This is an optimization exercise on Yosys and OpenROAD, whose aim is small area and a short achievable clock period, not a production implementation.
At most, simulation tests tie the RTL to the original design; equivalence was not proved.
Some runs may be left out. An edit can pass the tests and still lose a function that they never use.
For runs 8 to 17, only the layout was checked, not whether the RTL still works.

**design/flow/design.v**
```verilog
`timescale 1 ns / 1 ns
module Integrator
          (clk,
           reset,
           In,
           Out);
  input   clk;
  input   reset;
  input   signed [21:0] In;
  output  signed [21:0] Out;
  reg  [20:0] x1;
  reg  [20:0] x2;
  reg  [21:0] y1;
  reg  [21:0] y2;
  wire [20:0] x = In[20:0];
  wire fs0, fc0;
  Integrator_fa u_fa0 (.a(1'b1), .b(x1[0]), .c(~x2[1]), .s(fs0), .co(fc0));
  wire fs1, fc1;
  Integrator_fa u_fa1 (.a(x1[1]), .b(~x2[2]), .c(fc0), .s(fs1), .co(fc1));
  wire fs2, fc2;
  Integrator_fa u_fa2 (.a(x1[2]), .b(~x2[3]), .c(fc1), .s(fs2), .co(fc2));
  wire fs3, fc3;
  Integrator_fa u_fa3 (.a(x1[3]), .b(~x2[0]), .c(~x2[4]), .s(fs3), .co(fc3));
  wire fs4, fc4;
  Integrator_fa u_fa4 (.a(fs3), .b(fc2), .c(~x[0]), .s(fs4), .co(fc4));
  wire fs5, fc5;
  Integrator_fa u_fa5 (.a(1'b1), .b(x1[0]), .c(x1[4]), .s(fs5), .co(fc5));
  wire fs6, fc6;
  Integrator_fa u_fa6 (.a(~x2[1]), .b(~x2[5]), .c(fc3), .s(fs6), .co(fc6));
  wire fs7, fc7;
  Integrator_fa u_fa7 (.a(fs5), .b(fs6), .c(~x[1]), .s(fs7), .co(fc7));
  wire fs8, fc8;
  Integrator_fa u_fa8 (.a(~x[5]), .b(fc4), .c(fs7), .s(fs8), .co(fc8));
  wire fs9, fc9;
  Integrator_fa u_fa9 (.a(x1[1]), .b(x1[5]), .c(~x2[2]), .s(fs9), .co(fc9));
  wire fs10, fc10;
  Integrator_fa u_fa10 (.a(~x2[6]), .b(fc5), .c(fs9), .s(fs10), .co(fc10));
  wire fs11, fc11;
  Integrator_fa u_fa11 (.a(fc6), .b(fs10), .c(~x[2]), .s(fs11), .co(fc11));
  wire fs12, fc12;
  Integrator_fa u_fa12 (.a(~x[6]), .b(fc7), .c(fs11), .s(fs12), .co(fc12));
  wire fs13, fc13;
  Integrator_fa u_fa13 (.a(x1[2]), .b(x1[6]), .c(~x2[0]), .s(fs13), .co(fc13));
  wire fs14, fc14;
  Integrator_fa u_fa14 (.a(~x2[3]), .b(~x2[7]), .c(fc9), .s(fs14), .co(fc14));
  wire fs15, fc15;
  Integrator_fa u_fa15 (.a(fs13), .b(fc10), .c(fs14), .s(fs15), .co(fc15));
  wire fs16, fc16;
  Integrator_fa u_fa16 (.a(fs15), .b(~x[0]), .c(~x[3]), .s(fs16), .co(fc16));
  wire fs17, fc17;
  Integrator_fa u_fa17 (.a(~x[7]), .b(fc11), .c(fs16), .s(fs17), .co(fc17));
  wire fs18, fc18;
  Integrator_fa u_fa18 (.a(1'b1), .b(x1[0]), .c(x1[3]), .s(fs18), .co(fc18));
  wire fs19, fc19;
  Integrator_fa u_fa19 (.a(x1[7]), .b(~x2[1]), .c(~x2[4]), .s(fs19), .co(fc19));
  wire fs20, fc20;
  Integrator_fa u_fa20 (.a(~x2[8]), .b(fc13), .c(fs18), .s(fs20), .co(fc20));
  wire fs21, fc21;
  Integrator_fa u_fa21 (.a(fs19), .b(fc14), .c(fs20), .s(fs21), .co(fc21));
  wire fs22, fc22;
  Integrator_fa u_fa22 (.a(fc15), .b(fs21), .c(~x[1]), .s(fs22), .co(fc22));
  wire fs23, fc23;
  Integrator_fa u_fa23 (.a(~x[4]), .b(~x[8]), .c(fc16), .s(fs23), .co(fc23));
  wire fs24, fc24;
  Integrator_fa u_fa24 (.a(fs22), .b(fc17), .c(fs23), .s(fs24), .co(fc24));
  wire fs25, fc25;
  Integrator_fa u_fa25 (.a(x1[1]), .b(x1[4]), .c(x1[8]), .s(fs25), .co(fc25));
  wire fs26, fc26;
  Integrator_fa u_fa26 (.a(x2[0]), .b(~x2[2]), .c(~x2[5]), .s(fs26), .co(fc26));
  wire fs27, fc27;
  Integrator_fa u_fa27 (.a(~x2[9]), .b(fc18), .c(fc19), .s(fs27), .co(fc27));
  wire fs28, fc28;
  Integrator_fa u_fa28 (.a(fs25), .b(fs26), .c(fc20), .s(fs28), .co(fc28));
  wire fs29, fc29;
  Integrator_fa u_fa29 (.a(fs27), .b(fc21), .c(fs28), .s(fs29), .co(fc29));
  wire fs30, fc30;
  Integrator_fa u_fa30 (.a(fs29), .b(x[0]), .c(~x[2]), .s(fs30), .co(fc30));
  wire fs31, fc31;
  Integrator_fa u_fa31 (.a(~x[5]), .b(~x[9]), .c(fc22), .s(fs31), .co(fc31));
  wire fs32, fc32;
  Integrator_fa u_fa32 (.a(fs30), .b(fc23), .c(fs31), .s(fs32), .co(fc32));
  wire fs33, fc33;
  Integrator_fa u_fa33 (.a(x1[0]), .b(x1[2]), .c(x1[5]), .s(fs33), .co(fc33));
  wire fs34, fc34;
  Integrator_fa u_fa34 (.a(x1[9]), .b(x2[1]), .c(~x2[3]), .s(fs34), .co(fc34));
  wire fs35, fc35;
  Integrator_fa u_fa35 (.a(~x2[6]), .b(~x2[10]), .c(fc25), .s(fs35), .co(fc35));
  wire fs36, fc36;
  Integrator_fa u_fa36 (.a(fc26), .b(fs33), .c(fs34), .s(fs36), .co(fc36));
  wire fs37, fc37;
  Integrator_fa u_fa37 (.a(fc27), .b(fs35), .c(fs36), .s(fs37), .co(fc37));
  wire fs38, fc38;
  Integrator_fa u_fa38 (.a(fc28), .b(fs37), .c(fc29), .s(fs38), .co(fc38));
  wire fs39, fc39;
  Integrator_fa u_fa39 (.a(fs38), .b(x[1]), .c(~x[3]), .s(fs39), .co(fc39));
  wire fs40, fc40;
  Integrator_fa u_fa40 (.a(~x[6]), .b(~x[10]), .c(fc30), .s(fs40), .co(fc40));
  wire fs41, fc41;
  Integrator_fa u_fa41 (.a(fs39), .b(fc31), .c(fs40), .s(fs41), .co(fc41));
  wire fs42, fc42;
  Integrator_fa u_fa42 (.a(x1[1]), .b(x1[3]), .c(x1[6]), .s(fs42), .co(fc42));
  wire fs43, fc43;
  Integrator_fa u_fa43 (.a(x1[10]), .b(x2[2]), .c(~x2[4]), .s(fs43), .co(fc43));
  wire fs44, fc44;
  Integrator_fa u_fa44 (.a(~x2[7]), .b(~x2[11]), .c(fc33), .s(fs44), .co(fc44));
  wire fs45, fc45;
  Integrator_fa u_fa45 (.a(fc34), .b(fs42), .c(fs43), .s(fs45), .co(fc45));
  wire fs46, fc46;
  Integrator_fa u_fa46 (.a(fc35), .b(fc36), .c(fs44), .s(fs46), .co(fc46));
  wire fs47, fc47;
  Integrator_fa u_fa47 (.a(fs45), .b(fc37), .c(fs46), .s(fs47), .co(fc47));
  wire fs48, fc48;
  Integrator_fa u_fa48 (.a(fs47), .b(fc38), .c(x[2]), .s(fs48), .co(fc48));
  wire fs49, fc49;
  Integrator_fa u_fa49 (.a(~x[4]), .b(~x[7]), .c(~x[11]), .s(fs49), .co(fc49));
  wire fs50, fc50;
  Integrator_fa u_fa50 (.a(fc39), .b(fs48), .c(fs49), .s(fs50), .co(fc50));
  wire fs51, fc51;
  Integrator_fa u_fa51 (.a(fc40), .b(fs50), .c(fc41), .s(fs51), .co(fc51));
  wire fs52, fc52;
  Integrator_fa u_fa52 (.a(x1[2]), .b(x1[4]), .c(x1[7]), .s(fs52), .co(fc52));
  wire fs53, fc53;
  Integrator_fa u_fa53 (.a(x1[11]), .b(x2[3]), .c(~x2[5]), .s(fs53), .co(fc53));
  wire fs54, fc54;
  Integrator_fa u_fa54 (.a(~x2[8]), .b(~x2[12]), .c(fc42), .s(fs54), .co(fc54));
  wire fs55, fc55;
  Integrator_fa u_fa55 (.a(fc43), .b(fs52), .c(fs53), .s(fs55), .co(fc55));
  wire fs56, fc56;
  Integrator_fa u_fa56 (.a(fc44), .b(fc45), .c(fs54), .s(fs56), .co(fc56));
  wire fs57, fc57;
  Integrator_fa u_fa57 (.a(fs55), .b(fc46), .c(fs56), .s(fs57), .co(fc57));
  wire fs58, fc58;
  Integrator_fa u_fa58 (.a(fc47), .b(fs57), .c(x[3]), .s(fs58), .co(fc58));
  wire fs59, fc59;
  Integrator_fa u_fa59 (.a(~x[5]), .b(~x[8]), .c(~x[12]), .s(fs59), .co(fc59));
  wire fs60, fc60;
  Integrator_fa u_fa60 (.a(fc48), .b(fc49), .c(fs58), .s(fs60), .co(fc60));
  wire fs61, fc61;
  Integrator_fa u_fa61 (.a(fs59), .b(fc50), .c(fs60), .s(fs61), .co(fc61));
  wire fs62, fc62;
  Integrator_fa u_fa62 (.a(x1[3]), .b(x1[5]), .c(x1[8]), .s(fs62), .co(fc62));
  wire fs63, fc63;
  Integrator_fa u_fa63 (.a(x1[12]), .b(x2[4]), .c(~x2[6]), .s(fs63), .co(fc63));
  wire fs64, fc64;
  Integrator_fa u_fa64 (.a(~x2[9]), .b(~x2[13]), .c(fc52), .s(fs64), .co(fc64));
  wire fs65, fc65;
  Integrator_fa u_fa65 (.a(fc53), .b(fs62), .c(fs63), .s(fs65), .co(fc65));
  wire fs66, fc66;
  Integrator_fa u_fa66 (.a(fc54), .b(fc55), .c(fs64), .s(fs66), .co(fc66));
  wire fs67, fc67;
  Integrator_fa u_fa67 (.a(fs65), .b(fc56), .c(fs66), .s(fs67), .co(fc67));
  wire fs68, fc68;
  Integrator_fa u_fa68 (.a(fc57), .b(fs67), .c(x[4]), .s(fs68), .co(fc68));
  wire fs69, fc69;
  Integrator_fa u_fa69 (.a(~x[6]), .b(~x[9]), .c(~x[13]), .s(fs69), .co(fc69));
  wire fs70, fc70;
  Integrator_fa u_fa70 (.a(fc58), .b(fc59), .c(fs68), .s(fs70), .co(fc70));
  wire fs71, fc71;
  Integrator_fa u_fa71 (.a(fs69), .b(fc60), .c(fs70), .s(fs71), .co(fc71));
  wire fs72, fc72;
  Integrator_fa u_fa72 (.a(x1[4]), .b(x1[6]), .c(x1[9]), .s(fs72), .co(fc72));
  wire fs73, fc73;
  Integrator_fa u_fa73 (.a(x1[13]), .b(x2[5]), .c(~x2[7]), .s(fs73), .co(fc73));
  wire fs74, fc74;
  Integrator_fa u_fa74 (.a(~x2[10]), .b(~x2[14]), .c(fc62), .s(fs74), .co(fc74));
  wire fs75, fc75;
  Integrator_fa u_fa75 (.a(fc63), .b(fs72), .c(fs73), .s(fs75), .co(fc75));
  wire fs76, fc76;
  Integrator_fa u_fa76 (.a(fc64), .b(fc65), .c(fs74), .s(fs76), .co(fc76));
  wire fs77, fc77;
  Integrator_fa u_fa77 (.a(fs75), .b(fc66), .c(fs76), .s(fs77), .co(fc77));
  wire fs78, fc78;
  Integrator_fa u_fa78 (.a(fc67), .b(fs77), .c(x[5]), .s(fs78), .co(fc78));
  wire fs79, fc79;
  Integrator_fa u_fa79 (.a(~x[7]), .b(~x[10]), .c(~x[14]), .s(fs79), .co(fc79));
  wire fs80, fc80;
  Integrator_fa u_fa80 (.a(fc68), .b(fc69), .c(fs78), .s(fs80), .co(fc80));
  wire fs81, fc81;
  Integrator_fa u_fa81 (.a(fs79), .b(fc70), .c(fs80), .s(fs81), .co(fc81));
  wire fs82, fc82;
  Integrator_fa u_fa82 (.a(x1[5]), .b(x1[7]), .c(x1[10]), .s(fs82), .co(fc82));
  wire fs83, fc83;
  Integrator_fa u_fa83 (.a(x1[14]), .b(x2[6]), .c(~x2[8]), .s(fs83), .co(fc83));
  wire fs84, fc84;
  Integrator_fa u_fa84 (.a(~x2[11]), .b(~x2[15]), .c(fc72), .s(fs84), .co(fc84));
  wire fs85, fc85;
  Integrator_fa u_fa85 (.a(fc73), .b(fs82), .c(fs83), .s(fs85), .co(fc85));
  wire fs86, fc86;
  Integrator_fa u_fa86 (.a(fc74), .b(fc75), .c(fs84), .s(fs86), .co(fc86));
  wire fs87, fc87;
  Integrator_fa u_fa87 (.a(fs85), .b(fc76), .c(fs86), .s(fs87), .co(fc87));
  wire fs88, fc88;
  Integrator_fa u_fa88 (.a(fc77), .b(fs87), .c(x[6]), .s(fs88), .co(fc88));
  wire fs89, fc89;
  Integrator_fa u_fa89 (.a(~x[8]), .b(~x[11]), .c(~x[15]), .s(fs89), .co(fc89));
  wire fs90, fc90;
  Integrator_fa u_fa90 (.a(fc78), .b(fc79), .c(fs88), .s(fs90), .co(fc90));
  wire fs91, fc91;
  Integrator_fa u_fa91 (.a(fs89), .b(fc80), .c(fs90), .s(fs91), .co(fc91));
  wire fs92, fc92;
  Integrator_fa u_fa92 (.a(x1[6]), .b(x1[8]), .c(x1[11]), .s(fs92), .co(fc92));
  wire fs93, fc93;
  Integrator_fa u_fa93 (.a(x1[15]), .b(x2[7]), .c(~x2[9]), .s(fs93), .co(fc93));
  wire fs94, fc94;
  Integrator_fa u_fa94 (.a(~x2[12]), .b(~x2[16]), .c(fc82), .s(fs94), .co(fc94));
  wire fs95, fc95;
  Integrator_fa u_fa95 (.a(fc83), .b(fs92), .c(fs93), .s(fs95), .co(fc95));
  wire fs96, fc96;
  Integrator_fa u_fa96 (.a(fc84), .b(fc85), .c(fs94), .s(fs96), .co(fc96));
  wire fs97, fc97;
  Integrator_fa u_fa97 (.a(fs95), .b(fc86), .c(fs96), .s(fs97), .co(fc97));
  wire fs98, fc98;
  Integrator_fa u_fa98 (.a(fc87), .b(fs97), .c(x[7]), .s(fs98), .co(fc98));
  wire fs99, fc99;
  Integrator_fa u_fa99 (.a(~x[9]), .b(~x[12]), .c(~x[16]), .s(fs99), .co(fc99));
  wire fs100, fc100;
  Integrator_fa u_fa100 (.a(fc88), .b(fc89), .c(fs98), .s(fs100), .co(fc100));
  wire fs101, fc101;
  Integrator_fa u_fa101 (.a(fs99), .b(fc90), .c(fs100), .s(fs101), .co(fc101));
  wire fs102, fc102;
  Integrator_fa u_fa102 (.a(x1[7]), .b(x1[9]), .c(x1[12]), .s(fs102), .co(fc102));
  wire fs103, fc103;
  Integrator_fa u_fa103 (.a(x1[16]), .b(x2[8]), .c(~x2[10]), .s(fs103), .co(fc103));
  wire fs104, fc104;
  Integrator_fa u_fa104 (.a(~x2[13]), .b(~x2[17]), .c(fc92), .s(fs104), .co(fc104));
  wire fs105, fc105;
  Integrator_fa u_fa105 (.a(fc93), .b(fs102), .c(fs103), .s(fs105), .co(fc105));
  wire fs106, fc106;
  Integrator_fa u_fa106 (.a(fc94), .b(fc95), .c(fs104), .s(fs106), .co(fc106));
  wire fs107, fc107;
  Integrator_fa u_fa107 (.a(fs105), .b(fc96), .c(fs106), .s(fs107), .co(fc107));
  wire fs108, fc108;
  Integrator_fa u_fa108 (.a(fc97), .b(fs107), .c(x[8]), .s(fs108), .co(fc108));
  wire fs109, fc109;
  Integrator_fa u_fa109 (.a(~x[10]), .b(~x[13]), .c(~x[17]), .s(fs109), .co(fc109));
  wire fs110, fc110;
  Integrator_fa u_fa110 (.a(fc98), .b(fc99), .c(fs108), .s(fs110), .co(fc110));
  wire fs111, fc111;
  Integrator_fa u_fa111 (.a(fs109), .b(fc100), .c(fs110), .s(fs111), .co(fc111));
  wire fs112, fc112;
  Integrator_fa u_fa112 (.a(x1[8]), .b(x1[10]), .c(x1[13]), .s(fs112), .co(fc112));
  wire fs113, fc113;
  Integrator_fa u_fa113 (.a(x1[17]), .b(x2[9]), .c(~x2[11]), .s(fs113), .co(fc113));
  wire fs114, fc114;
  Integrator_fa u_fa114 (.a(~x2[14]), .b(~x2[18]), .c(fc102), .s(fs114), .co(fc114));
  wire fs115, fc115;
  Integrator_fa u_fa115 (.a(fc103), .b(fs112), .c(fs113), .s(fs115), .co(fc115));
  wire fs116, fc116;
  Integrator_fa u_fa116 (.a(fc104), .b(fc105), .c(fs114), .s(fs116), .co(fc116));
  wire fs117, fc117;
  Integrator_fa u_fa117 (.a(fs115), .b(fc106), .c(fs116), .s(fs117), .co(fc117));
  wire fs118, fc118;
  Integrator_fa u_fa118 (.a(fc107), .b(fs117), .c(x[9]), .s(fs118), .co(fc118));
  wire fs119, fc119;
  Integrator_fa u_fa119 (.a(~x[11]), .b(~x[14]), .c(~x[18]), .s(fs119), .co(fc119));
  wire fs120, fc120;
  Integrator_fa u_fa120 (.a(fc108), .b(fc109), .c(fs118), .s(fs120), .co(fc120));
  wire fs121, fc121;
  Integrator_fa u_fa121 (.a(fs119), .b(fc110), .c(fs120), .s(fs121), .co(fc121));
  wire fs122, fc122;
  Integrator_fa u_fa122 (.a(x1[9]), .b(x1[11]), .c(x1[14]), .s(fs122), .co(fc122));
  wire fs123, fc123;
  Integrator_fa u_fa123 (.a(x1[18]), .b(x2[10]), .c(~x2[12]), .s(fs123), .co(fc123));
  wire fs124, fc124;
  Integrator_fa u_fa124 (.a(~x2[15]), .b(~x2[19]), .c(fc112), .s(fs124), .co(fc124));
  wire fs125, fc125;
  Integrator_fa u_fa125 (.a(fc113), .b(fs122), .c(fs123), .s(fs125), .co(fc125));
  wire fs126, fc126;
  Integrator_fa u_fa126 (.a(fc114), .b(fc115), .c(fs124), .s(fs126), .co(fc126));
  wire fs127, fc127;
  Integrator_fa u_fa127 (.a(fs125), .b(fc116), .c(fs126), .s(fs127), .co(fc127));
  wire fs128, fc128;
  Integrator_fa u_fa128 (.a(fc117), .b(fs127), .c(x[10]), .s(fs128), .co(fc128));
  wire fs129, fc129;
  Integrator_fa u_fa129 (.a(~x[12]), .b(~x[15]), .c(~x[19]), .s(fs129), .co(fc129));
  wire fs130, fc130;
  Integrator_fa u_fa130 (.a(fc118), .b(fc119), .c(fs128), .s(fs130), .co(fc130));
  wire fs131, fc131;
  Integrator_fa u_fa131 (.a(fs129), .b(fc120), .c(fs130), .s(fs131), .co(fc131));
  wire fs132, fc132;
  Integrator_fa u_fa132 (.a(x1[10]), .b(x1[12]), .c(x1[15]), .s(fs132), .co(fc132));
  wire fs133, fc133;
  Integrator_fa u_fa133 (.a(x1[19]), .b(x2[11]), .c(~x2[13]), .s(fs133), .co(fc133));
  wire fs134, fc134;
  Integrator_fa u_fa134 (.a(~x2[16]), .b(~x2[20]), .c(fc122), .s(fs134), .co(fc134));
  wire fs135, fc135;
  Integrator_fa u_fa135 (.a(fc123), .b(fs132), .c(fs133), .s(fs135), .co(fc135));
  wire fs136, fc136;
  Integrator_fa u_fa136 (.a(fc124), .b(fc125), .c(fs134), .s(fs136), .co(fc136));
  wire fs137, fc137;
  Integrator_fa u_fa137 (.a(fs135), .b(fc126), .c(fs136), .s(fs137), .co(fc137));
  wire fs138, fc138;
  Integrator_fa u_fa138 (.a(fc127), .b(fs137), .c(x[11]), .s(fs138), .co(fc138));
  wire fs139, fc139;
  Integrator_fa u_fa139 (.a(~x[13]), .b(~x[16]), .c(~x[20]), .s(fs139), .co(fc139));
  wire fs140, fc140;
  Integrator_fa u_fa140 (.a(fc128), .b(fc129), .c(fs138), .s(fs140), .co(fc140));
  wire fs141, fc141;
  Integrator_fa u_fa141 (.a(fs139), .b(fc130), .c(fs140), .s(fs141), .co(fc141));
  wire [20:0] ts = {fc131, fc121, fc111, fc101, fc91, fc81, fc71, fc61, fc51, fs51, fc32, fc24, fs24, fc12, fc8, fs8, ~x[4], ~x[3], ~x[2], ~x[1], ~x[0]};
  wire [20:0] tc = {fs141, fs131, fs121, fs111, fs101, fs91, fs81, fs71, fs61, 1'b0, fs41, fs32, 1'b0, fs17, fs12, 1'b0, fs4, fs2, fs1, fs0, ~x2[0]};
  wire [21:0] ra = {y2[21], ts ^ tc ^ y2[20:0]};
  wire [21:0] rb = {(ts & tc) | (ts & y2[20:0]) | (tc & y2[20:0]), 1'b0};
  wire mp0 = ra[0] ^ rb[0];
  wire mg0_0 = ra[0] & rb[0];
  wire mt0_0 = mp0;
  wire mp1 = ra[1] ^ rb[1];
  wire mg1_0 = ra[1] & rb[1];
  wire mt1_0 = mp1;
  wire mp2 = ra[2] ^ rb[2];
  wire mg2_0 = ra[2] & rb[2];
  wire mt2_0 = mp2;
  wire mp3 = ra[3] ^ rb[3];
  wire mg3_0 = ra[3] & rb[3];
  wire mt3_0 = mp3;
  wire mp4 = ra[4] ^ rb[4];
  wire mg4_0 = ra[4] & rb[4];
  wire mt4_0 = mp4;
  wire mp5 = ra[5] ^ rb[5];
  wire mg5_0 = ra[5] & rb[5];
  wire mt5_0 = mp5;
  wire mp6 = ra[6] ^ rb[6];
  wire mg6_0 = ra[6] & rb[6];
  wire mt6_0 = mp6;
  wire mp7 = ra[7] ^ rb[7];
  wire mg7_0 = ra[7] & rb[7];
  wire mt7_0 = mp7;
  wire mp8 = ra[8] ^ rb[8];
  wire mg8_0 = ra[8] & rb[8];
  wire mt8_0 = mp8;
  wire mp9 = ra[9] ^ rb[9];
  wire mg9_0 = ra[9] & rb[9];
  wire mt9_0 = mp9;
  wire mp10 = ra[10] ^ rb[10];
  wire mg10_0 = ra[10] & rb[10];
  wire mt10_0 = mp10;
  wire mp11 = ra[11] ^ rb[11];
  wire mg11_0 = ra[11] & rb[11];
  wire mt11_0 = mp11;
  wire mp12 = ra[12] ^ rb[12];
  wire mg12_0 = ra[12] & rb[12];
  wire mt12_0 = mp12;
  wire mp13 = ra[13] ^ rb[13];
  wire mg13_0 = ra[13] & rb[13];
  wire mt13_0 = mp13;
  wire mp14 = ra[14] ^ rb[14];
  wire mg14_0 = ra[14] & rb[14];
  wire mt14_0 = mp14;
  wire mp15 = ra[15] ^ rb[15];
  wire mg15_0 = ra[15] & rb[15];
  wire mt15_0 = mp15;
  wire mp16 = ra[16] ^ rb[16];
  wire mg16_0 = ra[16] & rb[16];
  wire mt16_0 = mp16;
  wire mp17 = ra[17] ^ rb[17];
  wire mg17_0 = ra[17] & rb[17];
  wire mt17_0 = mp17;
  wire mp18 = ra[18] ^ rb[18];
  wire mg18_0 = ra[18] & rb[18];
  wire mt18_0 = mp18;
  wire mp19 = ra[19] ^ rb[19];
  wire mg19_0 = ra[19] & rb[19];
  wire mt19_0 = mp19;
  wire mp20 = ra[20] ^ rb[20];
  wire mg20_0 = ra[20] & rb[20];
  wire mt20_0 = mp20;
  wire mp21 = ra[21] ^ rb[21];
  wire mg21_0 = ra[21] & rb[21];
  wire mt21_0 = mp21;
  wire mg1_1 = mg1_0 | (mt1_0 & mg0_0);
  wire mt1_1 = mt1_0 & mt0_0;
  wire mg3_1 = mg3_0 | (mt3_0 & mg2_0);
  wire mt3_1 = mt3_0 & mt2_0;
  wire mg5_1 = mg5_0 | (mt5_0 & mg4_0);
  wire mt5_1 = mt5_0 & mt4_0;
  wire mg7_1 = mg7_0 | (mt7_0 & mg6_0);
  wire mt7_1 = mt7_0 & mt6_0;
  wire mg9_1 = mg9_0 | (mt9_0 & mg8_0);
  wire mt9_1 = mt9_0 & mt8_0;
  wire mg11_1 = mg11_0 | (mt11_0 & mg10_0);
  wire mt11_1 = mt11_0 & mt10_0;
  wire mg13_1 = mg13_0 | (mt13_0 & mg12_0);
  wire mt13_1 = mt13_0 & mt12_0;
  wire mg15_1 = mg15_0 | (mt15_0 & mg14_0);
  wire mt15_1 = mt15_0 & mt14_0;
  wire mg17_1 = mg17_0 | (mt17_0 & mg16_0);
  wire mt17_1 = mt17_0 & mt16_0;
  wire mg19_1 = mg19_0 | (mt19_0 & mg18_0);
  wire mt19_1 = mt19_0 & mt18_0;
  wire mg21_1 = mg21_0 | (mt21_0 & mg20_0);
  wire mt21_1 = mt21_0 & mt20_0;
  wire mg2_2 = mg2_0 | (mt2_0 & mg1_1);
  wire mt2_2 = mt2_0 & mt1_1;
  wire mg3_2 = mg3_1 | (mt3_1 & mg1_1);
  wire mt3_2 = mt3_1 & mt1_1;
  wire mg6_2 = mg6_0 | (mt6_0 & mg5_1);
  wire mt6_2 = mt6_0 & mt5_1;
  wire mg7_2 = mg7_1 | (mt7_1 & mg5_1);
  wire mt7_2 = mt7_1 & mt5_1;
  wire mg10_2 = mg10_0 | (mt10_0 & mg9_1);
  wire mt10_2 = mt10_0 & mt9_1;
  wire mg11_2 = mg11_1 | (mt11_1 & mg9_1);
  wire mt11_2 = mt11_1 & mt9_1;
  wire mg14_2 = mg14_0 | (mt14_0 & mg13_1);
  wire mt14_2 = mt14_0 & mt13_1;
  wire mg15_2 = mg15_1 | (mt15_1 & mg13_1);
  wire mt15_2 = mt15_1 & mt13_1;
  wire mg18_2 = mg18_0 | (mt18_0 & mg17_1);
  wire mt18_2 = mt18_0 & mt17_1;
  wire mg19_2 = mg19_1 | (mt19_1 & mg17_1);
  wire mt19_2 = mt19_1 & mt17_1;
  wire mg4_3 = mg4_0 | (mt4_0 & mg3_2);
  wire mt4_3 = mt4_0 & mt3_2;
  wire mg5_3 = mg5_1 | (mt5_1 & mg3_2);
  wire mt5_3 = mt5_1 & mt3_2;
  wire mg6_3 = mg6_2 | (mt6_2 & mg3_2);
  wire mt6_3 = mt6_2 & mt3_2;
  wire mg7_3 = mg7_2 | (mt7_2 & mg3_2);
  wire mt7_3 = mt7_2 & mt3_2;
  wire mg12_3 = mg12_0 | (mt12_0 & mg11_2);
  wire mt12_3 = mt12_0 & mt11_2;
  wire mg13_3 = mg13_1 | (mt13_1 & mg11_2);
  wire mt13_3 = mt13_1 & mt11_2;
  wire mg14_3 = mg14_2 | (mt14_2 & mg11_2);
  wire mt14_3 = mt14_2 & mt11_2;
  wire mg15_3 = mg15_2 | (mt15_2 & mg11_2);
  wire mt15_3 = mt15_2 & mt11_2;
  wire mg20_3 = mg20_0 | (mt20_0 & mg19_2);
  wire mt20_3 = mt20_0 & mt19_2;
  wire mg21_3 = mg21_1 | (mt21_1 & mg19_2);
  wire mt21_3 = mt21_1 & mt19_2;
  wire mg8_4 = mg8_0 | (mt8_0 & mg7_3);
  wire mt8_4 = mt8_0 & mt7_3;
  wire mg9_4 = mg9_1 | (mt9_1 & mg7_3);
  wire mt9_4 = mt9_1 & mt7_3;
  wire mg10_4 = mg10_2 | (mt10_2 & mg7_3);
  wire mt10_4 = mt10_2 & mt7_3;
  wire mg11_4 = mg11_2 | (mt11_2 & mg7_3);
  wire mt11_4 = mt11_2 & mt7_3;
  wire mg12_4 = mg12_3 | (mt12_3 & mg7_3);
  wire mt12_4 = mt12_3 & mt7_3;
  wire mg13_4 = mg13_3 | (mt13_3 & mg7_3);
  wire mt13_4 = mt13_3 & mt7_3;
  wire mg14_4 = mg14_3 | (mt14_3 & mg7_3);
  wire mt14_4 = mt14_3 & mt7_3;
  wire mg15_4 = mg15_3 | (mt15_3 & mg7_3);
  wire mt15_4 = mt15_3 & mt7_3;
  wire mg16_5 = mg16_0 | (mt16_0 & mg15_4);
  wire mt16_5 = mt16_0 & mt15_4;
  wire mg17_5 = mg17_1 | (mt17_1 & mg15_4);
  wire mt17_5 = mt17_1 & mt15_4;
  wire mg18_5 = mg18_2 | (mt18_2 & mg15_4);
  wire mt18_5 = mt18_2 & mt15_4;
  wire mg19_5 = mg19_2 | (mt19_2 & mg15_4);
  wire mt19_5 = mt19_2 & mt15_4;
  wire mg20_5 = mg20_3 | (mt20_3 & mg15_4);
  wire mt20_5 = mt20_3 & mt15_4;
  wire mg21_5 = mg21_3 | (mt21_3 & mg15_4);
  wire mt21_5 = mt21_3 & mt15_4;
  wire kp0 = ts[0] ^ tc[0];
  wire kg0_0 = ts[0] & tc[0];
  wire kt0_0 = kp0;
  wire kp1 = ts[1] ^ tc[1];
  wire kg1_0 = ts[1] & tc[1];
  wire kt1_0 = kp1;
  wire kp2 = ts[2] ^ tc[2];
  wire kg2_0 = ts[2] & tc[2];
  wire kt2_0 = kp2;
  wire kp3 = ts[3] ^ tc[3];
  wire kg3_0 = ts[3] & tc[3];
  wire kt3_0 = kp3;
  wire kp4 = ts[4] ^ tc[4];
  wire kg4_0 = ts[4] & tc[4];
  wire kt4_0 = kp4;
  wire kp5 = ts[5] ^ tc[5];
  wire kg5_0 = ts[5] & tc[5];
  wire kt5_0 = kp5;
  wire kp6 = ts[6] ^ tc[6];
  wire kg6_0 = ts[6] & tc[6];
  wire kt6_0 = kp6;
  wire kp7 = ts[7] ^ tc[7];
  wire kg7_0 = ts[7] & tc[7];
  wire kt7_0 = kp7;
  wire kp8 = ts[8] ^ tc[8];
  wire kg8_0 = ts[8] & tc[8];
  wire kt8_0 = kp8;
  wire kp9 = ts[9] ^ tc[9];
  wire kg9_0 = ts[9] & tc[9];
  wire kt9_0 = kp9;
  wire kp10 = ts[10] ^ tc[10];
  wire kg10_0 = ts[10] & tc[10];
  wire kt10_0 = kp10;
  wire kp11 = ts[11] ^ tc[11];
  wire kg11_0 = ts[11] & tc[11];
  wire kt11_0 = kp11;
  wire kp12 = ts[12] ^ tc[12];
  wire kg12_0 = ts[12] & tc[12];
  wire kt12_0 = kp12;
  wire kp13 = ts[13] ^ tc[13];
  wire kg13_0 = ts[13] & tc[13];
  wire kt13_0 = kp13;
  wire kp14 = ts[14] ^ tc[14];
  wire kg14_0 = ts[14] & tc[14];
  wire kt14_0 = kp14;
  wire kp15 = ts[15] ^ tc[15];
  wire kg15_0 = ts[15] & tc[15];
  wire kt15_0 = kp15;
  wire kp16 = ts[16] ^ tc[16];
  wire kg16_0 = ts[16] & tc[16];
  wire kt16_0 = kp16;
  wire kp17 = ts[17] ^ tc[17];
  wire kg17_0 = ts[17] & tc[17];
  wire kt17_0 = kp17;
  wire kp18 = ts[18] ^ tc[18];
  wire kg18_0 = ts[18] & tc[18];
  wire kt18_0 = kp18;
  wire kp19 = ts[19] ^ tc[19];
  wire kg19_0 = ts[19] & tc[19];
  wire kt19_0 = kp19;
  wire kg1_1 = kg1_0 | (kt1_0 & kg0_0);
  wire kt1_1 = kt1_0 & kt0_0;
  wire kg3_1 = kg3_0 | (kt3_0 & kg2_0);
  wire kt3_1 = kt3_0 & kt2_0;
  wire kg5_1 = kg5_0 | (kt5_0 & kg4_0);
  wire kt5_1 = kt5_0 & kt4_0;
  wire kg7_1 = kg7_0 | (kt7_0 & kg6_0);
  wire kt7_1 = kt7_0 & kt6_0;
  wire kg9_1 = kg9_0 | (kt9_0 & kg8_0);
  wire kt9_1 = kt9_0 & kt8_0;
  wire kg11_1 = kg11_0 | (kt11_0 & kg10_0);
  wire kt11_1 = kt11_0 & kt10_0;
  wire kg13_1 = kg13_0 | (kt13_0 & kg12_0);
  wire kt13_1 = kt13_0 & kt12_0;
  wire kg15_1 = kg15_0 | (kt15_0 & kg14_0);
  wire kt15_1 = kt15_0 & kt14_0;
  wire kg17_1 = kg17_0 | (kt17_0 & kg16_0);
  wire kt17_1 = kt17_0 & kt16_0;
  wire kg19_1 = kg19_0 | (kt19_0 & kg18_0);
  wire kt19_1 = kt19_0 & kt18_0;
  wire kg3_2 = kg3_1 | (kt3_1 & kg1_1);
  wire kt3_2 = kt3_1 & kt1_1;
  wire kg7_2 = kg7_1 | (kt7_1 & kg5_1);
  wire kt7_2 = kt7_1 & kt5_1;
  wire kg11_2 = kg11_1 | (kt11_1 & kg9_1);
  wire kt11_2 = kt11_1 & kt9_1;
  wire kg15_2 = kg15_1 | (kt15_1 & kg13_1);
  wire kt15_2 = kt15_1 & kt13_1;
  wire kg19_2 = kg19_1 | (kt19_1 & kg17_1);
  wire kt19_2 = kt19_1 & kt17_1;
  wire kg7_3 = kg7_2 | (kt7_2 & kg3_2);
  wire kt7_3 = kt7_2 & kt3_2;
  wire kg15_3 = kg15_2 | (kt15_2 & kg11_2);
  wire kt15_3 = kt15_2 & kt11_2;
  wire kg15_4 = kg15_3 | (kt15_3 & kg7_3);
  wire kt15_4 = kt15_3 & kt7_3;
  wire kg11_5 = kg11_2 | (kt11_2 & kg7_3);
  wire kt11_5 = kt11_2 & kt7_3;
  wire kg19_5 = kg19_2 | (kt19_2 & kg15_4);
  wire kt19_5 = kt19_2 & kt15_4;
  wire kg5_6 = kg5_1 | (kt5_1 & kg3_2);
  wire kt5_6 = kt5_1 & kt3_2;
  wire kg9_6 = kg9_1 | (kt9_1 & kg7_3);
  wire kt9_6 = kt9_1 & kt7_3;
  wire kg13_6 = kg13_1 | (kt13_1 & kg11_5);
  wire kt13_6 = kt13_1 & kt11_5;
  wire kg17_6 = kg17_1 | (kt17_1 & kg15_4);
  wire kt17_6 = kt17_1 & kt15_4;
  wire kg2_7 = kg2_0 | (kt2_0 & kg1_1);
  wire kt2_7 = kt2_0 & kt1_1;
  wire kg4_7 = kg4_0 | (kt4_0 & kg3_2);
  wire kt4_7 = kt4_0 & kt3_2;
  wire kg6_7 = kg6_0 | (kt6_0 & kg5_6);
  wire kt6_7 = kt6_0 & kt5_6;
  wire kg8_7 = kg8_0 | (kt8_0 & kg7_3);
  wire kt8_7 = kt8_0 & kt7_3;
  wire kg10_7 = kg10_0 | (kt10_0 & kg9_6);
  wire kt10_7 = kt10_0 & kt9_6;
  wire kg12_7 = kg12_0 | (kt12_0 & kg11_5);
  wire kt12_7 = kt12_0 & kt11_5;
  wire kg14_7 = kg14_0 | (kt14_0 & kg13_6);
  wire kt14_7 = kt14_0 & kt13_6;
  wire kg16_7 = kg16_0 | (kt16_0 & kg15_4);
  wire kt16_7 = kt16_0 & kt15_4;
  wire kg18_7 = kg18_0 | (kt18_0 & kg17_6);
  wire kt18_7 = kt18_0 & kt17_6;
  wire c20 = kg19_5;
  wire flip = (ts[20] ^ tc[20]) | (c20 ^ ts[20]);
  wire [21:0] y = {(mp21 ^ mg20_5) ^ flip, (mp20 ^ mg19_5), (mp19 ^ mg18_5), (mp18 ^ mg17_5), (mp17 ^ mg16_5), (mp16 ^ mg15_4), (mp15 ^ mg14_4), (mp14 ^ mg13_4), (mp13 ^ mg12_4), (mp12 ^ mg11_4), (mp11 ^ mg10_4), (mp10 ^ mg9_4), (mp9 ^ mg8_4), (mp8 ^ mg7_3), (mp7 ^ mg6_3), (mp6 ^ mg5_3), (mp5 ^ mg4_3), (mp4 ^ mg3_2), (mp3 ^ mg2_2), (mp2 ^ mg1_1), (mp1 ^ mg0_0), (mp0)};
  always @(posedge clk or posedge reset) begin
    if (reset) begin
      x1 <= 21'd0;
      x2 <= 21'd0;
      y1 <= 22'd0;
      y2 <= 22'd0;
    end else begin
      x1 <= x;
      x2 <= x1;
      y1 <= y;
      y2 <= y1;
    end
  end
  assign Out = y;
endmodule   
module Integrator_fa (a, b, c, s, co);
  input a, b, c;
  output s, co;
  assign s = a ^ b ^ c;
  assign co = (a & b) | (a & c) | (b & c);
endmodule
```
**design/flow/run.sh**
```bash
#!/bin/bash
# synth_recipe.tcl (not shown) runs the flow's synth.tcl, then flattens the netlist and writes it again
# the make line also repeats each setting of config.mk as NAME=value (left out here)
make -C /OpenROAD-flow-scripts/flow DESIGN_CONFIG=/design/flow/config.mk WORK_HOME=/design/flow/orfs CLKGATE_MAP_FILE= SYNTH_SCRIPT=/design/flow/synth_recipe.tcl finish
```
**design/flow/config.mk**
```make
export PLATFORM = sky130hd
export DESIGN_NAME = Integrator
export DESIGN_NICKNAME = Integrator
export VERILOG_FILES = /design/flow/design.v
export SDC_FILE = /design/flow/constraint.sdc
export NUM_CORES = 4
export LEC_CHECK = 0
export CAP_MARGIN = 20
export CORE_MARGIN = 2
export CORE_UTILIZATION = 40
export CTS_BUF_LIST = sky130_fd_sc_hd__clkbuf_4 sky130_fd_sc_hd__clkbuf_8
export CTS_CLUSTER_DIAMETER = 100
export CTS_CLUSTER_SIZE = 30
export SETUP_SLACK_MARGIN = 4
export SLEW_MARGIN = 20
export SYNTH_HIERARCHICAL = 1
export SYNTH_MINIMUM_KEEP_SIZE = 0
```
**design/flow/constraint.sdc**
```tcl
create_clock -name core_clock -period 14.0 [get_ports {clk}]
set_input_delay 2.8000 -clock core_clock [delete_from_list [all_inputs] [get_ports {clk}]]
set_output_delay 2.8000 -clock core_clock [all_outputs]
set_load 0.01 [all_outputs]
```
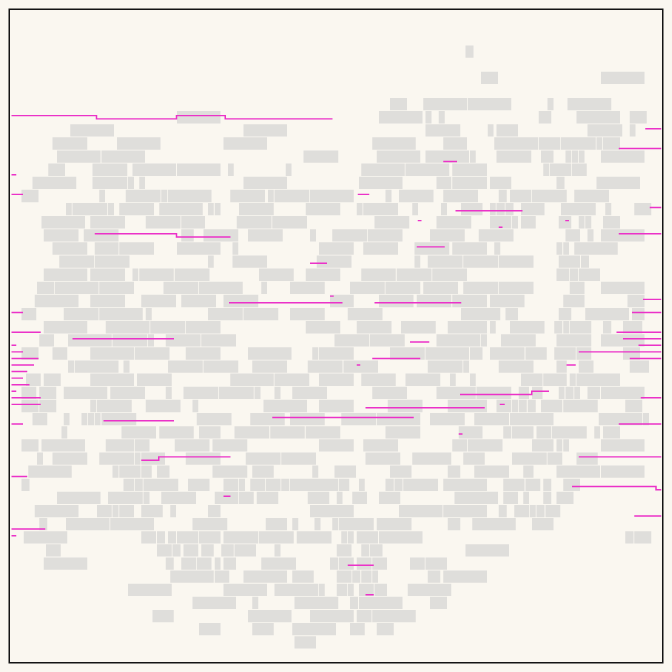
Fig. 1. M3 wires (run 1).
share of all routed wire	3.7%
wire length on this layer	500 um
longest straight run	29.0 um
nets with wire on the layer	48
main direction	horizontal
met3 Use GR: 0.03904
final WL: 13570 um
via count: 3617

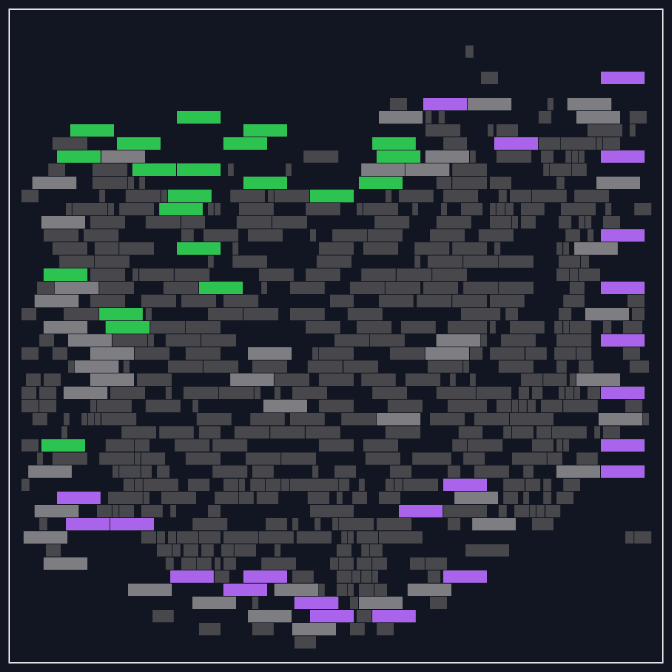
Fig. 2. Sequential cells grouped by signal name (run 1).
Other sequential cells in the stronger gray, the rest of the logic in the fainter gray.
color	name in the netlist	sequential cells
green	`x2`	21
purple	`y2`	22
not colored	43
Final Util: 0.4739
Seq/total area: 0.2719

==> impl_metrics.env, run 1 <==
export IMPL_post_place_ws_ps=3128
export IMPL_rr_endpoint="y1[20]"
export IMPL_grt_ovfl_total=0
export IMPL_numCtsBuffers=9
export IMPL_yosysMostFrequentCell="fa_1"
export IMPL_synth_ff_latch_count=86
export IMPL_layout_nets=757
export IMPL_drcViolationCount=0
export IMPL_synth_ff_type="dfrtp_1"
export IMPL_clk_path_buf_depth=2
export IMPL_htree_levels=3
export IMPL_io_pins=46
export IMPL_postPlaceCellArea_um2=7592
export IMPL_crit_type="in -> out"
export IMPL_design_area_um2=7914
export IMPL_cp_end_kind="output pin"
export IMPL_gp_congestion=0.8492
export IMPL_synthesis_area_um2=6875
export IMPL_wl_per_cell_um=18.02
export IMPL_syn_instance_count=465
export IMPL_fmax_mhz=102.3
export IMPL_synth_area_top_cells="fa_1 48%, dfrtp_1 31%, ha_1 7.5%"
export IMPL_rsz0062_at_grt="no"
export IMPL_seq_area_um2=2152
export IMPL_drt_iter0_drc=150
export IMPL_max_slew_margin=0.5307
export IMPL_viasPerCell=4.803
export IMPL_multi_input_area_um2=4531
export IMPL_postRouteAntennaNets=0
export IMPL_synthArstFlopShare=1.000
export IMPL_synth_top_area_frac=0.4775
export IMPL_hold_end="y2[9]"
export IMPL_grt_pass1_vias=4370
export IMPL_fp_dieW_um=135.1
export IMPL_yosysUniqueCellTypes=33
export IMPL_start_util=0.4117
export IMPL_clk_insertion_delay_late_ps=380
export IMPL_reg2regPathDepth=18
export IMPL_finalHoldViolCount=0
export IMPL_clockRootBuffer="clkbuf_8"
export IMPL_timing_rr_start="x1[3]"
export IMPL_r2r_setup_slack_ps=7680
export IMPL_ys_seq_area_frac=0.3130
export IMPL_worst_slew_pin_slew_ps=703.9
export IMPL_clock_sinks=86
export IMPL_max_cap_violations=0
export IMPL_grt_max_degree=54
export IMPL_synth_warnings=7
export IMPL_path_clk_slew_ps=80
export IMPL_worst_ep_required_time_ps=11200
export IMPL_dp_cells=730
export IMPL_area_growth_pct=15.10
export IMPL_skew_ps=7.632
export IMPL_drive_above_1_share=0.1295
export IMPL_n_antenna_cell=0
export IMPL_fp_dieH_um=135.1
export IMPL_dr_pass1_iters=4
export IMPL_critPathArrivalTime_ps=6970
export IMPL_status="timing/DRC/antenna clean"
export IMPL_finalWorstSetupSlack_ps=4226
export IMPL_die_area_um2=18250
export IMPL_ys_top_cells_by_count="164 x fa_1, 86 x dfrtp_1, 77 x inv_1"
export IMPL_min_path_type="reg -> reg"
export IMPL_grt_usage=0.1711
export IMPL_period_share=0.6981
export IMPL_synth_edf_count=0
export IMPL_dp_hpwl_um=11470
export IMPL_path_max_fanout=4
export IMPL_grt_first_pass_wirelength_um=23000
export IMPL_cts_tree="yes"
export IMPL_setup_tns_final_ps=0
export IMPL_hold_start="y1[9]"
export IMPL_maxSlewViolCount=0
export IMPL_start_kind="input port"
export IMPL_grt_antenna_before_repair=0
export IMPL_period_needed_ps=9774
export IMPL_min_path_cells=0
export IMPL_yosysTopAreaCell="fa_1"
export IMPL_finalSetupViolations=0
export IMPL_portBuffers=44
export IMPL_avgSynthCellArea_um2=14.79
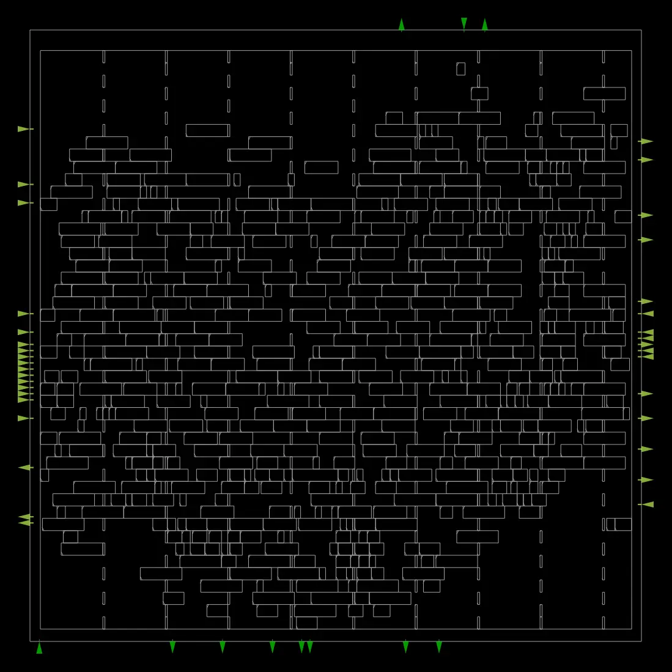
Fig. 3. Placement view (run 1).
Fill cells: 1479
core area: 16700 um^2
non-filler cells, final: 753
Cell Rows: 47

==> run 1: per-stage QoR <==
step	hold WS, ps	utilization
2_1_floorplan	331.2	-
3_5_place_dp	337.3	0.4546
3_3_place_gp	334.0	0.4546
6_report	353.5	0.4739
5_1_grt	360.9	0.4739
4_1_cts	355.2	0.4726
==> run 1: how the worst max path moves through the flow <==
| stage | from | endpoint | slack, ps | cells after the start |
|---|---|---|---|---|
| global placement | In[2] | Out[20] | 3150 | 16 |
| global route | In[14] | Out[20] | 4030 | 16 |
| CTS | In[12] | Out[18] | 4020 | 15 |
| detailed placement | In[2] | Out[20] | 3130 | 16 |
| finish | In[4] | Out[13] | 4230 | 15 |
| floorplan | In[1] | Out[17] | 4840 | 14 |
==> run 1: flip-flops by register name, summed over array words and instances, names as in the netlist <==
register	flops
y1	22
y2	22
x1	21
x2	21
==> run 1: metal layers <==
layer / vias to the layer above / global-route usage / routed length, um
met5: - / 0 / 0
met4: 0 / 0.05729 / 274
met3: 19 / 0.03904 / 499
met2: 72 / 0.2747 / 6855
met1: 1974 / 0.2327 / 5940
li1: 1552 / - / -
==> run 1: cell usage in the layout (no fill, tap or decap), drive strengths merged, types with 3 or more instances in the layout <==
master,instances
xnor2,12
nand2,8
inv,77
clkdlybuf4s50,24
clkbuf,12
conb,3
dlymetal6s2s,5
dfrtp,86
o21ai,9
clkinv,5
a21o,4
xor2,6
dlygate4sd2,8
fa,164
a21oi,22
nand3,4
buf,10
ha,41
nor2,6
==> run 1: area by class of cell <==
type	instances	share of cell area
Inverter	77	0.03668
Sequential cell	86	0.2719
Clock buffer	9	0.01565
Clock inverter	7	0.007431
Tap cell	220	0.03478
Multi-Input combinational cell	302	0.5725
Timing Repair Buffer	52	0.06103
==> run 1: per-module statistics from Yosys, one instance, submodules excluded <==
module / cells inside / copies in the design / flops+latches
Integrator: 323 / 1 / 86
Integrator_fa: 1 / 142 / 0
==> run 1: worst max-delay path: stages <==
cell and delay, ps:
clkdlybuf4s15_2 310, inv_1 160, fa_1 580, fa_1 440, fa_2 580, ha_4 210, ha_4 250, a21oi_1 130
o21ai_0 120, a31oi_2 280, nor2b_2 100, buf_4 150, nor2_1 140, xnor2_1 160, clkdlybuf4s50_1 570
==> run 1: repair_timing <==
item                       in CTS  in global routing
resized for setup              53                 17
buffers inserted                6                  1
hold buffers                    0                  0
pin swaps                       4                  6
setup endpoints to repair      11                  8
==> run 1: kinds of logic after synthesis <==
family | share of synthesized area
buf+inv | 0.04422
compound gates | 0.04386
flops | 0.3130
xor+xnor | 0.02293
other cells | 0.0005454
simple gates | 0.02329
fa+ha+maj | 0.5521
==> run 2: changes to the inputs <==
--- a/design/flow/config.mk
+++ b/design/flow/config.mk
@@ -12,5 +12,5 @@
 export CTS_CLUSTER_DIAMETER = 100
 export CTS_CLUSTER_SIZE = 30
-export SETUP_SLACK_MARGIN = 4
+export SETUP_SLACK_MARGIN = 4.5
 export SLEW_MARGIN = 20
 export SYNTH_HIERARCHICAL = 1
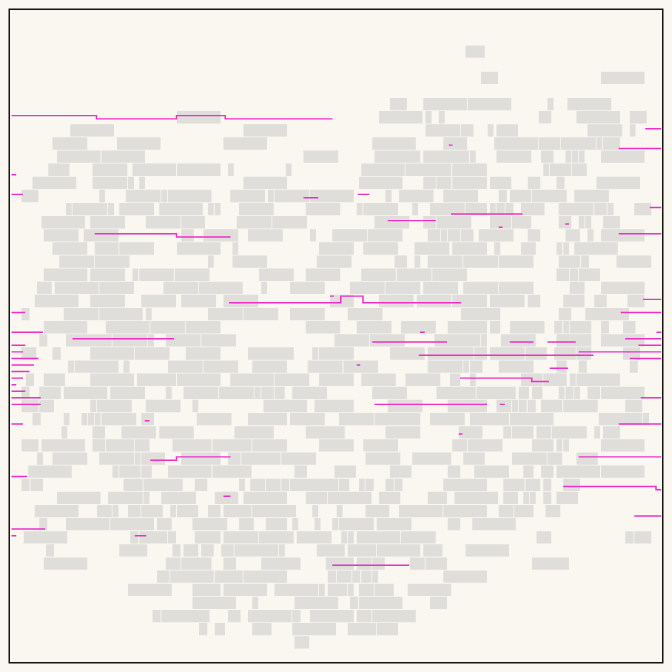
Fig. 4. M3 wires (run 2).
wire length on this layer	525 um
nets with wire on the layer	48
main direction	horizontal
longest straight run	35.9 um

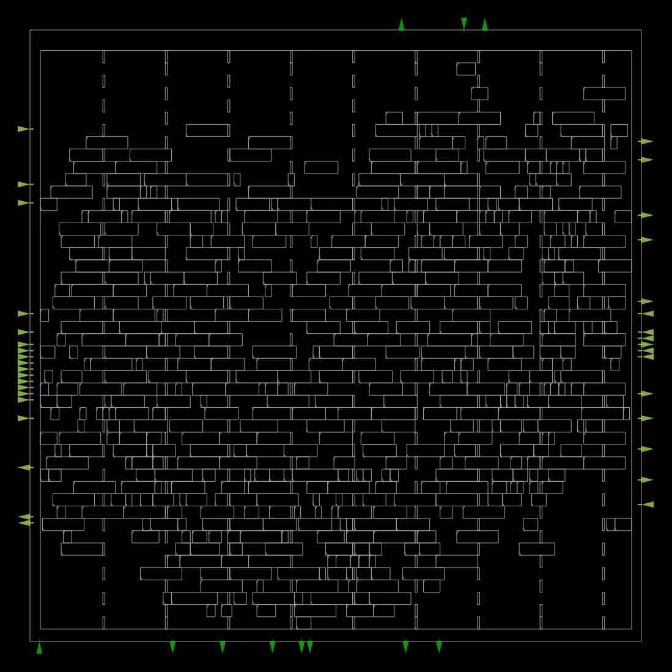
Fig. 5. Placement view (run 2).
Fill cells: 1443
Well Taps: 220
non-filler cells, final: 777
Seq/total area: 0.2592
num sequential: 86

==> impl_metrics.env, run 2 <==
export IMPL_io_pins=46
export IMPL_rr_endpoint="y1[17]"
export IMPL_path_max_fanout=4
export IMPL_synth_area_top_cells="fa_1 48%, dfrtp_1 31%, ha_1 7.5%"
export IMPL_ys_top_cells_by_count="164 x fa_1, 86 x dfrtp_1, 77 x inv_1"
export IMPL_synth_edf_count=0
export IMPL_syn_instance_count=465
export IMPL_worst_slew_pin_slew_ps=704.0
export IMPL_critPathMostFrequentCell="fa_2"
export IMPL_via_count=3727
export IMPL_met2_usage=0.2778
export IMPL_start_kind="input port"
export IMPL_grt_busiest_layer="met2"
export IMPL_hold_ws_ps=353.7
export IMPL_setup_tns_final_ps=0
export IMPL_wl_per_cell_um=18.27
export IMPL_fp_dieW_um=135.1
export IMPL_r2r_setup_slack_ps=7820
export IMPL_max_slew_margin=0.5307
export IMPL_wl_um=14200
export IMPL_finalHoldViolCount=0
export IMPL_timing_rr_start="x1[0]"
export IMPL_cts_tree="yes"
export IMPL_finalSetupViolations=0
export IMPL_grt_ovfl_total=0
export IMPL_dr_pass1_iters=4
export IMPL_path_buf_inv=5
export IMPL_clk_path_buf_depth=2
export IMPL_viasPerCell=4.797
export IMPL_postRouteAntennaNets=0
export IMPL_drcViolationCount=0
export IMPL_core_area_um2=16700
export IMPL_clk_insertion_delay_late_ps=380
export IMPL_yosysTopAreaCell="fa_1"
export IMPL_synth_warnings=7
export IMPL_rsz0062_at_grt="yes"
export IMPL_fp_dieH_um=135.1
export IMPL_hold_start="y1[9]"
export IMPL_grt_pass1_vias=4404
export IMPL_fmax_mhz=105.2
export IMPL_worst_ep_required_time_ps=11200
export IMPL_cp_end_kind="output pin"
export IMPL_die_area_um2=18250
export IMPL_start_util=0.4117
export IMPL_max_cap_violations=0
export IMPL_path_cells="buf_12 -> inv_8 -> fa_2 -> fa_1 -> fa_2 -> fa_2 -> ha_4 -> ha_4 -> and4_4 -> a31oi_4 -> buf_6 -> buf_6 -> o21ai_4 -> a31o_4 -> a21oi_2 -> xnor2_2 -> buf_2"
export IMPL_postPlaceCellArea_um2=7592
export IMPL_critPathLaunch="In[2]"
export IMPL_final_common_cell="fa_1"
export IMPL_slowest_delay_ps=580
export IMPL_grt_antenna_before_repair=0
export IMPL_path_delay_family="adder cells"
export IMPL_crit_slowest_cell="fa_2"
export IMPL_use_met3=0.03904
export IMPL_design_area_um2=8342
export IMPL_grt_max_degree=54
export IMPL_min_path_type="reg -> reg"
export IMPL_status="timing/DRC/antenna clean"
export IMPL_area_growth_pct=21.33
export IMPL_grt_use_met1=0.2345
export IMPL_reg2regPathDepth=18
export IMPL_portBuffers=44
export IMPL_layout_nets=781
export IMPL_avgSynthCellArea_um2=14.79
export IMPL_path_clk_slew_ps=80
export IMPL_fp_row_count=47
export IMPL_yosysMostFrequentCell="fa_1"
export IMPL_n_antenna_cell=0
export IMPL_synth_ff_type="dfrtp_1"
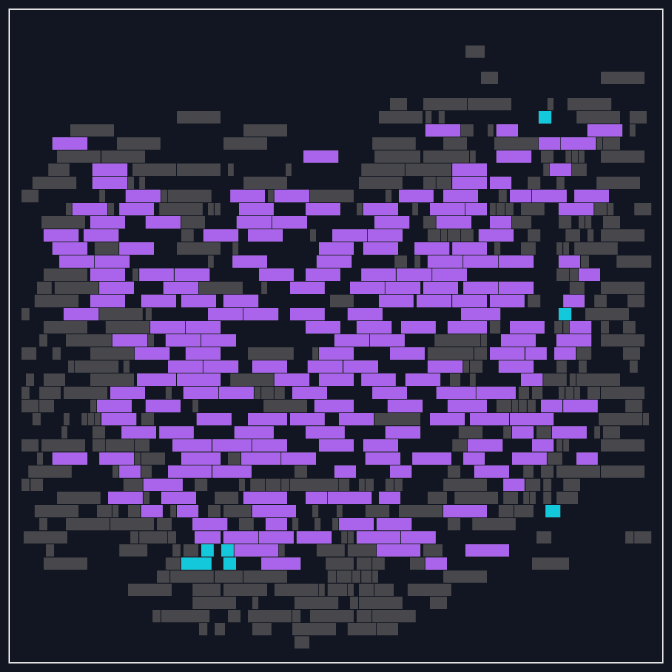
Fig. 6. Gate families picked out (run 2).
color	family	cells	most used
purple	fa/ha/maj cells	205	fa_1
cyan	non-inverting ao/oa cells	7	a21o_1

-- run 2: changes by cell type in the layout (fill, tap and decap cells not counted), sizes merged --
cell | previous run | this run
buf | 10 | 44
clkbuf | 12 | 16
clkdlybuf4s15 | 2 | 1
clkdlybuf4s50 | 24 | 15
dlygate4sd2 | 8 | 4
-- run 2: metal layers --
layer | vias to the layer above | part of all wire
met5 | - | 0
met4 | 0 | 0.021
met3 | 22 | 0.037
met2 | 74 | 0.51
met1 | 2026 | 0.43
li1 | 1605 | -
-- run 2: worst max-delay path by stage --
stage	endpoint	slack [ps]	cells past startpoint
floorplan	Out[17]	4840	14
global placement	Out[20]	3150	16
detailed placement	Out[20]	3130	16
CTS	Out[20]	4400	18
global route	Out[20]	4360	17
finish	Out[20]	4490	17
-- run 2: area by class of cell --
class	instances	area, um^2	area share
Tap cell	220	275.3	0.03300
Sequential cell	86	2162	0.2592
Clock buffer	9	123.9	0.01485
Inverter	77	305.3	0.03660
Multi-Input combinational cell	302	4782	0.5733
Clock inverter	7	58.81	0.007050
Timing Repair Buffer	76	634.4	0.07605
-- run 2: modules after synthesis (local to each module, per instance) --
| module | flip-flops and latches | times used |
|---|---|---|
| Integrator_fa | 0 | 142 |
| Integrator | 86 | 1 |
-- run 2: cells by family after synthesis --
group,synth area share
buffers and inverters,0.04422
other,0.0005454
xor gates and xnor gates,0.02293
DFF,0.3130
and+or+nand+nor,0.02329
AOI/OAI and AO/OA,0.04386
adders and majority gates,0.5521
-- run 2: what timing repair did --
action / CTS / global route
setup endpoints to repair: 14 / 13
hold buffers: 0 / 0
pin swaps: 23 / 39
buffers inserted: 9 / 22
gates resized for setup: 120 / 75
-- run 2: metrics by stage --
| step | instances | worst slack [ps] | utilization |
|---|---|---|---|
| 6_report | 777 | 4493 | 0.4995 |
| 3_3_place_gp | 730 | 3149 | 0.4546 |
| 3_5_place_dp | 730 | 3128 | 0.4546 |
| 2_1_floorplan | 467 | 4840 | - |
| 4_1_cts | 755 | 4397 | 0.4801 |
| 5_1_grt | 777 | 4356 | 0.4995 |
-- run 2: worst register-to-register path: cells and delay by family (launching register included) --
family	cells	cell delay, ps
compound gates	2	180
xor+xnor	1	150
fa+ha+maj	11	4650
buf+inv	2	290
flops	1	460
simple gates	2	370
==> run 3: changes to the inputs <==
==> design/flow/flow/run.sh (new file) <==
#!/bin/bash
# Layout flow: the standard synthesis and ORFS layout (standard.sh), with
# one change: the input and output ports get plain buffer cells
# (buffer_ports -buffer_cell) instead of the delay cells buffer_ports picks by
# itself.  Each step's full output goes to a log file here.
set -euo pipefail
export BUFFER_PORTS_ARGS="-buffer_cell sky130_fd_sc_hd__buf_2"
bash standard.sh synth > run_synth.log 2>&1
bash standard.sh > run_layout.log 2>&1
==> design/flow/standard.sh (new file) <==
#!/bin/bash
# synth_recipe.tcl (not shown) runs the flow's synth.tcl, then flattens the netlist and writes it again
# the make line also repeats each setting of config.mk as NAME=value (left out here)
make -C /OpenROAD-flow-scripts/flow DESIGN_CONFIG=/design/flow/config.mk WORK_HOME=/design/flow/orfs CLKGATE_MAP_FILE= SYNTH_SCRIPT=/design/flow/synth_recipe.tcl "${@:-finish}"
removed: design/flow/run.sh
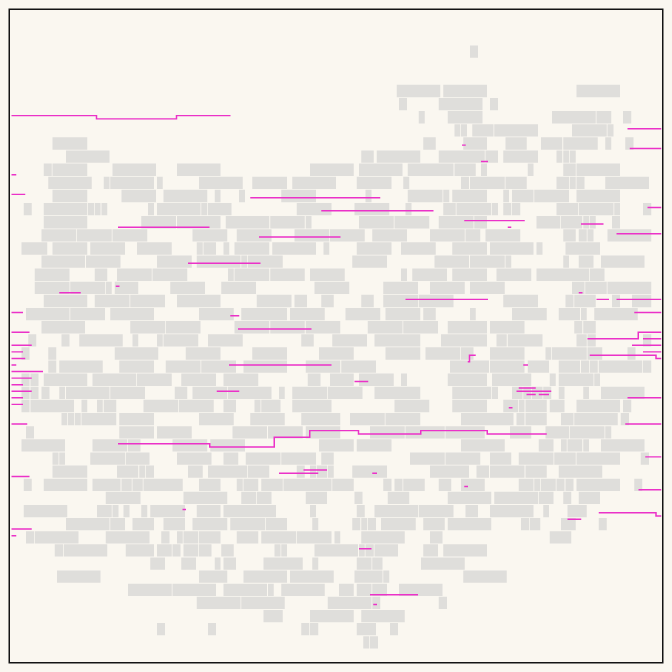
Fig. 7. M3 wires (run 3).
nets with wire on the layer	56
longest straight run	26.7 um
wire length on this layer	539 um
main direction	horizontal
share of all routed wire	3.9%

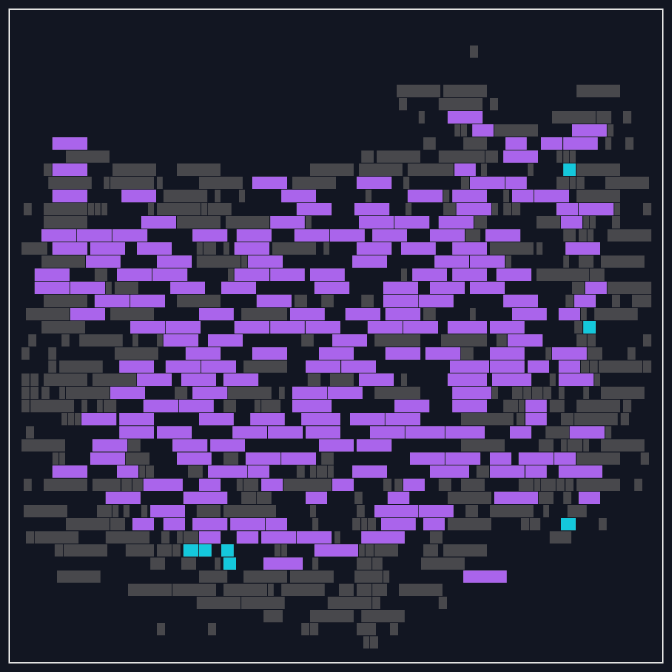
Fig. 8. Gate families picked out (run 3).
color	family	cells	most used
cyan	non-inverting ao/oa cells	7	a21o_1
purple	fa/ha/maj cells	205	fa_1
commonest non-fill, non-tap cell in the layout: fa_1
non-filler cells, final: 764
fraction of area in multi-input gates: 0.5767

==> impl_metrics.env, run 3 <==
export IMPL_status="timing/DRC/antenna clean"
export IMPL_start_kind="input port"
export IMPL_dr_pass1_iters=4
export IMPL_yosysMostFrequentCell="fa_1"
export IMPL_die_area_um2=18250
export IMPL_drt_iter0_drc=165
export IMPL_clock_sinks=86
export IMPL_core_area_um2=16700
export IMPL_path_max_fanout=4
export IMPL_synth_top_family_by_area="adder cells"
export IMPL_clk_path_buf_depth=2
export IMPL_r2r_setup_slack_ps=7820
export IMPL_postLayoutCoreUtil=0.4784
export IMPL_cp_endpoint="Out[16]"
export IMPL_postRouteAntennaNets=0
export IMPL_finalHoldViolCount=0
export IMPL_ys_seq_area_frac=0.3130
export IMPL_grt_ovfl_total=0
export IMPL_synthMuxAreaShare=0
export IMPL_synthesis_area_um2=6875
export IMPL_synth_edf_count=0
export IMPL_timing_rr_start="x1[0]"
export IMPL_grt_antenna_before_repair=0
export IMPL_grt_pass1_vias=4409
export IMPL_syn_instance_count=465
export IMPL_fmax_mhz=105.7
export IMPL_start_util=0.4117
export IMPL_grt_max_degree=61
export IMPL_crit_type="in -> out"
export IMPL_critPathArrivalTime_ps=6660
export IMPL_yosysUniqueCellTypes=33
export IMPL_avgSynthCellArea_um2=14.79
export IMPL_synthXorXnorAreaFrac=0.02293
export IMPL_synth_simple_area_share=0.02329
export IMPL_io_pins=46
export IMPL_synth_compound_area_frac=0.04386
export IMPL_maxSlewViolCount=0
export IMPL_seq_area_um2=2160
export IMPL_drcViolationCount=0
export IMPL_yosysTopAreaCell="fa_1"
export IMPL_synth_area_top_cells="fa_1 48%, dfrtp_1 31%, ha_1 7.5%"
export IMPL_fill_cells=1472
export IMPL_synthAdderAreaFrac=0.5521
export IMPL_synth_ff_latch_count=86
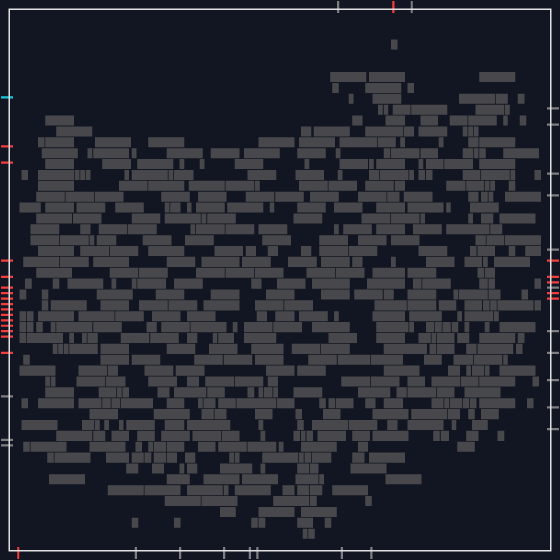
Fig. 9. Pin placement (run 3).
Pins as bars across the die edge, other pins in gray.
color	port	pins	direction	edge
red	`In`	22	input	15 left, 5 right, 1 top, 1 bottom
cyan	`clk`	1	input	left
number of port buffers: 44
height of the die: 135.1 um
die width: 135.1 um

run 3: layer usage:
layer | vias to the layer above | share of wire | routed length, um | track usage
met5 | - | 0 | 0 | 0
li1 | 1588 | - | - | -
met3 | 28 | 0.039 | 538 | 0.03341
met2 | 88 | 0.50 | 6951 | 0.2721
met4 | 0 | 0.027 | 369 | 0.06597
met1 | 2036 | 0.43 | 6004 | 0.2333
run 3: worst min-delay path by stage:
stage	startpoint	endpoint	slack, ps	depth (start not counted)
after floorplan	x1[20]	x2[20]	330	0
final	y1[7]	y2[7]	350	0
after CTS	y1[0]	y2[0]	360	0
after global routing	y1[10]	y2[10]	360	0
after detailed placement	y1[18]	y2[18]	330	0
after global placement	y1[20]	y2[20]	330	0
run 3: logic make-up (layout without fill, tap and decap cells):
logic type / count (synthesis) / after routing
xor gates and xnor gates: 18 / 18
adders and majority gates: 205 / 205
other: 1 / 3
AOI/OAI and AO/OA: 45 / 45
DFF: 86 / 86
buffers and inverters: 79 / 156
and+or+nand+nor: 31 / 31
run 3: cell type report:
| type | instances | share of cell area |
|---|---|---|
| flip-flops and latches | 86 | 0.2703 |
| clock inverters | 5 | 0.01347 |
| clock buffers | 11 | 0.01738 |
| multi-input cells | 302 | 0.5767 |
| inverters | 77 | 0.03852 |
| well taps | 220 | 0.03445 |
| repair buffers | 63 | 0.04917 |
run 3: modules after synthesis (local to each module, per instance):
module / times used / cells inside / flops+latches
Integrator: 1 / 323 / 86
Integrator_fa: 142 / 1 / 0
run 3: worst max-delay path, stage by stage:
cell,delay (ps)
buf_6,120
inv_2,70
fa_2,350
fa_1,460
fa_2,360
fa_2,580
ha_4,220
ha_4,280
and4_1,200
a31oi_2,100
buf_6,160
nor2b_4,130
a21oi_2,80
fa_2,580
inv_2,40
buf_6,110
run 3: repair_timing:
action | 4_1_cts | 5_1_grt
resized for setup | 36 | 25
endpoints found under the setup margin | 9 | 7
hold buffers | 0 | 0
buffers inserted | 9 | 9
pin swaps | 10 | 16
run 3: per-stage QoR:
step,instances,cell area [um^2]
2_1_floorplan,467,6883
3_3_place_gp,730,7372
3_5_place_dp,730,7372
4_1_cts,755,7820
5_1_grt,764,7990
6_report,764,7990
==> run 4: changes to the inputs <==
--- a/design/flow/config.mk
+++ b/design/flow/config.mk
@@ -12,5 +12,5 @@
 export CTS_CLUSTER_DIAMETER = 100
 export CTS_CLUSTER_SIZE = 30
-export SETUP_SLACK_MARGIN = 4.5
+export SETUP_SLACK_MARGIN = 4
 export SLEW_MARGIN = 20
 export SYNTH_HIERARCHICAL = 1
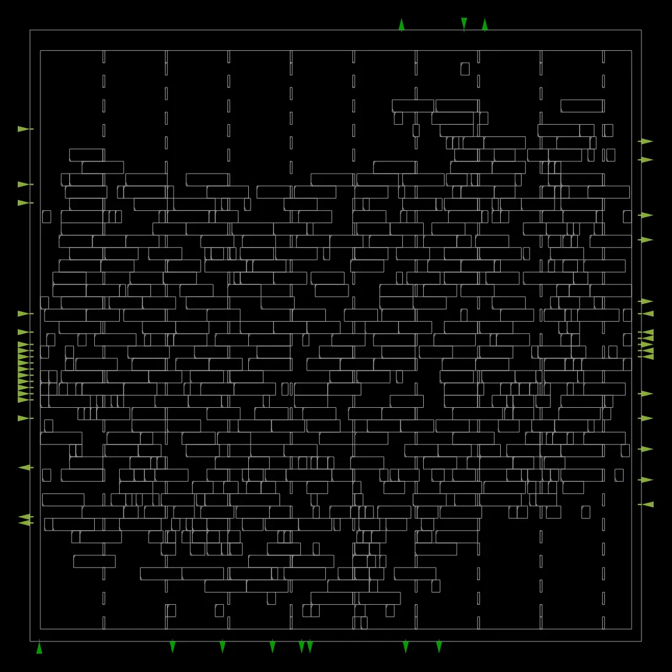
Fig. 10. Placement view (run 4).
non-filler cells, final: 747
Seq/total area: 0.2814
Fill cells: 1504
Final Util: 0.4580

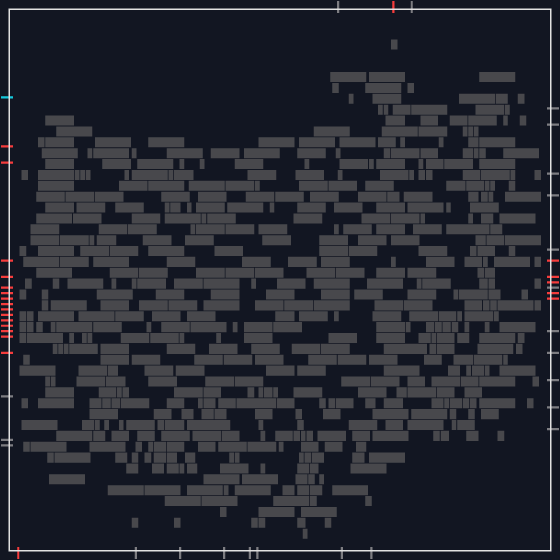
Fig. 11. Pin placement (run 4).
Pins as bars across the die edge, other pins in gray.
color	port	pins	direction	edge
cyan	`clk`	1	input	left
red	`In`	22	input	15 left, 5 right, 1 top, 1 bottom

==> impl_metrics.env, run 4 <==
export IMPL_dp_hpwl_um=11510
export IMPL_fmax_mhz=102.6
export IMPL_postRouteAntennaNets=0
export IMPL_hold_start="y1[7]"
export IMPL_cts_tree="yes"
export IMPL_finalHoldViolCount=0
export IMPL_clockRootBuffer="clkbuf_8"
export IMPL_reg2regPathDepth=17
export IMPL_max_slew_margin=0.4626
export IMPL_synth_edf_count=0
export IMPL_rsz0062_at_grt="no"
export IMPL_max_cap_violations=0
export IMPL_min_path_type="reg -> reg"
export IMPL_grt_pass1_vias=4353
export IMPL_htree_levels=3
export IMPL_yosysMostFrequentCell="fa_1"
export IMPL_drive_above_1_share=0.1442
export IMPL_seq_area_um2=2152
export IMPL_period_needed_ps=9751
export IMPL_via_count=3630
export IMPL_path_max_fanout=4
export IMPL_grt_ovfl_total=0
export IMPL_drcViolationCount=0
export IMPL_postPlaceCellArea_um2=7372
export IMPL_synth_ff_latch_count=86
export IMPL_skew_ps=15.06
export IMPL_met1Wirelength_um=6072
export IMPL_timing_rr_start="x1[3]"
export IMPL_crit_type="in -> out"
export IMPL_viasPerCell=4.859
export IMPL_wl_um=13480
export IMPL_wl_met2_um=6710
export IMPL_design_area_um2=7649
export IMPL_core_area_um2=16700
export IMPL_fp_row_count=47
export IMPL_period_share=0.6965
export IMPL_fp_dieH_um=135.1
export IMPL_synthesis_area_um2=6875
export IMPL_path_clk_slew_ps=80
export IMPL_clk_insertion_delay_late_ps=390
export IMPL_maxSlewViolCount=0
export IMPL_met3_length_um=390
export IMPL_start_kind="input port"
export IMPL_synthArstFlopShare=1.000
export IMPL_min_path_cells=0
export IMPL_finalSetupViolations=0
export IMPL_grt_usage=0.1686
export IMPL_wl_per_cell_um=18.05
export IMPL_clock_sinks=86
export IMPL_dr_pass1_iters=4
export IMPL_status="timing/DRC/antenna clean"
export IMPL_final_common_cell="fa_1"
export IMPL_syn_instance_count=465
export IMPL_critPathArrivalTime_ps=6950
export IMPL_avgSynthCellArea_um2=14.79
export IMPL_mostFrequentLayoutCells="164 x fa_1, 86 x dfrtp_1, 75 x inv_1"
export IMPL_synth_ff_type="dfrtp_1"
export IMPL_io_pins=46
export IMPL_fp_dieW_um=135.1
export IMPL_ys_seq_area_frac=0.3130
export IMPL_start_util=0.4117
export IMPL_layout_nets=751
export IMPL_hold_ws_ps=353.7
export IMPL_cts_hold_buf=0
export IMPL_drt_iter0_drc=173
export IMPL_gp_congestion=0.8604
export IMPL_synth_top_area_frac=0.4775
export IMPL_grt_antenna_before_repair=0
export IMPL_cp_end_kind="output pin"
export IMPL_synth_area_top_cells="fa_1 48%, dfrtp_1 31%, ha_1 7.5%"
export IMPL_yosysUniqueCellTypes=33
export IMPL_multi_input_area_um2=4449
export IMPL_highest_layer="met4"
export IMPL_grt_max_degree=61
export IMPL_numCtsBuffers=9
export IMPL_die_area_um2=18250
export IMPL_portBuffers=44
export IMPL_worst_ep_required_time_ps=11200
export IMPL_n_antenna_cell=0
export IMPL_area_growth_pct=11.25
export IMPL_yosysTopAreaCell="fa_1"
export IMPL_r2r_setup_slack_ps=7700
export IMPL_worst_slew_pin_slew_ps=806.2
export IMPL_ys_top_cells_by_count="164 x fa_1, 86 x dfrtp_1, 77 x inv_1"
export IMPL_synth_warnings=7
export IMPL_setup_tns_final_ps=0
export IMPL_clk_path_buf_depth=2
export IMPL_grt_first_pass_wirelength_um=22490
export IMPL_rr_endpoint="y1[20]"
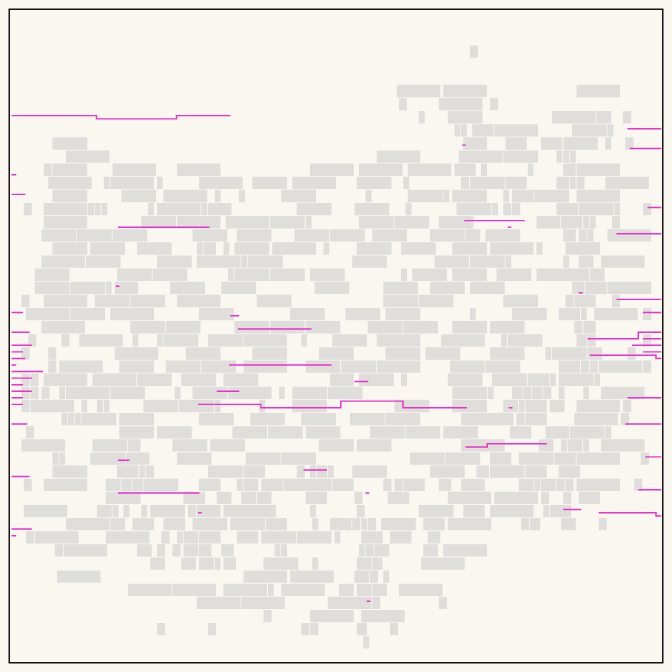
Fig. 12. M3 wires (run 4).
longest straight run	20.9 um
share of all routed wire	2.9%
main direction	horizontal
wire length on this layer	391 um

[run 4: modules after synthesis (local to each module, per instance)]
module | cells inside | area, um^2 | copies in the design | flip-flops and latches
Integrator_fa | 1 | 20.02 | 142 | 0
Integrator | 323 | 4033 | 1 | 86
[run 4: cells by family after synthesis]
kind of cell | count (synthesis) | synth area share
AOI/OAI and AO/OA | 45 | 0.04386
xor gates and xnor gates | 18 | 0.02293
adders and majority gates | 205 | 0.5521
buffers and inverters | 79 | 0.04422
DFF | 86 | 0.3130
other | 1 | 0.0005454
and+or+nand+nor | 31 | 0.02329
[run 4: critical path, cell delays in order]
cell	delay (ps)
buf_2	200
inv_2	100
fa_1	410
fa_1	470
fa_1	390
fa_1	490
ha_1	340
ha_4	270
a21oi_1	120
o21ai_0	110
a31oi_2	290
o21ai_2	150
a31o_2	280
a21oi_1	170
xnor2_1	180
buf_2	180
[run 4: metal layers]
metal  GRT usage  vias up
li1            -     1548
met5           0        -
met3     0.03228       23
met2      0.2645       56
met4     0.06539        0
met1      0.2350     2003
[run 4: metrics by stage]
step | util | setup slack, ps | std cells
global route | 0.4580 | 4035 | 747
detailed placement | 0.4414 | 4064 | 730
finish | 0.4580 | 4249 | 747
global placement | 0.4414 | 4124 | 730
floorplan | - | 4840 | 467
CTS | 0.4562 | 4038 | 746
[run 4: how the worst max path moves through the flow]
stage / from / to / depth (start not counted)
final: In[2] / Out[20] / 16
after global routing: In[2] / Out[20] / 16
after CTS: In[2] / Out[20] / 16
after detailed placement: In[2] / Out[20] / 16
after global placement: In[2] / Out[20] / 16
after floorplan: In[1] / Out[17] / 14
[run 4: cell type report]
| class | count | share of cell area |
|---|---|---|
| Multi-Input combinational cell | 302 | 0.5817 |
| Sequential cell | 86 | 0.2814 |
| Inverter | 77 | 0.03795 |
| Clock inverter | 5 | 0.01407 |
| Tap cell | 220 | 0.03599 |
| Timing Repair Buffer | 46 | 0.03075 |
| Clock buffer | 11 | 0.01816 |
[run 4: what timing repair did]
item                                    in CTS  in global routing
resized for setup                            0                  5
endpoints found under the setup margin       0                  6
buffers inserted                             0                  1
==> run 5: changes to the inputs <==
--- a/design/flow/config.mk
+++ b/design/flow/config.mk
@@ -12,5 +12,5 @@
 export CTS_CLUSTER_DIAMETER = 100
 export CTS_CLUSTER_SIZE = 30
-export SETUP_SLACK_MARGIN = 4
+export SETUP_SLACK_MARGIN = 5
 export SLEW_MARGIN = 20
 export SYNTH_HIERARCHICAL = 1
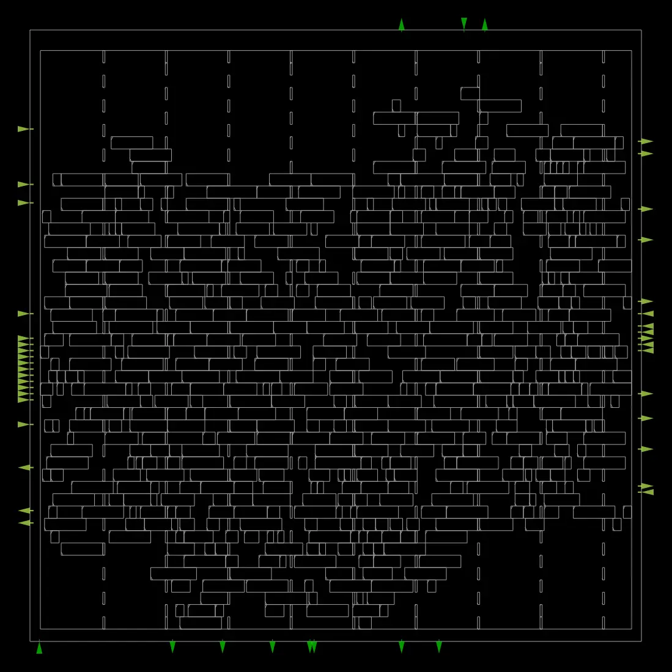
Fig. 13. Placement view (run 5).
Fill cells: 1428
Final Util: 0.5135
Seq/total area: 0.2526
non-filler cells, final: 796

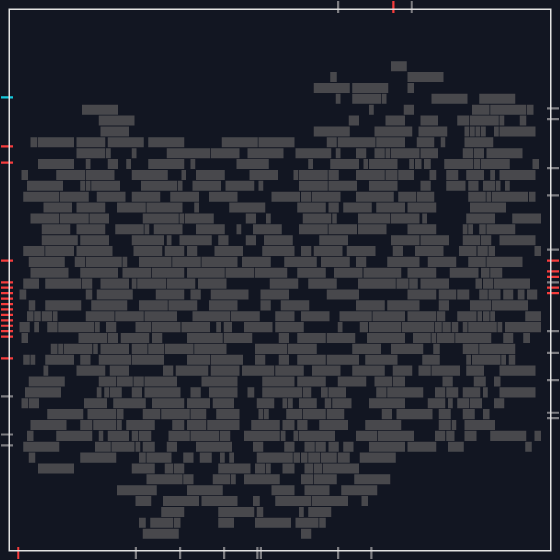
Fig. 14. Pin placement (run 5).
Pins as bars across the die edge, other pins in gray.
color	port	pins	direction	edge
cyan	`clk`	1	input	left
red	`In`	22	input	15 left, 5 right, 1 top, 1 bottom

==> impl_metrics.env, run 5 <==
export IMPL_wl_um=14250
export IMPL_core_area_um2=16700
export IMPL_clk_path_buf_depth=2
export IMPL_dr_pass1_iters=4
export IMPL_htree_levels=3
export IMPL_yosysMostFrequentCell="fa_1"
export IMPL_rr_endpoint="y1[15]"
export IMPL_postPlaceCellArea_um2=7430
export IMPL_cp_endpoint="Out[21]"
export IMPL_postRouteAntennaNets=0
export IMPL_grt_usage=0.1753
export IMPL_gp_congestion=0.8731
export IMPL_synth_ff_type="dfrtp_1"
export IMPL_reg2regPathDepth=20
export IMPL_status="timing/DRC/antenna clean"
export IMPL_drive_above_1_share=0.4028
export IMPL_slowest_delay_ps=580
export IMPL_path_clk_slew_ps=90
export IMPL_synth_top_area_frac=0.4775
export IMPL_path_cells="buf_8 -> clkinvlp_4 -> buf_6 -> fa_2 -> fa_1 -> fa_2 -> ha_4 -> a21oi_4 -> o21ai_4 -> a2111oi_4 -> nand3b_1 -> and3_4 -> or3_4 -> xnor2_2 -> buf_2"
export IMPL_design_area_um2=8576
export IMPL_maxSlewViolCount=0
export IMPL_rsz0062_at_grt="yes"
export IMPL_wl_per_cell_um=17.90
export IMPL_timing_rr_start="x1[0]"
export IMPL_ys_top_cells_by_count="164 x fa_1, 86 x dfrtp_1, 77 x inv_1"
export IMPL_synth_area_top_cells="fa_1 48%, dfrtp_1 31%, ha_1 7.5%"
export IMPL_yosysUniqueCellTypes=33
export IMPL_ys_seq_area_frac=0.3130
export IMPL_synthArstFlopShare=1.000
export IMPL_min_path_type="reg -> reg"
export IMPL_finalHoldViolCount=0
export IMPL_yosysTopAreaCell="fa_1"
export IMPL_grt_pass1_vias=4585
export IMPL_fp_row_count=47
export IMPL_worst_slew_pin_slew_ps=706.4
export IMPL_cts_hold_buf=0
export IMPL_cp_end_kind="output pin"
export IMPL_fmax_mhz=107.3
export IMPL_dp_cells=730
export IMPL_grt_ovfl_total=0
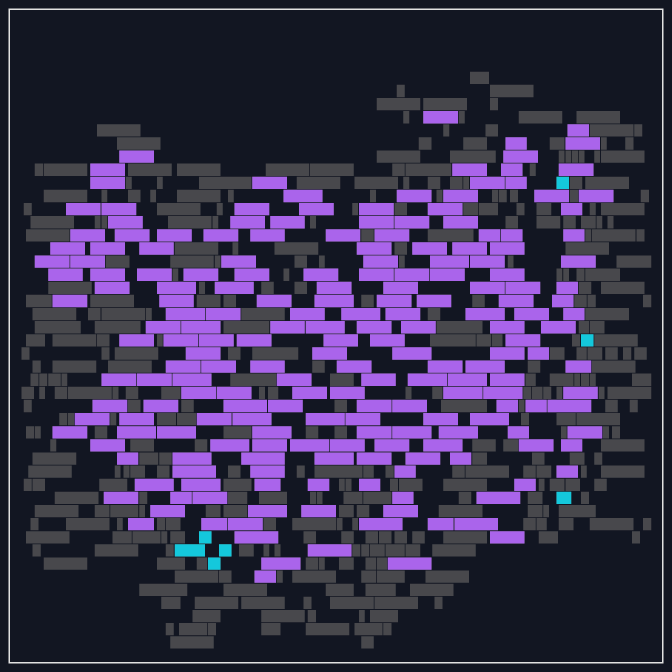
Fig. 15. Gate families picked out (run 5).
color	family	cells	most used
cyan	non-inverting ao/oa cells	7	a21o_1
purple	fa/ha/maj cells	205	fa_1

[run 5: cell families after synthesis]
| group | after synthesis | share of synthesized area |
|---|---|---|
| flip-flops | 86 | 0.3130 |
| other | 1 | 0.0005454 |
| XOR/XNOR | 18 | 0.02293 |
| AO/OA/AOI/OAI | 45 | 0.04386 |
| buffers and inverters | 79 | 0.04422 |
| AND/OR/NAND/NOR | 31 | 0.02329 |
| adder cells (fa/ha/maj) | 205 | 0.5521 |
[run 5: critical path, delay by kind of cell]
| family | cells | cell delay (ps) |
|---|---|---|
| adders and majority gates | 4 | 1630 |
| AOI/OAI and AO/OA | 3 | 590 |
| xor gates and xnor gates | 1 | 190 |
| buffers and inverters | 4 | 450 |
| and+or+nand+nor | 3 | 850 |
[run 5: layout make-up]
class / count / area (um^2) / share of cell area
clock buffers: 9 / 123.9 / 0.01444
well taps: 220 / 275.3 / 0.03210
inverters: 77 / 334.1 / 0.03896
flip-flops and latches: 86 / 2166 / 0.2526
clock inverters: 7 / 85.08 / 0.009921
repair buffers: 95 / 695.7 / 0.08112
multi-input cells: 302 / 4896 / 0.5709
[run 5: routing by layer]
metal  up-vias  part of all wire  GRT usage  wire length (um)
met5         -                 0          0                 0
met4         0             0.020    0.05440               278
met3        25             0.032    0.03829               452
met2        66              0.52     0.2902              7431
met1      2116              0.43     0.2337              6085
li1       1645                 -          -                 -
[run 5: Yosys stat by module, one instance, submodules excluded]
module,flip-flops and latches,times used
Integrator,86,1
Integrator_fa,0,142
[run 5: how the worst min path moves through the flow]
stage,from,endpoint
final,y1[13],y2[13]
after CTS,y1[13],y2[13]
after detailed placement,y1[0],y2[0]
after floorplan,x1[20],x2[20]
after global placement,y1[20],y2[20]
after global routing,y1[0],y2[0]
[run 5: repair_timing]
item / CTS / global route
pin swaps: 41 / 61
resized for setup: 96 / 62
endpoints found under the setup margin: 12 / 12
buffers inserted: 24 / 26
[run 5: per-stage QoR]
stage | setup slack (ps) | hold WS, ps
floorplan | 5009 | 331.2
global placement | 4314 | 334.4
detailed placement | 4255 | 335.5
CTS | 4633 | 357.5
global route | 4569 | 364.0
finish | 4681 | 354.3
==> run 6: changes to the inputs <==
--- a/design/flow/config.mk
+++ b/design/flow/config.mk
@@ -6,5 +6,5 @@
 export NUM_CORES = 4
 export LEC_CHECK = 0
-export CAP_MARGIN = 20
+export CAP_MARGIN = 0
 export CORE_MARGIN = 2
 export CORE_UTILIZATION = 40
@@ -12,6 +12,6 @@
 export CTS_CLUSTER_DIAMETER = 100
 export CTS_CLUSTER_SIZE = 30
-export SETUP_SLACK_MARGIN = 5
-export SLEW_MARGIN = 20
+export SETUP_SLACK_MARGIN = 4
+export SLEW_MARGIN = 0
 export SYNTH_HIERARCHICAL = 1
 export SYNTH_MINIMUM_KEEP_SIZE = 0
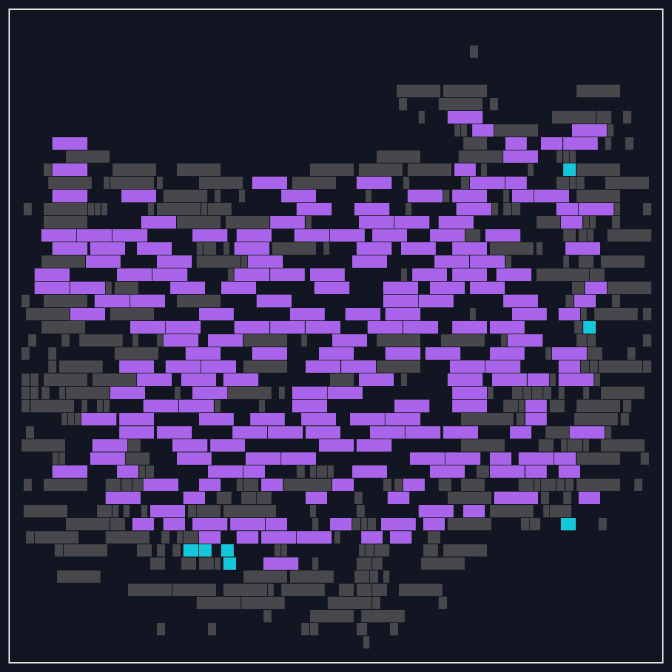
Fig. 16. Gate families picked out (run 6).
color	family	cells	most used
purple	fa/ha/maj cells	205	fa_1
cyan	non-inverting ao/oa cells	7	a21o_1
non-filler cells, final: 747
fraction of area in multi-input gates: 0.5817

==> impl_metrics.env, run 6 <==
export IMPL_grt_max_degree=61
export IMPL_layout_nets=751
export IMPL_area_growth_pct=11.25
export IMPL_numCtsBuffers=9
export IMPL_gp_congestion=0.8604
export IMPL_synth_compound_area_frac=0.04386
export IMPL_crit_slowest_cell="fa_1"
export IMPL_synth_simple_area_share=0.02329
export IMPL_grt_ovfl_total=0
export IMPL_ys_top_cells_by_count="164 x fa_1, 86 x dfrtp_1, 77 x inv_1"
export IMPL_synthesis_area_um2=6875
export IMPL_min_path_type="reg -> reg"
export IMPL_portBuffers=44
export IMPL_dp_hpwl_um=11510
export IMPL_synth_warnings=7
export IMPL_drt_iter0_drc=173
export IMPL_dr_pass1_iters=4
export IMPL_start_kind="input port"
export IMPL_setup_tns_final_ps=0
export IMPL_maxSlewViolCount=0
export IMPL_status="timing/DRC/antenna clean"
export IMPL_drive_above_1_share=0.1442
export IMPL_synth_top_family_by_area="adder cells"
export IMPL_yosysTopAreaCell="fa_1"
export IMPL_grt_pass1_vias=4353
export IMPL_postPlaceCellArea_um2=7372
export IMPL_synthMuxAreaShare=0
export IMPL_finalHoldViolCount=0
export IMPL_fp_dieH_um=135.1
export IMPL_synth_edf_count=0
export IMPL_clk_path_buf_depth=2
export IMPL_mostFrequentLayoutCells="164 x fa_1, 86 x dfrtp_1, 75 x inv_1"
export IMPL_synthArstFlopShare=1.000
export IMPL_clk_insertion_delay_late_ps=390
export IMPL_period_share=0.6965
export IMPL_synthXorXnorAreaFrac=0.02293
export IMPL_syn_instance_count=465
export IMPL_postLayoutCoreUtil=0.4580
export IMPL_clockRootBuffer="clkbuf_8"
export IMPL_clock_sinks=86
export IMPL_synth_top_area_frac=0.4775
export IMPL_die_area_um2=18250
export IMPL_path_clk_slew_ps=80
export IMPL_wl_per_cell_um=18.05
export IMPL_fp_row_count=47
export IMPL_viasPerCell=4.859
export IMPL_n_antenna_cell=0
export IMPL_max_slew_margin=0.4626
export IMPL_worst_slew_pin_slew_ps=806.2
export IMPL_via_count=3630
export IMPL_grt_first_pass_wirelength_um=22490
export IMPL_synth_ff_type="dfrtp_1"
export IMPL_synth_ff_latch_count=86
export IMPL_avgSynthCellArea_um2=14.79
export IMPL_rsz0062_at_grt="no"
export IMPL_cts_tree="yes"
export IMPL_path_cells="buf_2 -> inv_2 -> fa_1 -> fa_1 -> fa_1 -> fa_1 -> ha_1 -> ha_4 -> a21oi_1 -> o21ai_0 -> a31oi_2 -> o21ai_2 -> a31o_2 -> a21oi_1 -> xnor2_1 -> buf_2"
export IMPL_yosysMostFrequentCell="fa_1"
export IMPL_fill_cells=1504
export IMPL_final_common_cell="fa_1"
export IMPL_critPathMostFrequentCell="fa_1"
export IMPL_io_pins=46
export IMPL_grt_usage=0.1686
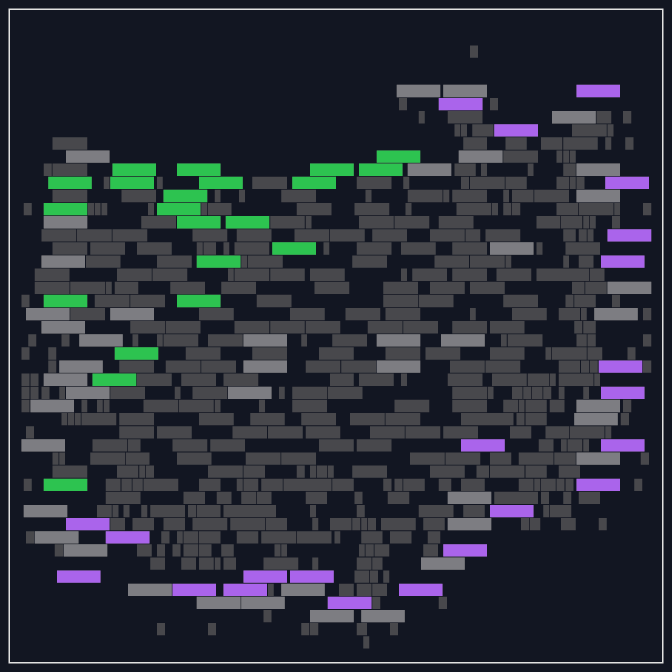
Fig. 17. Sequential cells grouped by signal name (run 6).
Other sequential cells in the stronger gray, the rest of the logic in the fainter gray.
color	name in the netlist	sequential cells
purple	`y2`	22
green	`x2`	21
not colored	43
register area: 2152 um^2

[run 6: cell counts after synthesis]
No cell type changed its count.
[run 6: worst paths after layout]
kind                       startpoint  cells after the start      end  slack [ps]
hold / removal                  y1[7]                      0    y2[7]         350
max in group asynchronous       reset                      3   x1[17]       10440
setup / recovery                In[2]                     16  Out[20]        4250
setup reg to reg                x1[3]                     17   y1[20]        7700
min in group asynchronous       reset                      2   y2[10]        2400
hold reg to reg                 y1[7]                      0    y2[7]         350
[run 6: kinds of logic (layout without fill, tap and decap cells)]
kind of cell	after synthesis	count (layout)
AOI/OAI and AO/OA	45	45
xor gates and xnor gates	18	18
adders and majority gates	205	205
buffers and inverters	79	139
DFF	86	86
other	1	3
and+or+nand+nor	31	31
[run 6: worst max-delay path, delay by kind of cell]
kind                     cells  cell delay [ps]
adder cells (fa/ha/maj)      6             2370
buffers and inverters        3              480
AO/OA/AOI/OAI                6             1120
XOR/XNOR                     1              180
[run 6: cell type report]
class                   count  area (um^2)  share of cell area
well taps                 220        275.3             0.03599
inverters                  77        290.3             0.03795
multi-input cells         302         4449              0.5817
flip-flops and latches     86         2152              0.2814
repair buffers             46        235.2             0.03075
clock buffers              11        138.9             0.01816
clock inverters             5        107.6             0.01407
[run 6: per-stage QoR]
step	hold WS, ps	worst slack (ps)	std cells
after floorplan	331.2	4840	467
after global placement	334.5	4124	730
after detailed placement	334.7	4064	730
after CTS	356.9	4038	746
after global routing	361.5	4035	747
final	353.7	4249	747
[run 6: Yosys stat by module, one instance, submodules excluded]
module         copies in the design  cell area (um^2)  flops+latches
Integrator_fa                   142             20.02              0
Integrator                        1              4033             86
[run 6: layer usage]
layer / up-vias / share of wire / GRT usage
li1: 1548 / - / -
met1: 2003 / 0.45 / 0.2350
met2: 56 / 0.50 / 0.2645
met3: 23 / 0.029 / 0.03228
met4: 0 / 0.023 / 0.06539
met5: - / 0 / 0
[run 6: timing repair]
item | CTS | global route
buffers inserted | 0 | 1
gates resized for setup | 0 | 5
setup endpoints to repair | 0 | 6
endpoints found under the hold margin | 0 | 0
hold buffers | 0 | 0
==> run 7: changes to the inputs <==
==> design/flow/flow/run.sh (replaced) <==
#!/bin/bash
# Layout flow: the standard synthesis and ORFS layout (standard.sh) with two
# changes to how the layout is made:
#  - the input and output ports get plain buffer cells (buffer_ports
#    -buffer_cell) instead of the delay cells buffer_ports picks by itself;
#  - clock tree synthesis adds no dummy loads (-dont_use_dummy_load); the
#    other CTS arguments are the ones ORFS builds from config.mk.
# Each step's full output goes to a log file here (ORFS keeps its own per-step
# logs under orfs/logs).
set -euo pipefail
export BUFFER_PORTS_ARGS="-buffer_cell sky130_fd_sc_hd__buf_2"
export CTS_ARGS="-sink_clustering_enable -repair_clock_nets -sink_clustering_size 30 -sink_clustering_max_diameter 100 -buf_list {sky130_fd_sc_hd__clkbuf_4 sky130_fd_sc_hd__clkbuf_8} -dont_use_dummy_load"
bash standard.sh synth > run_synth.log 2>&1
bash standard.sh > run_layout.log 2>&1
--- a/design/flow/config.mk
+++ b/design/flow/config.mk
@@ -6,5 +6,5 @@
 export NUM_CORES = 4
 export LEC_CHECK = 0
-export CAP_MARGIN = 0
+export CAP_MARGIN = 20
 export CORE_MARGIN = 2
 export CORE_UTILIZATION = 40
@@ -13,5 +13,5 @@
 export CTS_CLUSTER_SIZE = 30
 export SETUP_SLACK_MARGIN = 4
-export SLEW_MARGIN = 0
+export SLEW_MARGIN = 20
 export SYNTH_HIERARCHICAL = 1
 export SYNTH_MINIMUM_KEEP_SIZE = 0
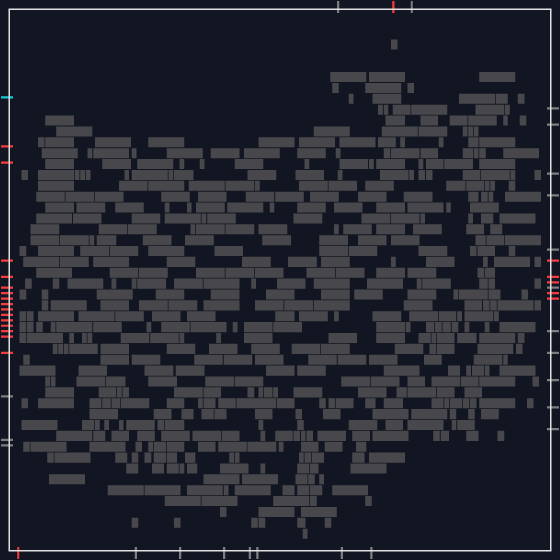
Fig. 18. Pin placement (run 7).
Pins as bars across the die edge, other pins in gray.
color	port	pins	direction	edge
red	`In`	22	input	15 left, 5 right, 1 top, 1 bottom
cyan	`clk`	1	input	left

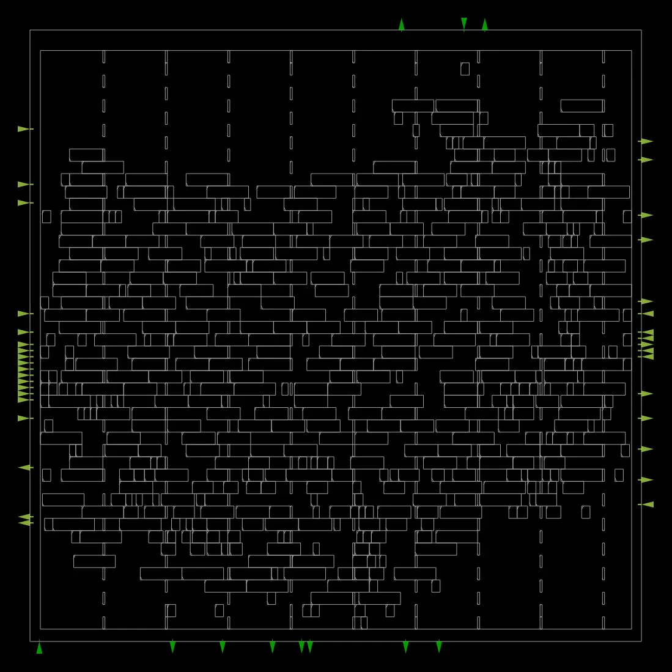
Fig. 19. Placement view (run 7).
Seq/total area: 0.2860
Fill cells: 1519
non-filler cells, final: 740
Final Util: 0.4506

==> impl_metrics.env, run 7 <==
export IMPL_finalSetupViolations=0
export IMPL_synthArstFlopShare=1.000
export IMPL_drcViolationCount=0
export IMPL_start_kind="input port"
export IMPL_final_common_cell="fa_1"
export IMPL_period_needed_ps=9753
export IMPL_yosysUniqueCellTypes=33
export IMPL_post_place_ws_ps=4064
export IMPL_io_pins=46
export IMPL_skew_ps=24.36
export IMPL_fp_row_count=47
export IMPL_critPathLaunch="In[2]"
export IMPL_synthesis_area_um2=6875
export IMPL_htree_levels=3
export IMPL_clk_insertion_delay_late_ps=390
export IMPL_die_area_um2=18250
export IMPL_synth_top_area_frac=0.4775
export IMPL_area_growth_pct=9.463
export IMPL_fp_dieW_um=135.1
export IMPL_period_share=0.6967
export IMPL_finalHoldViolCount=0
export IMPL_wl_um=13380
export IMPL_worst_slew_pin_slew_ps=803.2
export IMPL_mostFrequentLayoutCells="164 x fa_1, 86 x dfrtp_1, 75 x inv_1"
export IMPL_critPathArrivalTime_ps=6950
export IMPL_rr_endpoint="y1[21]"
export IMPL_rsz0062_at_grt="no"
export IMPL_synth_edf_count=0
export IMPL_max_cap_violations=0
export IMPL_crit_type="in -> out"
export IMPL_gp_congestion=0.8604
export IMPL_cp_end_kind="output pin"
export IMPL_path_max_fanout=4
export IMPL_clk_path_buf_depth=2
export IMPL_path_clk_slew_ps=60
export IMPL_grt_usage=0.1674
export IMPL_via_count=3595
export IMPL_ys_seq_area_frac=0.3130
export IMPL_avgSynthCellArea_um2=14.79
export IMPL_dr_pass1_iters=4
export IMPL_layout_nets=751
export IMPL_fmax_mhz=102.5
export IMPL_core_area_um2=16700
export IMPL_cts_hold_buf=0
export IMPL_numCtsBuffers=9
export IMPL_fp_dieH_um=135.1
export IMPL_viasPerCell=4.858
export IMPL_drt_iter0_drc=164
export IMPL_min_path_type="reg -> reg"
export IMPL_finalWorstSetupSlack_ps=4247
export IMPL_postRouteAntennaNets=0
export IMPL_syn_instance_count=465
export IMPL_hold_ws_ps=349.5
export IMPL_yosysTopAreaCell="fa_1"
export IMPL_worst_ep_required_time_ps=11200
export IMPL_grt_ovfl_total=0
export IMPL_n_antenna_cell=0
export IMPL_max_slew_margin=0.4645
export IMPL_grt_first_pass_wirelength_um=22310
export IMPL_grt_antenna_before_repair=0
export IMPL_maxSlewViolCount=0
export IMPL_timing_rr_start="x1[3]"
export IMPL_drive_above_1_share=0.1327
export IMPL_yosysMostFrequentCell="fa_1"
export IMPL_portBuffers=44
export IMPL_grt_max_degree=61
export IMPL_clock_sinks=86
export IMPL_synth_warnings=7
export IMPL_reg2regPathDepth=16
export IMPL_wl_per_cell_um=18.07
export IMPL_r2r_setup_slack_ps=7700
export IMPL_setup_tns_final_ps=0
export IMPL_dp_hpwl_um=11510
export IMPL_clockRootBuffer="clkbuf_8"
export IMPL_cts_tree="yes"
export IMPL_start_util=0.4117
export IMPL_synth_area_top_cells="fa_1 48%, dfrtp_1 31%, ha_1 7.5%"
export IMPL_cp_endpoint="Out[20]"
export IMPL_synth_ff_latch_count=86
export IMPL_synth_ff_type="dfrtp_1"
export IMPL_status="timing/DRC/antenna clean"
export IMPL_grt_pass1_vias=4310
export IMPL_ys_top_cells_by_count="164 x fa_1, 86 x dfrtp_1, 77 x inv_1"
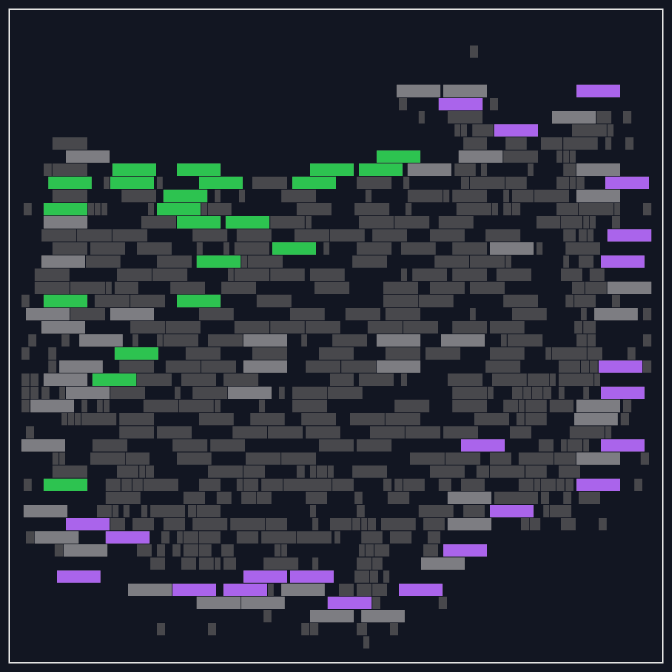
Fig. 20. Sequential cells grouped by signal name (run 7).
Other sequential cells in the stronger gray, the rest of the logic in the fainter gray.
color	name in the netlist	sequential cells
purple	`y2`	22
green	`x2`	21
not colored	43

==> run 7: cell count changes in the layout (fill, tap and decap cells not counted), sizes merged <==
cell    change
clkbuf      -2
clkinv      -2
bufinv      -3
==> run 7: area by class of cell <==
type	instances	area, um^2	share of cell area
repair buffers	46	235.2	0.03126
well taps	220	275.3	0.03658
clock buffers	9	123.9	0.01646
flip-flops and latches	86	2152	0.2860
multi-input cells	302	4449	0.5912
inverters	77	290.3	0.03857
==> run 7: Yosys stat by module, one instance, submodules excluded <==
module         flip-flops and latches  area, um^2  cells inside  copies in the design
Integrator_fa                       0       20.02             1                   142
Integrator                         86        4033           323                     1
==> run 7: through the flow <==
stage / util / std cells / instance area (um^2)
final: 0.4506 / 740 / 7526
after global routing: 0.4506 / 740 / 7526
after CTS: 0.4488 / 739 / 7496
after detailed placement: 0.4414 / 730 / 7372
after floorplan: - / 467 / 6883
after global placement: 0.4414 / 730 / 7372
==> run 7: worst min-delay path by stage <==
| stage | startpoint | to | slack (ps) | depth (start not counted) |
|---|---|---|---|---|
| 5_1_grt | y1[10] | y2[10] | 360 | 0 |
| 2_1_floorplan | x1[20] | x2[20] | 330 | 0 |
| 4_1_cts | y1[0] | y2[0] | 350 | 0 |
| 3_3_place_gp | y1[20] | y2[20] | 330 | 0 |
| 6_report | y1[7] | y2[7] | 350 | 0 |
| 3_5_place_dp | y1[18] | y2[18] | 330 | 0 |
==> run 7: kinds of logic after synthesis <==
family	after synthesis	share of synthesized area
compound gates	45	0.04386
flops	86	0.3130
other cells	1	0.0005454
fa+ha+maj	205	0.5521
buf+inv	79	0.04422
xor+xnor	18	0.02293
simple gates	31	0.02329
==> run 7: worst max-delay path, stage by stage <==
cell	delay, ps
buf_2	210
inv_2	100
fa_1	410
fa_1	470
fa_1	390
fa_1	490
ha_1	340
ha_4	270
a21oi_1	120
o21ai_0	110
a31oi_2	290
o21ai_2	150
a31o_2	280
a21oi_1	170
xnor2_1	180
buf_2	180
==> run 7: layer usage <==
metal  up-vias  GRT usage  part of all wire
met5         -          0                 0
met4         0    0.05961             0.019
met3        20    0.03191             0.030
met2        63     0.2657              0.50
met1      1968     0.2332              0.45
li1       1544          -                 -
==> run 7: what timing repair did <==
action / 4_1_cts / 5_1_grt
resized for setup: 0 / 5
setup buffers: 0 / 1
endpoints found under the hold margin: 0 / 0
endpoints found under the setup margin: 0 / 6
## Run 8: files that changed since run 7, shown whole
removed: design/flow/flow/run.sh
removed: design/flow/standard.sh
==> design/flow/design.v <==
`timescale 1 ns / 1 ns
module Integrator
          (clk,
           reset,
           In,
           Out);
  input   clk;
  input   reset;
  input   signed [21:0] In;
  output  signed [21:0] Out;
  reg  [20:0] x1;
  reg  [20:0] x2;
  reg  [21:0] y1;
  reg  [21:0] y2;
  wire [20:0] x = In[20:0];
  wire fs0, fc0;
  Integrator_fa u_fa0 (.a(1'b1), .b(x1[0]), .c(~x2[1]), .s(fs0), .co(fc0));
  wire fs1, fc1;
  Integrator_fa u_fa1 (.a(x1[1]), .b(~x2[2]), .c(fc0), .s(fs1), .co(fc1));
  wire fs2, fc2;
  Integrator_fa u_fa2 (.a(x1[2]), .b(~x2[3]), .c(fc1), .s(fs2), .co(fc2));
  wire fs3, fc3;
  Integrator_fa u_fa3 (.a(x1[3]), .b(~x2[0]), .c(~x2[4]), .s(fs3), .co(fc3));
  wire fs4, fc4;
  Integrator_fa u_fa4 (.a(fs3), .b(fc2), .c(~x[0]), .s(fs4), .co(fc4));
  wire fs5, fc5;
  Integrator_fa u_fa5 (.a(1'b1), .b(x1[0]), .c(x1[4]), .s(fs5), .co(fc5));
  wire fs6, fc6;
  Integrator_fa u_fa6 (.a(~x2[1]), .b(~x2[5]), .c(fc3), .s(fs6), .co(fc6));
  wire fs7, fc7;
  Integrator_fa u_fa7 (.a(fs5), .b(fs6), .c(~x[1]), .s(fs7), .co(fc7));
  wire fs8, fc8;
  Integrator_fa u_fa8 (.a(~x[5]), .b(fc4), .c(fs7), .s(fs8), .co(fc8));
  wire fs9, fc9;
  Integrator_fa u_fa9 (.a(x1[1]), .b(x1[5]), .c(~x2[2]), .s(fs9), .co(fc9));
  wire fs10, fc10;
  Integrator_fa u_fa10 (.a(~x2[6]), .b(fc5), .c(fs9), .s(fs10), .co(fc10));
  wire fs11, fc11;
  Integrator_fa u_fa11 (.a(fc6), .b(fs10), .c(~x[2]), .s(fs11), .co(fc11));
  wire fs12, fc12;
  Integrator_fa u_fa12 (.a(~x[6]), .b(fc7), .c(fs11), .s(fs12), .co(fc12));
  wire fs13, fc13;
  Integrator_fa u_fa13 (.a(x1[2]), .b(x1[6]), .c(~x2[0]), .s(fs13), .co(fc13));
  wire fs14, fc14;
  Integrator_fa u_fa14 (.a(~x2[3]), .b(~x2[7]), .c(fc9), .s(fs14), .co(fc14));
  wire fs15, fc15;
  Integrator_fa u_fa15 (.a(fs13), .b(fc10), .c(fs14), .s(fs15), .co(fc15));
  wire fs16, fc16;
  Integrator_fa u_fa16 (.a(fs15), .b(~x[0]), .c(~x[3]), .s(fs16), .co(fc16));
  wire fs17, fc17;
  Integrator_fa u_fa17 (.a(~x[7]), .b(fc11), .c(fs16), .s(fs17), .co(fc17));
  wire fs18, fc18;
  Integrator_fa u_fa18 (.a(1'b1), .b(x1[0]), .c(x1[3]), .s(fs18), .co(fc18));
  wire fs19, fc19;
  Integrator_fa u_fa19 (.a(x1[7]), .b(~x2[1]), .c(~x2[4]), .s(fs19), .co(fc19));
  wire fs20, fc20;
  Integrator_fa u_fa20 (.a(~x2[8]), .b(fc13), .c(fs18), .s(fs20), .co(fc20));
  wire fs21, fc21;
  Integrator_fa u_fa21 (.a(fs19), .b(fc14), .c(fs20), .s(fs21), .co(fc21));
  wire fs22, fc22;
  Integrator_fa u_fa22 (.a(fc15), .b(fs21), .c(~x[1]), .s(fs22), .co(fc22));
  wire fs23, fc23;
  Integrator_fa u_fa23 (.a(~x[4]), .b(~x[8]), .c(fc16), .s(fs23), .co(fc23));
  wire fs24, fc24;
  Integrator_fa u_fa24 (.a(fs22), .b(fc17), .c(fs23), .s(fs24), .co(fc24));
  wire fs25, fc25;
  Integrator_fa u_fa25 (.a(x1[1]), .b(x1[4]), .c(x1[8]), .s(fs25), .co(fc25));
  wire fs26, fc26;
  Integrator_fa u_fa26 (.a(x2[0]), .b(~x2[2]), .c(~x2[5]), .s(fs26), .co(fc26));
  wire fs27, fc27;
  Integrator_fa u_fa27 (.a(~x2[9]), .b(fc18), .c(fc19), .s(fs27), .co(fc27));
  wire fs28, fc28;
  Integrator_fa u_fa28 (.a(fs25), .b(fs26), .c(fc20), .s(fs28), .co(fc28));
  wire fs29, fc29;
  Integrator_fa u_fa29 (.a(fs27), .b(fc21), .c(fs28), .s(fs29), .co(fc29));
  wire fs30, fc30;
  Integrator_fa u_fa30 (.a(fs29), .b(x[0]), .c(~x[2]), .s(fs30), .co(fc30));
  wire fs31, fc31;
  Integrator_fa u_fa31 (.a(~x[5]), .b(~x[9]), .c(fc22), .s(fs31), .co(fc31));
  wire fs32, fc32;
  Integrator_fa u_fa32 (.a(fs30), .b(fc23), .c(fs31), .s(fs32), .co(fc32));
  wire fs33, fc33;
  Integrator_fa u_fa33 (.a(x1[0]), .b(x1[2]), .c(x1[5]), .s(fs33), .co(fc33));
  wire fs34, fc34;
  Integrator_fa u_fa34 (.a(x1[9]), .b(x2[1]), .c(~x2[3]), .s(fs34), .co(fc34));
  wire fs35, fc35;
  Integrator_fa u_fa35 (.a(~x2[6]), .b(~x2[10]), .c(fc25), .s(fs35), .co(fc35));
  wire fs36, fc36;
  Integrator_fa u_fa36 (.a(fc26), .b(fs33), .c(fs34), .s(fs36), .co(fc36));
  wire fs37, fc37;
  Integrator_fa u_fa37 (.a(fc27), .b(fs35), .c(fs36), .s(fs37), .co(fc37));
  wire fs38, fc38;
  Integrator_fa u_fa38 (.a(fc28), .b(fs37), .c(fc29), .s(fs38), .co(fc38));
  wire fs39, fc39;
  Integrator_fa u_fa39 (.a(fs38), .b(x[1]), .c(~x[3]), .s(fs39), .co(fc39));
  wire fs40, fc40;
  Integrator_fa u_fa40 (.a(~x[6]), .b(~x[10]), .c(fc30), .s(fs40), .co(fc40));
  wire fs41, fc41;
  Integrator_fa u_fa41 (.a(fs39), .b(fc31), .c(fs40), .s(fs41), .co(fc41));
  wire fs42, fc42;
  Integrator_fa u_fa42 (.a(x1[1]), .b(x1[3]), .c(x1[6]), .s(fs42), .co(fc42));
  wire fs43, fc43;
  Integrator_fa u_fa43 (.a(x1[10]), .b(x2[2]), .c(~x2[4]), .s(fs43), .co(fc43));
  wire fs44, fc44;
  Integrator_fa u_fa44 (.a(~x2[7]), .b(~x2[11]), .c(fc33), .s(fs44), .co(fc44));
  wire fs45, fc45;
  Integrator_fa u_fa45 (.a(fc34), .b(fs42), .c(fs43), .s(fs45), .co(fc45));
  wire fs46, fc46;
  Integrator_fa u_fa46 (.a(fc35), .b(fc36), .c(fs44), .s(fs46), .co(fc46));
  wire fs47, fc47;
  Integrator_fa u_fa47 (.a(fs45), .b(fc37), .c(fs46), .s(fs47), .co(fc47));
  wire fs48, fc48;
  Integrator_fa u_fa48 (.a(fs47), .b(fc38), .c(x[2]), .s(fs48), .co(fc48));
  wire fs49, fc49;
  Integrator_fa u_fa49 (.a(~x[4]), .b(~x[7]), .c(~x[11]), .s(fs49), .co(fc49));
  wire fs50, fc50;
  Integrator_fa u_fa50 (.a(fc39), .b(fs48), .c(fs49), .s(fs50), .co(fc50));
  wire fs51, fc51;
  Integrator_fa u_fa51 (.a(fc40), .b(fs50), .c(fc41), .s(fs51), .co(fc51));
  wire fs52, fc52;
  Integrator_fa u_fa52 (.a(x1[2]), .b(x1[4]), .c(x1[7]), .s(fs52), .co(fc52));
  wire fs53, fc53;
  Integrator_fa u_fa53 (.a(x1[11]), .b(x2[3]), .c(~x2[5]), .s(fs53), .co(fc53));
  wire fs54, fc54;
  Integrator_fa u_fa54 (.a(~x2[8]), .b(~x2[12]), .c(fc42), .s(fs54), .co(fc54));
  wire fs55, fc55;
  Integrator_fa u_fa55 (.a(fc43), .b(fs52), .c(fs53), .s(fs55), .co(fc55));
  wire fs56, fc56;
  Integrator_fa u_fa56 (.a(fc44), .b(fc45), .c(fs54), .s(fs56), .co(fc56));
  wire fs57, fc57;
  Integrator_fa u_fa57 (.a(fs55), .b(fc46), .c(fs56), .s(fs57), .co(fc57));
  wire fs58, fc58;
  Integrator_fa u_fa58 (.a(fc47), .b(fs57), .c(x[3]), .s(fs58), .co(fc58));
  wire fs59, fc59;
  Integrator_fa u_fa59 (.a(~x[5]), .b(~x[8]), .c(~x[12]), .s(fs59), .co(fc59));
  wire fs60, fc60;
  Integrator_fa u_fa60 (.a(fc48), .b(fc49), .c(fs58), .s(fs60), .co(fc60));
  wire fs61, fc61;
  Integrator_fa u_fa61 (.a(fs59), .b(fc50), .c(fs60), .s(fs61), .co(fc61));
  wire fs62, fc62;
  Integrator_fa u_fa62 (.a(x1[3]), .b(x1[5]), .c(x1[8]), .s(fs62), .co(fc62));
  wire fs63, fc63;
  Integrator_fa u_fa63 (.a(x1[12]), .b(x2[4]), .c(~x2[6]), .s(fs63), .co(fc63));
  wire fs64, fc64;
  Integrator_fa u_fa64 (.a(~x2[9]), .b(~x2[13]), .c(fc52), .s(fs64), .co(fc64));
  wire fs65, fc65;
  Integrator_fa u_fa65 (.a(fc53), .b(fs62), .c(fs63), .s(fs65), .co(fc65));
  wire fs66, fc66;
  Integrator_fa u_fa66 (.a(fc54), .b(fc55), .c(fs64), .s(fs66), .co(fc66));
  wire fs67, fc67;
  Integrator_fa u_fa67 (.a(fs65), .b(fc56), .c(fs66), .s(fs67), .co(fc67));
  wire fs68, fc68;
  Integrator_fa u_fa68 (.a(fc57), .b(fs67), .c(x[4]), .s(fs68), .co(fc68));
  wire fs69, fc69;
  Integrator_fa u_fa69 (.a(~x[6]), .b(~x[9]), .c(~x[13]), .s(fs69), .co(fc69));
  wire fs70, fc70;
  Integrator_fa u_fa70 (.a(fc58), .b(fc59), .c(fs68), .s(fs70), .co(fc70));
  wire fs71, fc71;
  Integrator_fa u_fa71 (.a(fs69), .b(fc60), .c(fs70), .s(fs71), .co(fc71));
  wire fs72, fc72;
  Integrator_fa u_fa72 (.a(x1[4]), .b(x1[6]), .c(x1[9]), .s(fs72), .co(fc72));
  wire fs73, fc73;
  Integrator_fa u_fa73 (.a(x1[13]), .b(x2[5]), .c(~x2[7]), .s(fs73), .co(fc73));
  wire fs74, fc74;
  Integrator_fa u_fa74 (.a(~x2[10]), .b(~x2[14]), .c(fc62), .s(fs74), .co(fc74));
  wire fs75, fc75;
  Integrator_fa u_fa75 (.a(fc63), .b(fs72), .c(fs73), .s(fs75), .co(fc75));
  wire fs76, fc76;
  Integrator_fa u_fa76 (.a(fc64), .b(fc65), .c(fs74), .s(fs76), .co(fc76));
  wire fs77, fc77;
  Integrator_fa u_fa77 (.a(fs75), .b(fc66), .c(fs76), .s(fs77), .co(fc77));
  wire fs78, fc78;
  Integrator_fa u_fa78 (.a(fc67), .b(fs77), .c(x[5]), .s(fs78), .co(fc78));
  wire fs79, fc79;
  Integrator_fa u_fa79 (.a(~x[7]), .b(~x[10]), .c(~x[14]), .s(fs79), .co(fc79));
  wire fs80, fc80;
  Integrator_fa u_fa80 (.a(fc68), .b(fc69), .c(fs78), .s(fs80), .co(fc80));
  wire fs81, fc81;
  Integrator_fa u_fa81 (.a(fs79), .b(fc70), .c(fs80), .s(fs81), .co(fc81));
  wire fs82, fc82;
  Integrator_fa u_fa82 (.a(x1[5]), .b(x1[7]), .c(x1[10]), .s(fs82), .co(fc82));
  wire fs83, fc83;
  Integrator_fa u_fa83 (.a(x1[14]), .b(x2[6]), .c(~x2[8]), .s(fs83), .co(fc83));
  wire fs84, fc84;
  Integrator_fa u_fa84 (.a(~x2[11]), .b(~x2[15]), .c(fc72), .s(fs84), .co(fc84));
  wire fs85, fc85;
  Integrator_fa u_fa85 (.a(fc73), .b(fs82), .c(fs83), .s(fs85), .co(fc85));
  wire fs86, fc86;
  Integrator_fa u_fa86 (.a(fc74), .b(fc75), .c(fs84), .s(fs86), .co(fc86));
  wire fs87, fc87;
  Integrator_fa u_fa87 (.a(fs85), .b(fc76), .c(fs86), .s(fs87), .co(fc87));
  wire fs88, fc88;
  Integrator_fa u_fa88 (.a(fc77), .b(fs87), .c(x[6]), .s(fs88), .co(fc88));
  wire fs89, fc89;
  Integrator_fa u_fa89 (.a(~x[8]), .b(~x[11]), .c(~x[15]), .s(fs89), .co(fc89));
  wire fs90, fc90;
  Integrator_fa u_fa90 (.a(fc78), .b(fc79), .c(fs88), .s(fs90), .co(fc90));
  wire fs91, fc91;
  Integrator_fa u_fa91 (.a(fs89), .b(fc80), .c(fs90), .s(fs91), .co(fc91));
  wire fs92, fc92;
  Integrator_fa u_fa92 (.a(x1[6]), .b(x1[8]), .c(x1[11]), .s(fs92), .co(fc92));
  wire fs93, fc93;
  Integrator_fa u_fa93 (.a(x1[15]), .b(x2[7]), .c(~x2[9]), .s(fs93), .co(fc93));
  wire fs94, fc94;
  Integrator_fa u_fa94 (.a(~x2[12]), .b(~x2[16]), .c(fc82), .s(fs94), .co(fc94));
  wire fs95, fc95;
  Integrator_fa u_fa95 (.a(fc83), .b(fs92), .c(fs93), .s(fs95), .co(fc95));
  wire fs96, fc96;
  Integrator_fa u_fa96 (.a(fc84), .b(fc85), .c(fs94), .s(fs96), .co(fc96));
  wire fs97, fc97;
  Integrator_fa u_fa97 (.a(fs95), .b(fc86), .c(fs96), .s(fs97), .co(fc97));
  wire fs98, fc98;
  Integrator_fa u_fa98 (.a(fc87), .b(fs97), .c(x[7]), .s(fs98), .co(fc98));
  wire fs99, fc99;
  Integrator_fa u_fa99 (.a(~x[9]), .b(~x[12]), .c(~x[16]), .s(fs99), .co(fc99));
  wire fs100, fc100;
  Integrator_fa u_fa100 (.a(fc88), .b(fc89), .c(fs98), .s(fs100), .co(fc100));
  wire fs101, fc101;
  Integrator_fa u_fa101 (.a(fs99), .b(fc90), .c(fs100), .s(fs101), .co(fc101));
  wire fs102, fc102;
  Integrator_fa u_fa102 (.a(x1[7]), .b(x1[9]), .c(x1[12]), .s(fs102), .co(fc102));
  wire fs103, fc103;
  Integrator_fa u_fa103 (.a(x1[16]), .b(x2[8]), .c(~x2[10]), .s(fs103), .co(fc103));
  wire fs104, fc104;
  Integrator_fa u_fa104 (.a(~x2[13]), .b(~x2[17]), .c(fc92), .s(fs104), .co(fc104));
  wire fs105, fc105;
  Integrator_fa u_fa105 (.a(fc93), .b(fs102), .c(fs103), .s(fs105), .co(fc105));
  wire fs106, fc106;
  Integrator_fa u_fa106 (.a(fc94), .b(fc95), .c(fs104), .s(fs106), .co(fc106));
  wire fs107, fc107;
  Integrator_fa u_fa107 (.a(fs105), .b(fc96), .c(fs106), .s(fs107), .co(fc107));
  wire fs108, fc108;
  Integrator_fa u_fa108 (.a(fc97), .b(fs107), .c(x[8]), .s(fs108), .co(fc108));
  wire fs109, fc109;
  Integrator_fa u_fa109 (.a(~x[10]), .b(~x[13]), .c(~x[17]), .s(fs109), .co(fc109));
  wire fs110, fc110;
  Integrator_fa u_fa110 (.a(fc98), .b(fc99), .c(fs108), .s(fs110), .co(fc110));
  wire fs111, fc111;
  Integrator_fa u_fa111 (.a(fs109), .b(fc100), .c(fs110), .s(fs111), .co(fc111));
  wire fs112, fc112;
  Integrator_fa u_fa112 (.a(x1[8]), .b(x1[10]), .c(x1[13]), .s(fs112), .co(fc112));
  wire fs113, fc113;
  Integrator_fa u_fa113 (.a(x1[17]), .b(x2[9]), .c(~x2[11]), .s(fs113), .co(fc113));
  wire fs114, fc114;
  Integrator_fa u_fa114 (.a(~x2[14]), .b(~x2[18]), .c(fc102), .s(fs114), .co(fc114));
  wire fs115, fc115;
  Integrator_fa u_fa115 (.a(fc103), .b(fs112), .c(fs113), .s(fs115), .co(fc115));
  wire fs116, fc116;
  Integrator_fa u_fa116 (.a(fc104), .b(fc105), .c(fs114), .s(fs116), .co(fc116));
  wire fs117, fc117;
  Integrator_fa u_fa117 (.a(fs115), .b(fc106), .c(fs116), .s(fs117), .co(fc117));
  wire fs118, fc118;
  Integrator_fa u_fa118 (.a(fc107), .b(fs117), .c(x[9]), .s(fs118), .co(fc118));
  wire fs119, fc119;
  Integrator_fa u_fa119 (.a(~x[11]), .b(~x[14]), .c(~x[18]), .s(fs119), .co(fc119));
  wire fs120, fc120;
  Integrator_fa u_fa120 (.a(fc108), .b(fc109), .c(fs118), .s(fs120), .co(fc120));
  wire fs121, fc121;
  Integrator_fa u_fa121 (.a(fs119), .b(fc110), .c(fs120), .s(fs121), .co(fc121));
  wire fs122, fc122;
  Integrator_fa u_fa122 (.a(x1[9]), .b(x1[11]), .c(x1[14]), .s(fs122), .co(fc122));
  wire fs123, fc123;
  Integrator_fa u_fa123 (.a(x1[18]), .b(x2[10]), .c(~x2[12]), .s(fs123), .co(fc123));
  wire fs124, fc124;
  Integrator_fa u_fa124 (.a(~x2[15]), .b(~x2[19]), .c(fc112), .s(fs124), .co(fc124));
  wire fs125, fc125;
  Integrator_fa u_fa125 (.a(fc113), .b(fs122), .c(fs123), .s(fs125), .co(fc125));
  wire fs126, fc126;
  Integrator_fa u_fa126 (.a(fc114), .b(fc115), .c(fs124), .s(fs126), .co(fc126));
  wire fs127, fc127;
  Integrator_fa u_fa127 (.a(fs125), .b(fc116), .c(fs126), .s(fs127), .co(fc127));
  wire fs128, fc128;
  Integrator_fa u_fa128 (.a(fc117), .b(fs127), .c(x[10]), .s(fs128), .co(fc128));
  wire fs129, fc129;
  Integrator_fa u_fa129 (.a(~x[12]), .b(~x[15]), .c(~x[19]), .s(fs129), .co(fc129));
  wire fs130, fc130;
  Integrator_fa u_fa130 (.a(fc118), .b(fc119), .c(fs128), .s(fs130), .co(fc130));
  wire fs131, fc131;
  Integrator_fa u_fa131 (.a(fs129), .b(fc120), .c(fs130), .s(fs131), .co(fc131));
  wire fs132, fc132;
  Integrator_fa u_fa132 (.a(x1[10]), .b(x1[12]), .c(x1[15]), .s(fs132), .co(fc132));
  wire fs133, fc133;
  Integrator_fa u_fa133 (.a(x1[19]), .b(x2[11]), .c(~x2[13]), .s(fs133), .co(fc133));
  wire fs134, fc134;
  Integrator_fa u_fa134 (.a(~x2[16]), .b(~x2[20]), .c(fc122), .s(fs134), .co(fc134));
  wire fs135, fc135;
  Integrator_fa u_fa135 (.a(fc123), .b(fs132), .c(fs133), .s(fs135), .co(fc135));
  wire fs136, fc136;
  Integrator_fa u_fa136 (.a(fc124), .b(fc125), .c(fs134), .s(fs136), .co(fc136));
  wire fs137, fc137;
  Integrator_fa u_fa137 (.a(fs135), .b(fc126), .c(fs136), .s(fs137), .co(fc137));
  wire fs138, fc138;
  Integrator_fa u_fa138 (.a(fc127), .b(fs137), .c(x[11]), .s(fs138), .co(fc138));
  wire fs139, fc139;
  Integrator_fa u_fa139 (.a(~x[13]), .b(~x[16]), .c(~x[20]), .s(fs139), .co(fc139));
  wire fs140, fc140;
  Integrator_fa u_fa140 (.a(fc128), .b(fc129), .c(fs138), .s(fs140), .co(fc140));
  wire fs141, fc141;
  Integrator_fa u_fa141 (.a(fs139), .b(fc130), .c(fs140), .s(fs141), .co(fc141));
  wire [20:0] ts = {fc131, fc121, fc111, fc101, fc91, fc81, fc71, fc61, fc51, fs51, fc32, fc24, fs24, fc12, fc8, fs8, ~x[4], ~x[3], ~x[2], ~x[1], ~x[0]};
  wire [20:0] tc = {fs141, fs131, fs121, fs111, fs101, fs91, fs81, fs71, fs61, 1'b0, fs41, fs32, 1'b0, fs17, fs12, 1'b0, fs4, fs2, fs1, fs0, ~x2[0]};
  wire [21:0] rs = {y2[21], ts ^ tc ^ y2[20:0]};
  wire [21:0] rc = {(ts & tc) | (ts & y2[20:0]) | (tc & y2[20:0]), 1'b0};
  wire [21:0] sum = rs + rc;
  wire [20:0] low = {1'b0, ts[19:0]} + {1'b0, tc[19:0]};
  wire c20 = low[20];
  wire flip = (ts[20] ^ tc[20]) | (c20 ^ ts[20]);
  wire [21:0] y = {sum[21] ^ flip, sum[20:0]};
  always @(posedge clk or posedge reset) begin
    if (reset) begin
      x1 <= 21'd0;
      x2 <= 21'd0;
      y1 <= 22'd0;
      y2 <= 22'd0;
    end else begin
      x1 <= x;
      x2 <= x1;
      y1 <= y;
      y2 <= y1;
    end
  end
  assign Out = y;
endmodule   
module Integrator_fa (a, b, c, s, co);
  input a, b, c;
  output s, co;
  assign s = a ^ b ^ c;
  assign co = (a & b) | (a & c) | (b & c);
endmodule
==> design/flow/run.sh <==
#!/bin/bash
# synth_recipe.tcl (not shown) runs the flow's synth.tcl, then flattens the netlist and writes it again
# the make line also repeats each setting of config.mk as NAME=value (left out here)
make -C /OpenROAD-flow-scripts/flow DESIGN_CONFIG=/design/flow/config.mk WORK_HOME=/design/flow/orfs CLKGATE_MAP_FILE= SYNTH_SCRIPT=/design/flow/synth_recipe.tcl finish
==> design/flow/config.mk <==
export PLATFORM = sky130hd
export DESIGN_NAME = Integrator
export DESIGN_NICKNAME = Integrator
export VERILOG_FILES = /design/flow/design.v
export SDC_FILE = /design/flow/constraint.sdc
export NUM_CORES = 4
export LEC_CHECK = 0
export CAP_MARGIN = 20
export CORE_MARGIN = 2
export CORE_UTILIZATION = 40
export SETUP_SLACK_MARGIN = 5
export SLEW_MARGIN = 20
export SYNTH_HIERARCHICAL = 1
export SYNTH_MINIMUM_KEEP_SIZE = 0
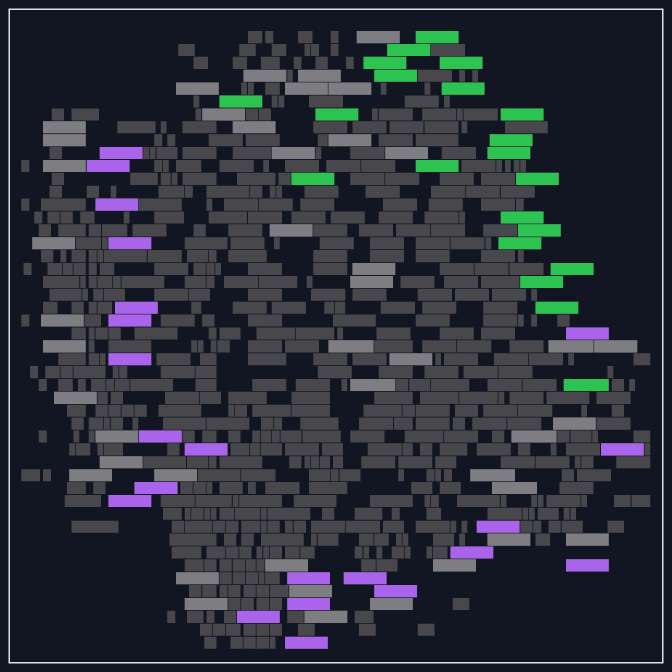
Fig. 21. Sequential cells grouped by signal name (run 8).
Other sequential cells in the stronger gray, the rest of the logic in the fainter gray.
color	name in the netlist	sequential cells
green	`x2`	21
purple	`y2`	22
Seq/total area: 0.2350
register area: 2161 um^2
Final Util: 0.5297

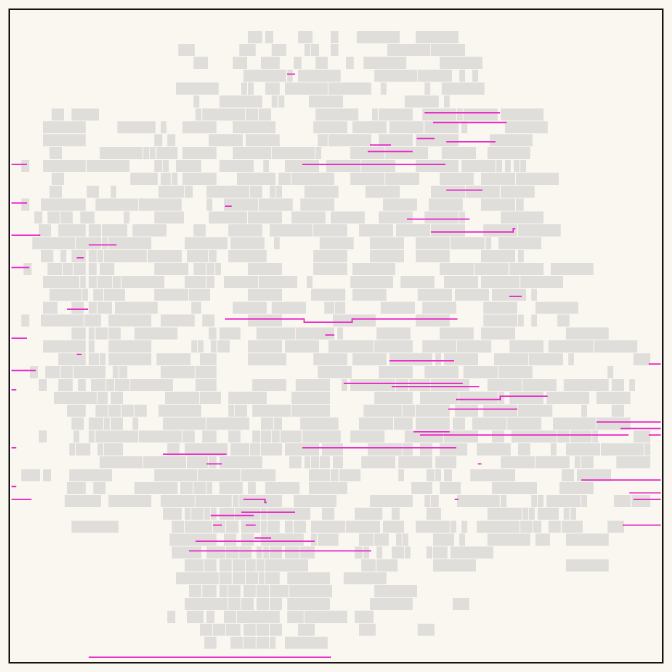
Fig. 22. M3 wires (run 8).
longest straight run	50.8 um
share of all routed wire	3.8%
nets with wire on the layer	48
main direction	horizontal
wire length on this layer	621 um

==> impl_metrics.env, run 8 <==
export IMPL_worst_slew_pin_slew_ps=682.0
export IMPL_start_util=0.4116
export IMPL_grt_ovfl_total=0
export IMPL_grt_pass1_vias=5083
export IMPL_synthesis_area_um2=7144
export IMPL_period_share=0.6677
export IMPL_core_area_um2=17360
export IMPL_path_clk_slew_ps=60
export IMPL_layout_nets=870
export IMPL_rr_endpoint="y1[10]"
export IMPL_worst_ep_required_time_ps=11200
export IMPL_cp_end_kind="output pin"
export IMPL_timing_rr_start="x1[0]"
export IMPL_synth_warnings=7
export IMPL_postRouteAntennaNets=0
export IMPL_synth_top_area_frac=0.4511
export IMPL_reg2regPathDepth=40
export IMPL_synth_edf_count=0
export IMPL_synth_area_top_cells="fa_1 45%, dfrtp_1 30%, ha_1 7.2%"
export IMPL_grt_max_degree=50
export IMPL_syn_instance_count=514
export IMPL_status="timing/DRC/antenna clean"
export IMPL_r2r_setup_slack_ps=5210
export IMPL_grt_antenna_before_repair=0
export IMPL_dp_hpwl_um=12720
export IMPL_cts_tree="yes"
export IMPL_ys_seq_area_frac=0.3012
export IMPL_path_max_fanout=4
export IMPL_yosysTopAreaCell="fa_1"
export IMPL_grt_usage=0.2030
export IMPL_gp_congestion=0.8660
export IMPL_start_kind="input port"
export IMPL_crit_type="in -> out"
export IMPL_skew_ps=6.828
export IMPL_htree_levels=3
export IMPL_via_count=4317
export IMPL_n_antenna_cell=0
export IMPL_drcViolationCount=0
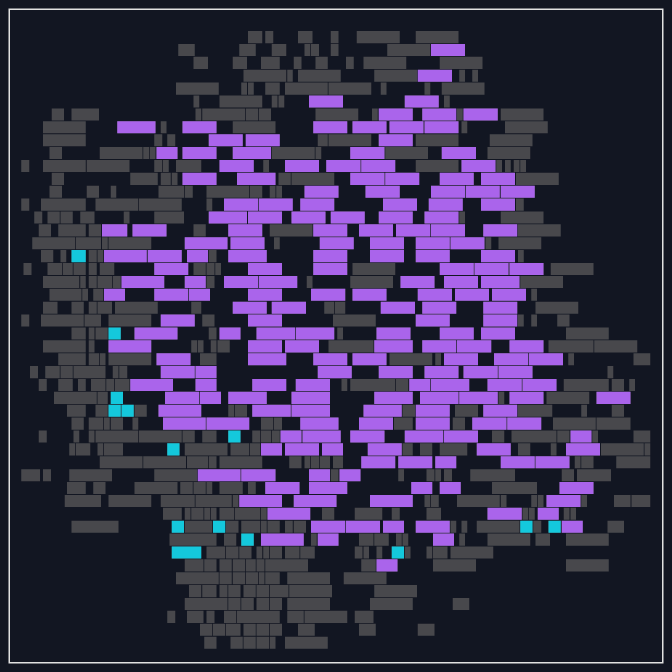
Fig. 23. Gate families picked out (run 8).
color	family	cells	most used
purple	fa/ha/maj cells	202	fa_1
cyan	non-inverting ao/oa cells	14	a21o_1
non-filler cells, final: 873
fraction of area in multi-input gates: 0.5623

-- run 8: how the worst max path moves through the flow --
stage / start / to / slack (ps) / cells after the start
6_report: In[0] / Out[20] / 4650 / 16
5_1_grt: In[0] / Out[18] / 4520 / 15
4_1_cts: In[1] / Out[20] / 4670 / 15
3_5_place_dp: In[2] / Out[19] / 3310 / 16
3_3_place_gp: In[2] / Out[19] / 3370 / 16
2_1_floorplan: In[2] / Out[18] / 4940 / 14
-- run 8: logic make-up after synthesis --
group                      share of synthesized area
AOI/OAI and AO/OA                            0.06760
xor gates and xnor gates                     0.01962
buffers and inverters                        0.04378
and+or+nand+nor                              0.03958
adders and majority gates                     0.5229
other                                      0.0005249
muxes                                       0.004728
DFF                                           0.3012
-- run 8: timing repair --
action | CTS | global route
gates cloned | 0 | 0
resized for setup | 220 | 27
pin swaps | 83 | 28
setup buffers | 66 | 11
setup endpoints to repair | 16 | 14
endpoints found under the hold margin | 0 | 0
-- run 8: routing by layer --
metal  routed length (um)  GRT usage  vias to the layer above
li1                     -          -                     1885
met1                 7132     0.2773                     2328
met2                 8509     0.3353                       88
met3                  620    0.03679                       16
met4                  247    0.05670                        0
met5                    0          0                        -
-- run 8: Yosys stat by module (local to each module, per instance) --
module	cell area, um^2	cells	flip-flops and latches	times used
Integrator_fa	20.02	1	0	142
Integrator	4302	372	86	1
-- run 8: final cells by class --
class,instances,area [um^2]
clock buffer,14,264.0
clock inverter,1,5.005
fill,1410,8163
inverter,75,312.8
multi-input combinational,350,5170
sequential,86,2161
tap,225,281.5
timing repair buffer,122,999.7
-- run 8: through the flow --
stage / instances
after floorplan: 516
after global placement: 781
after detailed placement: 781
after CTS: 862
after global routing: 873
final: 873
-- run 8: worst max-delay path: stages --
cell and delay (ps):
buf_12 110, buf_4 130, inv_4 60, fa_1 450, fa_2 370, fa_2 390
fa_1 560, ha_4 230, a21o_1 170, a21o_1 200, a211oi_2 260, o31a_4 240
o21bai_4 80, a31oi_4 210, xnor2_2 140, buf_2 150
==> run 9: changes to the inputs <==
--- a/design/flow/config.mk
+++ b/design/flow/config.mk
@@ -9,4 +9,7 @@
 export CORE_MARGIN = 2
 export CORE_UTILIZATION = 40
+export CTS_BUF_LIST = sky130_fd_sc_hd__clkbuf_4 sky130_fd_sc_hd__clkbuf_8
+export CTS_CLUSTER_DIAMETER = 100
+export CTS_CLUSTER_SIZE = 30
 export SETUP_SLACK_MARGIN = 5
 export SLEW_MARGIN = 20
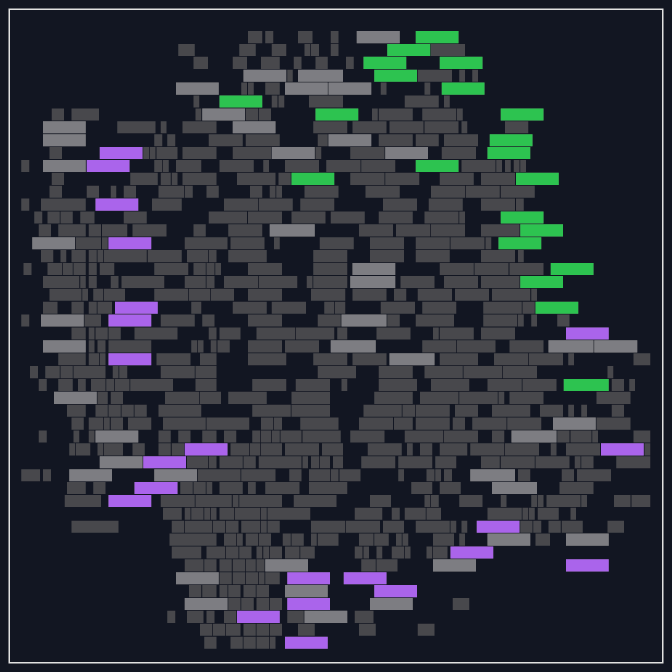
Fig. 24. Sequential cells grouped by signal name (run 9).
Other sequential cells in the stronger gray, the rest of the logic in the fainter gray.
color	name in the netlist	sequential cells
green	`x2`	21
purple	`y2`	22

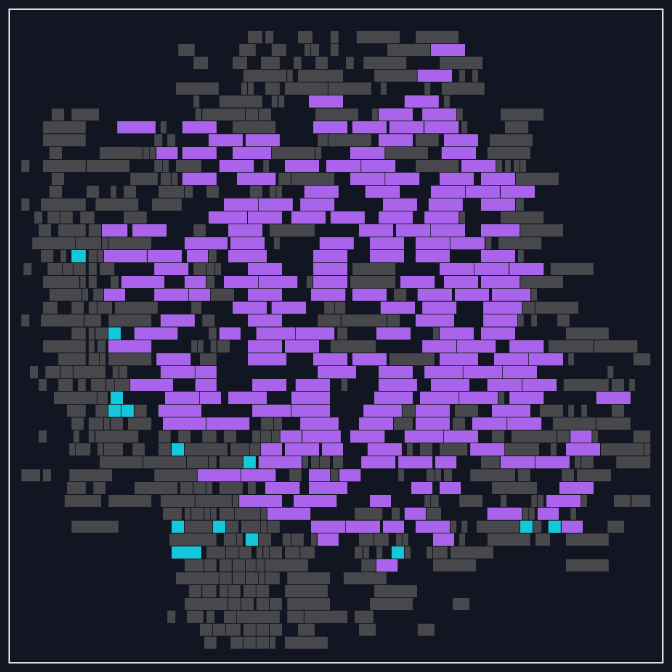
Fig. 25. Gate families picked out (run 9).
color	family	cells	most used
cyan	non-inverting ao/oa cells	14	a21o_1
purple	fa/ha/maj cells	202	fa_1

==> impl_metrics.env, run 9 <==
export IMPL_final_common_cell="fa_1"
export IMPL_rsz0062_at_grt="yes"
export IMPL_wl_um=16450
export IMPL_skew_ps=11.81
export IMPL_grt_max_degree=50
export IMPL_area_growth_pct=28.04
export IMPL_min_path_type="reg -> reg"
export IMPL_start_kind="input port"
export IMPL_cts_hold_buf=0
export IMPL_syn_instance_count=514
export IMPL_final_cells=877
export IMPL_synth_ff_type="dfrtp_1"
export IMPL_via_count=4321
export IMPL_path_max_fanout=4
export IMPL_cp_end_kind="output pin"
export IMPL_ys_top_cells_by_count="161 x fa_1, 86 x dfrtp_1, 74 x inv_1"
export IMPL_highest_layer="met4"
export IMPL_drcViolationCount=0
export IMPL_fp_dieW_um=137.6
export IMPL_start_util=0.4116
export IMPL_dp_cells=781
export IMPL_grt_pass1_vias=5073
export IMPL_met3_length_um=755
export IMPL_gp_congestion=0.8660
export IMPL_fp_row_count=48
export IMPL_numCtsBuffers=9
export IMPL_yosysUniqueCellTypes=45
export IMPL_path_clk_slew_ps=80
export IMPL_core_area_um2=17360
export IMPL_cp_endpoint="Out[20]"
export IMPL_fmax_mhz=107.3
export IMPL_crit_type="in -> out"
export IMPL_finalHoldViolCount=0
export IMPL_maxSlewViolCount=0
export IMPL_dr_pass1_iters=4
export IMPL_dp_hpwl_um=12720
export IMPL_layout_nets=874
export IMPL_period_needed_ps=9322
export IMPL_critPathLaunch="In[0]"
export IMPL_avgSynthCellArea_um2=13.90
export IMPL_grt_antenna_before_repair=0
export IMPL_grt_usage=0.2014
export IMPL_fp_dieH_um=137.6
export IMPL_yosysMostFrequentCell="fa_1"
export IMPL_timing_rr_start="x1[6]"
export IMPL_status="timing/DRC/antenna clean"
export IMPL_clockRootBuffer="clkbuf_8"
export IMPL_reg2regPathDepth=41
export IMPL_cts_tree="yes"
export IMPL_synthArstFlopShare=1.000
export IMPL_clk_insertion_delay_late_ps=380
export IMPL_crit_slowest_cell="fa_1"
export IMPL_worst_slew_pin_slew_ps=689.3
export IMPL_synth_ff_latch_count=86
export IMPL_slowest_delay_ps=560
export IMPL_die_area_um2=18950
export IMPL_drt_iter0_drc=219
export IMPL_ys_seq_area_frac=0.3012
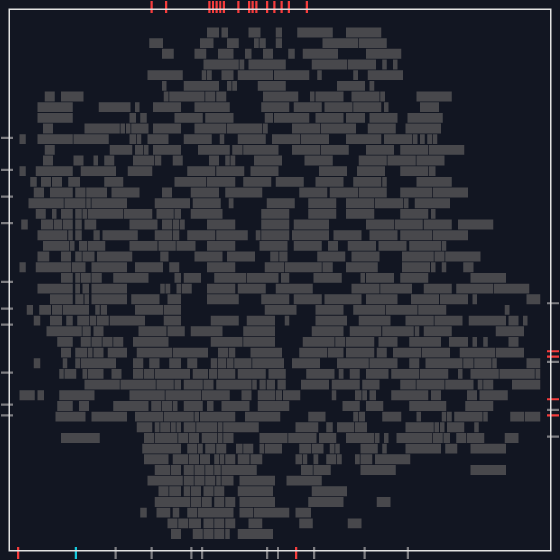
Fig. 26. Pin placement (run 9).
Pins as bars across the die edge, other pins in gray.
color	port	pins	direction	edge
cyan	`clk`	1	input	bottom
red	`In`	22	input	16 top, 4 right, 2 bottom
all pins by edge	16 top, 12 bottom, 10 left, 8 right

[run 9: cell counts after synthesis]
Identical to the previous run, type by type.
[run 9: how the worst min path moves through the flow]
stage | start | depth (start not counted) | endpoint
5_1_grt | x1[20] | 0 | x2[20]
3_5_place_dp | y1[14] | 0 | y2[14]
2_1_floorplan | x1[20] | 0 | x2[20]
3_3_place_gp | y1[9] | 0 | y2[9]
6_report | y1[12] | 0 | y2[12]
4_1_cts | y1[14] | 0 | y2[14]
[run 9: timing repair]
| item | CTS | global route |
|---|---|---|
| cloned | 0 | 0 |
| pin swaps | 87 | 42 |
| buffers inserted | 68 | 13 |
| setup endpoints to repair | 16 | 14 |
| resized for setup | 230 | 30 |
[run 9: Yosys stat by module (local to each module, per instance)]
module | flops+latches | cells inside | copies in the design
Integrator | 86 | 372 | 1
Integrator_fa | 0 | 1 | 142
[run 9: cell families after synthesis]
family,Yosys count,share of synthesized area
muxes,3,0.004728
and+or+nand+nor,57,0.03958
other,1,0.0005249
buffers and inverters,80,0.04378
DFF,86,0.3012
adders and majority gates,202,0.5229
xor gates and xnor gates,16,0.01962
AOI/OAI and AO/OA,69,0.06760
[run 9: layout make-up]
cell class	count	area, um^2
fill	1434	8209
multi-input combinational	350	5179
sequential	86	2166
timing repair buffer	126	1030
inverter	75	312.8
tap	225	281.5
clock buffer	14	173.9
clock inverter	1	5.005
[run 9: per-layer routing]
| layer | vias up | track usage |
|---|---|---|
| met4 | 0 | 0.04983 |
| met2 | 95 | 0.3328 |
| met1 | 2306 | 0.2736 |
| met3 | 22 | 0.04268 |
| li1 | 1898 | - |
| met5 | - | 0 |
[run 9: metrics by stage]
stage,setup WS (ps),instance area (um^2),utilization,hold slack [ps]
3_3_place_gp,3366,7936,0.4573,332.4
3_5_place_dp,3314,7936,0.4573,334.7
4_1_cts,4674,8947,0.5155,354.4
5_1_grt,4521,9148,0.5270,361.9
2_1_floorplan,4937,7247,-,331.2
6_report,4678,9148,0.5270,355.9
[run 9: worst max-delay path: cells and delay by family]
kind | cells | cell delay, ps
adder cells (fa/ha/maj) | 5 | 1970
AO/OA/AOI/OAI | 6 | 1150
buffers and inverters | 4 | 460
XOR/XNOR | 1 | 140
==> run 10: changes to the inputs <==
--- a/design/flow/config.mk
+++ b/design/flow/config.mk
@@ -12,5 +12,5 @@
 export CTS_CLUSTER_DIAMETER = 100
 export CTS_CLUSTER_SIZE = 30
-export SETUP_SLACK_MARGIN = 5
+export SETUP_SLACK_MARGIN = 4
 export SLEW_MARGIN = 20
 export SYNTH_HIERARCHICAL = 1
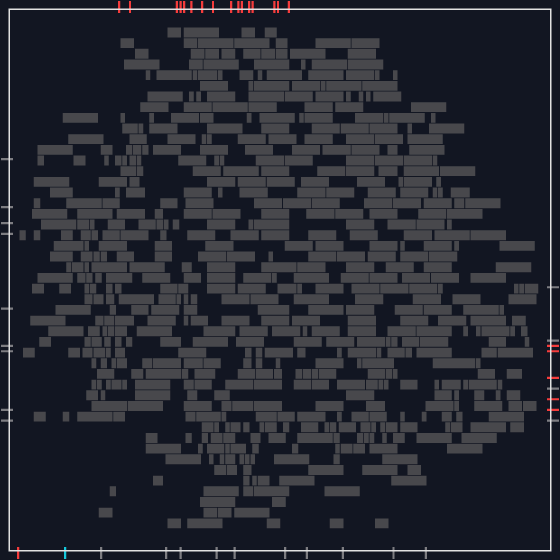
Fig. 27. Pin placement (run 10).
Pins as bars across the die edge, other pins in gray.
color	port	pins	direction	edge
red	`In`	22	input	16 top, 5 right, 1 bottom
cyan	`clk`	1	input	bottom
all pins by edge	16 top, 12 bottom, 9 right, 9 left

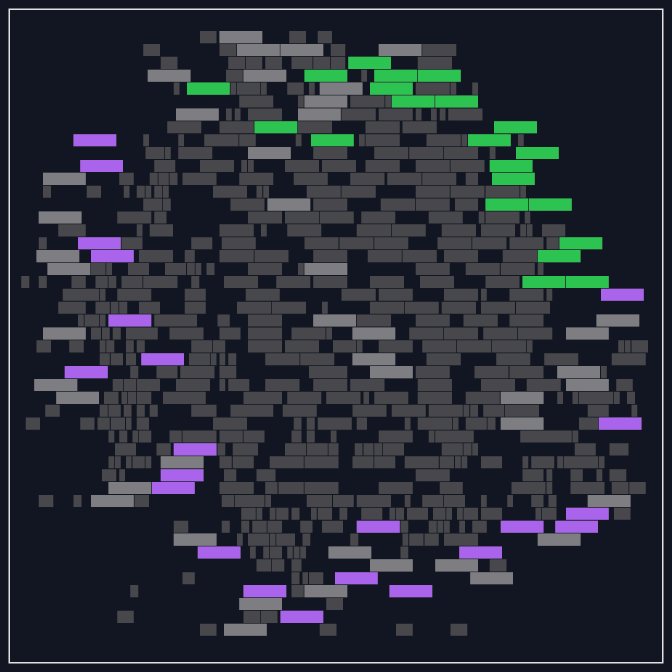
Fig. 28. Sequential cells grouped by signal name (run 10).
Other sequential cells in the stronger gray, the rest of the logic in the fainter gray.
color	name in the netlist	sequential cells
purple	`y2`	22
green	`x2`	21
not colored	43

==> impl_metrics.env, run 10 <==
export IMPL_gp_congestion=0.8689
export IMPL_finalSetupViolations=0
export IMPL_clockRootBuffer="clkbuf_8"
export IMPL_area_growth_pct=13.68
export IMPL_start_kind="input port"
export IMPL_max_cap_violations=0
export IMPL_mostFrequentLayoutCells="158 x fa_1, 86 x dfrtp_1, 67 x inv_1"
export IMPL_synthesis_area_um2=7144
export IMPL_synth_warnings=7
export IMPL_crit_type="in -> out"
export IMPL_dp_hpwl_um=12620
export IMPL_postPlaceCellArea_um2=7851
export IMPL_synth_ff_latch_count=86
export IMPL_fp_dieH_um=137.6
export IMPL_clk_insertion_delay_late_ps=400
export IMPL_postRouteAntennaNets=0
export IMPL_path_max_fanout=7
export IMPL_grt_first_pass_wirelength_um=25390
export IMPL_fp_dieW_um=137.6
export IMPL_synth_area_top_cells="fa_1 45%, dfrtp_1 30%, ha_1 7.2%"
export IMPL_syn_instance_count=514
export IMPL_via_count=3952
export IMPL_maxSlewViolCount=0
export IMPL_yosysMostFrequentCell="fa_1"
export IMPL_grt_ovfl_total=0
export IMPL_avgSynthCellArea_um2=13.90
export IMPL_numCtsBuffers=9
export IMPL_die_area_um2=18950
export IMPL_skew_ps=17.52
export IMPL_dr_pass1_iters=4
export IMPL_layout_nets=795
export IMPL_synth_edf_count=0
export IMPL_rsz0062_at_grt="no"
export IMPL_yosysTopAreaCell="fa_1"
export IMPL_ys_top_cells_by_count="161 x fa_1, 86 x dfrtp_1, 74 x inv_1"
export IMPL_synth_top_area_frac=0.4511
export IMPL_drcViolationCount=0
export IMPL_synthArstFlopShare=1.000
export IMPL_min_path_type="reg -> reg"
export IMPL_wl_um=14840
export IMPL_htree_levels=3
export IMPL_clk_path_buf_depth=2
export IMPL_n_antenna_cell=0
export IMPL_reg2regPathDepth=17
export IMPL_yosysUniqueCellTypes=45
export IMPL_drive_above_1_share=0.1098
export IMPL_min_path_cells=0
export IMPL_status="timing/DRC/antenna clean"
export IMPL_critPathArrivalTime_ps=7070
export IMPL_fmax_mhz=101.3
export IMPL_worst_slew_pin_slew_ps=673.6
export IMPL_worst_ep_required_time_ps=11200
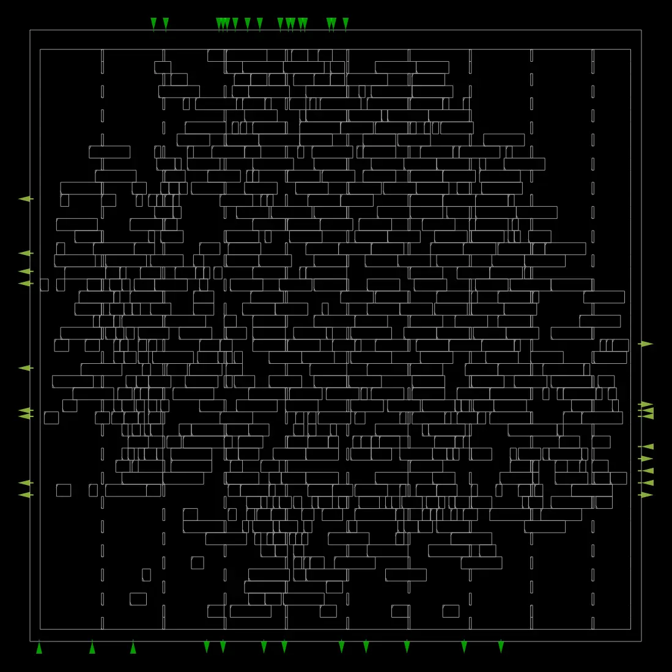
Fig. 29. Placement view (run 10).
non-filler cells, final: 799
Cell Rows: 48
core area: 17360 um^2
Final Util: 0.4679
Seq/total area: 0.2650

[run 10: cell count changes in the layout (fill, tap and decap cells not counted), moves of 5 or more]
| cell | previous run | this run |
|---|---|---|
| clkbuf_2 | 0 | 5 |
| fa_1 | 127 | 158 |
| buf_6 | 9 | 0 |
| ha_1 | 26 | 34 |
| inv_1 | 53 | 67 |
| o21ai_0 | 2 | 7 |
| buf_2 | 17 | 1 |
| dfrtp_2 | 11 | 0 |
| fa_2 | 34 | 3 |
| ha_4 | 14 | 3 |
| clkdlybuf4s50_1 | 12 | 25 |
| buf_4 | 76 | 3 |
| dfrtp_1 | 75 | 86 |
| inv_2 | 15 | 7 |
[run 10: Yosys stat by module (local to each module, per instance)]
module         cells  flops+latches  times used  area [um^2]
Integrator       372             86           1         4302
Integrator_fa      1              0         142        20.02
[run 10: kinds of logic after synthesis]
family | count (synthesis) | share of synthesized area
and+or+nand+nor | 57 | 0.03958
buffers and inverters | 80 | 0.04378
adders and majority gates | 202 | 0.5229
AOI/OAI and AO/OA | 69 | 0.06760
DFF | 86 | 0.3012
other | 1 | 0.0005249
muxes | 3 | 0.004728
xor gates and xnor gates | 16 | 0.01962
[run 10: area by class of cell]
class | count | area (um^2)
clock buffer | 9 | 123.9
clock inverter | 7 | 75.07
fill | 1530 | 9235
inverter | 75 | 282.8
multi-input combinational | 350 | 4778
sequential | 86 | 2152
tap | 225 | 281.5
timing repair buffer | 47 | 427.9
[run 10: worst paths after layout]
path	to	from	slack (ps)
worst max register to register	y1[19]	x1[0]	7590
min in group asynchronous	y1[14]	reset	2800
worst min-delay path	y2[13]	y1[13]	350
max in group asynchronous	x2[4]	reset	10140
worst min register to register	y2[13]	y1[13]	350
worst max-delay path	Out[19]	In[11]	4130
[run 10: per-layer routing]
metal  track usage  wire length, um
met5             0                0
met3       0.04709              784
met4       0.05498              238
met1        0.2517             6295
met2        0.2916             7517
[run 10: critical path, cell delays in order]
cell and delay [ps]:
clkdlybuf4s50_1 540, inv_2 110, fa_1 400, fa_1 530
fa_2 470, fa_1 500, ha_2 320, a21o_1 240
a21o_1 190, a21oi_1 140, o21ai_0 110, a21oi_1 240
nand4b_1 160, o311ai_2 120, buf_2 180
[run 10: through the flow]
stage / std cells / hold slack [ps] / setup slack, ps
global placement: 781 / 332.7 / 3325
finish: 799 / 352.1 / 4128
CTS: 798 / 349.6 / 3987
detailed placement: 781 / 336.2 / 3285
floorplan: 516 / 331.2 / 4799
global route: 799 / 351.9 / 3948
[run 10: what timing repair did]
action                                  CTS  global route
gates resized for setup                  41            23
endpoints found under the setup margin   11             7
hold buffers                              0             0
pin swaps                                 2             5
setup buffers                             1             1
==> run 11: changes to the inputs <==
--- a/design/flow/config.mk
+++ b/design/flow/config.mk
@@ -12,5 +12,5 @@
 export CTS_CLUSTER_DIAMETER = 100
 export CTS_CLUSTER_SIZE = 30
-export SETUP_SLACK_MARGIN = 4
+export SETUP_SLACK_MARGIN = 3
 export SLEW_MARGIN = 20
 export SYNTH_HIERARCHICAL = 1
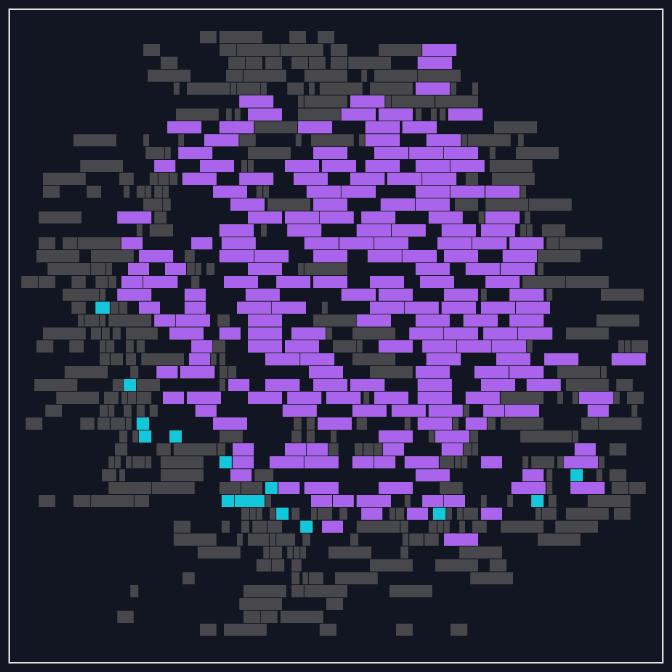
Fig. 30. Gate families picked out (run 11).
color	family	cells	most used
purple	fa/ha/maj cells	202	fa_1
cyan	non-inverting ao/oa cells	14	a21o_1
fraction of area in multi-input gates: 0.5822
non-filler cells, final: 797

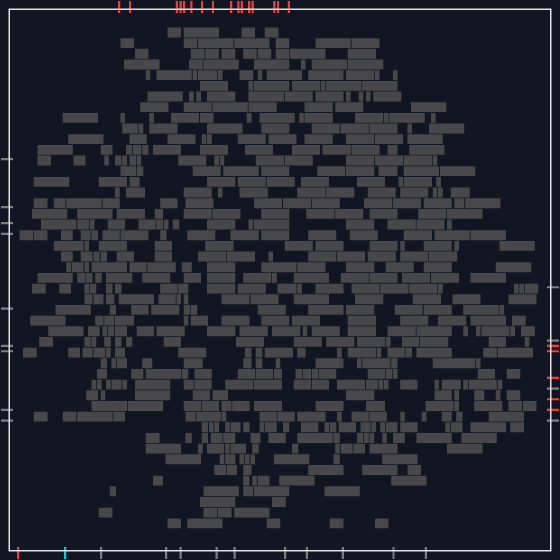
Fig. 31. Pin placement (run 11).
Pins as bars across the die edge, other pins in gray.
color	port	pins	direction	edge
cyan	`clk`	1	input	bottom
red	`In`	22	input	16 top, 5 right, 1 bottom

==> impl_metrics.env, run 11 <==
export IMPL_grt_pass1_vias=4687
export IMPL_mostFrequentLayoutCells="161 x fa_1, 86 x dfrtp_1, 73 x inv_1"
export IMPL_post_place_ws_ps=3285
export IMPL_synth_ff_type="dfrtp_1"
export IMPL_core_area_um2=17360
export IMPL_period_needed_ps=10710
export IMPL_grt_antenna_before_repair=0
export IMPL_setup_tns_final_ps=0
export IMPL_status="timing/DRC/antenna clean"
export IMPL_dr_pass1_iters=4
export IMPL_synth_area_top_cells="fa_1 45%, dfrtp_1 30%, ha_1 7.2%"
export IMPL_via_count=3936
export IMPL_fp_row_count=48
export IMPL_htree_levels=3
export IMPL_maxSlewViolCount=0
export IMPL_cts_tree="yes"
export IMPL_yosysUniqueCellTypes=45
export IMPL_crit_slowest_cell="clkdlybuf4s50_1"
export IMPL_post_cts_buffers=0
export IMPL_synthAdderAreaFrac=0.5229
export IMPL_worst_slew_pin_slew_ps=677.4
export IMPL_portBuffers=44
export IMPL_layout_nets=793
export IMPL_final_common_cell="fa_1"
export IMPL_n_antenna_cell=0
export IMPL_critPathMostFrequentCell="fa_1"
export IMPL_clock_sinks=86
export IMPL_clockRootBuffer="clkbuf_8"
export IMPL_area_growth_pct=12.68
export IMPL_design_area_um2=8050
export IMPL_period_share=0.7649
export IMPL_avgSynthCellArea_um2=13.90
export IMPL_timing_rr_start="x1[0]"
export IMPL_dp_cells=781
export IMPL_synth_top_area_frac=0.4511
export IMPL_path_max_fanout=7
export IMPL_gp_congestion=0.8689
export IMPL_wl_per_cell_um=18.43
export IMPL_grt_first_pass_wirelength_um=25150
export IMPL_finalWorstSetupSlack_ps=3292
export IMPL_clk_path_buf_depth=2
export IMPL_synth_simple_area_share=0.03958
export IMPL_finalHoldViolCount=0
export IMPL_grt_ovfl_total=0
export IMPL_io_pins=46
export IMPL_start_util=0.4116
export IMPL_yosysTopAreaCell="fa_1"
export IMPL_rsz0062_at_grt="no"
export IMPL_fp_dieW_um=137.6
export IMPL_slowest_delay_ps=610
export IMPL_postRouteAntennaNets=0
export IMPL_path_clk_slew_ps=100
export IMPL_die_area_um2=18950
export IMPL_synthMuxAreaShare=0.004729
export IMPL_grt_usage=0.1823
export IMPL_synthArstFlopShare=1.000
export IMPL_min_path_type="reg -> reg"
export IMPL_max_slew_margin=0.5484
export IMPL_critPathLaunch="In[2]"
export IMPL_grt_max_degree=50
export IMPL_synth_top_family_by_area="adder cells"
export IMPL_skew_ps=15.88
export IMPL_finalSetupViolations=0
export IMPL_start_kind="input port"
export IMPL_syn_instance_count=514
export IMPL_hold_start="y1[13]"
export IMPL_synthesis_area_um2=7144
export IMPL_fmax_mhz=93.39
export IMPL_clk_insertion_delay_late_ps=400
export IMPL_dp_hpwl_um=12620
export IMPL_synth_warnings=7
export IMPL_path_cells="clkdlybuf4s50_1 -> inv_1 -> fa_1 -> fa_1 -> fa_1 -> fa_1 -> fa_1 -> ha_1 -> a21o_1 -> a21o_1 -> a21oi_1 -> o21ai_0 -> a21oi_1 -> nand4b_1 -> o311ai_1 -> clkdlybuf4s50_1"
export IMPL_synthXorXnorAreaFrac=0.01961
export IMPL_cts_hold_buf=0
export IMPL_max_cap_violations=0
export IMPL_drt_iter0_drc=167
export IMPL_synth_ff_latch_count=86
export IMPL_viasPerCell=4.939
export IMPL_wl_um=14690
export IMPL_synth_edf_count=0
export IMPL_drcViolationCount=0
export IMPL_synth_compound_area_frac=0.06760
export IMPL_critPathArrivalTime_ps=7910
export IMPL_numCtsBuffers=9
export IMPL_ys_top_cells_by_count="161 x fa_1, 86 x dfrtp_1, 74 x inv_1"
export IMPL_crit_type="in -> out"
export IMPL_postPlaceCellArea_um2=7851
export IMPL_ctsResizeCount=0
export IMPL_fp_dieH_um=137.6
export IMPL_yosysMostFrequentCell="fa_1"
export IMPL_cp_end_kind="output pin"
export IMPL_worst_ep_required_time_ps=11200
export IMPL_drive_above_1_share=0.05594
export IMPL_ys_seq_area_frac=0.3012
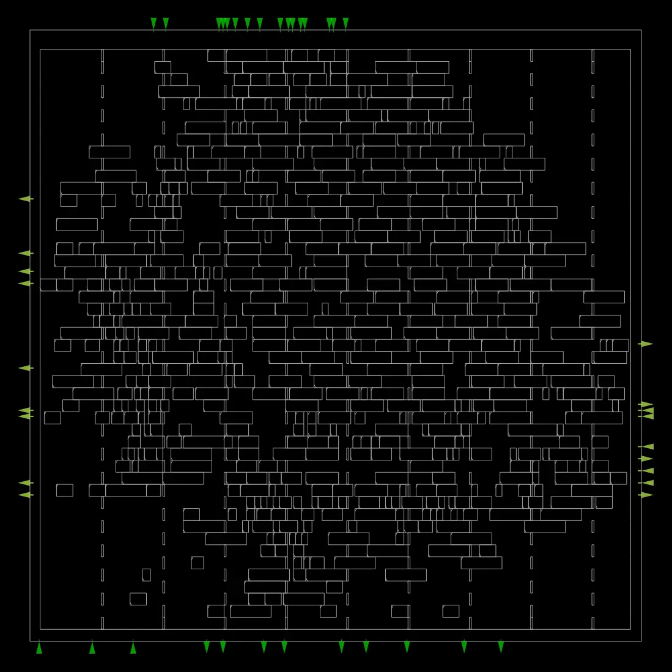
Fig. 32. Placement view (run 11).
Final Util: 0.4638
Fill cells: 1528
Well Taps: 225
Seq/total area: 0.2673

==> run 11: changes by cell type in the layout (fill, tap and decap cells not counted), moves of 4 or more <==
cell             delta
clkbuf_2            -5
clkdlybuf4s50_1    +19
dlygate4sd2_1       -8
ha_1                +7
ha_2                -4
inv_1               +6
inv_2               -6
==> run 11: critical path: cells and delay by family <==
| family | cells | cell delay [ps] |
|---|---|---|
| AO/OA/AOI/OAI | 6 | 1020 |
| adder cells (fa/ha/maj) | 6 | 2600 |
| buffers and inverters | 3 | 1370 |
| AND/OR/NAND/NOR | 1 | 120 |
==> run 11: area by class of cell <==
| type | count | area [um^2] | share of cell area |
|---|---|---|---|
| Timing Repair Buffer | 45 | 447.9 | 0.05564 |
| Sequential cell | 86 | 2152 | 0.2673 |
| Clock buffer | 9 | 123.9 | 0.01539 |
| Clock inverter | 7 | 75.07 | 0.009325 |
| Multi-Input combinational cell | 350 | 4687 | 0.5822 |
| Tap cell | 225 | 281.5 | 0.03497 |
| Inverter | 75 | 282.8 | 0.03513 |
==> run 11: worst paths after layout <==
path | endpoint | slack [ps] | cells after the start
worst max-delay path | Out[19] | 3290 | 16
worst min-delay path | y2[13] | 350 | 0
worst max register to register | y1[19] | 7570 | 17
worst min register to register | y2[13] | 350 | 0
max in group asynchronous | x2[4] | 10150 | 3
min in group asynchronous | y1[14] | 2790 | 2
==> run 11: layer usage <==
layer | GRT usage | vias to the layer above | share of wire | wire length [um]
met5 | 0 | - | 0 | 0
met4 | 0.05097 | 0 | 0.015 | 216
met3 | 0.04709 | 16 | 0.045 | 666
met2 | 0.2880 | 70 | 0.50 | 7408
met1 | 0.2510 | 2115 | 0.44 | 6396
li1 | - | 1735 | - | -
==> run 11: cells by family after synthesis <==
group,count (synthesis)
AO/OA/AOI/OAI,69
XOR/XNOR,16
adder cells (fa/ha/maj),202
buffers and inverters,80
flip-flops,86
multiplexers,3
other,1
AND/OR/NAND/NOR,57
==> run 11: modules after synthesis (local to each module, per instance) <==
module,flops+latches,times used,cells
Integrator,86,1,372
Integrator_fa,0,142,1
==> run 11: metrics by stage <==
step | hold slack [ps] | util
after floorplan | 331.2 | -
after global placement | 332.7 | 0.4524
after detailed placement | 336.2 | 0.4524
after CTS | 349.6 | 0.4638
after global routing | 351.9 | 0.4638
final | 348.6 | 0.4638
==> run 12: changes to the inputs <==
--- a/design/flow/config.mk
+++ b/design/flow/config.mk
@@ -8,9 +8,9 @@
 export CAP_MARGIN = 20
 export CORE_MARGIN = 2
-export CORE_UTILIZATION = 40
+export CORE_UTILIZATION = 60
 export CTS_BUF_LIST = sky130_fd_sc_hd__clkbuf_4 sky130_fd_sc_hd__clkbuf_8
 export CTS_CLUSTER_DIAMETER = 100
 export CTS_CLUSTER_SIZE = 30
-export SETUP_SLACK_MARGIN = 3
+export SETUP_SLACK_MARGIN = 4.5
 export SLEW_MARGIN = 20
 export SYNTH_HIERARCHICAL = 1
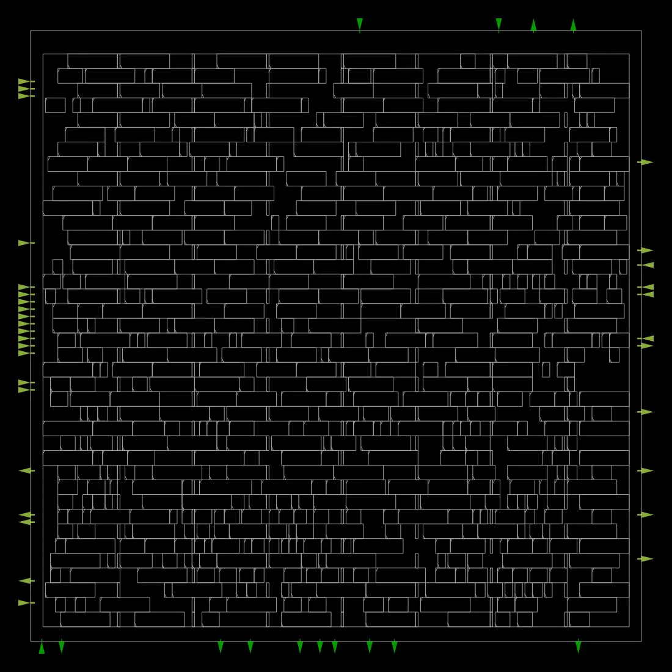
Fig. 33. Placement view (run 12).
Well Taps: 143
Fill cells: 779

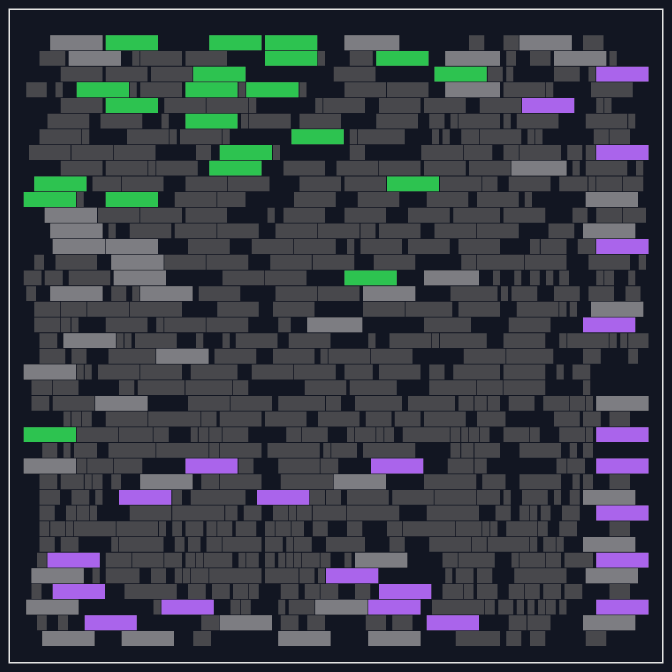
Fig. 34. Sequential cells grouped by signal name (run 12).
Other sequential cells in the stronger gray, the rest of the logic in the fainter gray.
color	name in the netlist	sequential cells
purple	`y2`	22
green	`x2`	21

==> impl_metrics.env, run 12 <==
export IMPL_start_kind="input port"
export IMPL_postRouteAntennaNets=0
export IMPL_yosysMostFrequentCell="fa_1"
export IMPL_setup_tns_final_ps=0
export IMPL_synth_simple_area_share=0.03958
export IMPL_finalHoldViolCount=0
export IMPL_clk_path_buf_depth=2
export IMPL_worst_slew_pin_slew_ps=670.1
export IMPL_drt_iter0_drc=211
export IMPL_period_needed_ps=9404
export IMPL_via_count=4139
export IMPL_dp_hpwl_um=12110
export IMPL_maxSlewViolCount=0
export IMPL_yosysUniqueCellTypes=45
export IMPL_finalSetupViolations=0
export IMPL_grt_busiest_layer="met2"
export IMPL_fmax_mhz=106.3
export IMPL_synth_top_family_by_area="adder cells"
export IMPL_synth_warnings=7
export IMPL_ys_top_cells_by_count="161 x fa_1, 86 x dfrtp_1, 74 x inv_1"
export IMPL_die_area_um2=12800
export IMPL_worst_ep_required_time_ps=11200
export IMPL_io_pins=46
export IMPL_numCtsBuffers=9
export IMPL_status="timing/DRC/antenna clean"
export IMPL_dr_pass1_iters=15
export IMPL_period_share=0.6717
export IMPL_grt_use_met1=0.3521
export IMPL_avgSynthCellArea_um2=13.90
export IMPL_grt_first_pass_wirelength_um=24780
export IMPL_max_cap_violations=0
export IMPL_use_met3=0.04446
export IMPL_min_path_type="reg -> reg"
export IMPL_htree_levels=3
export IMPL_max_slew_margin=0.5532
export IMPL_syn_instance_count=514
export IMPL_drive_above_1_share=0.2566
export IMPL_synthXorXnorAreaFrac=0.01961
export IMPL_wl_per_cell_um=20.26
export IMPL_layout_nets=825
export IMPL_clock_sinks=86
export IMPL_fp_dieH_um=113.1
export IMPL_hold_ws_ps=354.8
export IMPL_clockRootBuffer="clkbuf_8"
export IMPL_path_max_fanout=7
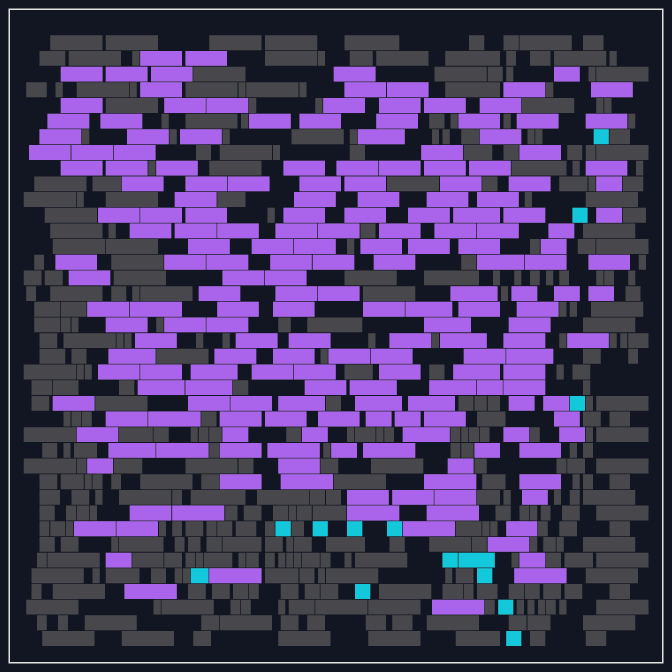
Fig. 35. Gate families picked out (run 12).
color	family	cells	most used
purple	fa/ha/maj cells	202	fa_1
cyan	non-inverting ao/oa cells	14	a21o_1
non-filler cells, final: 747
fraction of area in multi-input gates: 0.5948

[run 12: metal layers]
| metal | wire [um] | up-vias |
|---|---|---|
| li1 | - | 1799 |
| met1 | 6163 | 2234 |
| met2 | 8268 | 84 |
| met3 | 439 | 22 |
| met4 | 262 | 0 |
| met5 | 0 | - |
[run 12: modules after synthesis, one instance, submodules excluded]
module | copies in the design | cells | flip-flops and latches | cell area, um^2
Integrator | 1 | 372 | 86 | 4302
Integrator_fa | 142 | 1 | 0 | 20.02
[run 12: final timing paths]
path / from / end / slack, ps / depth (start not counted)
min in group asynchronous: reset / y1[19] / 2810 / 2
worst min register to register: y1[19] / y2[19] / 350 / 0
worst min-delay path: y1[19] / y2[19] / 350 / 0
worst max register to register: x1[2] / y1[18] / 7720 / 20
worst max-delay path: In[2] / Out[19] / 4600 / 16
max in group asynchronous: reset / x1[3] / 10050 / 3
[run 12: final cells by class]
cell class | instances | area [um^2]
Clock inverter | 7 | 57.56
Fill cell | 779 | 3022
Clock buffer | 9 | 123.9
Multi-Input combinational cell | 350 | 5052
Inverter | 75 | 285.3
Tap cell | 143 | 178.9
Timing Repair Buffer | 77 | 636.9
Sequential cell | 86 | 2160
[run 12: worst max-delay path: stages]
cell and delay [ps]:
buf_6 100, inv_2 60, fa_2 370, fa_1 460
fa_2 350, fa_2 360, fa_1 530, ha_4 230
a21o_1 180, a21o_1 200, a21oi_2 180, o21ai_2 90
a21oi_2 170, nand4b_1 190, o311ai_4 130, buf_2 190
[run 12: cells by family (layout without fill, tap and decap cells)]
kind of cell / after synthesis / count (layout)
compound gates: 69 / 69
xor+xnor: 16 / 16
fa+ha+maj: 202 / 202
buf+inv: 80 / 168
flops: 86 / 86
mux: 3 / 3
other cells: 1 / 3
simple gates: 57 / 57
[run 12: metrics by stage]
stage / worst slack (ps) / cells / util / cell area, um^2
after CTS: 4385 / 731 / 0.7137 / 8219
final: 4596 / 747 / 0.7376 / 8494
after global placement: 3303 / 699 / 0.6729 / 7749
after global routing: 4400 / 747 / 0.7376 / 8494
after detailed placement: 3198 / 699 / 0.6729 / 7749
after floorplan: 4799 / 516 / - / 7152
[run 12: repair_timing]
item / 4_1_cts / 5_1_grt
hold endpoints to repair: 0 / 0
setup buffers: 16 / 16
pin swaps: 25 / 35
resized for setup: 116 / 52
endpoints found under the setup margin: 14 / 10
==> run 13: changes to the inputs <==
--- a/design/flow/config.mk
+++ b/design/flow/config.mk
@@ -12,5 +12,5 @@
 export CTS_CLUSTER_DIAMETER = 100
 export CTS_CLUSTER_SIZE = 30
-export SETUP_SLACK_MARGIN = 4.5
+export SETUP_SLACK_MARGIN = 4
 export SLEW_MARGIN = 20
 export SYNTH_HIERARCHICAL = 1
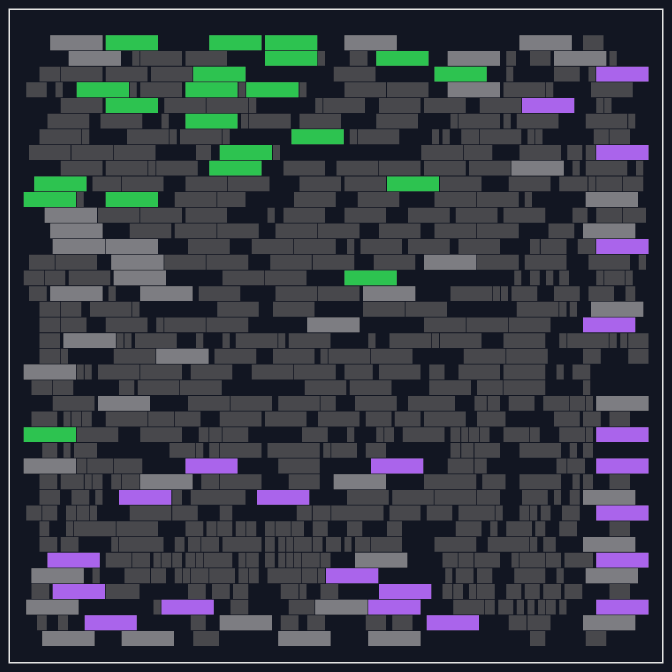
Fig. 36. Sequential cells grouped by signal name (run 13).
Other sequential cells in the stronger gray, the rest of the logic in the fainter gray.
color	name in the netlist	sequential cells
purple	`y2`	22
green	`x2`	21

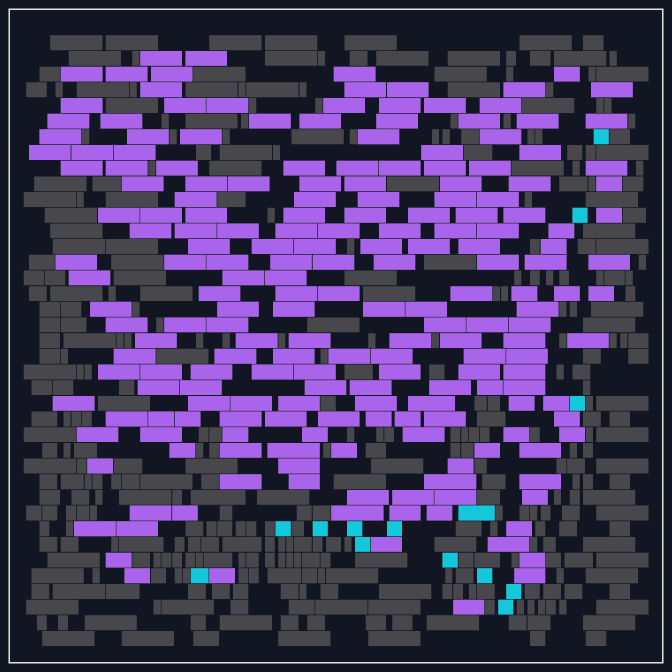
Fig. 37. Gate families picked out (run 13).
color	family	cells	most used
cyan	non-inverting ao/oa cells	14	a21o_1
purple	fa/ha/maj cells	202	fa_1

==> impl_metrics.env, run 13 <==
export IMPL_status="timing/DRC/antenna clean"
export IMPL_ys_seq_area_frac=0.3012
export IMPL_syn_instance_count=514
export IMPL_fp_row_count=39
export IMPL_dr_pass1_iters=15
export IMPL_timing_rr_start="x1[3]"
export IMPL_grt_ovfl_total=0
export IMPL_viasPerCell=5.561
export IMPL_synthesis_area_um2=7144
export IMPL_synth_warnings=7
export IMPL_path_clk_slew_ps=90
export IMPL_synth_ff_latch_count=86
export IMPL_via_count=4015
export IMPL_cts_tree="yes"
export IMPL_path_max_fanout=6
export IMPL_max_cap_violations=0
export IMPL_synth_edf_count=0
export IMPL_cp_endpoint="Out[20]"
export IMPL_grt_antenna_before_repair=0
export IMPL_fmax_mhz=101.6
export IMPL_period_needed_ps=9841
export IMPL_fp_dieW_um=113.1
export IMPL_start_kind="input port"
export IMPL_ys_top_cells_by_count="161 x fa_1, 86 x dfrtp_1, 74 x inv_1"
export IMPL_fill_cells=835
export IMPL_final_common_cell="fa_1"
export IMPL_clk_insertion_delay_late_ps=390
export IMPL_grt_pass1_vias=4711
export IMPL_fp_dieH_um=113.1
export IMPL_worst_ep_required_time_ps=11200
export IMPL_clk_path_buf_depth=2
export IMPL_maxSlewViolCount=0
export IMPL_drcViolationCount=0
export IMPL_start_util=0.6204
export IMPL_n_antenna_cell=0
export IMPL_clockRootBuffer="clkbuf_8"
export IMPL_clock_sinks=86
export IMPL_numCtsBuffers=9
export IMPL_postRouteAntennaNets=0
export IMPL_drt_iter0_drc=221
export IMPL_finalWorstSetupSlack_ps=4159
export IMPL_post_place_ws_ps=3198
export IMPL_critPathLaunch="In[12]"
export IMPL_max_slew_margin=0.5502
export IMPL_yosysUniqueCellTypes=45
export IMPL_gp_congestion=0.8966
export IMPL_min_path_type="reg -> reg"
export IMPL_period_share=0.7029
export IMPL_rsz0062_at_grt="no"
export IMPL_synth_top_area_frac=0.4511
export IMPL_drive_above_1_share=0.1174
export IMPL_area_growth_pct=12.99
export IMPL_yosysMostFrequentCell="fa_1"
export IMPL_synth_ff_type="dfrtp_1"
export IMPL_dp_hpwl_um=12110
export IMPL_die_area_um2=12800
export IMPL_skew_ps=19.33
export IMPL_critPathArrivalTime_ps=7040
export IMPL_setup_tns_final_ps=0
export IMPL_layout_nets=800
export IMPL_grt_first_pass_wirelength_um=24080
export IMPL_yosysTopAreaCell="fa_1"
export IMPL_wl_per_cell_um=19.89
export IMPL_worst_slew_pin_slew_ps=674.6
export IMPL_cp_end_kind="output pin"
export IMPL_finalSetupViolations=0
export IMPL_portBuffers=44
export IMPL_htree_levels=3
export IMPL_grt_max_degree=52
export IMPL_synthArstFlopShare=1.000
export IMPL_crit_type="in -> out"
export IMPL_wl_um=14360
export IMPL_grt_usage=0.2563
export IMPL_r2r_setup_slack_ps=7350
export IMPL_avgSynthCellArea_um2=13.90
export IMPL_reg2regPathDepth=20
export IMPL_rr_endpoint="y1[18]"
export IMPL_synth_area_top_cells="fa_1 45%, dfrtp_1 30%, ha_1 7.2%"
export IMPL_finalHoldViolCount=0
export IMPL_mostFrequentLayoutCells="160 x fa_1, 86 x dfrtp_1, 65 x inv_1"
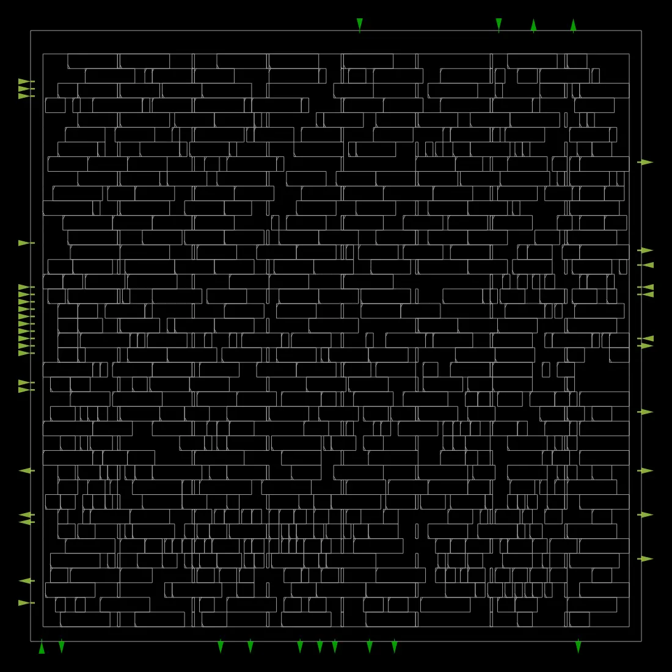
Fig. 38. Placement view (run 13).
non-filler cells, final: 722
core area: 11520 um^2

[run 13: kinds of logic (layout without fill, tap and decap cells)]
| logic type | count (synthesis) | after routing | synth area share |
|---|---|---|---|
| AO/OA/AOI/OAI | 69 | 69 | 0.06760 |
| flip-flops | 86 | 86 | 0.3012 |
| adder cells (fa/ha/maj) | 202 | 202 | 0.5229 |
| AND/OR/NAND/NOR | 57 | 57 | 0.03958 |
| multiplexers | 3 | 3 | 0.004728 |
| other | 1 | 3 | 0.0005249 |
| XOR/XNOR | 16 | 16 | 0.01962 |
| buffers and inverters | 80 | 143 | 0.04378 |
[run 13: stage by stage]
step                        util  hold slack (ps)  instance area (um^2)  instances
after floorplan                -            331.2                  7152        516
after global placement    0.6729            331.1                  7749        699
after detailed placement  0.6729            334.7                  7749        699
after CTS                 0.6933            357.0                  7984        719
after global routing      0.7010            362.5                  8073        722
final                     0.7010            354.5                  8073        722
[run 13: timing repair]
item / in CTS / in global routing
hold buffers: 0 / 0
endpoints found under the setup margin: 11 / 8
gates resized for setup: 38 / 29
setup buffers: 4 / 3
endpoints found under the hold margin: 0 / 0
pin swaps: 3 / 6
[run 13: worst max-delay path: stages]
cell and delay [ps]:
clkdlybuf4s50_1 490, inv_1 140, fa_1 410, fa_1 540, fa_1 460, fa_1 510
ha_2 300, a21o_1 200, a21o_1 170, a21o_1 190, o21bai_4 190, a31oi_4 210
xnor2_2 140, dlygate4sd2_1 290
[run 13: area by class of cell]
cell class	count	area, um^2	area share
tap	143	178.9	0.02216
multi-input combinational	350	4797	0.5942
timing repair buffer	52	480.5	0.05952
sequential	86	2152	0.2666
clock inverter	7	57.56	0.007130
clock buffer	9	123.9	0.01534
inverter	75	282.8	0.03503
[run 13: worst min path at each step]
stage / start / depth (start not counted) / slack [ps] / end
2_1_floorplan: x1[20] / 0 / 330 / x2[20]
6_report: y1[1] / 0 / 350 / y2[1]
4_1_cts: y1[1] / 0 / 360 / y2[1]
3_5_place_dp: y1[12] / 0 / 330 / y2[12]
5_1_grt: y1[16] / 0 / 360 / y2[16]
3_3_place_gp: y1[19] / 0 / 330 / y2[19]
[run 13: modules after synthesis, one instance, submodules excluded]
module	cell area (um^2)	times used	flip-flops and latches
Integrator_fa	20.02	142	0
Integrator	4302	1	86
[run 13: per-layer routing]
metal / wire length, um / track usage
met1: 5795 / 0.3490
met3: 607 / 0.04285
met5: 0 / 0
met2: 7703 / 0.4291
met4: 257 / 0.08374
## Run 14: files that changed since run 13, shown whole
==> design/flow/design.v <==
`timescale 1 ns / 1 ns
module Integrator
          (clk,
           reset,
           In,
           Out);
  input   clk;
  input   reset;
  input   signed [21:0] In;
  output  signed [21:0] Out;
  reg  [20:0] rk;
  reg  [20:0] u;
  reg  [21:0] y1;
  reg  [21:0] y2;
  wire [20:0] x = In[20:0];
  wire [20:0] p = {x[11:0], 9'b0} + {~x[13:0], 7'b0} + {~x[16:0], 4'b0} + ~x + rk;
  wire [21:0] y = {p[20], p} + y2;
  wire [20:0] ax = p + ~rk + 21'd146;
  wire [20:0] rk_next = {x[10:0], 10'b0} + {x[12:0], 8'b0} + {x[15:0], 5'b0} + {x[19:0], 1'b0} + u + 21'd145;
  always @(posedge clk or posedge reset) begin
    if (reset) begin
      rk <= 21'd145;
      u  <= 21'd0;
      y1 <= 22'd0;
      y2 <= 22'd0;
    end else begin
      rk <= rk_next;
      u  <= ax;
      y1 <= y;
      y2 <= y1;
    end
  end
  assign Out = y;
endmodule   
==> design/flow/config.mk <==
export PLATFORM = sky130hd
export DESIGN_NAME = Integrator
export DESIGN_NICKNAME = Integrator
export VERILOG_FILES = /design/flow/design.v
export SDC_FILE = /design/flow/constraint.sdc
export NUM_CORES = 4
export LEC_CHECK = 0
export CAP_MARGIN = 20
export CORE_MARGIN = 2
export CORE_UTILIZATION = 40
export SLEW_MARGIN = 20
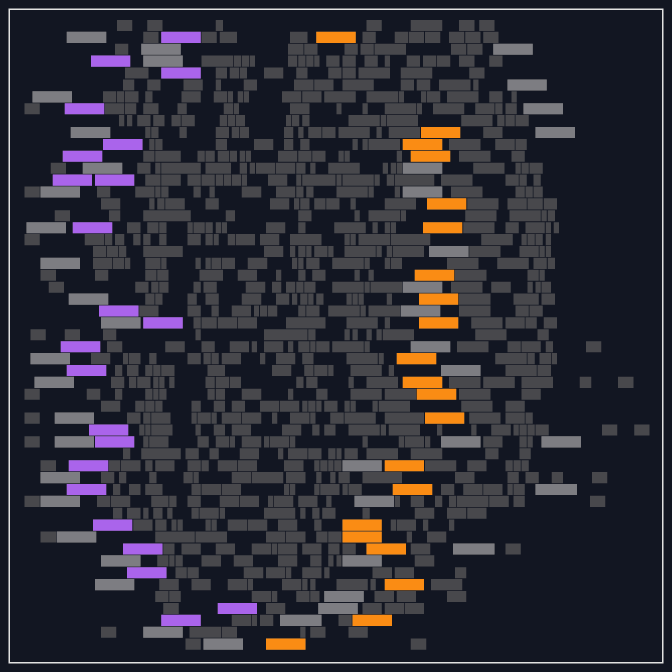
Fig. 39. Sequential cells grouped by signal name (run 14).
Other sequential cells in the stronger gray, the rest of the logic in the fainter gray.
color	name in the netlist	sequential cells
orange	`u`	21
purple	`y2`	22
Seq/total area: 0.2265
Final Util: 0.4571
register area: 2156 um^2

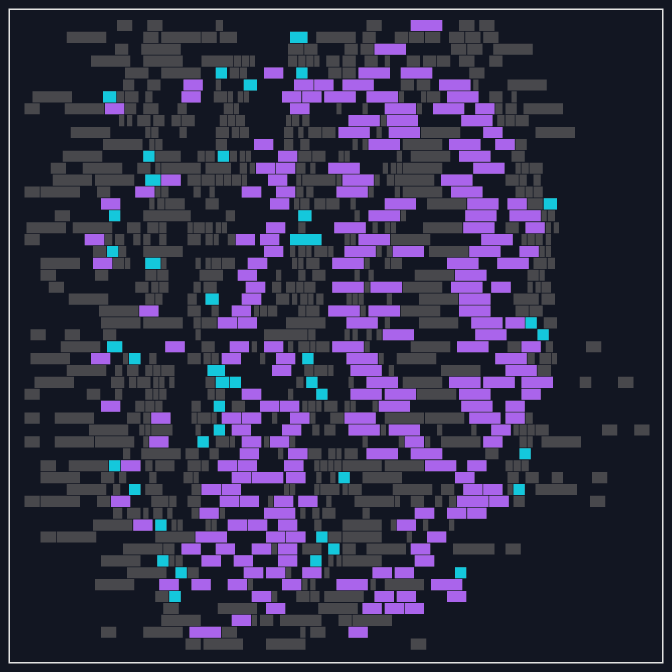
Fig. 40. Gate families picked out (run 14).
color	family	cells	most used
cyan	non-inverting ao/oa cells	41	a21o_1
purple	fa/ha/maj cells	210	ha_1
non-filler cells, final: 1128
fraction of area in multi-input gates: 0.6115
commonest non-fill, non-tap cell in the layout: ha_1

==> impl_metrics.env, run 14 <==
export IMPL_synth_ff_type="dfrtp_1"
export IMPL_cts_tree="yes"
export IMPL_maxSlewViolCount=0
export IMPL_cp_num_cells=22
export IMPL_drive_above_1_share=0.05862
export IMPL_cts_hold_buf=0
export IMPL_setup_tns_final_ps=0
export IMPL_status="timing/DRC/antenna clean"
export IMPL_post_place_ws_ps=1779
export IMPL_fmax_mhz=82.06
export IMPL_fp_dieH_um=149.1
export IMPL_min_path_cells=0
export IMPL_dr_pass1_iters=4
export IMPL_grt_max_degree=87
export IMPL_area_growth_pct=13.10
export IMPL_via_count=5630
export IMPL_htree_levels=3
export IMPL_wl_um=17300
export IMPL_n_antenna_cell=0
export IMPL_wl_per_cell_um=15.33
export IMPL_path_delay_family="adder cells"
export IMPL_worst_slew_pin_slew_ps=775.6
export IMPL_slowest_delay_ps=840
export IMPL_grt_usage=0.1679
export IMPL_grt_pass1_vias=5863
export IMPL_die_area_um2=22220
export IMPL_syn_instance_count=791
export IMPL_start_util=0.4042
export IMPL_period_share=0.8704
export IMPL_synthesis_area_um2=8416
export IMPL_clk_insertion_delay_late_ps=350
export IMPL_synthArstFlopShare=1.000
export IMPL_max_slew_margin=0.4829
export IMPL_viasPerCell=4.991
export IMPL_synth_top_area_frac=0.2468
export IMPL_skew_ps=10.72
export IMPL_drt_iter0_drc=236
export IMPL_finalWorstSetupSlack_ps=1814
export IMPL_rsz0062_at_grt="no"
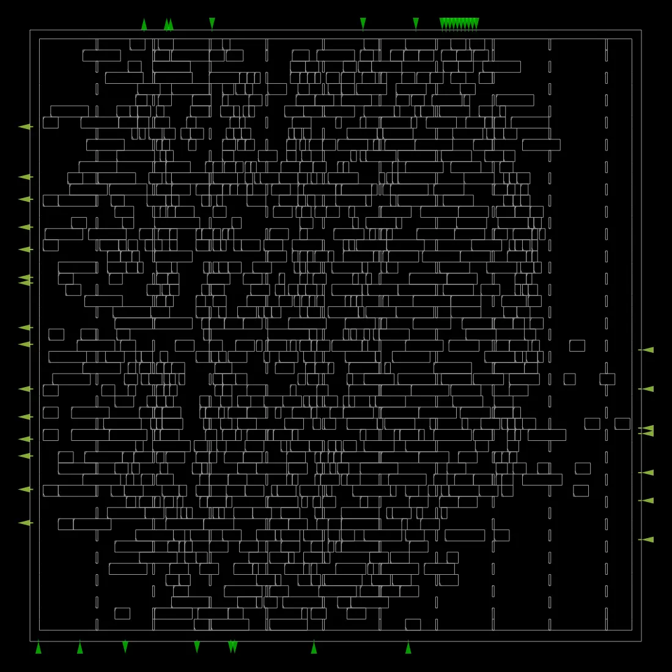
Fig. 41. Placement view (run 14).
Well Taps: 275
core area: 20820 um^2
Cell Rows: 53
Fill cells: 2025

[run 14: cell types whose count changed after synthesis, moves of 18 or more]
cell	previous run	this run
nor2_1	17	38
fa_1	161	81
xnor2_1	9	55
xor2_1	7	25
ha_1	41	129
inv_1	74	116
[run 14: final cells by class]
class	instances	area, um^2
inverters	116	436.7
repair buffers	47	466.7
multi-input cells	588	5821
fillers	2025	11300
clock inverters	4	47.55
clock buffers	12	246.5
flip-flops and latches	86	2156
well taps	275	344.1
[run 14: cell families (layout without fill, tap and decap cells)]
logic type / after synthesis / count (layout) / synth area share
compound gates: 148 / 148 / 0.1304
simple gates: 150 / 150 / 0.09352
buf+inv: 117 / 179 / 0.05219
xor+xnor: 80 / 80 / 0.08326
flops: 86 / 86 / 0.2562
fa+ha+maj: 210 / 210 / 0.3845
[run 14: final timing paths]
check / to / slack (ps) / start
max: Out[21] / 1810 / In[4]
max reg2reg: u[20] / 8390 / rk[7]
min in group asynchronous: y2[18] / 2980 / reset
min reg2reg: y2[9] / 350 / y1[9]
max in group asynchronous: u[1] / 10480 / reset
min: y2[9] / 350 / y1[9]
[run 14: stage by stage]
step	hold slack [ps]	area, um^2
4_1_cts	349.0	9514
3_5_place_dp	334.7	9220
2_1_floorplan	331.2	8416
5_1_grt	353.9	9518
3_3_place_gp	331.3	9220
6_report	346.1	9518
[run 14: metal layers]
| layer | global-route usage | routed length [um] |
|---|---|---|
| met4 | 0.05905 | 313 |
| met2 | 0.2541 | 7511 |
| met1 | 0.2495 | 9122 |
| met3 | 0.01896 | 348 |
| met5 | 0 | 0 |
==> run 15: changes to the inputs <==
==> design/flow/design.v (replaced) <==
`timescale 1 ns / 1 ns
module Integrator
          (clk,
           reset,
           In,
           Out);
  input   clk;
  input   reset;
  input   signed [21:0] In;   
  output  signed [21:0] Out;   
  wire [10:0] Constant_out1;   
  wire signed [11:0] Product_cast;   
  wire signed [33:0] Product_mul_temp;   
  wire signed [32:0] Product_cast_1;   
  wire signed [20:0] Product_out1;   
  wire [10:0] Constant1_out1;   
  reg signed [21:0] Delay_out1;   
  wire [10:0] Constant2_out1;   
  wire signed [11:0] Product1_cast;   
  wire signed [33:0] Product1_mul_temp;   
  wire signed [32:0] Product1_cast_1;   
  wire signed [20:0] Product1_out1;   
  wire signed [31:0] Sum_add_cast;   
  wire signed [31:0] Sum_add_cast_1;   
  wire signed [31:0] Sum_add_temp;   
  wire signed [20:0] Sum_out1;   
  reg signed [21:0] Delay1_out1;   
  wire signed [11:0] Product2_cast;   
  wire signed [33:0] Product2_mul_temp;   
  wire signed [32:0] Product2_cast_1;   
  wire signed [20:0] Product2_out1;   
  wire signed [20:0] Sum2_out1;   
  wire signed [21:0] out_1;   
  reg signed [21:0] Delay2_reg [0:1];   
  wire signed [21:0] Delay2_reg_next [0:1];   
  wire signed [21:0] Delay2_out1;   
  wire signed [31:0] Sum1_add_cast;   
  wire signed [31:0] Sum1_add_cast_1;   
  wire signed [31:0] Sum1_add_temp;   
  assign Constant_out1 = 11'b00101101111;
  assign Product_cast = {1'b0, Constant_out1};
  assign Product_mul_temp = Product_cast * In;
  assign Product_cast_1 = Product_mul_temp[32:0];
  assign Product_out1 = Product_cast_1[20:0];
  assign Constant1_out1 = 11'b10100100010;
  always @(posedge clk or posedge reset)
    begin : Delay_process
      if (reset == 1'b1) begin
        Delay_out1 <= 22'sb0000000000000000000000;
	Delay1_out1 <= 22'sb0000000000000000000000;
        Delay2_reg[0] <= 22'sb0000000000000000000000;
        Delay2_reg[1] <= 22'sb0000000000000000000000;
      end
      else begin
        Delay_out1 <= In;
        Delay1_out1 <= Delay_out1;
        Delay2_reg[0] <= Delay2_reg_next[0];
        Delay2_reg[1] <= Delay2_reg_next[1];
      end
    end
  assign Constant2_out1 = 11'b00101101111;
  assign Product1_cast = {1'b0, Constant1_out1};
  assign Product1_mul_temp = Product1_cast * Delay_out1;
  assign Product1_cast_1 = Product1_mul_temp[32:0];
  assign Product1_out1 = Product1_cast_1[20:0];
  assign Sum_add_cast = {{11{Product_out1[20]}}, Product_out1};
  assign Sum_add_cast_1 = {{11{Product1_out1[20]}}, Product1_out1};
  assign Sum_add_temp = Sum_add_cast + Sum_add_cast_1;
  assign Sum_out1 = Sum_add_temp[20:0];
  assign Product2_cast = {1'b0, Constant2_out1};
  assign Product2_mul_temp = Product2_cast * Delay1_out1;
  assign Product2_cast_1 = Product2_mul_temp[32:0];
  assign Product2_out1 = Product2_cast_1[20:0];
  assign Sum2_out1 = Sum_out1 + Product2_out1;
  assign Delay2_out1 = Delay2_reg[1];
  assign Delay2_reg_next[0] = out_1;
  assign Delay2_reg_next[1] = Delay2_reg[0];
  assign Sum1_add_cast = {{11{Sum2_out1[20]}}, Sum2_out1};
  assign Sum1_add_cast_1 = {{10{Delay2_out1[21]}}, Delay2_out1};
  assign Sum1_add_temp = Sum1_add_cast + Sum1_add_cast_1;
  assign out_1 = Sum1_add_temp[21:0];
  assign Out = out_1;
endmodule   
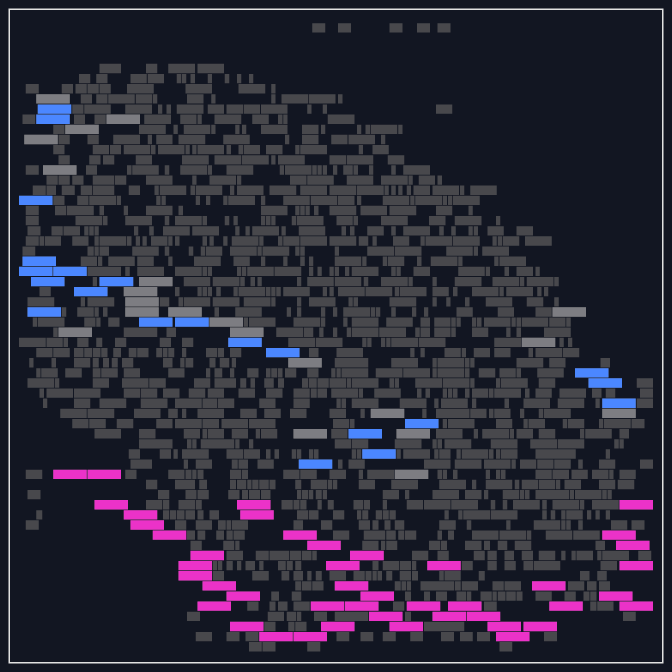
Fig. 42. Sequential cells grouped by signal name (run 15).
Other sequential cells in the stronger gray, the rest of the logic in the fainter gray.
color	name in the netlist	sequential cells
magenta	`Delay2_reg`	44
blue	`Delay_out1`	21
not colored	21

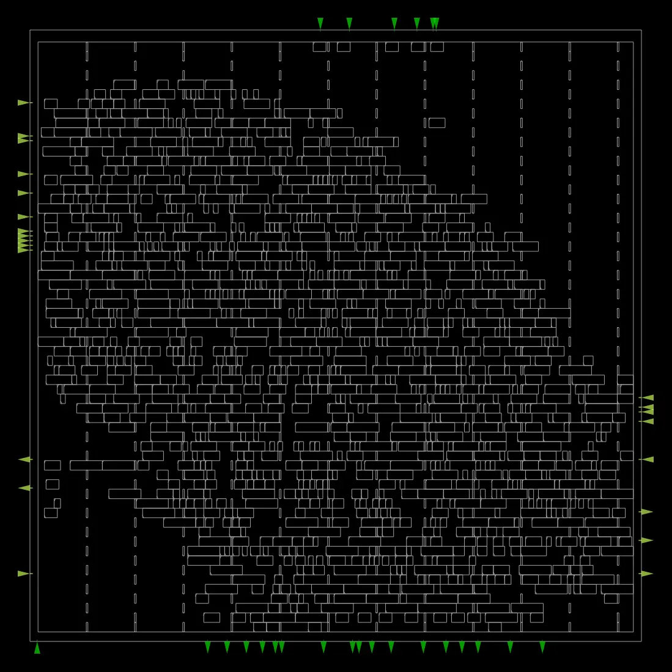
Fig. 43. Placement view (run 15).
non-filler cells, final: 1539
core area: 28700 um^2

==> impl_metrics.env, run 15 <==
export IMPL_synthAdderAreaFrac=0.5545
export IMPL_avgSynthCellArea_um2=10.85
export IMPL_clock_sinks=86
export IMPL_fp_dieH_um=174.8
export IMPL_synth_simple_area_share=0.01833
export IMPL_gp_congestion=0.8438
export IMPL_critPathMostFrequentCell="fa_1"
export IMPL_n_antenna_cell=0
export IMPL_start_kind="input port"
export IMPL_synthesis_area_um2=11670
export IMPL_wl_um=23380
export IMPL_skew_ps=9.220
export IMPL_yosysUniqueCellTypes=41
export IMPL_setup_tns_final_ps=0
export IMPL_portBuffers=44
export IMPL_status="timing/DRC/antenna clean"
export IMPL_clk_path_buf_depth=2
export IMPL_finalHoldViolCount=0
export IMPL_maxSlewViolCount=0
export IMPL_critPathArrivalTime_ps=10710
export IMPL_synth_warnings=2
export IMPL_crit_slowest_cell="clkdlybuf4s50_1"
export IMPL_synth_compound_area_frac=0.05908
export IMPL_rr_endpoint="Delay2_reg[0][21]"
export IMPL_ys_seq_area_frac=0.1844
export IMPL_postRouteAntennaNets=0
export IMPL_grt_antenna_before_repair=0
export IMPL_htree_levels=3
export IMPL_dr_pass1_iters=4
export IMPL_clk_insertion_delay_late_ps=360
export IMPL_period_needed_ps=13510
export IMPL_synthMuxAreaShare=0
export IMPL_path_clk_slew_ps=70
export IMPL_worst_ep_required_time_ps=11200
export IMPL_clockRootBuffer="clkbuf_16"
export IMPL_wl_per_cell_um=15.19
export IMPL_die_area_um2=30560
export IMPL_layout_nets=1561
export IMPL_timing_rr_start="Delay_out1[1]"
export IMPL_period_share=0.9651
export IMPL_grt_usage=0.1723
export IMPL_start_util=0.4066
export IMPL_fp_dieW_um=174.8
export IMPL_yosysTopAreaCell="fa_1"
export IMPL_via_count=6917
export IMPL_path_max_fanout=4
export IMPL_critPathLaunch="In[2]"
export IMPL_max_slew_margin=0.5047
export IMPL_r2r_setup_slack_ps=4420
export IMPL_cp_end_kind="output pin"
export IMPL_worst_slew_pin_slew_ps=743.0
export IMPL_yosysMostFrequentCell="inv_1"
export IMPL_synth_top_area_frac=0.3723
export IMPL_max_cap_violations=0
export IMPL_synthXorXnorAreaFrac=0.06487
export IMPL_min_path_type="reg -> reg"
export IMPL_viasPerCell=4.494
export IMPL_reg2regPathDepth=37
export IMPL_grt_pass1_vias=7639
export IMPL_numCtsBuffers=9
export IMPL_mostFrequentLayoutCells="367 x inv_1, 217 x fa_1, 170 x ha_1"
export IMPL_dp_hpwl_um=20260
export IMPL_grt_first_pass_wirelength_um=40490
export IMPL_dp_cells=1523
export IMPL_largest_register_ff_count=44
export IMPL_synthArstFlopShare=1.000
export IMPL_synth_ff_type="dfrtp_1"
export IMPL_fmax_mhz=74.01
export IMPL_area_growth_pct=12.09
export IMPL_ys_top_cells_by_count="368 x inv_1, 217 x fa_1, 170 x ha_1"
export IMPL_drive_above_1_share=0.04502
export IMPL_finalSetupViolations=0
export IMPL_crit_type="in -> out"
export IMPL_synth_area_top_cells="fa_1 37%, dfrtp_1 18%, ha_1 18%"
export IMPL_drt_iter0_drc=216
export IMPL_rsz0062_at_grt="no"
export IMPL_cts_tree="yes"
export IMPL_cp_endpoint="Out[20]"
export IMPL_synth_top_family_by_area="adder cells"
export IMPL_fp_row_count=62
export IMPL_drcViolationCount=0
export IMPL_synth_ff_latch_count=86
export IMPL_synth_edf_count=0
export IMPL_io_pins=46
export IMPL_grt_ovfl_total=0
export IMPL_slowest_delay_ps=590
export IMPL_final_common_cell="inv_1"
export IMPL_grt_max_degree=58
export IMPL_syn_instance_count=1076
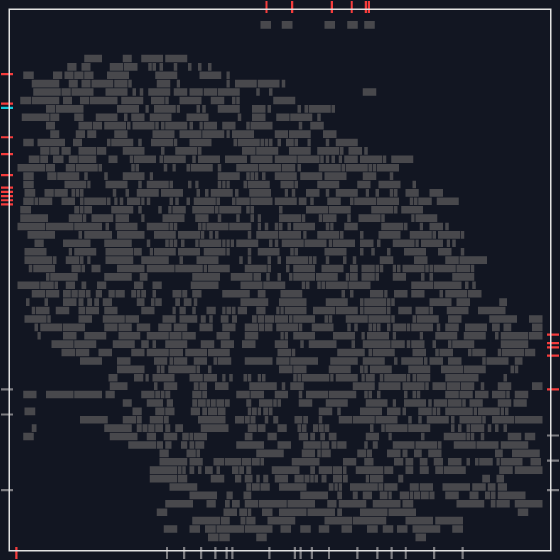
Fig. 44. Pin placement (run 15).
Pins as bars across the die edge, other pins in gray.
color	port	pins	direction	edge
red	`In`	22	input	10 left, 6 top, 5 right, 1 bottom
cyan	`clk`	1	input	left
all pins by edge	18 bottom, 14 left, 8 right, 6 top

-- run 15: per-stage QoR --
stage	cell area [um^2]	hold slack, ps	util	worst slack, ps
final	13080	340.6	0.4558	488.3
after global routing	13080	340.9	0.4558	85.40
after CTS	13060	344.4	0.4551	89.83
after detailed placement	12730	334.7	0.4437	145.8
after global placement	12730	331.8	0.4437	126.6
after floorplan	11670	331.2	-	1680
-- run 15: worst min-delay path by stage --
stage	from	cells past startpoint	slack (ps)	to
after floorplan	Delay_out1[20]	0	330	Delay1_out1[20]
after global placement	Delay2_reg[0][21]	0	330	Delay2_reg[1][21]
after detailed placement	Delay2_reg[0][21]	0	330	Delay2_reg[1][21]
after CTS	Delay2_reg[0][15]	0	340	Delay2_reg[1][15]
after global routing	Delay2_reg[0][15]	0	340	Delay2_reg[1][15]
final	Delay2_reg[0][15]	0	340	Delay2_reg[1][15]
-- run 15: kinds of logic (layout without fill, tap and decap cells) --
logic type      Yosys count  after routing
fa+ha+maj               387            387
compound gates          106            106
flops                    86             86
buf+inv                 369            448
xor+xnor                 83             83
simple gates             45             45
-- run 15: layer usage --
layer / routed length (um) / GRT usage / vias to the layer above
met2: 11470 / 0.2816 / 63
met1: 10940 / 0.2425 / 3490
met5: 0 / 0 / -
met3: 599 / 0.02763 / 19
li1: - / - / 3345
met4: 372 / 0.03889 / 0
-- run 15: what timing repair did --
item,in CTS,in global routing
hold endpoints to repair,0,0
buffers inserted,0,0
endpoints found under the setup margin,0,3
gates resized for setup,0,6
hold buffers,0,0
-- run 15: critical path, delay by kind of cell --
family	cells	cell delay, ps
AND/OR/NAND/NOR	1	190
AO/OA/AOI/OAI	11	2010
adder cells (fa/ha/maj)	9	3780
buffers and inverters	7	1500
XOR/XNOR	2	430
-- run 15: cell type report --
cell class                 count  area (um^2)
fill                        2753        15620
multi-input combinational    621         8138
sequential                    86         2152
inverter                     369         1388
timing repair buffer          63        595.6
tap                          384        480.5
clock buffer                   9        225.2
clock inverter                 7        102.6
--- run 16 (changed files replaced; the others as in run 15) ---
==> design/flow/design.v <==
`timescale 1 ns / 1 ns
module Integrator
          (clk,
           reset,
           In,
           Out);
  input   clk;
  input   reset;
  input   signed [21:0] In;
  output  signed [21:0] Out;
  reg  [20:0] x1;
  reg  [20:0] x2;
  reg  [21:0] y1;
  reg  [21:0] y2;
  wire [20:0] x = In[20:0];
  wire fs0 = 1'b1 ^ x1[0] ^ ~x2[1];
  wire fc0 = (1'b1 & x1[0]) | (1'b1 & ~x2[1]) | (x1[0] & ~x2[1]);
  wire fs1 = x1[1] ^ ~x2[2] ^ fc0;
  wire fc1 = (x1[1] & ~x2[2]) | (x1[1] & fc0) | (~x2[2] & fc0);
  wire fs2 = x1[2] ^ ~x2[3] ^ fc1;
  wire fc2 = (x1[2] & ~x2[3]) | (x1[2] & fc1) | (~x2[3] & fc1);
  wire fs3 = x1[3] ^ ~x2[0] ^ ~x2[4];
  wire fc3 = (x1[3] & ~x2[0]) | (x1[3] & ~x2[4]) | (~x2[0] & ~x2[4]);
  wire fs4 = fs3 ^ fc2 ^ ~x[0];
  wire fc4 = (fs3 & fc2) | (fs3 & ~x[0]) | (fc2 & ~x[0]);
  wire fs5 = 1'b1 ^ x1[0] ^ x1[4];
  wire fc5 = (1'b1 & x1[0]) | (1'b1 & x1[4]) | (x1[0] & x1[4]);
  wire fs6 = ~x2[1] ^ ~x2[5] ^ fc3;
  wire fc6 = (~x2[1] & ~x2[5]) | (~x2[1] & fc3) | (~x2[5] & fc3);
  wire fs7 = fs5 ^ fs6 ^ ~x[1];
  wire fc7 = (fs5 & fs6) | (fs5 & ~x[1]) | (fs6 & ~x[1]);
  wire fs8 = ~x[5] ^ fc4 ^ fs7;
  wire fc8 = (~x[5] & fc4) | (~x[5] & fs7) | (fc4 & fs7);
  wire fs9 = x1[1] ^ x1[5] ^ ~x2[2];
  wire fc9 = (x1[1] & x1[5]) | (x1[1] & ~x2[2]) | (x1[5] & ~x2[2]);
  wire fs10 = ~x2[6] ^ fc5 ^ fs9;
  wire fc10 = (~x2[6] & fc5) | (~x2[6] & fs9) | (fc5 & fs9);
  wire fs11 = fc6 ^ fs10 ^ ~x[2];
  wire fc11 = (fc6 & fs10) | (fc6 & ~x[2]) | (fs10 & ~x[2]);
  wire fs12 = ~x[6] ^ fc7 ^ fs11;
  wire fc12 = (~x[6] & fc7) | (~x[6] & fs11) | (fc7 & fs11);
  wire fs13 = x1[2] ^ x1[6] ^ ~x2[0];
  wire fc13 = (x1[2] & x1[6]) | (x1[2] & ~x2[0]) | (x1[6] & ~x2[0]);
  wire fs14 = ~x2[3] ^ ~x2[7] ^ fc9;
  wire fc14 = (~x2[3] & ~x2[7]) | (~x2[3] & fc9) | (~x2[7] & fc9);
  wire fs15 = fs13 ^ fc10 ^ fs14;
  wire fc15 = (fs13 & fc10) | (fs13 & fs14) | (fc10 & fs14);
  wire fs16 = x[0] ^ x[3] ^ x[7];
  wire fc16 = (x[0] & x[3]) | (x[0] & x[7]) | (x[3] & x[7]);
  wire fs17 = fs15 ^ fc11 ^ ~fs16;
  wire fc17 = (fs15 & fc11) | (fs15 & ~fs16) | (fc11 & ~fs16);
  wire fs18 = 1'b1 ^ x1[0] ^ x1[3];
  wire fc18 = (1'b1 & x1[0]) | (1'b1 & x1[3]) | (x1[0] & x1[3]);
  wire fs19 = x2[1] ^ x2[4] ^ x2[8];
  wire fc19 = (x2[1] & x2[4]) | (x2[1] & x2[8]) | (x2[4] & x2[8]);
  wire fs20 = x1[7] ^ fc13 ^ fs18;
  wire fc20 = (x1[7] & fc13) | (x1[7] & fs18) | (fc13 & fs18);
  wire fs21 = ~fs19 ^ fc14 ^ fs20;
  wire fc21 = (~fs19 & fc14) | (~fs19 & fs20) | (fc14 & fs20);
  wire fs22 = fc15 ^ fs21 ^ ~x[1];
  wire fc22 = (fc15 & fs21) | (fc15 & ~x[1]) | (fs21 & ~x[1]);
  wire fs23 = x[4] ^ x[8] ^ fc16;
  wire fc23 = (x[4] & x[8]) | (x[4] & fc16) | (x[8] & fc16);
  wire fs24 = fs22 ^ fc17 ^ ~fs23;
  wire fc24 = (fs22 & fc17) | (fs22 & ~fs23) | (fc17 & ~fs23);
  wire fs25 = x1[1] ^ x1[4] ^ x1[8];
  wire fc25 = (x1[1] & x1[4]) | (x1[1] & x1[8]) | (x1[4] & x1[8]);
  wire fs26 = x2[2] ^ x2[5] ^ x2[9];
  wire fc26 = (x2[2] & x2[5]) | (x2[2] & x2[9]) | (x2[5] & x2[9]);
  wire fs27 = x2[0] ^ fc18 ^ ~fc19;
  wire fc27 = (x2[0] & fc18) | (x2[0] & ~fc19) | (fc18 & ~fc19);
  wire fs28 = fs25 ^ fc20 ^ fs27;
  wire fc28 = (fs25 & fc20) | (fs25 & fs27) | (fc20 & fs27);
  wire fs29 = ~fs26 ^ fc21 ^ fs28;
  wire fc29 = (~fs26 & fc21) | (~fs26 & fs28) | (fc21 & fs28);
  wire fs30 = fs29 ^ x[0] ^ ~x[2];
  wire fc30 = (fs29 & x[0]) | (fs29 & ~x[2]) | (x[0] & ~x[2]);
  wire fs31 = ~x[5] ^ ~x[9] ^ fc22;
  wire fc31 = (~x[5] & ~x[9]) | (~x[5] & fc22) | (~x[9] & fc22);
  wire fs32 = fs30 ^ ~fc23 ^ fs31;
  wire fc32 = (fs30 & ~fc23) | (fs30 & fs31) | (~fc23 & fs31);
  wire fs33 = x1[0] ^ x1[2] ^ x1[5];
  wire fc33 = (x1[0] & x1[2]) | (x1[0] & x1[5]) | (x1[2] & x1[5]);
  wire fs34 = x1[9] ^ x2[1] ^ ~x2[3];
  wire fc34 = (x1[9] & x2[1]) | (x1[9] & ~x2[3]) | (x2[1] & ~x2[3]);
  wire fs35 = x2[6] ^ x2[10] ^ fc26;
  wire fc35 = (x2[6] & x2[10]) | (x2[6] & fc26) | (x2[10] & fc26);
  wire fs36 = fc25 ^ fs33 ^ fs34;
  wire fc36 = (fc25 & fs33) | (fc25 & fs34) | (fs33 & fs34);
  wire fs37 = fc27 ^ ~fs35 ^ fs36;
  wire fc37 = (fc27 & ~fs35) | (fc27 & fs36) | (~fs35 & fs36);
  wire fs38 = fc28 ^ fs37 ^ fc29;
  wire fc38 = (fc28 & fs37) | (fc28 & fc29) | (fs37 & fc29);
  wire fs39 = fs38 ^ x[1] ^ ~x[3];
  wire fc39 = (fs38 & x[1]) | (fs38 & ~x[3]) | (x[1] & ~x[3]);
  wire fs40 = ~x[6] ^ ~x[10] ^ fc30;
  wire fc40 = (~x[6] & ~x[10]) | (~x[6] & fc30) | (~x[10] & fc30);
  wire fs41 = fs39 ^ fc31 ^ fs40;
  wire fc41 = (fs39 & fc31) | (fs39 & fs40) | (fc31 & fs40);
  wire fs42 = x1[1] ^ x1[3] ^ x1[6];
  wire fc42 = (x1[1] & x1[3]) | (x1[1] & x1[6]) | (x1[3] & x1[6]);
  wire fs43 = x1[10] ^ x2[2] ^ ~x2[4];
  wire fc43 = (x1[10] & x2[2]) | (x1[10] & ~x2[4]) | (x2[2] & ~x2[4]);
  wire fs44 = ~x2[7] ^ ~x2[11] ^ fc33;
  wire fc44 = (~x2[7] & ~x2[11]) | (~x2[7] & fc33) | (~x2[11] & fc33);
  wire fs45 = fc34 ^ fs42 ^ fs43;
  wire fc45 = (fc34 & fs42) | (fc34 & fs43) | (fs42 & fs43);
  wire fs46 = ~fc35 ^ fc36 ^ fs44;
  wire fc46 = (~fc35 & fc36) | (~fc35 & fs44) | (fc36 & fs44);
  wire fs47 = fs45 ^ fc37 ^ fs46;
  wire fc47 = (fs45 & fc37) | (fs45 & fs46) | (fc37 & fs46);
  wire fs48 = fs47 ^ fc38 ^ x[2];
  wire fc48 = (fs47 & fc38) | (fs47 & x[2]) | (fc38 & x[2]);
  wire fs49 = x[4] ^ x[7] ^ x[11];
  wire fc49 = (x[4] & x[7]) | (x[4] & x[11]) | (x[7] & x[11]);
  wire fs50 = fc39 ^ fs48 ^ ~fs49;
  wire fc50 = (fc39 & fs48) | (fc39 & ~fs49) | (fs48 & ~fs49);
  wire fs51 = fc40 ^ fs50 ^ fc41;
  wire fc51 = (fc40 & fs50) | (fc40 & fc41) | (fs50 & fc41);
  wire fs52 = x1[2] ^ x1[4] ^ x1[7];
  wire fc52 = (x1[2] & x1[4]) | (x1[2] & x1[7]) | (x1[4] & x1[7]);
  wire fs53 = x1[11] ^ x2[3] ^ ~x2[5];
  wire fc53 = (x1[11] & x2[3]) | (x1[11] & ~x2[5]) | (x2[3] & ~x2[5]);
  wire fs54 = ~x2[8] ^ ~x2[12] ^ fc42;
  wire fc54 = (~x2[8] & ~x2[12]) | (~x2[8] & fc42) | (~x2[12] & fc42);
  wire fs55 = fc43 ^ fs52 ^ fs53;
  wire fc55 = (fc43 & fs52) | (fc43 & fs53) | (fs52 & fs53);
  wire fs56 = fc44 ^ fc45 ^ fs54;
  wire fc56 = (fc44 & fc45) | (fc44 & fs54) | (fc45 & fs54);
  wire fs57 = fs55 ^ fc46 ^ fs56;
  wire fc57 = (fs55 & fc46) | (fs55 & fs56) | (fc46 & fs56);
  wire fs58 = fc47 ^ fs57 ^ x[3];
  wire fc58 = (fc47 & fs57) | (fc47 & x[3]) | (fs57 & x[3]);
  wire fs59 = x[5] ^ x[8] ^ x[12];
  wire fc59 = (x[5] & x[8]) | (x[5] & x[12]) | (x[8] & x[12]);
  wire fs60 = fc48 ^ ~fc49 ^ fs58;
  wire fc60 = (fc48 & ~fc49) | (fc48 & fs58) | (~fc49 & fs58);
  wire fs61 = ~fs59 ^ fc50 ^ fs60;
  wire fc61 = (~fs59 & fc50) | (~fs59 & fs60) | (fc50 & fs60);
  wire fs62 = x1[3] ^ x1[5] ^ x1[8];
  wire fc62 = (x1[3] & x1[5]) | (x1[3] & x1[8]) | (x1[5] & x1[8]);
  wire fs63 = x1[12] ^ x2[4] ^ ~x2[6];
  wire fc63 = (x1[12] & x2[4]) | (x1[12] & ~x2[6]) | (x2[4] & ~x2[6]);
  wire fs64 = ~x2[9] ^ ~x2[13] ^ fc52;
  wire fc64 = (~x2[9] & ~x2[13]) | (~x2[9] & fc52) | (~x2[13] & fc52);
  wire fs65 = fc53 ^ fs62 ^ fs63;
  wire fc65 = (fc53 & fs62) | (fc53 & fs63) | (fs62 & fs63);
  wire fs66 = fc54 ^ fc55 ^ fs64;
  wire fc66 = (fc54 & fc55) | (fc54 & fs64) | (fc55 & fs64);
  wire fs67 = fs65 ^ fc56 ^ fs66;
  wire fc67 = (fs65 & fc56) | (fs65 & fs66) | (fc56 & fs66);
  wire fs68 = fc57 ^ fs67 ^ x[4];
  wire fc68 = (fc57 & fs67) | (fc57 & x[4]) | (fs67 & x[4]);
  wire fs69 = x[6] ^ x[9] ^ x[13];
  wire fc69 = (x[6] & x[9]) | (x[6] & x[13]) | (x[9] & x[13]);
  wire fs70 = fc58 ^ ~fc59 ^ fs68;
  wire fc70 = (fc58 & ~fc59) | (fc58 & fs68) | (~fc59 & fs68);
  wire fs71 = ~fs69 ^ fc60 ^ fs70;
  wire fc71 = (~fs69 & fc60) | (~fs69 & fs70) | (fc60 & fs70);
  wire fs72 = x1[4] ^ x1[6] ^ x1[9];
  wire fc72 = (x1[4] & x1[6]) | (x1[4] & x1[9]) | (x1[6] & x1[9]);
  wire fs73 = x1[13] ^ x2[5] ^ ~x2[7];
  wire fc73 = (x1[13] & x2[5]) | (x1[13] & ~x2[7]) | (x2[5] & ~x2[7]);
  wire fs74 = ~x2[10] ^ ~x2[14] ^ fc62;
  wire fc74 = (~x2[10] & ~x2[14]) | (~x2[10] & fc62) | (~x2[14] & fc62);
  wire fs75 = fc63 ^ fs72 ^ fs73;
  wire fc75 = (fc63 & fs72) | (fc63 & fs73) | (fs72 & fs73);
  wire fs76 = fc64 ^ fc65 ^ fs74;
  wire fc76 = (fc64 & fc65) | (fc64 & fs74) | (fc65 & fs74);
  wire fs77 = fs75 ^ fc66 ^ fs76;
  wire fc77 = (fs75 & fc66) | (fs75 & fs76) | (fc66 & fs76);
  wire fs78 = fc67 ^ fs77 ^ x[5];
  wire fc78 = (fc67 & fs77) | (fc67 & x[5]) | (fs77 & x[5]);
  wire fs79 = x[7] ^ x[10] ^ x[14];
  wire fc79 = (x[7] & x[10]) | (x[7] & x[14]) | (x[10] & x[14]);
  wire fs80 = fc68 ^ ~fc69 ^ fs78;
  wire fc80 = (fc68 & ~fc69) | (fc68 & fs78) | (~fc69 & fs78);
  wire fs81 = ~fs79 ^ fc70 ^ fs80;
  wire fc81 = (~fs79 & fc70) | (~fs79 & fs80) | (fc70 & fs80);
  wire fs82 = x1[5] ^ x1[7] ^ x1[10];
  wire fc82 = (x1[5] & x1[7]) | (x1[5] & x1[10]) | (x1[7] & x1[10]);
  wire fs83 = x1[14] ^ x2[6] ^ ~x2[8];
  wire fc83 = (x1[14] & x2[6]) | (x1[14] & ~x2[8]) | (x2[6] & ~x2[8]);
  wire fs84 = ~x2[11] ^ ~x2[15] ^ fc72;
  wire fc84 = (~x2[11] & ~x2[15]) | (~x2[11] & fc72) | (~x2[15] & fc72);
  wire fs85 = fc73 ^ fs82 ^ fs83;
  wire fc85 = (fc73 & fs82) | (fc73 & fs83) | (fs82 & fs83);
  wire fs86 = fc74 ^ fc75 ^ fs84;
  wire fc86 = (fc74 & fc75) | (fc74 & fs84) | (fc75 & fs84);
  wire fs87 = fs85 ^ fc76 ^ fs86;
  wire fc87 = (fs85 & fc76) | (fs85 & fs86) | (fc76 & fs86);
  wire fs88 = fc77 ^ fs87 ^ x[6];
  wire fc88 = (fc77 & fs87) | (fc77 & x[6]) | (fs87 & x[6]);
  wire fs89 = x[8] ^ x[11] ^ x[15];
  wire fc89 = (x[8] & x[11]) | (x[8] & x[15]) | (x[11] & x[15]);
  wire fs90 = fc78 ^ ~fc79 ^ fs88;
  wire fc90 = (fc78 & ~fc79) | (fc78 & fs88) | (~fc79 & fs88);
  wire fs91 = ~fs89 ^ fc80 ^ fs90;
  wire fc91 = (~fs89 & fc80) | (~fs89 & fs90) | (fc80 & fs90);
  wire fs92 = x1[6] ^ x1[8] ^ x1[11];
  wire fc92 = (x1[6] & x1[8]) | (x1[6] & x1[11]) | (x1[8] & x1[11]);
  wire fs93 = x1[15] ^ x2[7] ^ ~x2[9];
  wire fc93 = (x1[15] & x2[7]) | (x1[15] & ~x2[9]) | (x2[7] & ~x2[9]);
  wire fs94 = ~x2[12] ^ ~x2[16] ^ fc82;
  wire fc94 = (~x2[12] & ~x2[16]) | (~x2[12] & fc82) | (~x2[16] & fc82);
  wire fs95 = fc83 ^ fs92 ^ fs93;
  wire fc95 = (fc83 & fs92) | (fc83 & fs93) | (fs92 & fs93);
  wire fs96 = fc84 ^ fc85 ^ fs94;
  wire fc96 = (fc84 & fc85) | (fc84 & fs94) | (fc85 & fs94);
  wire fs97 = fs95 ^ fc86 ^ fs96;
  wire fc97 = (fs95 & fc86) | (fs95 & fs96) | (fc86 & fs96);
  wire fs98 = fc87 ^ fs97 ^ x[7];
  wire fc98 = (fc87 & fs97) | (fc87 & x[7]) | (fs97 & x[7]);
  wire fs99 = x[9] ^ x[12] ^ x[16];
  wire fc99 = (x[9] & x[12]) | (x[9] & x[16]) | (x[12] & x[16]);
  wire fs100 = fc88 ^ ~fc89 ^ fs98;
  wire fc100 = (fc88 & ~fc89) | (fc88 & fs98) | (~fc89 & fs98);
  wire fs101 = ~fs99 ^ fc90 ^ fs100;
  wire fc101 = (~fs99 & fc90) | (~fs99 & fs100) | (fc90 & fs100);
  wire fs102 = x1[7] ^ x1[9] ^ x1[12];
  wire fc102 = (x1[7] & x1[9]) | (x1[7] & x1[12]) | (x1[9] & x1[12]);
  wire fs103 = x1[16] ^ x2[8] ^ ~x2[10];
  wire fc103 = (x1[16] & x2[8]) | (x1[16] & ~x2[10]) | (x2[8] & ~x2[10]);
  wire fs104 = ~x2[13] ^ ~x2[17] ^ fc92;
  wire fc104 = (~x2[13] & ~x2[17]) | (~x2[13] & fc92) | (~x2[17] & fc92);
  wire fs105 = fc93 ^ fs102 ^ fs103;
  wire fc105 = (fc93 & fs102) | (fc93 & fs103) | (fs102 & fs103);
  wire fs106 = fc94 ^ fc95 ^ fs104;
  wire fc106 = (fc94 & fc95) | (fc94 & fs104) | (fc95 & fs104);
  wire fs107 = fs105 ^ fc96 ^ fs106;
  wire fc107 = (fs105 & fc96) | (fs105 & fs106) | (fc96 & fs106);
  wire fs108 = fc97 ^ fs107 ^ x[8];
  wire fc108 = (fc97 & fs107) | (fc97 & x[8]) | (fs107 & x[8]);
  wire fs109 = x[10] ^ x[13] ^ x[17];
  wire fc109 = (x[10] & x[13]) | (x[10] & x[17]) | (x[13] & x[17]);
  wire fs110 = fc98 ^ ~fc99 ^ fs108;
  wire fc110 = (fc98 & ~fc99) | (fc98 & fs108) | (~fc99 & fs108);
  wire fs111 = ~fs109 ^ fc100 ^ fs110;
  wire fc111 = (~fs109 & fc100) | (~fs109 & fs110) | (fc100 & fs110);
  wire fs112 = x1[8] ^ x1[10] ^ x1[13];
  wire fc112 = (x1[8] & x1[10]) | (x1[8] & x1[13]) | (x1[10] & x1[13]);
  wire fs113 = x1[17] ^ x2[9] ^ ~x2[11];
  wire fc113 = (x1[17] & x2[9]) | (x1[17] & ~x2[11]) | (x2[9] & ~x2[11]);
  wire fs114 = ~x2[14] ^ ~x2[18] ^ fc102;
  wire fc114 = (~x2[14] & ~x2[18]) | (~x2[14] & fc102) | (~x2[18] & fc102);
  wire fs115 = fc103 ^ fs112 ^ fs113;
  wire fc115 = (fc103 & fs112) | (fc103 & fs113) | (fs112 & fs113);
  wire fs116 = fc104 ^ fc105 ^ fs114;
  wire fc116 = (fc104 & fc105) | (fc104 & fs114) | (fc105 & fs114);
  wire fs117 = fs115 ^ fc106 ^ fs116;
  wire fc117 = (fs115 & fc106) | (fs115 & fs116) | (fc106 & fs116);
  wire fs118 = fc107 ^ fs117 ^ x[9];
  wire fc118 = (fc107 & fs117) | (fc107 & x[9]) | (fs117 & x[9]);
  wire fs119 = x[11] ^ x[14] ^ x[18];
  wire fc119 = (x[11] & x[14]) | (x[11] & x[18]) | (x[14] & x[18]);
  wire fs120 = fc108 ^ ~fc109 ^ fs118;
  wire fc120 = (fc108 & ~fc109) | (fc108 & fs118) | (~fc109 & fs118);
  wire fs121 = ~fs119 ^ fc110 ^ fs120;
  wire fc121 = (~fs119 & fc110) | (~fs119 & fs120) | (fc110 & fs120);
  wire fs122 = x1[9] ^ x1[11] ^ x1[14];
  wire fc122 = (x1[9] & x1[11]) | (x1[9] & x1[14]) | (x1[11] & x1[14]);
  wire fs123 = x1[18] ^ x2[10] ^ ~x2[12];
  wire fc123 = (x1[18] & x2[10]) | (x1[18] & ~x2[12]) | (x2[10] & ~x2[12]);
  wire fs124 = ~x2[15] ^ ~x2[19] ^ fc112;
  wire fc124 = (~x2[15] & ~x2[19]) | (~x2[15] & fc112) | (~x2[19] & fc112);
  wire fs125 = fc113 ^ fs122 ^ fs123;
  wire fc125 = (fc113 & fs122) | (fc113 & fs123) | (fs122 & fs123);
  wire fs126 = fc114 ^ fc115 ^ fs124;
  wire fc126 = (fc114 & fc115) | (fc114 & fs124) | (fc115 & fs124);
  wire fs127 = fs125 ^ fc116 ^ fs126;
  wire fc127 = (fs125 & fc116) | (fs125 & fs126) | (fc116 & fs126);
  wire fs128 = fc117 ^ fs127 ^ x[10];
  wire fc128 = (fc117 & fs127) | (fc117 & x[10]) | (fs127 & x[10]);
  wire fs129 = x[12] ^ x[15] ^ x[19];
  wire fc129 = (x[12] & x[15]) | (x[12] & x[19]) | (x[15] & x[19]);
  wire fs130 = fc118 ^ ~fc119 ^ fs128;
  wire fc130 = (fc118 & ~fc119) | (fc118 & fs128) | (~fc119 & fs128);
  wire fs131 = ~fs129 ^ fc120 ^ fs130;
  wire fc131 = (~fs129 & fc120) | (~fs129 & fs130) | (fc120 & fs130);
  wire fs132 = x1[10] ^ x1[12] ^ x1[15];
  wire fc132 = (x1[10] & x1[12]) | (x1[10] & x1[15]) | (x1[12] & x1[15]);
  wire fs133 = x1[19] ^ x2[11] ^ ~x2[13];
  wire fc133 = (x1[19] & x2[11]) | (x1[19] & ~x2[13]) | (x2[11] & ~x2[13]);
  wire fs134 = ~x2[16] ^ ~x2[20] ^ fc122;
  wire fc134 = (~x2[16] & ~x2[20]) | (~x2[16] & fc122) | (~x2[20] & fc122);
  wire fs135 = fc123 ^ fs132 ^ fs133;
  wire fc135 = (fc123 & fs132) | (fc123 & fs133) | (fs132 & fs133);
  wire fs136 = fc124 ^ fc125 ^ fs134;
  wire fc136 = (fc124 & fc125) | (fc124 & fs134) | (fc125 & fs134);
  wire fs137 = fs135 ^ fc126 ^ fs136;
  wire fc137 = (fs135 & fc126) | (fs135 & fs136) | (fc126 & fs136);
  wire fs138 = fc127 ^ fs137 ^ x[11];
  wire fc138 = (fc127 & fs137) | (fc127 & x[11]) | (fs137 & x[11]);
  wire fs139 = x[13] ^ x[16] ^ x[20];
  wire fc139 = (x[13] & x[16]) | (x[13] & x[20]) | (x[16] & x[20]);
  wire fs140 = fc128 ^ ~fc129 ^ fs138;
  wire fc140 = (fc128 & ~fc129) | (fc128 & fs138) | (~fc129 & fs138);
  wire fs141 = ~fs139 ^ fc130 ^ fs140;
  wire fc141 = (~fs139 & fc130) | (~fs139 & fs140) | (fc130 & fs140);
  wire [20:0] ts = {fc131, fc121, fc111, fc101, fc91, fc81, fc71, fc61, fc51, fs51, fc32, fc24, fs24, fc12, fc8, fs8, ~x[4], ~x[3], ~x[2], ~x[1], ~x[0]};
  wire [20:0] tc = {fs141, fs131, fs121, fs111, fs101, fs91, fs81, fs71, fs61, 1'b0, fs41, fs32, 1'b0, fs17, fs12, 1'b0, fs4, fs2, fs1, fs0, ~x2[0]};
  wire [21:0] rs = {y2[21], ts ^ tc ^ y2[20:0]};
  wire [21:0] rc = {(ts & tc) | (ts & y2[20:0]) | (tc & y2[20:0]), 1'b0};
  wire [21:0] sum = rs + rc;
  wire [20:0] low = {1'b0, ts[19:0]} + {1'b0, tc[19:0]};
  wire c20 = low[20];
  wire flip = (ts[20] ^ tc[20]) | (c20 ^ ts[20]);
  wire [21:0] y = {sum[21] ^ flip, sum[20:0]};
  always @(posedge clk or posedge reset) begin
    if (reset) begin
      x1 <= 21'd0;
      x2 <= 21'd0;
      y1 <= 22'd0;
      y2 <= 22'd0;
    end else begin
      x1 <= x;
      x2 <= x1;
      y1 <= y;
      y2 <= y1;
    end
  end
  assign Out = y;
endmodule   
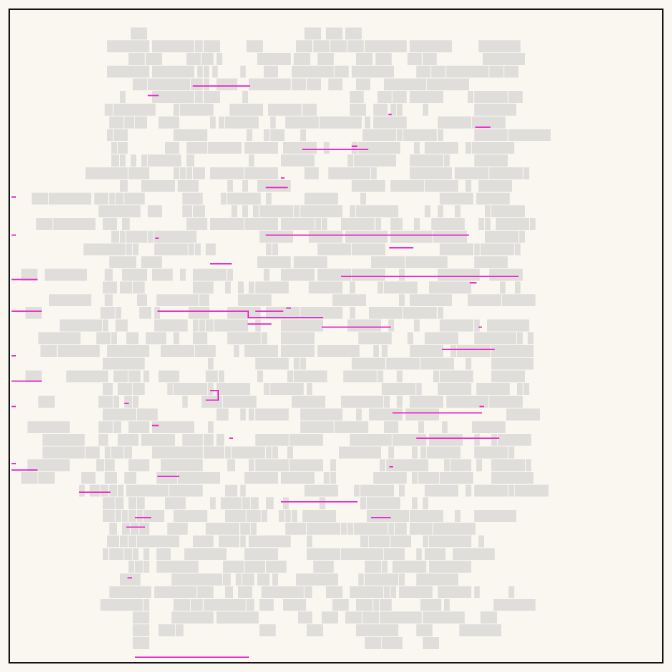
Fig. 45. M3 wires (run 16).
wire length on this layer	336 um
longest straight run	43.2 um
main direction	horizontal
met3 Use GR: 0.01858
via count: 4213
final WL: 15000 um

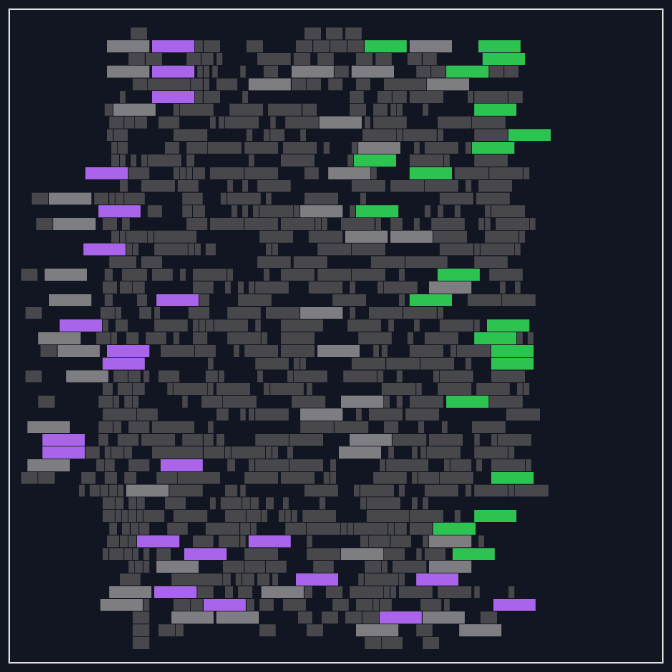
Fig. 46. Sequential cells grouped by signal name (run 16).
Other sequential cells in the stronger gray, the rest of the logic in the fainter gray.
color	name in the netlist	sequential cells
purple	`y2`	22
green	`x2`	21
not colored	43
register area: 2152 um^2

==> impl_metrics.env, run 16 <==
export IMPL_mostFrequentLayoutCells="180 x inv_1, 148 x fa_1, 86 x dfrtp_1"
export IMPL_post_cts_buffers=0
export IMPL_min_path_type="reg -> reg"
export IMPL_grt_max_degree=56
export IMPL_synthAdderAreaFrac=0.4771
export IMPL_path_max_fanout=5
export IMPL_min_path_cells=0
export IMPL_die_area_um2=19510
export IMPL_viasPerCell=4.697
export IMPL_cts_tree="yes"
export IMPL_drcViolationCount=0
export IMPL_grt_first_pass_wirelength_um=26080
export IMPL_synthMuxAreaShare=0.002718
export IMPL_io_pins=46
export IMPL_critPathMostFrequentCell="fa_1"
export IMPL_design_area_um2=8426
export IMPL_postPlaceCellArea_um2=8093
export IMPL_rr_endpoint="y1[21]"
export IMPL_ctsResizeCount=0
export IMPL_reg2regPathDepth=23
export IMPL_crit_slowest_cell="clkdlybuf4s50_1"
export IMPL_area_growth_pct=14.41
export IMPL_worst_ep_required_time_ps=11200
export IMPL_start_kind="input port"
export IMPL_syn_instance_count=608
export IMPL_synth_warnings=1
export IMPL_max_cap_violations=0
export IMPL_drt_iter0_drc=142
export IMPL_fp_dieH_um=139.7
export IMPL_ys_top_cells_by_count="181 x inv_1, 148 x fa_1, 86 x dfrtp_1"
export IMPL_finalSetupViolations=0
export IMPL_clk_path_buf_depth=2
export IMPL_synth_edf_count=0
export IMPL_maxSlewViolCount=0
export IMPL_fill_cells=1668
export IMPL_fp_dieW_um=139.7
export IMPL_final_cells=897
export IMPL_n_antenna_cell=0
export IMPL_cts_hold_buf=0
export IMPL_final_common_cell="inv_1"
export IMPL_status="timing/DRC/antenna clean"
export IMPL_critPathArrivalTime_ps=8220
export IMPL_yosysTopAreaCell="fa_1"
export IMPL_synth_top_area_frac=0.4023
export IMPL_synth_ff_type="dfrtp_1"
export IMPL_hold_end="y2[3]"
export IMPL_rsz0062_at_grt="no"
export IMPL_r2r_setup_slack_ps=7000
export IMPL_setup_tns_final_ps=0
export IMPL_dr_pass1_iters=4
export IMPL_gp_congestion=0.8767
export IMPL_synthXorXnorAreaFrac=0.04043
export IMPL_dp_cells=881
export IMPL_hold_start="y1[3]"
export IMPL_layout_nets=879
export IMPL_core_area_um2=18020
export IMPL_synth_ff_latch_count=86
export IMPL_cp_end_kind="output pin"
export IMPL_fmax_mhz=90.75
export IMPL_drive_above_1_share=0.03892
export IMPL_grt_pass1_vias=4906
export IMPL_start_util=0.4086
export IMPL_clockRootBuffer="clkbuf_16"
export IMPL_skew_ps=4.290
export IMPL_slowest_delay_ps=630
export IMPL_path_clk_slew_ps=70
export IMPL_synth_simple_area_share=0.03126
export IMPL_grt_antenna_before_repair=0
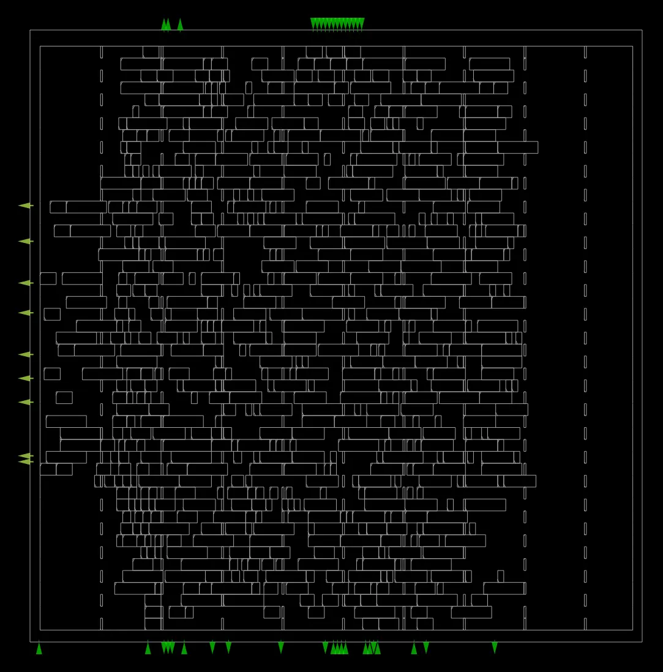
Fig. 47. Placement view (run 16).
Cell Rows: 49
Well Taps: 229

[run 16: worst max-delay path by stage]
stage | from | to | cells past startpoint
floorplan | In[2] | Out[21] | 17
global placement | In[3] | Out[21] | 18
detailed placement | In[3] | Out[21] | 18
CTS | In[3] | Out[21] | 18
global route | In[3] | Out[21] | 18
finish | In[3] | Out[21] | 18
[run 16: logic make-up (layout without fill, tap and decap cells)]
kind of cell    count (synthesis)  after routing
xor+xnor                       34             34
fa+ha+maj                     192            192
mux                             2              2
simple gates                   45             45
flops                          86             86
compound gates                 67             67
buf+inv                       182            242
[run 16: layer usage]
metal | track usage | vias up | wire, um
met5 | 0 | - | 0
met4 | 0.07158 | 0 | 418
met3 | 0.01858 | 24 | 336
met2 | 0.2893 | 59 | 7629
met1 | 0.2341 | 2201 | 6612
li1 | - | 1929 | -
[run 16: final cells by class]
| class | instances | area, um^2 | area share |
|---|---|---|---|
| clock buffer | 10 | 239.0 | 0.02836 |
| tap | 229 | 286.5 | 0.03401 |
| sequential | 86 | 2152 | 0.2554 |
| timing repair buffer | 45 | 447.9 | 0.05316 |
| clock inverter | 6 | 93.84 | 0.01114 |
| multi-input combinational | 340 | 4526 | 0.5371 |
| inverter | 181 | 680.7 | 0.08078 |
[run 16: per-stage QoR]
| stage | hold slack (ps) | worst slack, ps | utilization |
|---|---|---|---|
| floorplan | 331.2 | 4517 | - |
| global placement | 332.6 | 3057 | 0.4490 |
| detailed placement | 335.5 | 2943 | 0.4490 |
| CTS | 346.7 | 2943 | 0.4674 |
| global route | 352.8 | 2633 | 0.4674 |
| finish | 345.6 | 2981 | 0.4674 |
[run 16: worst max-delay path: cells and delay by family]
kind	cells	cell delay [ps]
adder cells (fa/ha/maj)	5	2370
AND/OR/NAND/NOR	1	130
AO/OA/AOI/OAI	6	1230
buffers and inverters	5	1480
XOR/XNOR	1	190
==> run 17: changes to the inputs <==
--- a/design/flow/config.mk
+++ b/design/flow/config.mk
@@ -6,6 +6,8 @@
 export NUM_CORES = 4
 export LEC_CHECK = 0
+export ABC_CLOCK_PERIOD_IN_PS = 5000
 export CAP_MARGIN = 20
 export CORE_MARGIN = 2
 export CORE_UTILIZATION = 40
+export SETUP_SLACK_MARGIN = 5
 export SLEW_MARGIN = 20
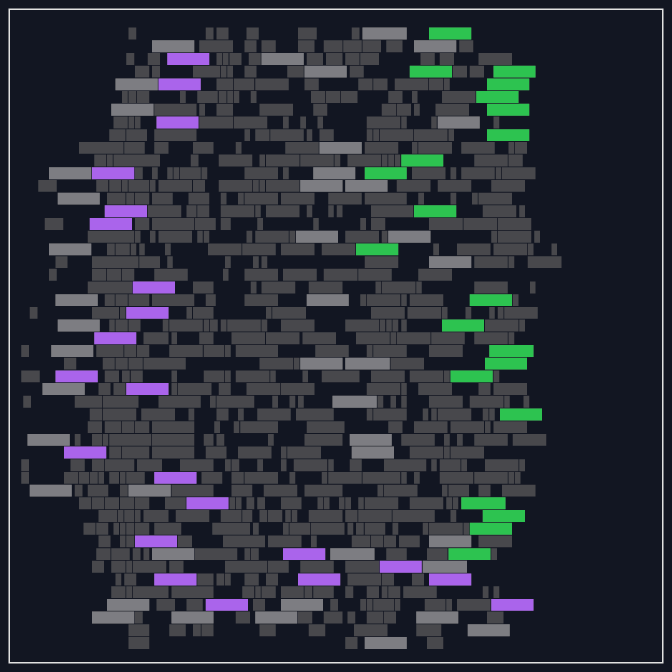
Fig. 48. Sequential cells grouped by signal name (run 17).
Other sequential cells in the stronger gray, the rest of the logic in the fainter gray.
color	name in the netlist	sequential cells
green	`x2`	21
purple	`y2`	22

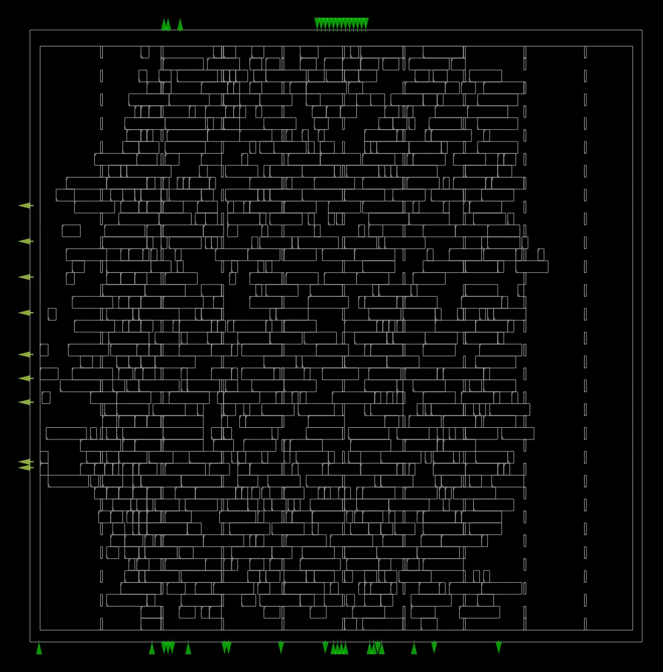
Fig. 49. Placement view (run 17).
non-filler cells, final: 933
Seq/total area: 0.2382
core area: 18020 um^2
Fill cells: 1565

==> impl_metrics.env, run 17 <==
export IMPL_yosysUniqueCellTypes=43
export IMPL_fp_dieH_um=139.7
export IMPL_final_common_cell="inv_1"
export IMPL_status="timing/DRC/antenna clean"
export IMPL_grt_usage=0.1745
export IMPL_htree_levels=3
export IMPL_met1Wirelength_um=6796
export IMPL_fp_row_count=49
export IMPL_wl_um=15550
export IMPL_path_max_fanout=4
export IMPL_path_cells="buf_2 -> fa_2 -> inv_1 -> fa_1 -> fa_1 -> fa_1 -> inv_2 -> ha_4 -> nand3_4 -> a211oi_4 -> o31ai_4 -> a21oi_2 -> a221oi_4 -> o21ai_2 -> a31oi_2 -> xnor2_1 -> buf_2"
export IMPL_clk_insertion_delay_late_ps=350
export IMPL_synthArstFlopShare=1.000
export IMPL_seq_area_um2=2161
export IMPL_met3_length_um=246
export IMPL_via_count=4397
export IMPL_yosysTopAreaCell="fa_1"
export IMPL_avgSynthCellArea_um2=12.11
export IMPL_synth_edf_count=0
export IMPL_synth_area_top_cells="fa_1 40%, dfrtp_1 29%, inv_1 9.2%"
export IMPL_clock_sinks=86
export IMPL_synth_warnings=1
export IMPL_fp_dieW_um=139.7
export IMPL_post_place_ws_ps=3243
export IMPL_max_slew_margin=0.5080
export IMPL_grt_max_degree=56
export IMPL_cts_hold_buf=0
export IMPL_portBuffers=44
export IMPL_layout_nets=915
export IMPL_period_needed_ps=9660
export IMPL_mostFrequentLayoutCells="162 x inv_1, 139 x fa_1, 79 x dfrtp_1"
export IMPL_wl_per_cell_um=16.66
export IMPL_setup_tns_final_ps=0
export IMPL_dp_hpwl_um=12600
export IMPL_ys_top_cells_by_count="181 x inv_1, 148 x fa_1, 86 x dfrtp_1"
export IMPL_gp_congestion=0.8524
export IMPL_cts_tree="yes"
export IMPL_area_growth_pct=23.17
export IMPL_io_pins=46
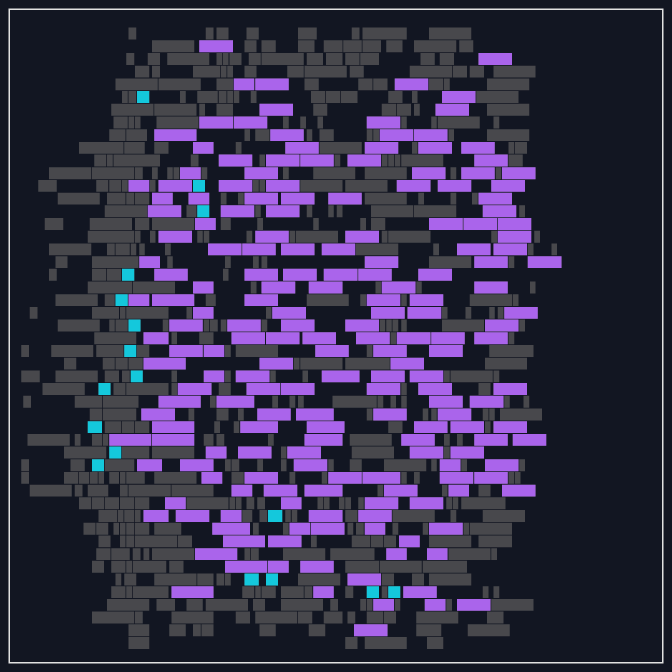
Fig. 50. Gate families picked out (run 17).
color	family	cells	most used
purple	fa/ha/maj cells	192	fa_1
cyan	non-inverting ao/oa cells	17	a21o_1

run 17: repair_timing:
action / 4_1_cts / 5_1_grt
buffers inserted: 21 / 15
resized for setup: 164 / 50
pin swaps: 41 / 28
setup endpoints to repair: 17 / 15
run 17: per-stage QoR:
step | util | area, um^2
6_report | 0.5033 | 9071
5_1_grt | 0.5033 | 9071
4_1_cts | 0.4881 | 8797
3_5_place_dp | 0.4531 | 8168
3_3_place_gp | 0.4531 | 8168
2_1_floorplan | - | 7440
run 17: worst paths after layout:
check,endpoint,slack (ps),startpoint
max,Out[21],4340,In[3]
max reg2reg,y1[21],7560,x2[1]
min reg2reg,y2[5],350,y1[5]
min in group asynchronous,y1[7],2810,reset
max in group asynchronous,x1[10],10020,reset
min,y2[5],350,y1[5]
run 17: cell families (layout without fill, tap and decap cells):
group	Yosys count	after routing	synth area share
compound gates	67	67	0.06303
xor+xnor	34	34	0.04044
fa+ha+maj	192	192	0.4771
buf+inv	182	278	0.09327
flops	86	86	0.2922
mux	2	2	0.002718
simple gates	45	45	0.03126
run 17: cell type report:
class / count / share of cell area
sequential: 86 / 0.2382
clock inverter: 6 / 0.005793
timing repair buffer: 81 / 0.07683
clock buffer: 10 / 0.02524
inverter: 181 / 0.07628
multi-input combinational: 340 / 0.5461
tap: 229 / 0.03159
run 17: critical path: cells and delay by family:
| kind | cells | cell delay [ps] |
|---|---|---|
| xor+xnor | 1 | 190 |
| fa+ha+maj | 5 | 2310 |
| buf+inv | 4 | 410 |
| compound gates | 6 | 1040 |
| simple gates | 1 | 90 |
run 17: routing by layer:
layer  vias to the layer above  track usage
met3                        26      0.01445
met2                        73       0.2911
met4                         0      0.06474
li1                       2002            -
met1                      2296       0.2407
met5                         -            0

==> gallery <==
Placement view.
Plate I
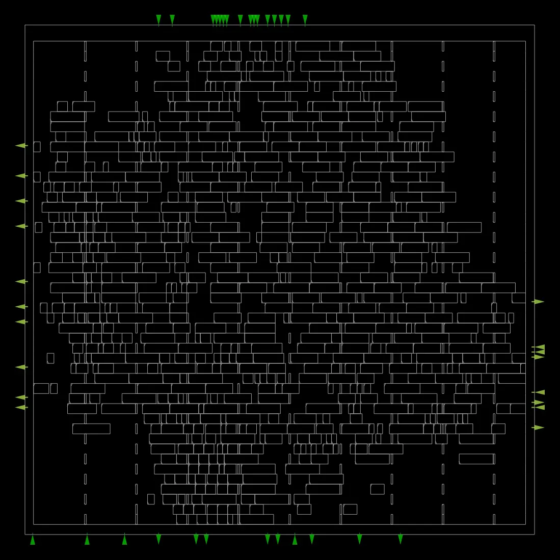
Plate II
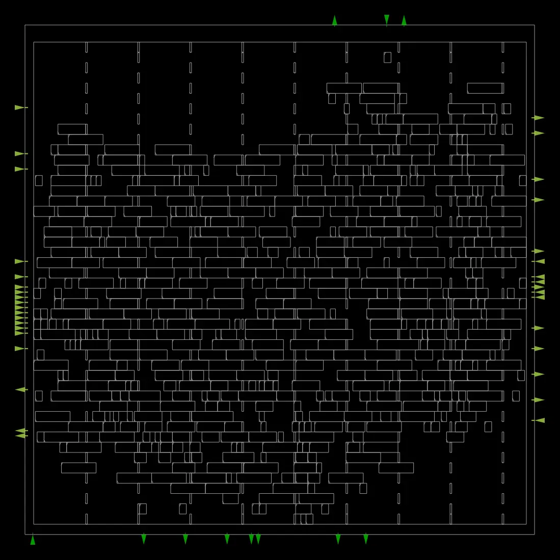
| picture | from |
|---|---|
| Plate I | run 8 |
| Plate II | run 3 |


==> screenshots <==
M3 wires.
image #1
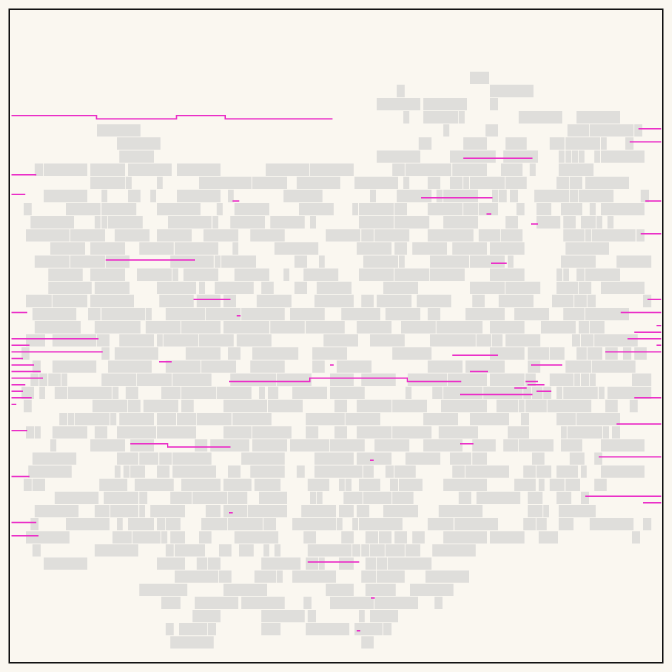
image #2
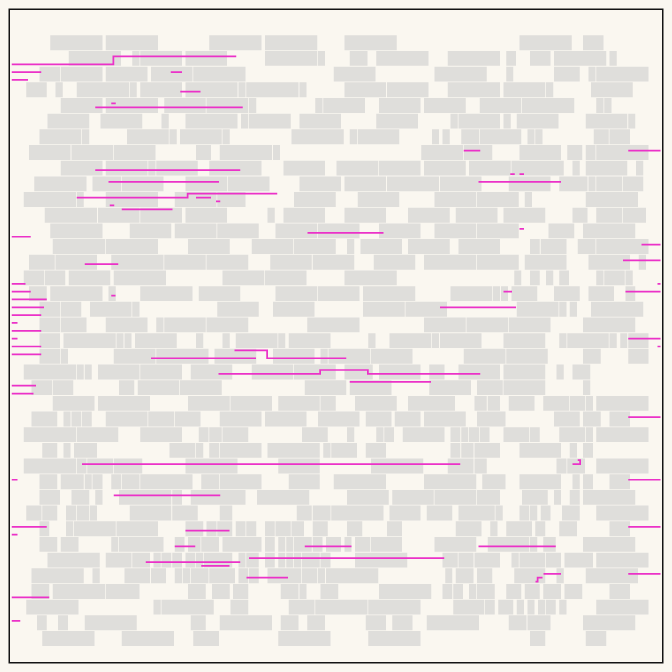
image #3
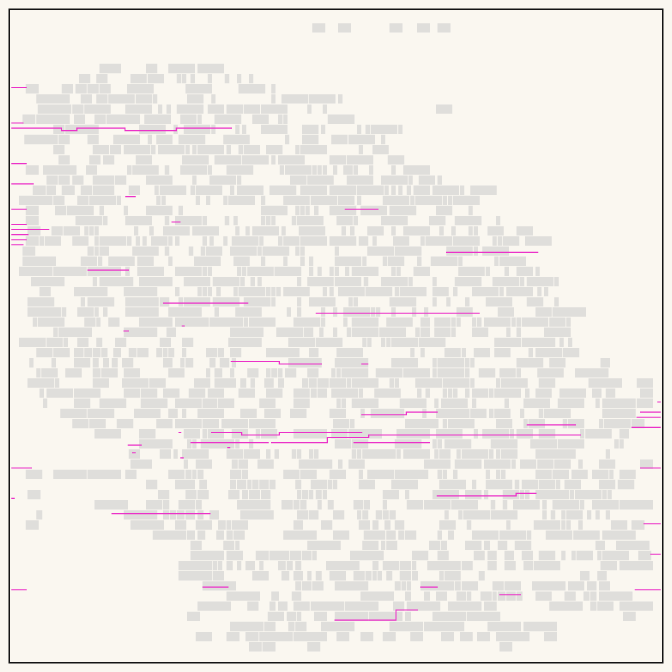
image #4
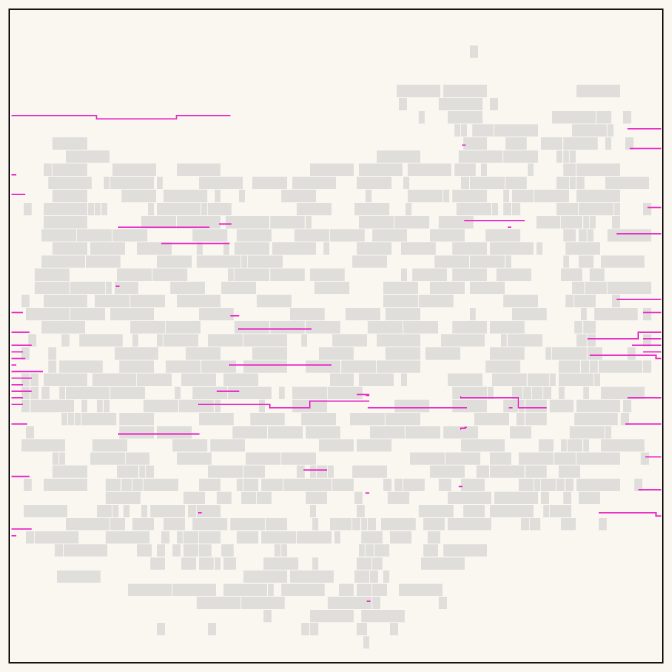
image #5
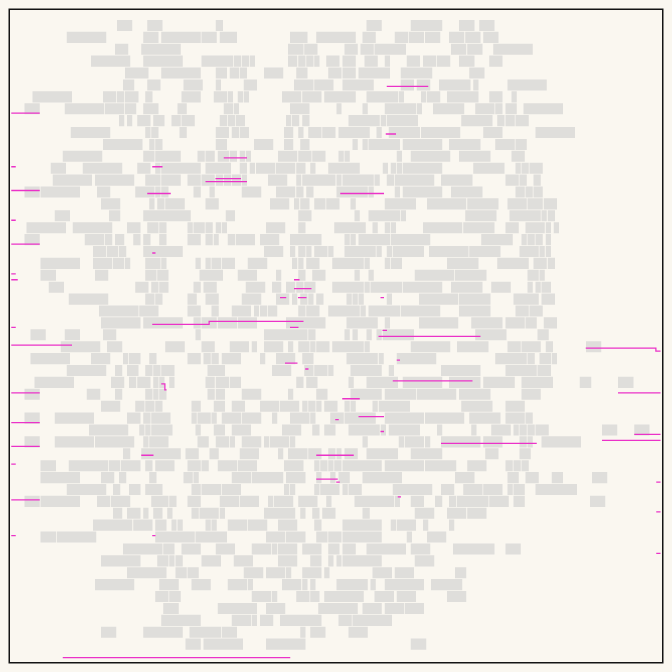
image #6
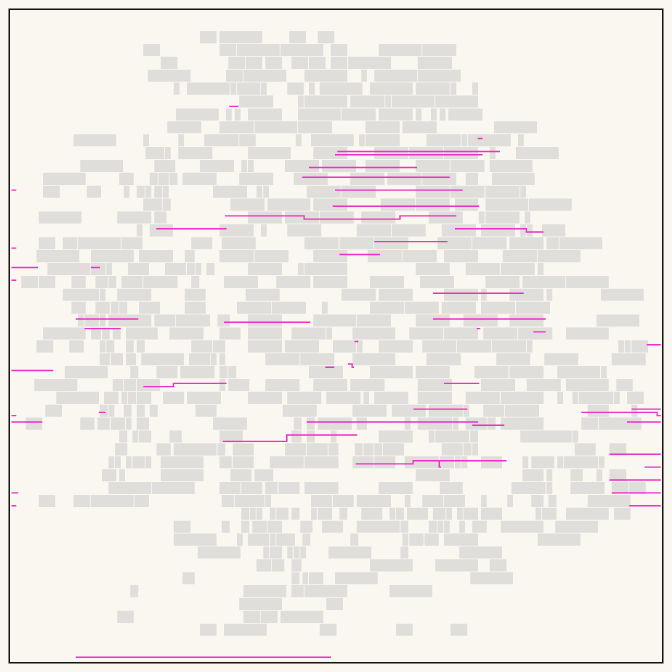
| from | picture |
|---|---|
| run 11 | image #6 |
| run 7 | image #4 |
| run 13 | image #2 |
| run 15 | image #3 |
| run 5 | image #1 |
| run 14 | image #5 |

Key to image #4:
nets with wire on the layer	42
wire length on this layer	404 um

-- separate check: timing with driven ports --
Ports are ideal in the flow. The routed layouts listed here were re-timed in OpenROAD. Step 1 assumes that a clkbuf_16 drives the clock port and a buf_2 every other input. Step 2 adds t to the input delays and takes it off the output delays; t is the mean of the earliest and latest rising clock arrival at the registers after step 1. Input paths then give back, and output paths get back, about the clock's delay inside the block. Slacks: ideal / step 1 / step 2; pairs: ideal / step 1.
run	shift t [ns]	setup slack, ns	latest minus earliest clock arrival (ns)
run 1	0.410	4.226 / 4.201 / 4.201	0.009 / 0.009
run 2	0.411	4.493 / 4.425 / 4.425	0.008 / 0.009
run 3	0.420	4.538 / 4.486 / 4.486	0.013 / 0.013
run 4	0.422	4.249 / 4.229 / 4.229	0.015 / 0.015
run 5	0.420	4.681 / 4.625 / 4.625	0.020 / 0.019
run 6	0.422	4.249 / 4.229 / 4.229	0.015 / 0.015
run 7	0.409	4.247 / 4.226 / 4.226	0.025 / 0.025
run 8	0.389	4.652 / 4.601 / 4.537	0.007 / 0.007
run 9	0.410	4.678 / 4.615 / 4.546	0.012 / 0.012
run 10	0.422	4.128 / 4.098 / 4.098	0.017 / 0.018
run 11	0.424	3.292 / 3.265 / 3.265	0.016 / 0.015
run 12	0.419	4.596 / 4.552 / 4.552	0.019 / 0.018
run 13	0.418	4.159 / 4.133 / 4.133	0.020 / 0.020
run 14	0.381	1.814 / 1.783 / 1.783	0.011 / 0.011
run 15	0.403	0.488 / 0.463 / 0.463	0.011 / 0.011
run 16	0.385	2.981 / 2.950 / 2.950	0.005 / 0.005
run 17	0.378	4.340 / 4.292 / 4.292	0.008 / 0.007
After both steps every run listed still meets setup and hold. The setup slack of run 9, which loses most, moves by -0.063 ns with the drivers and by -0.132 ns with both steps.
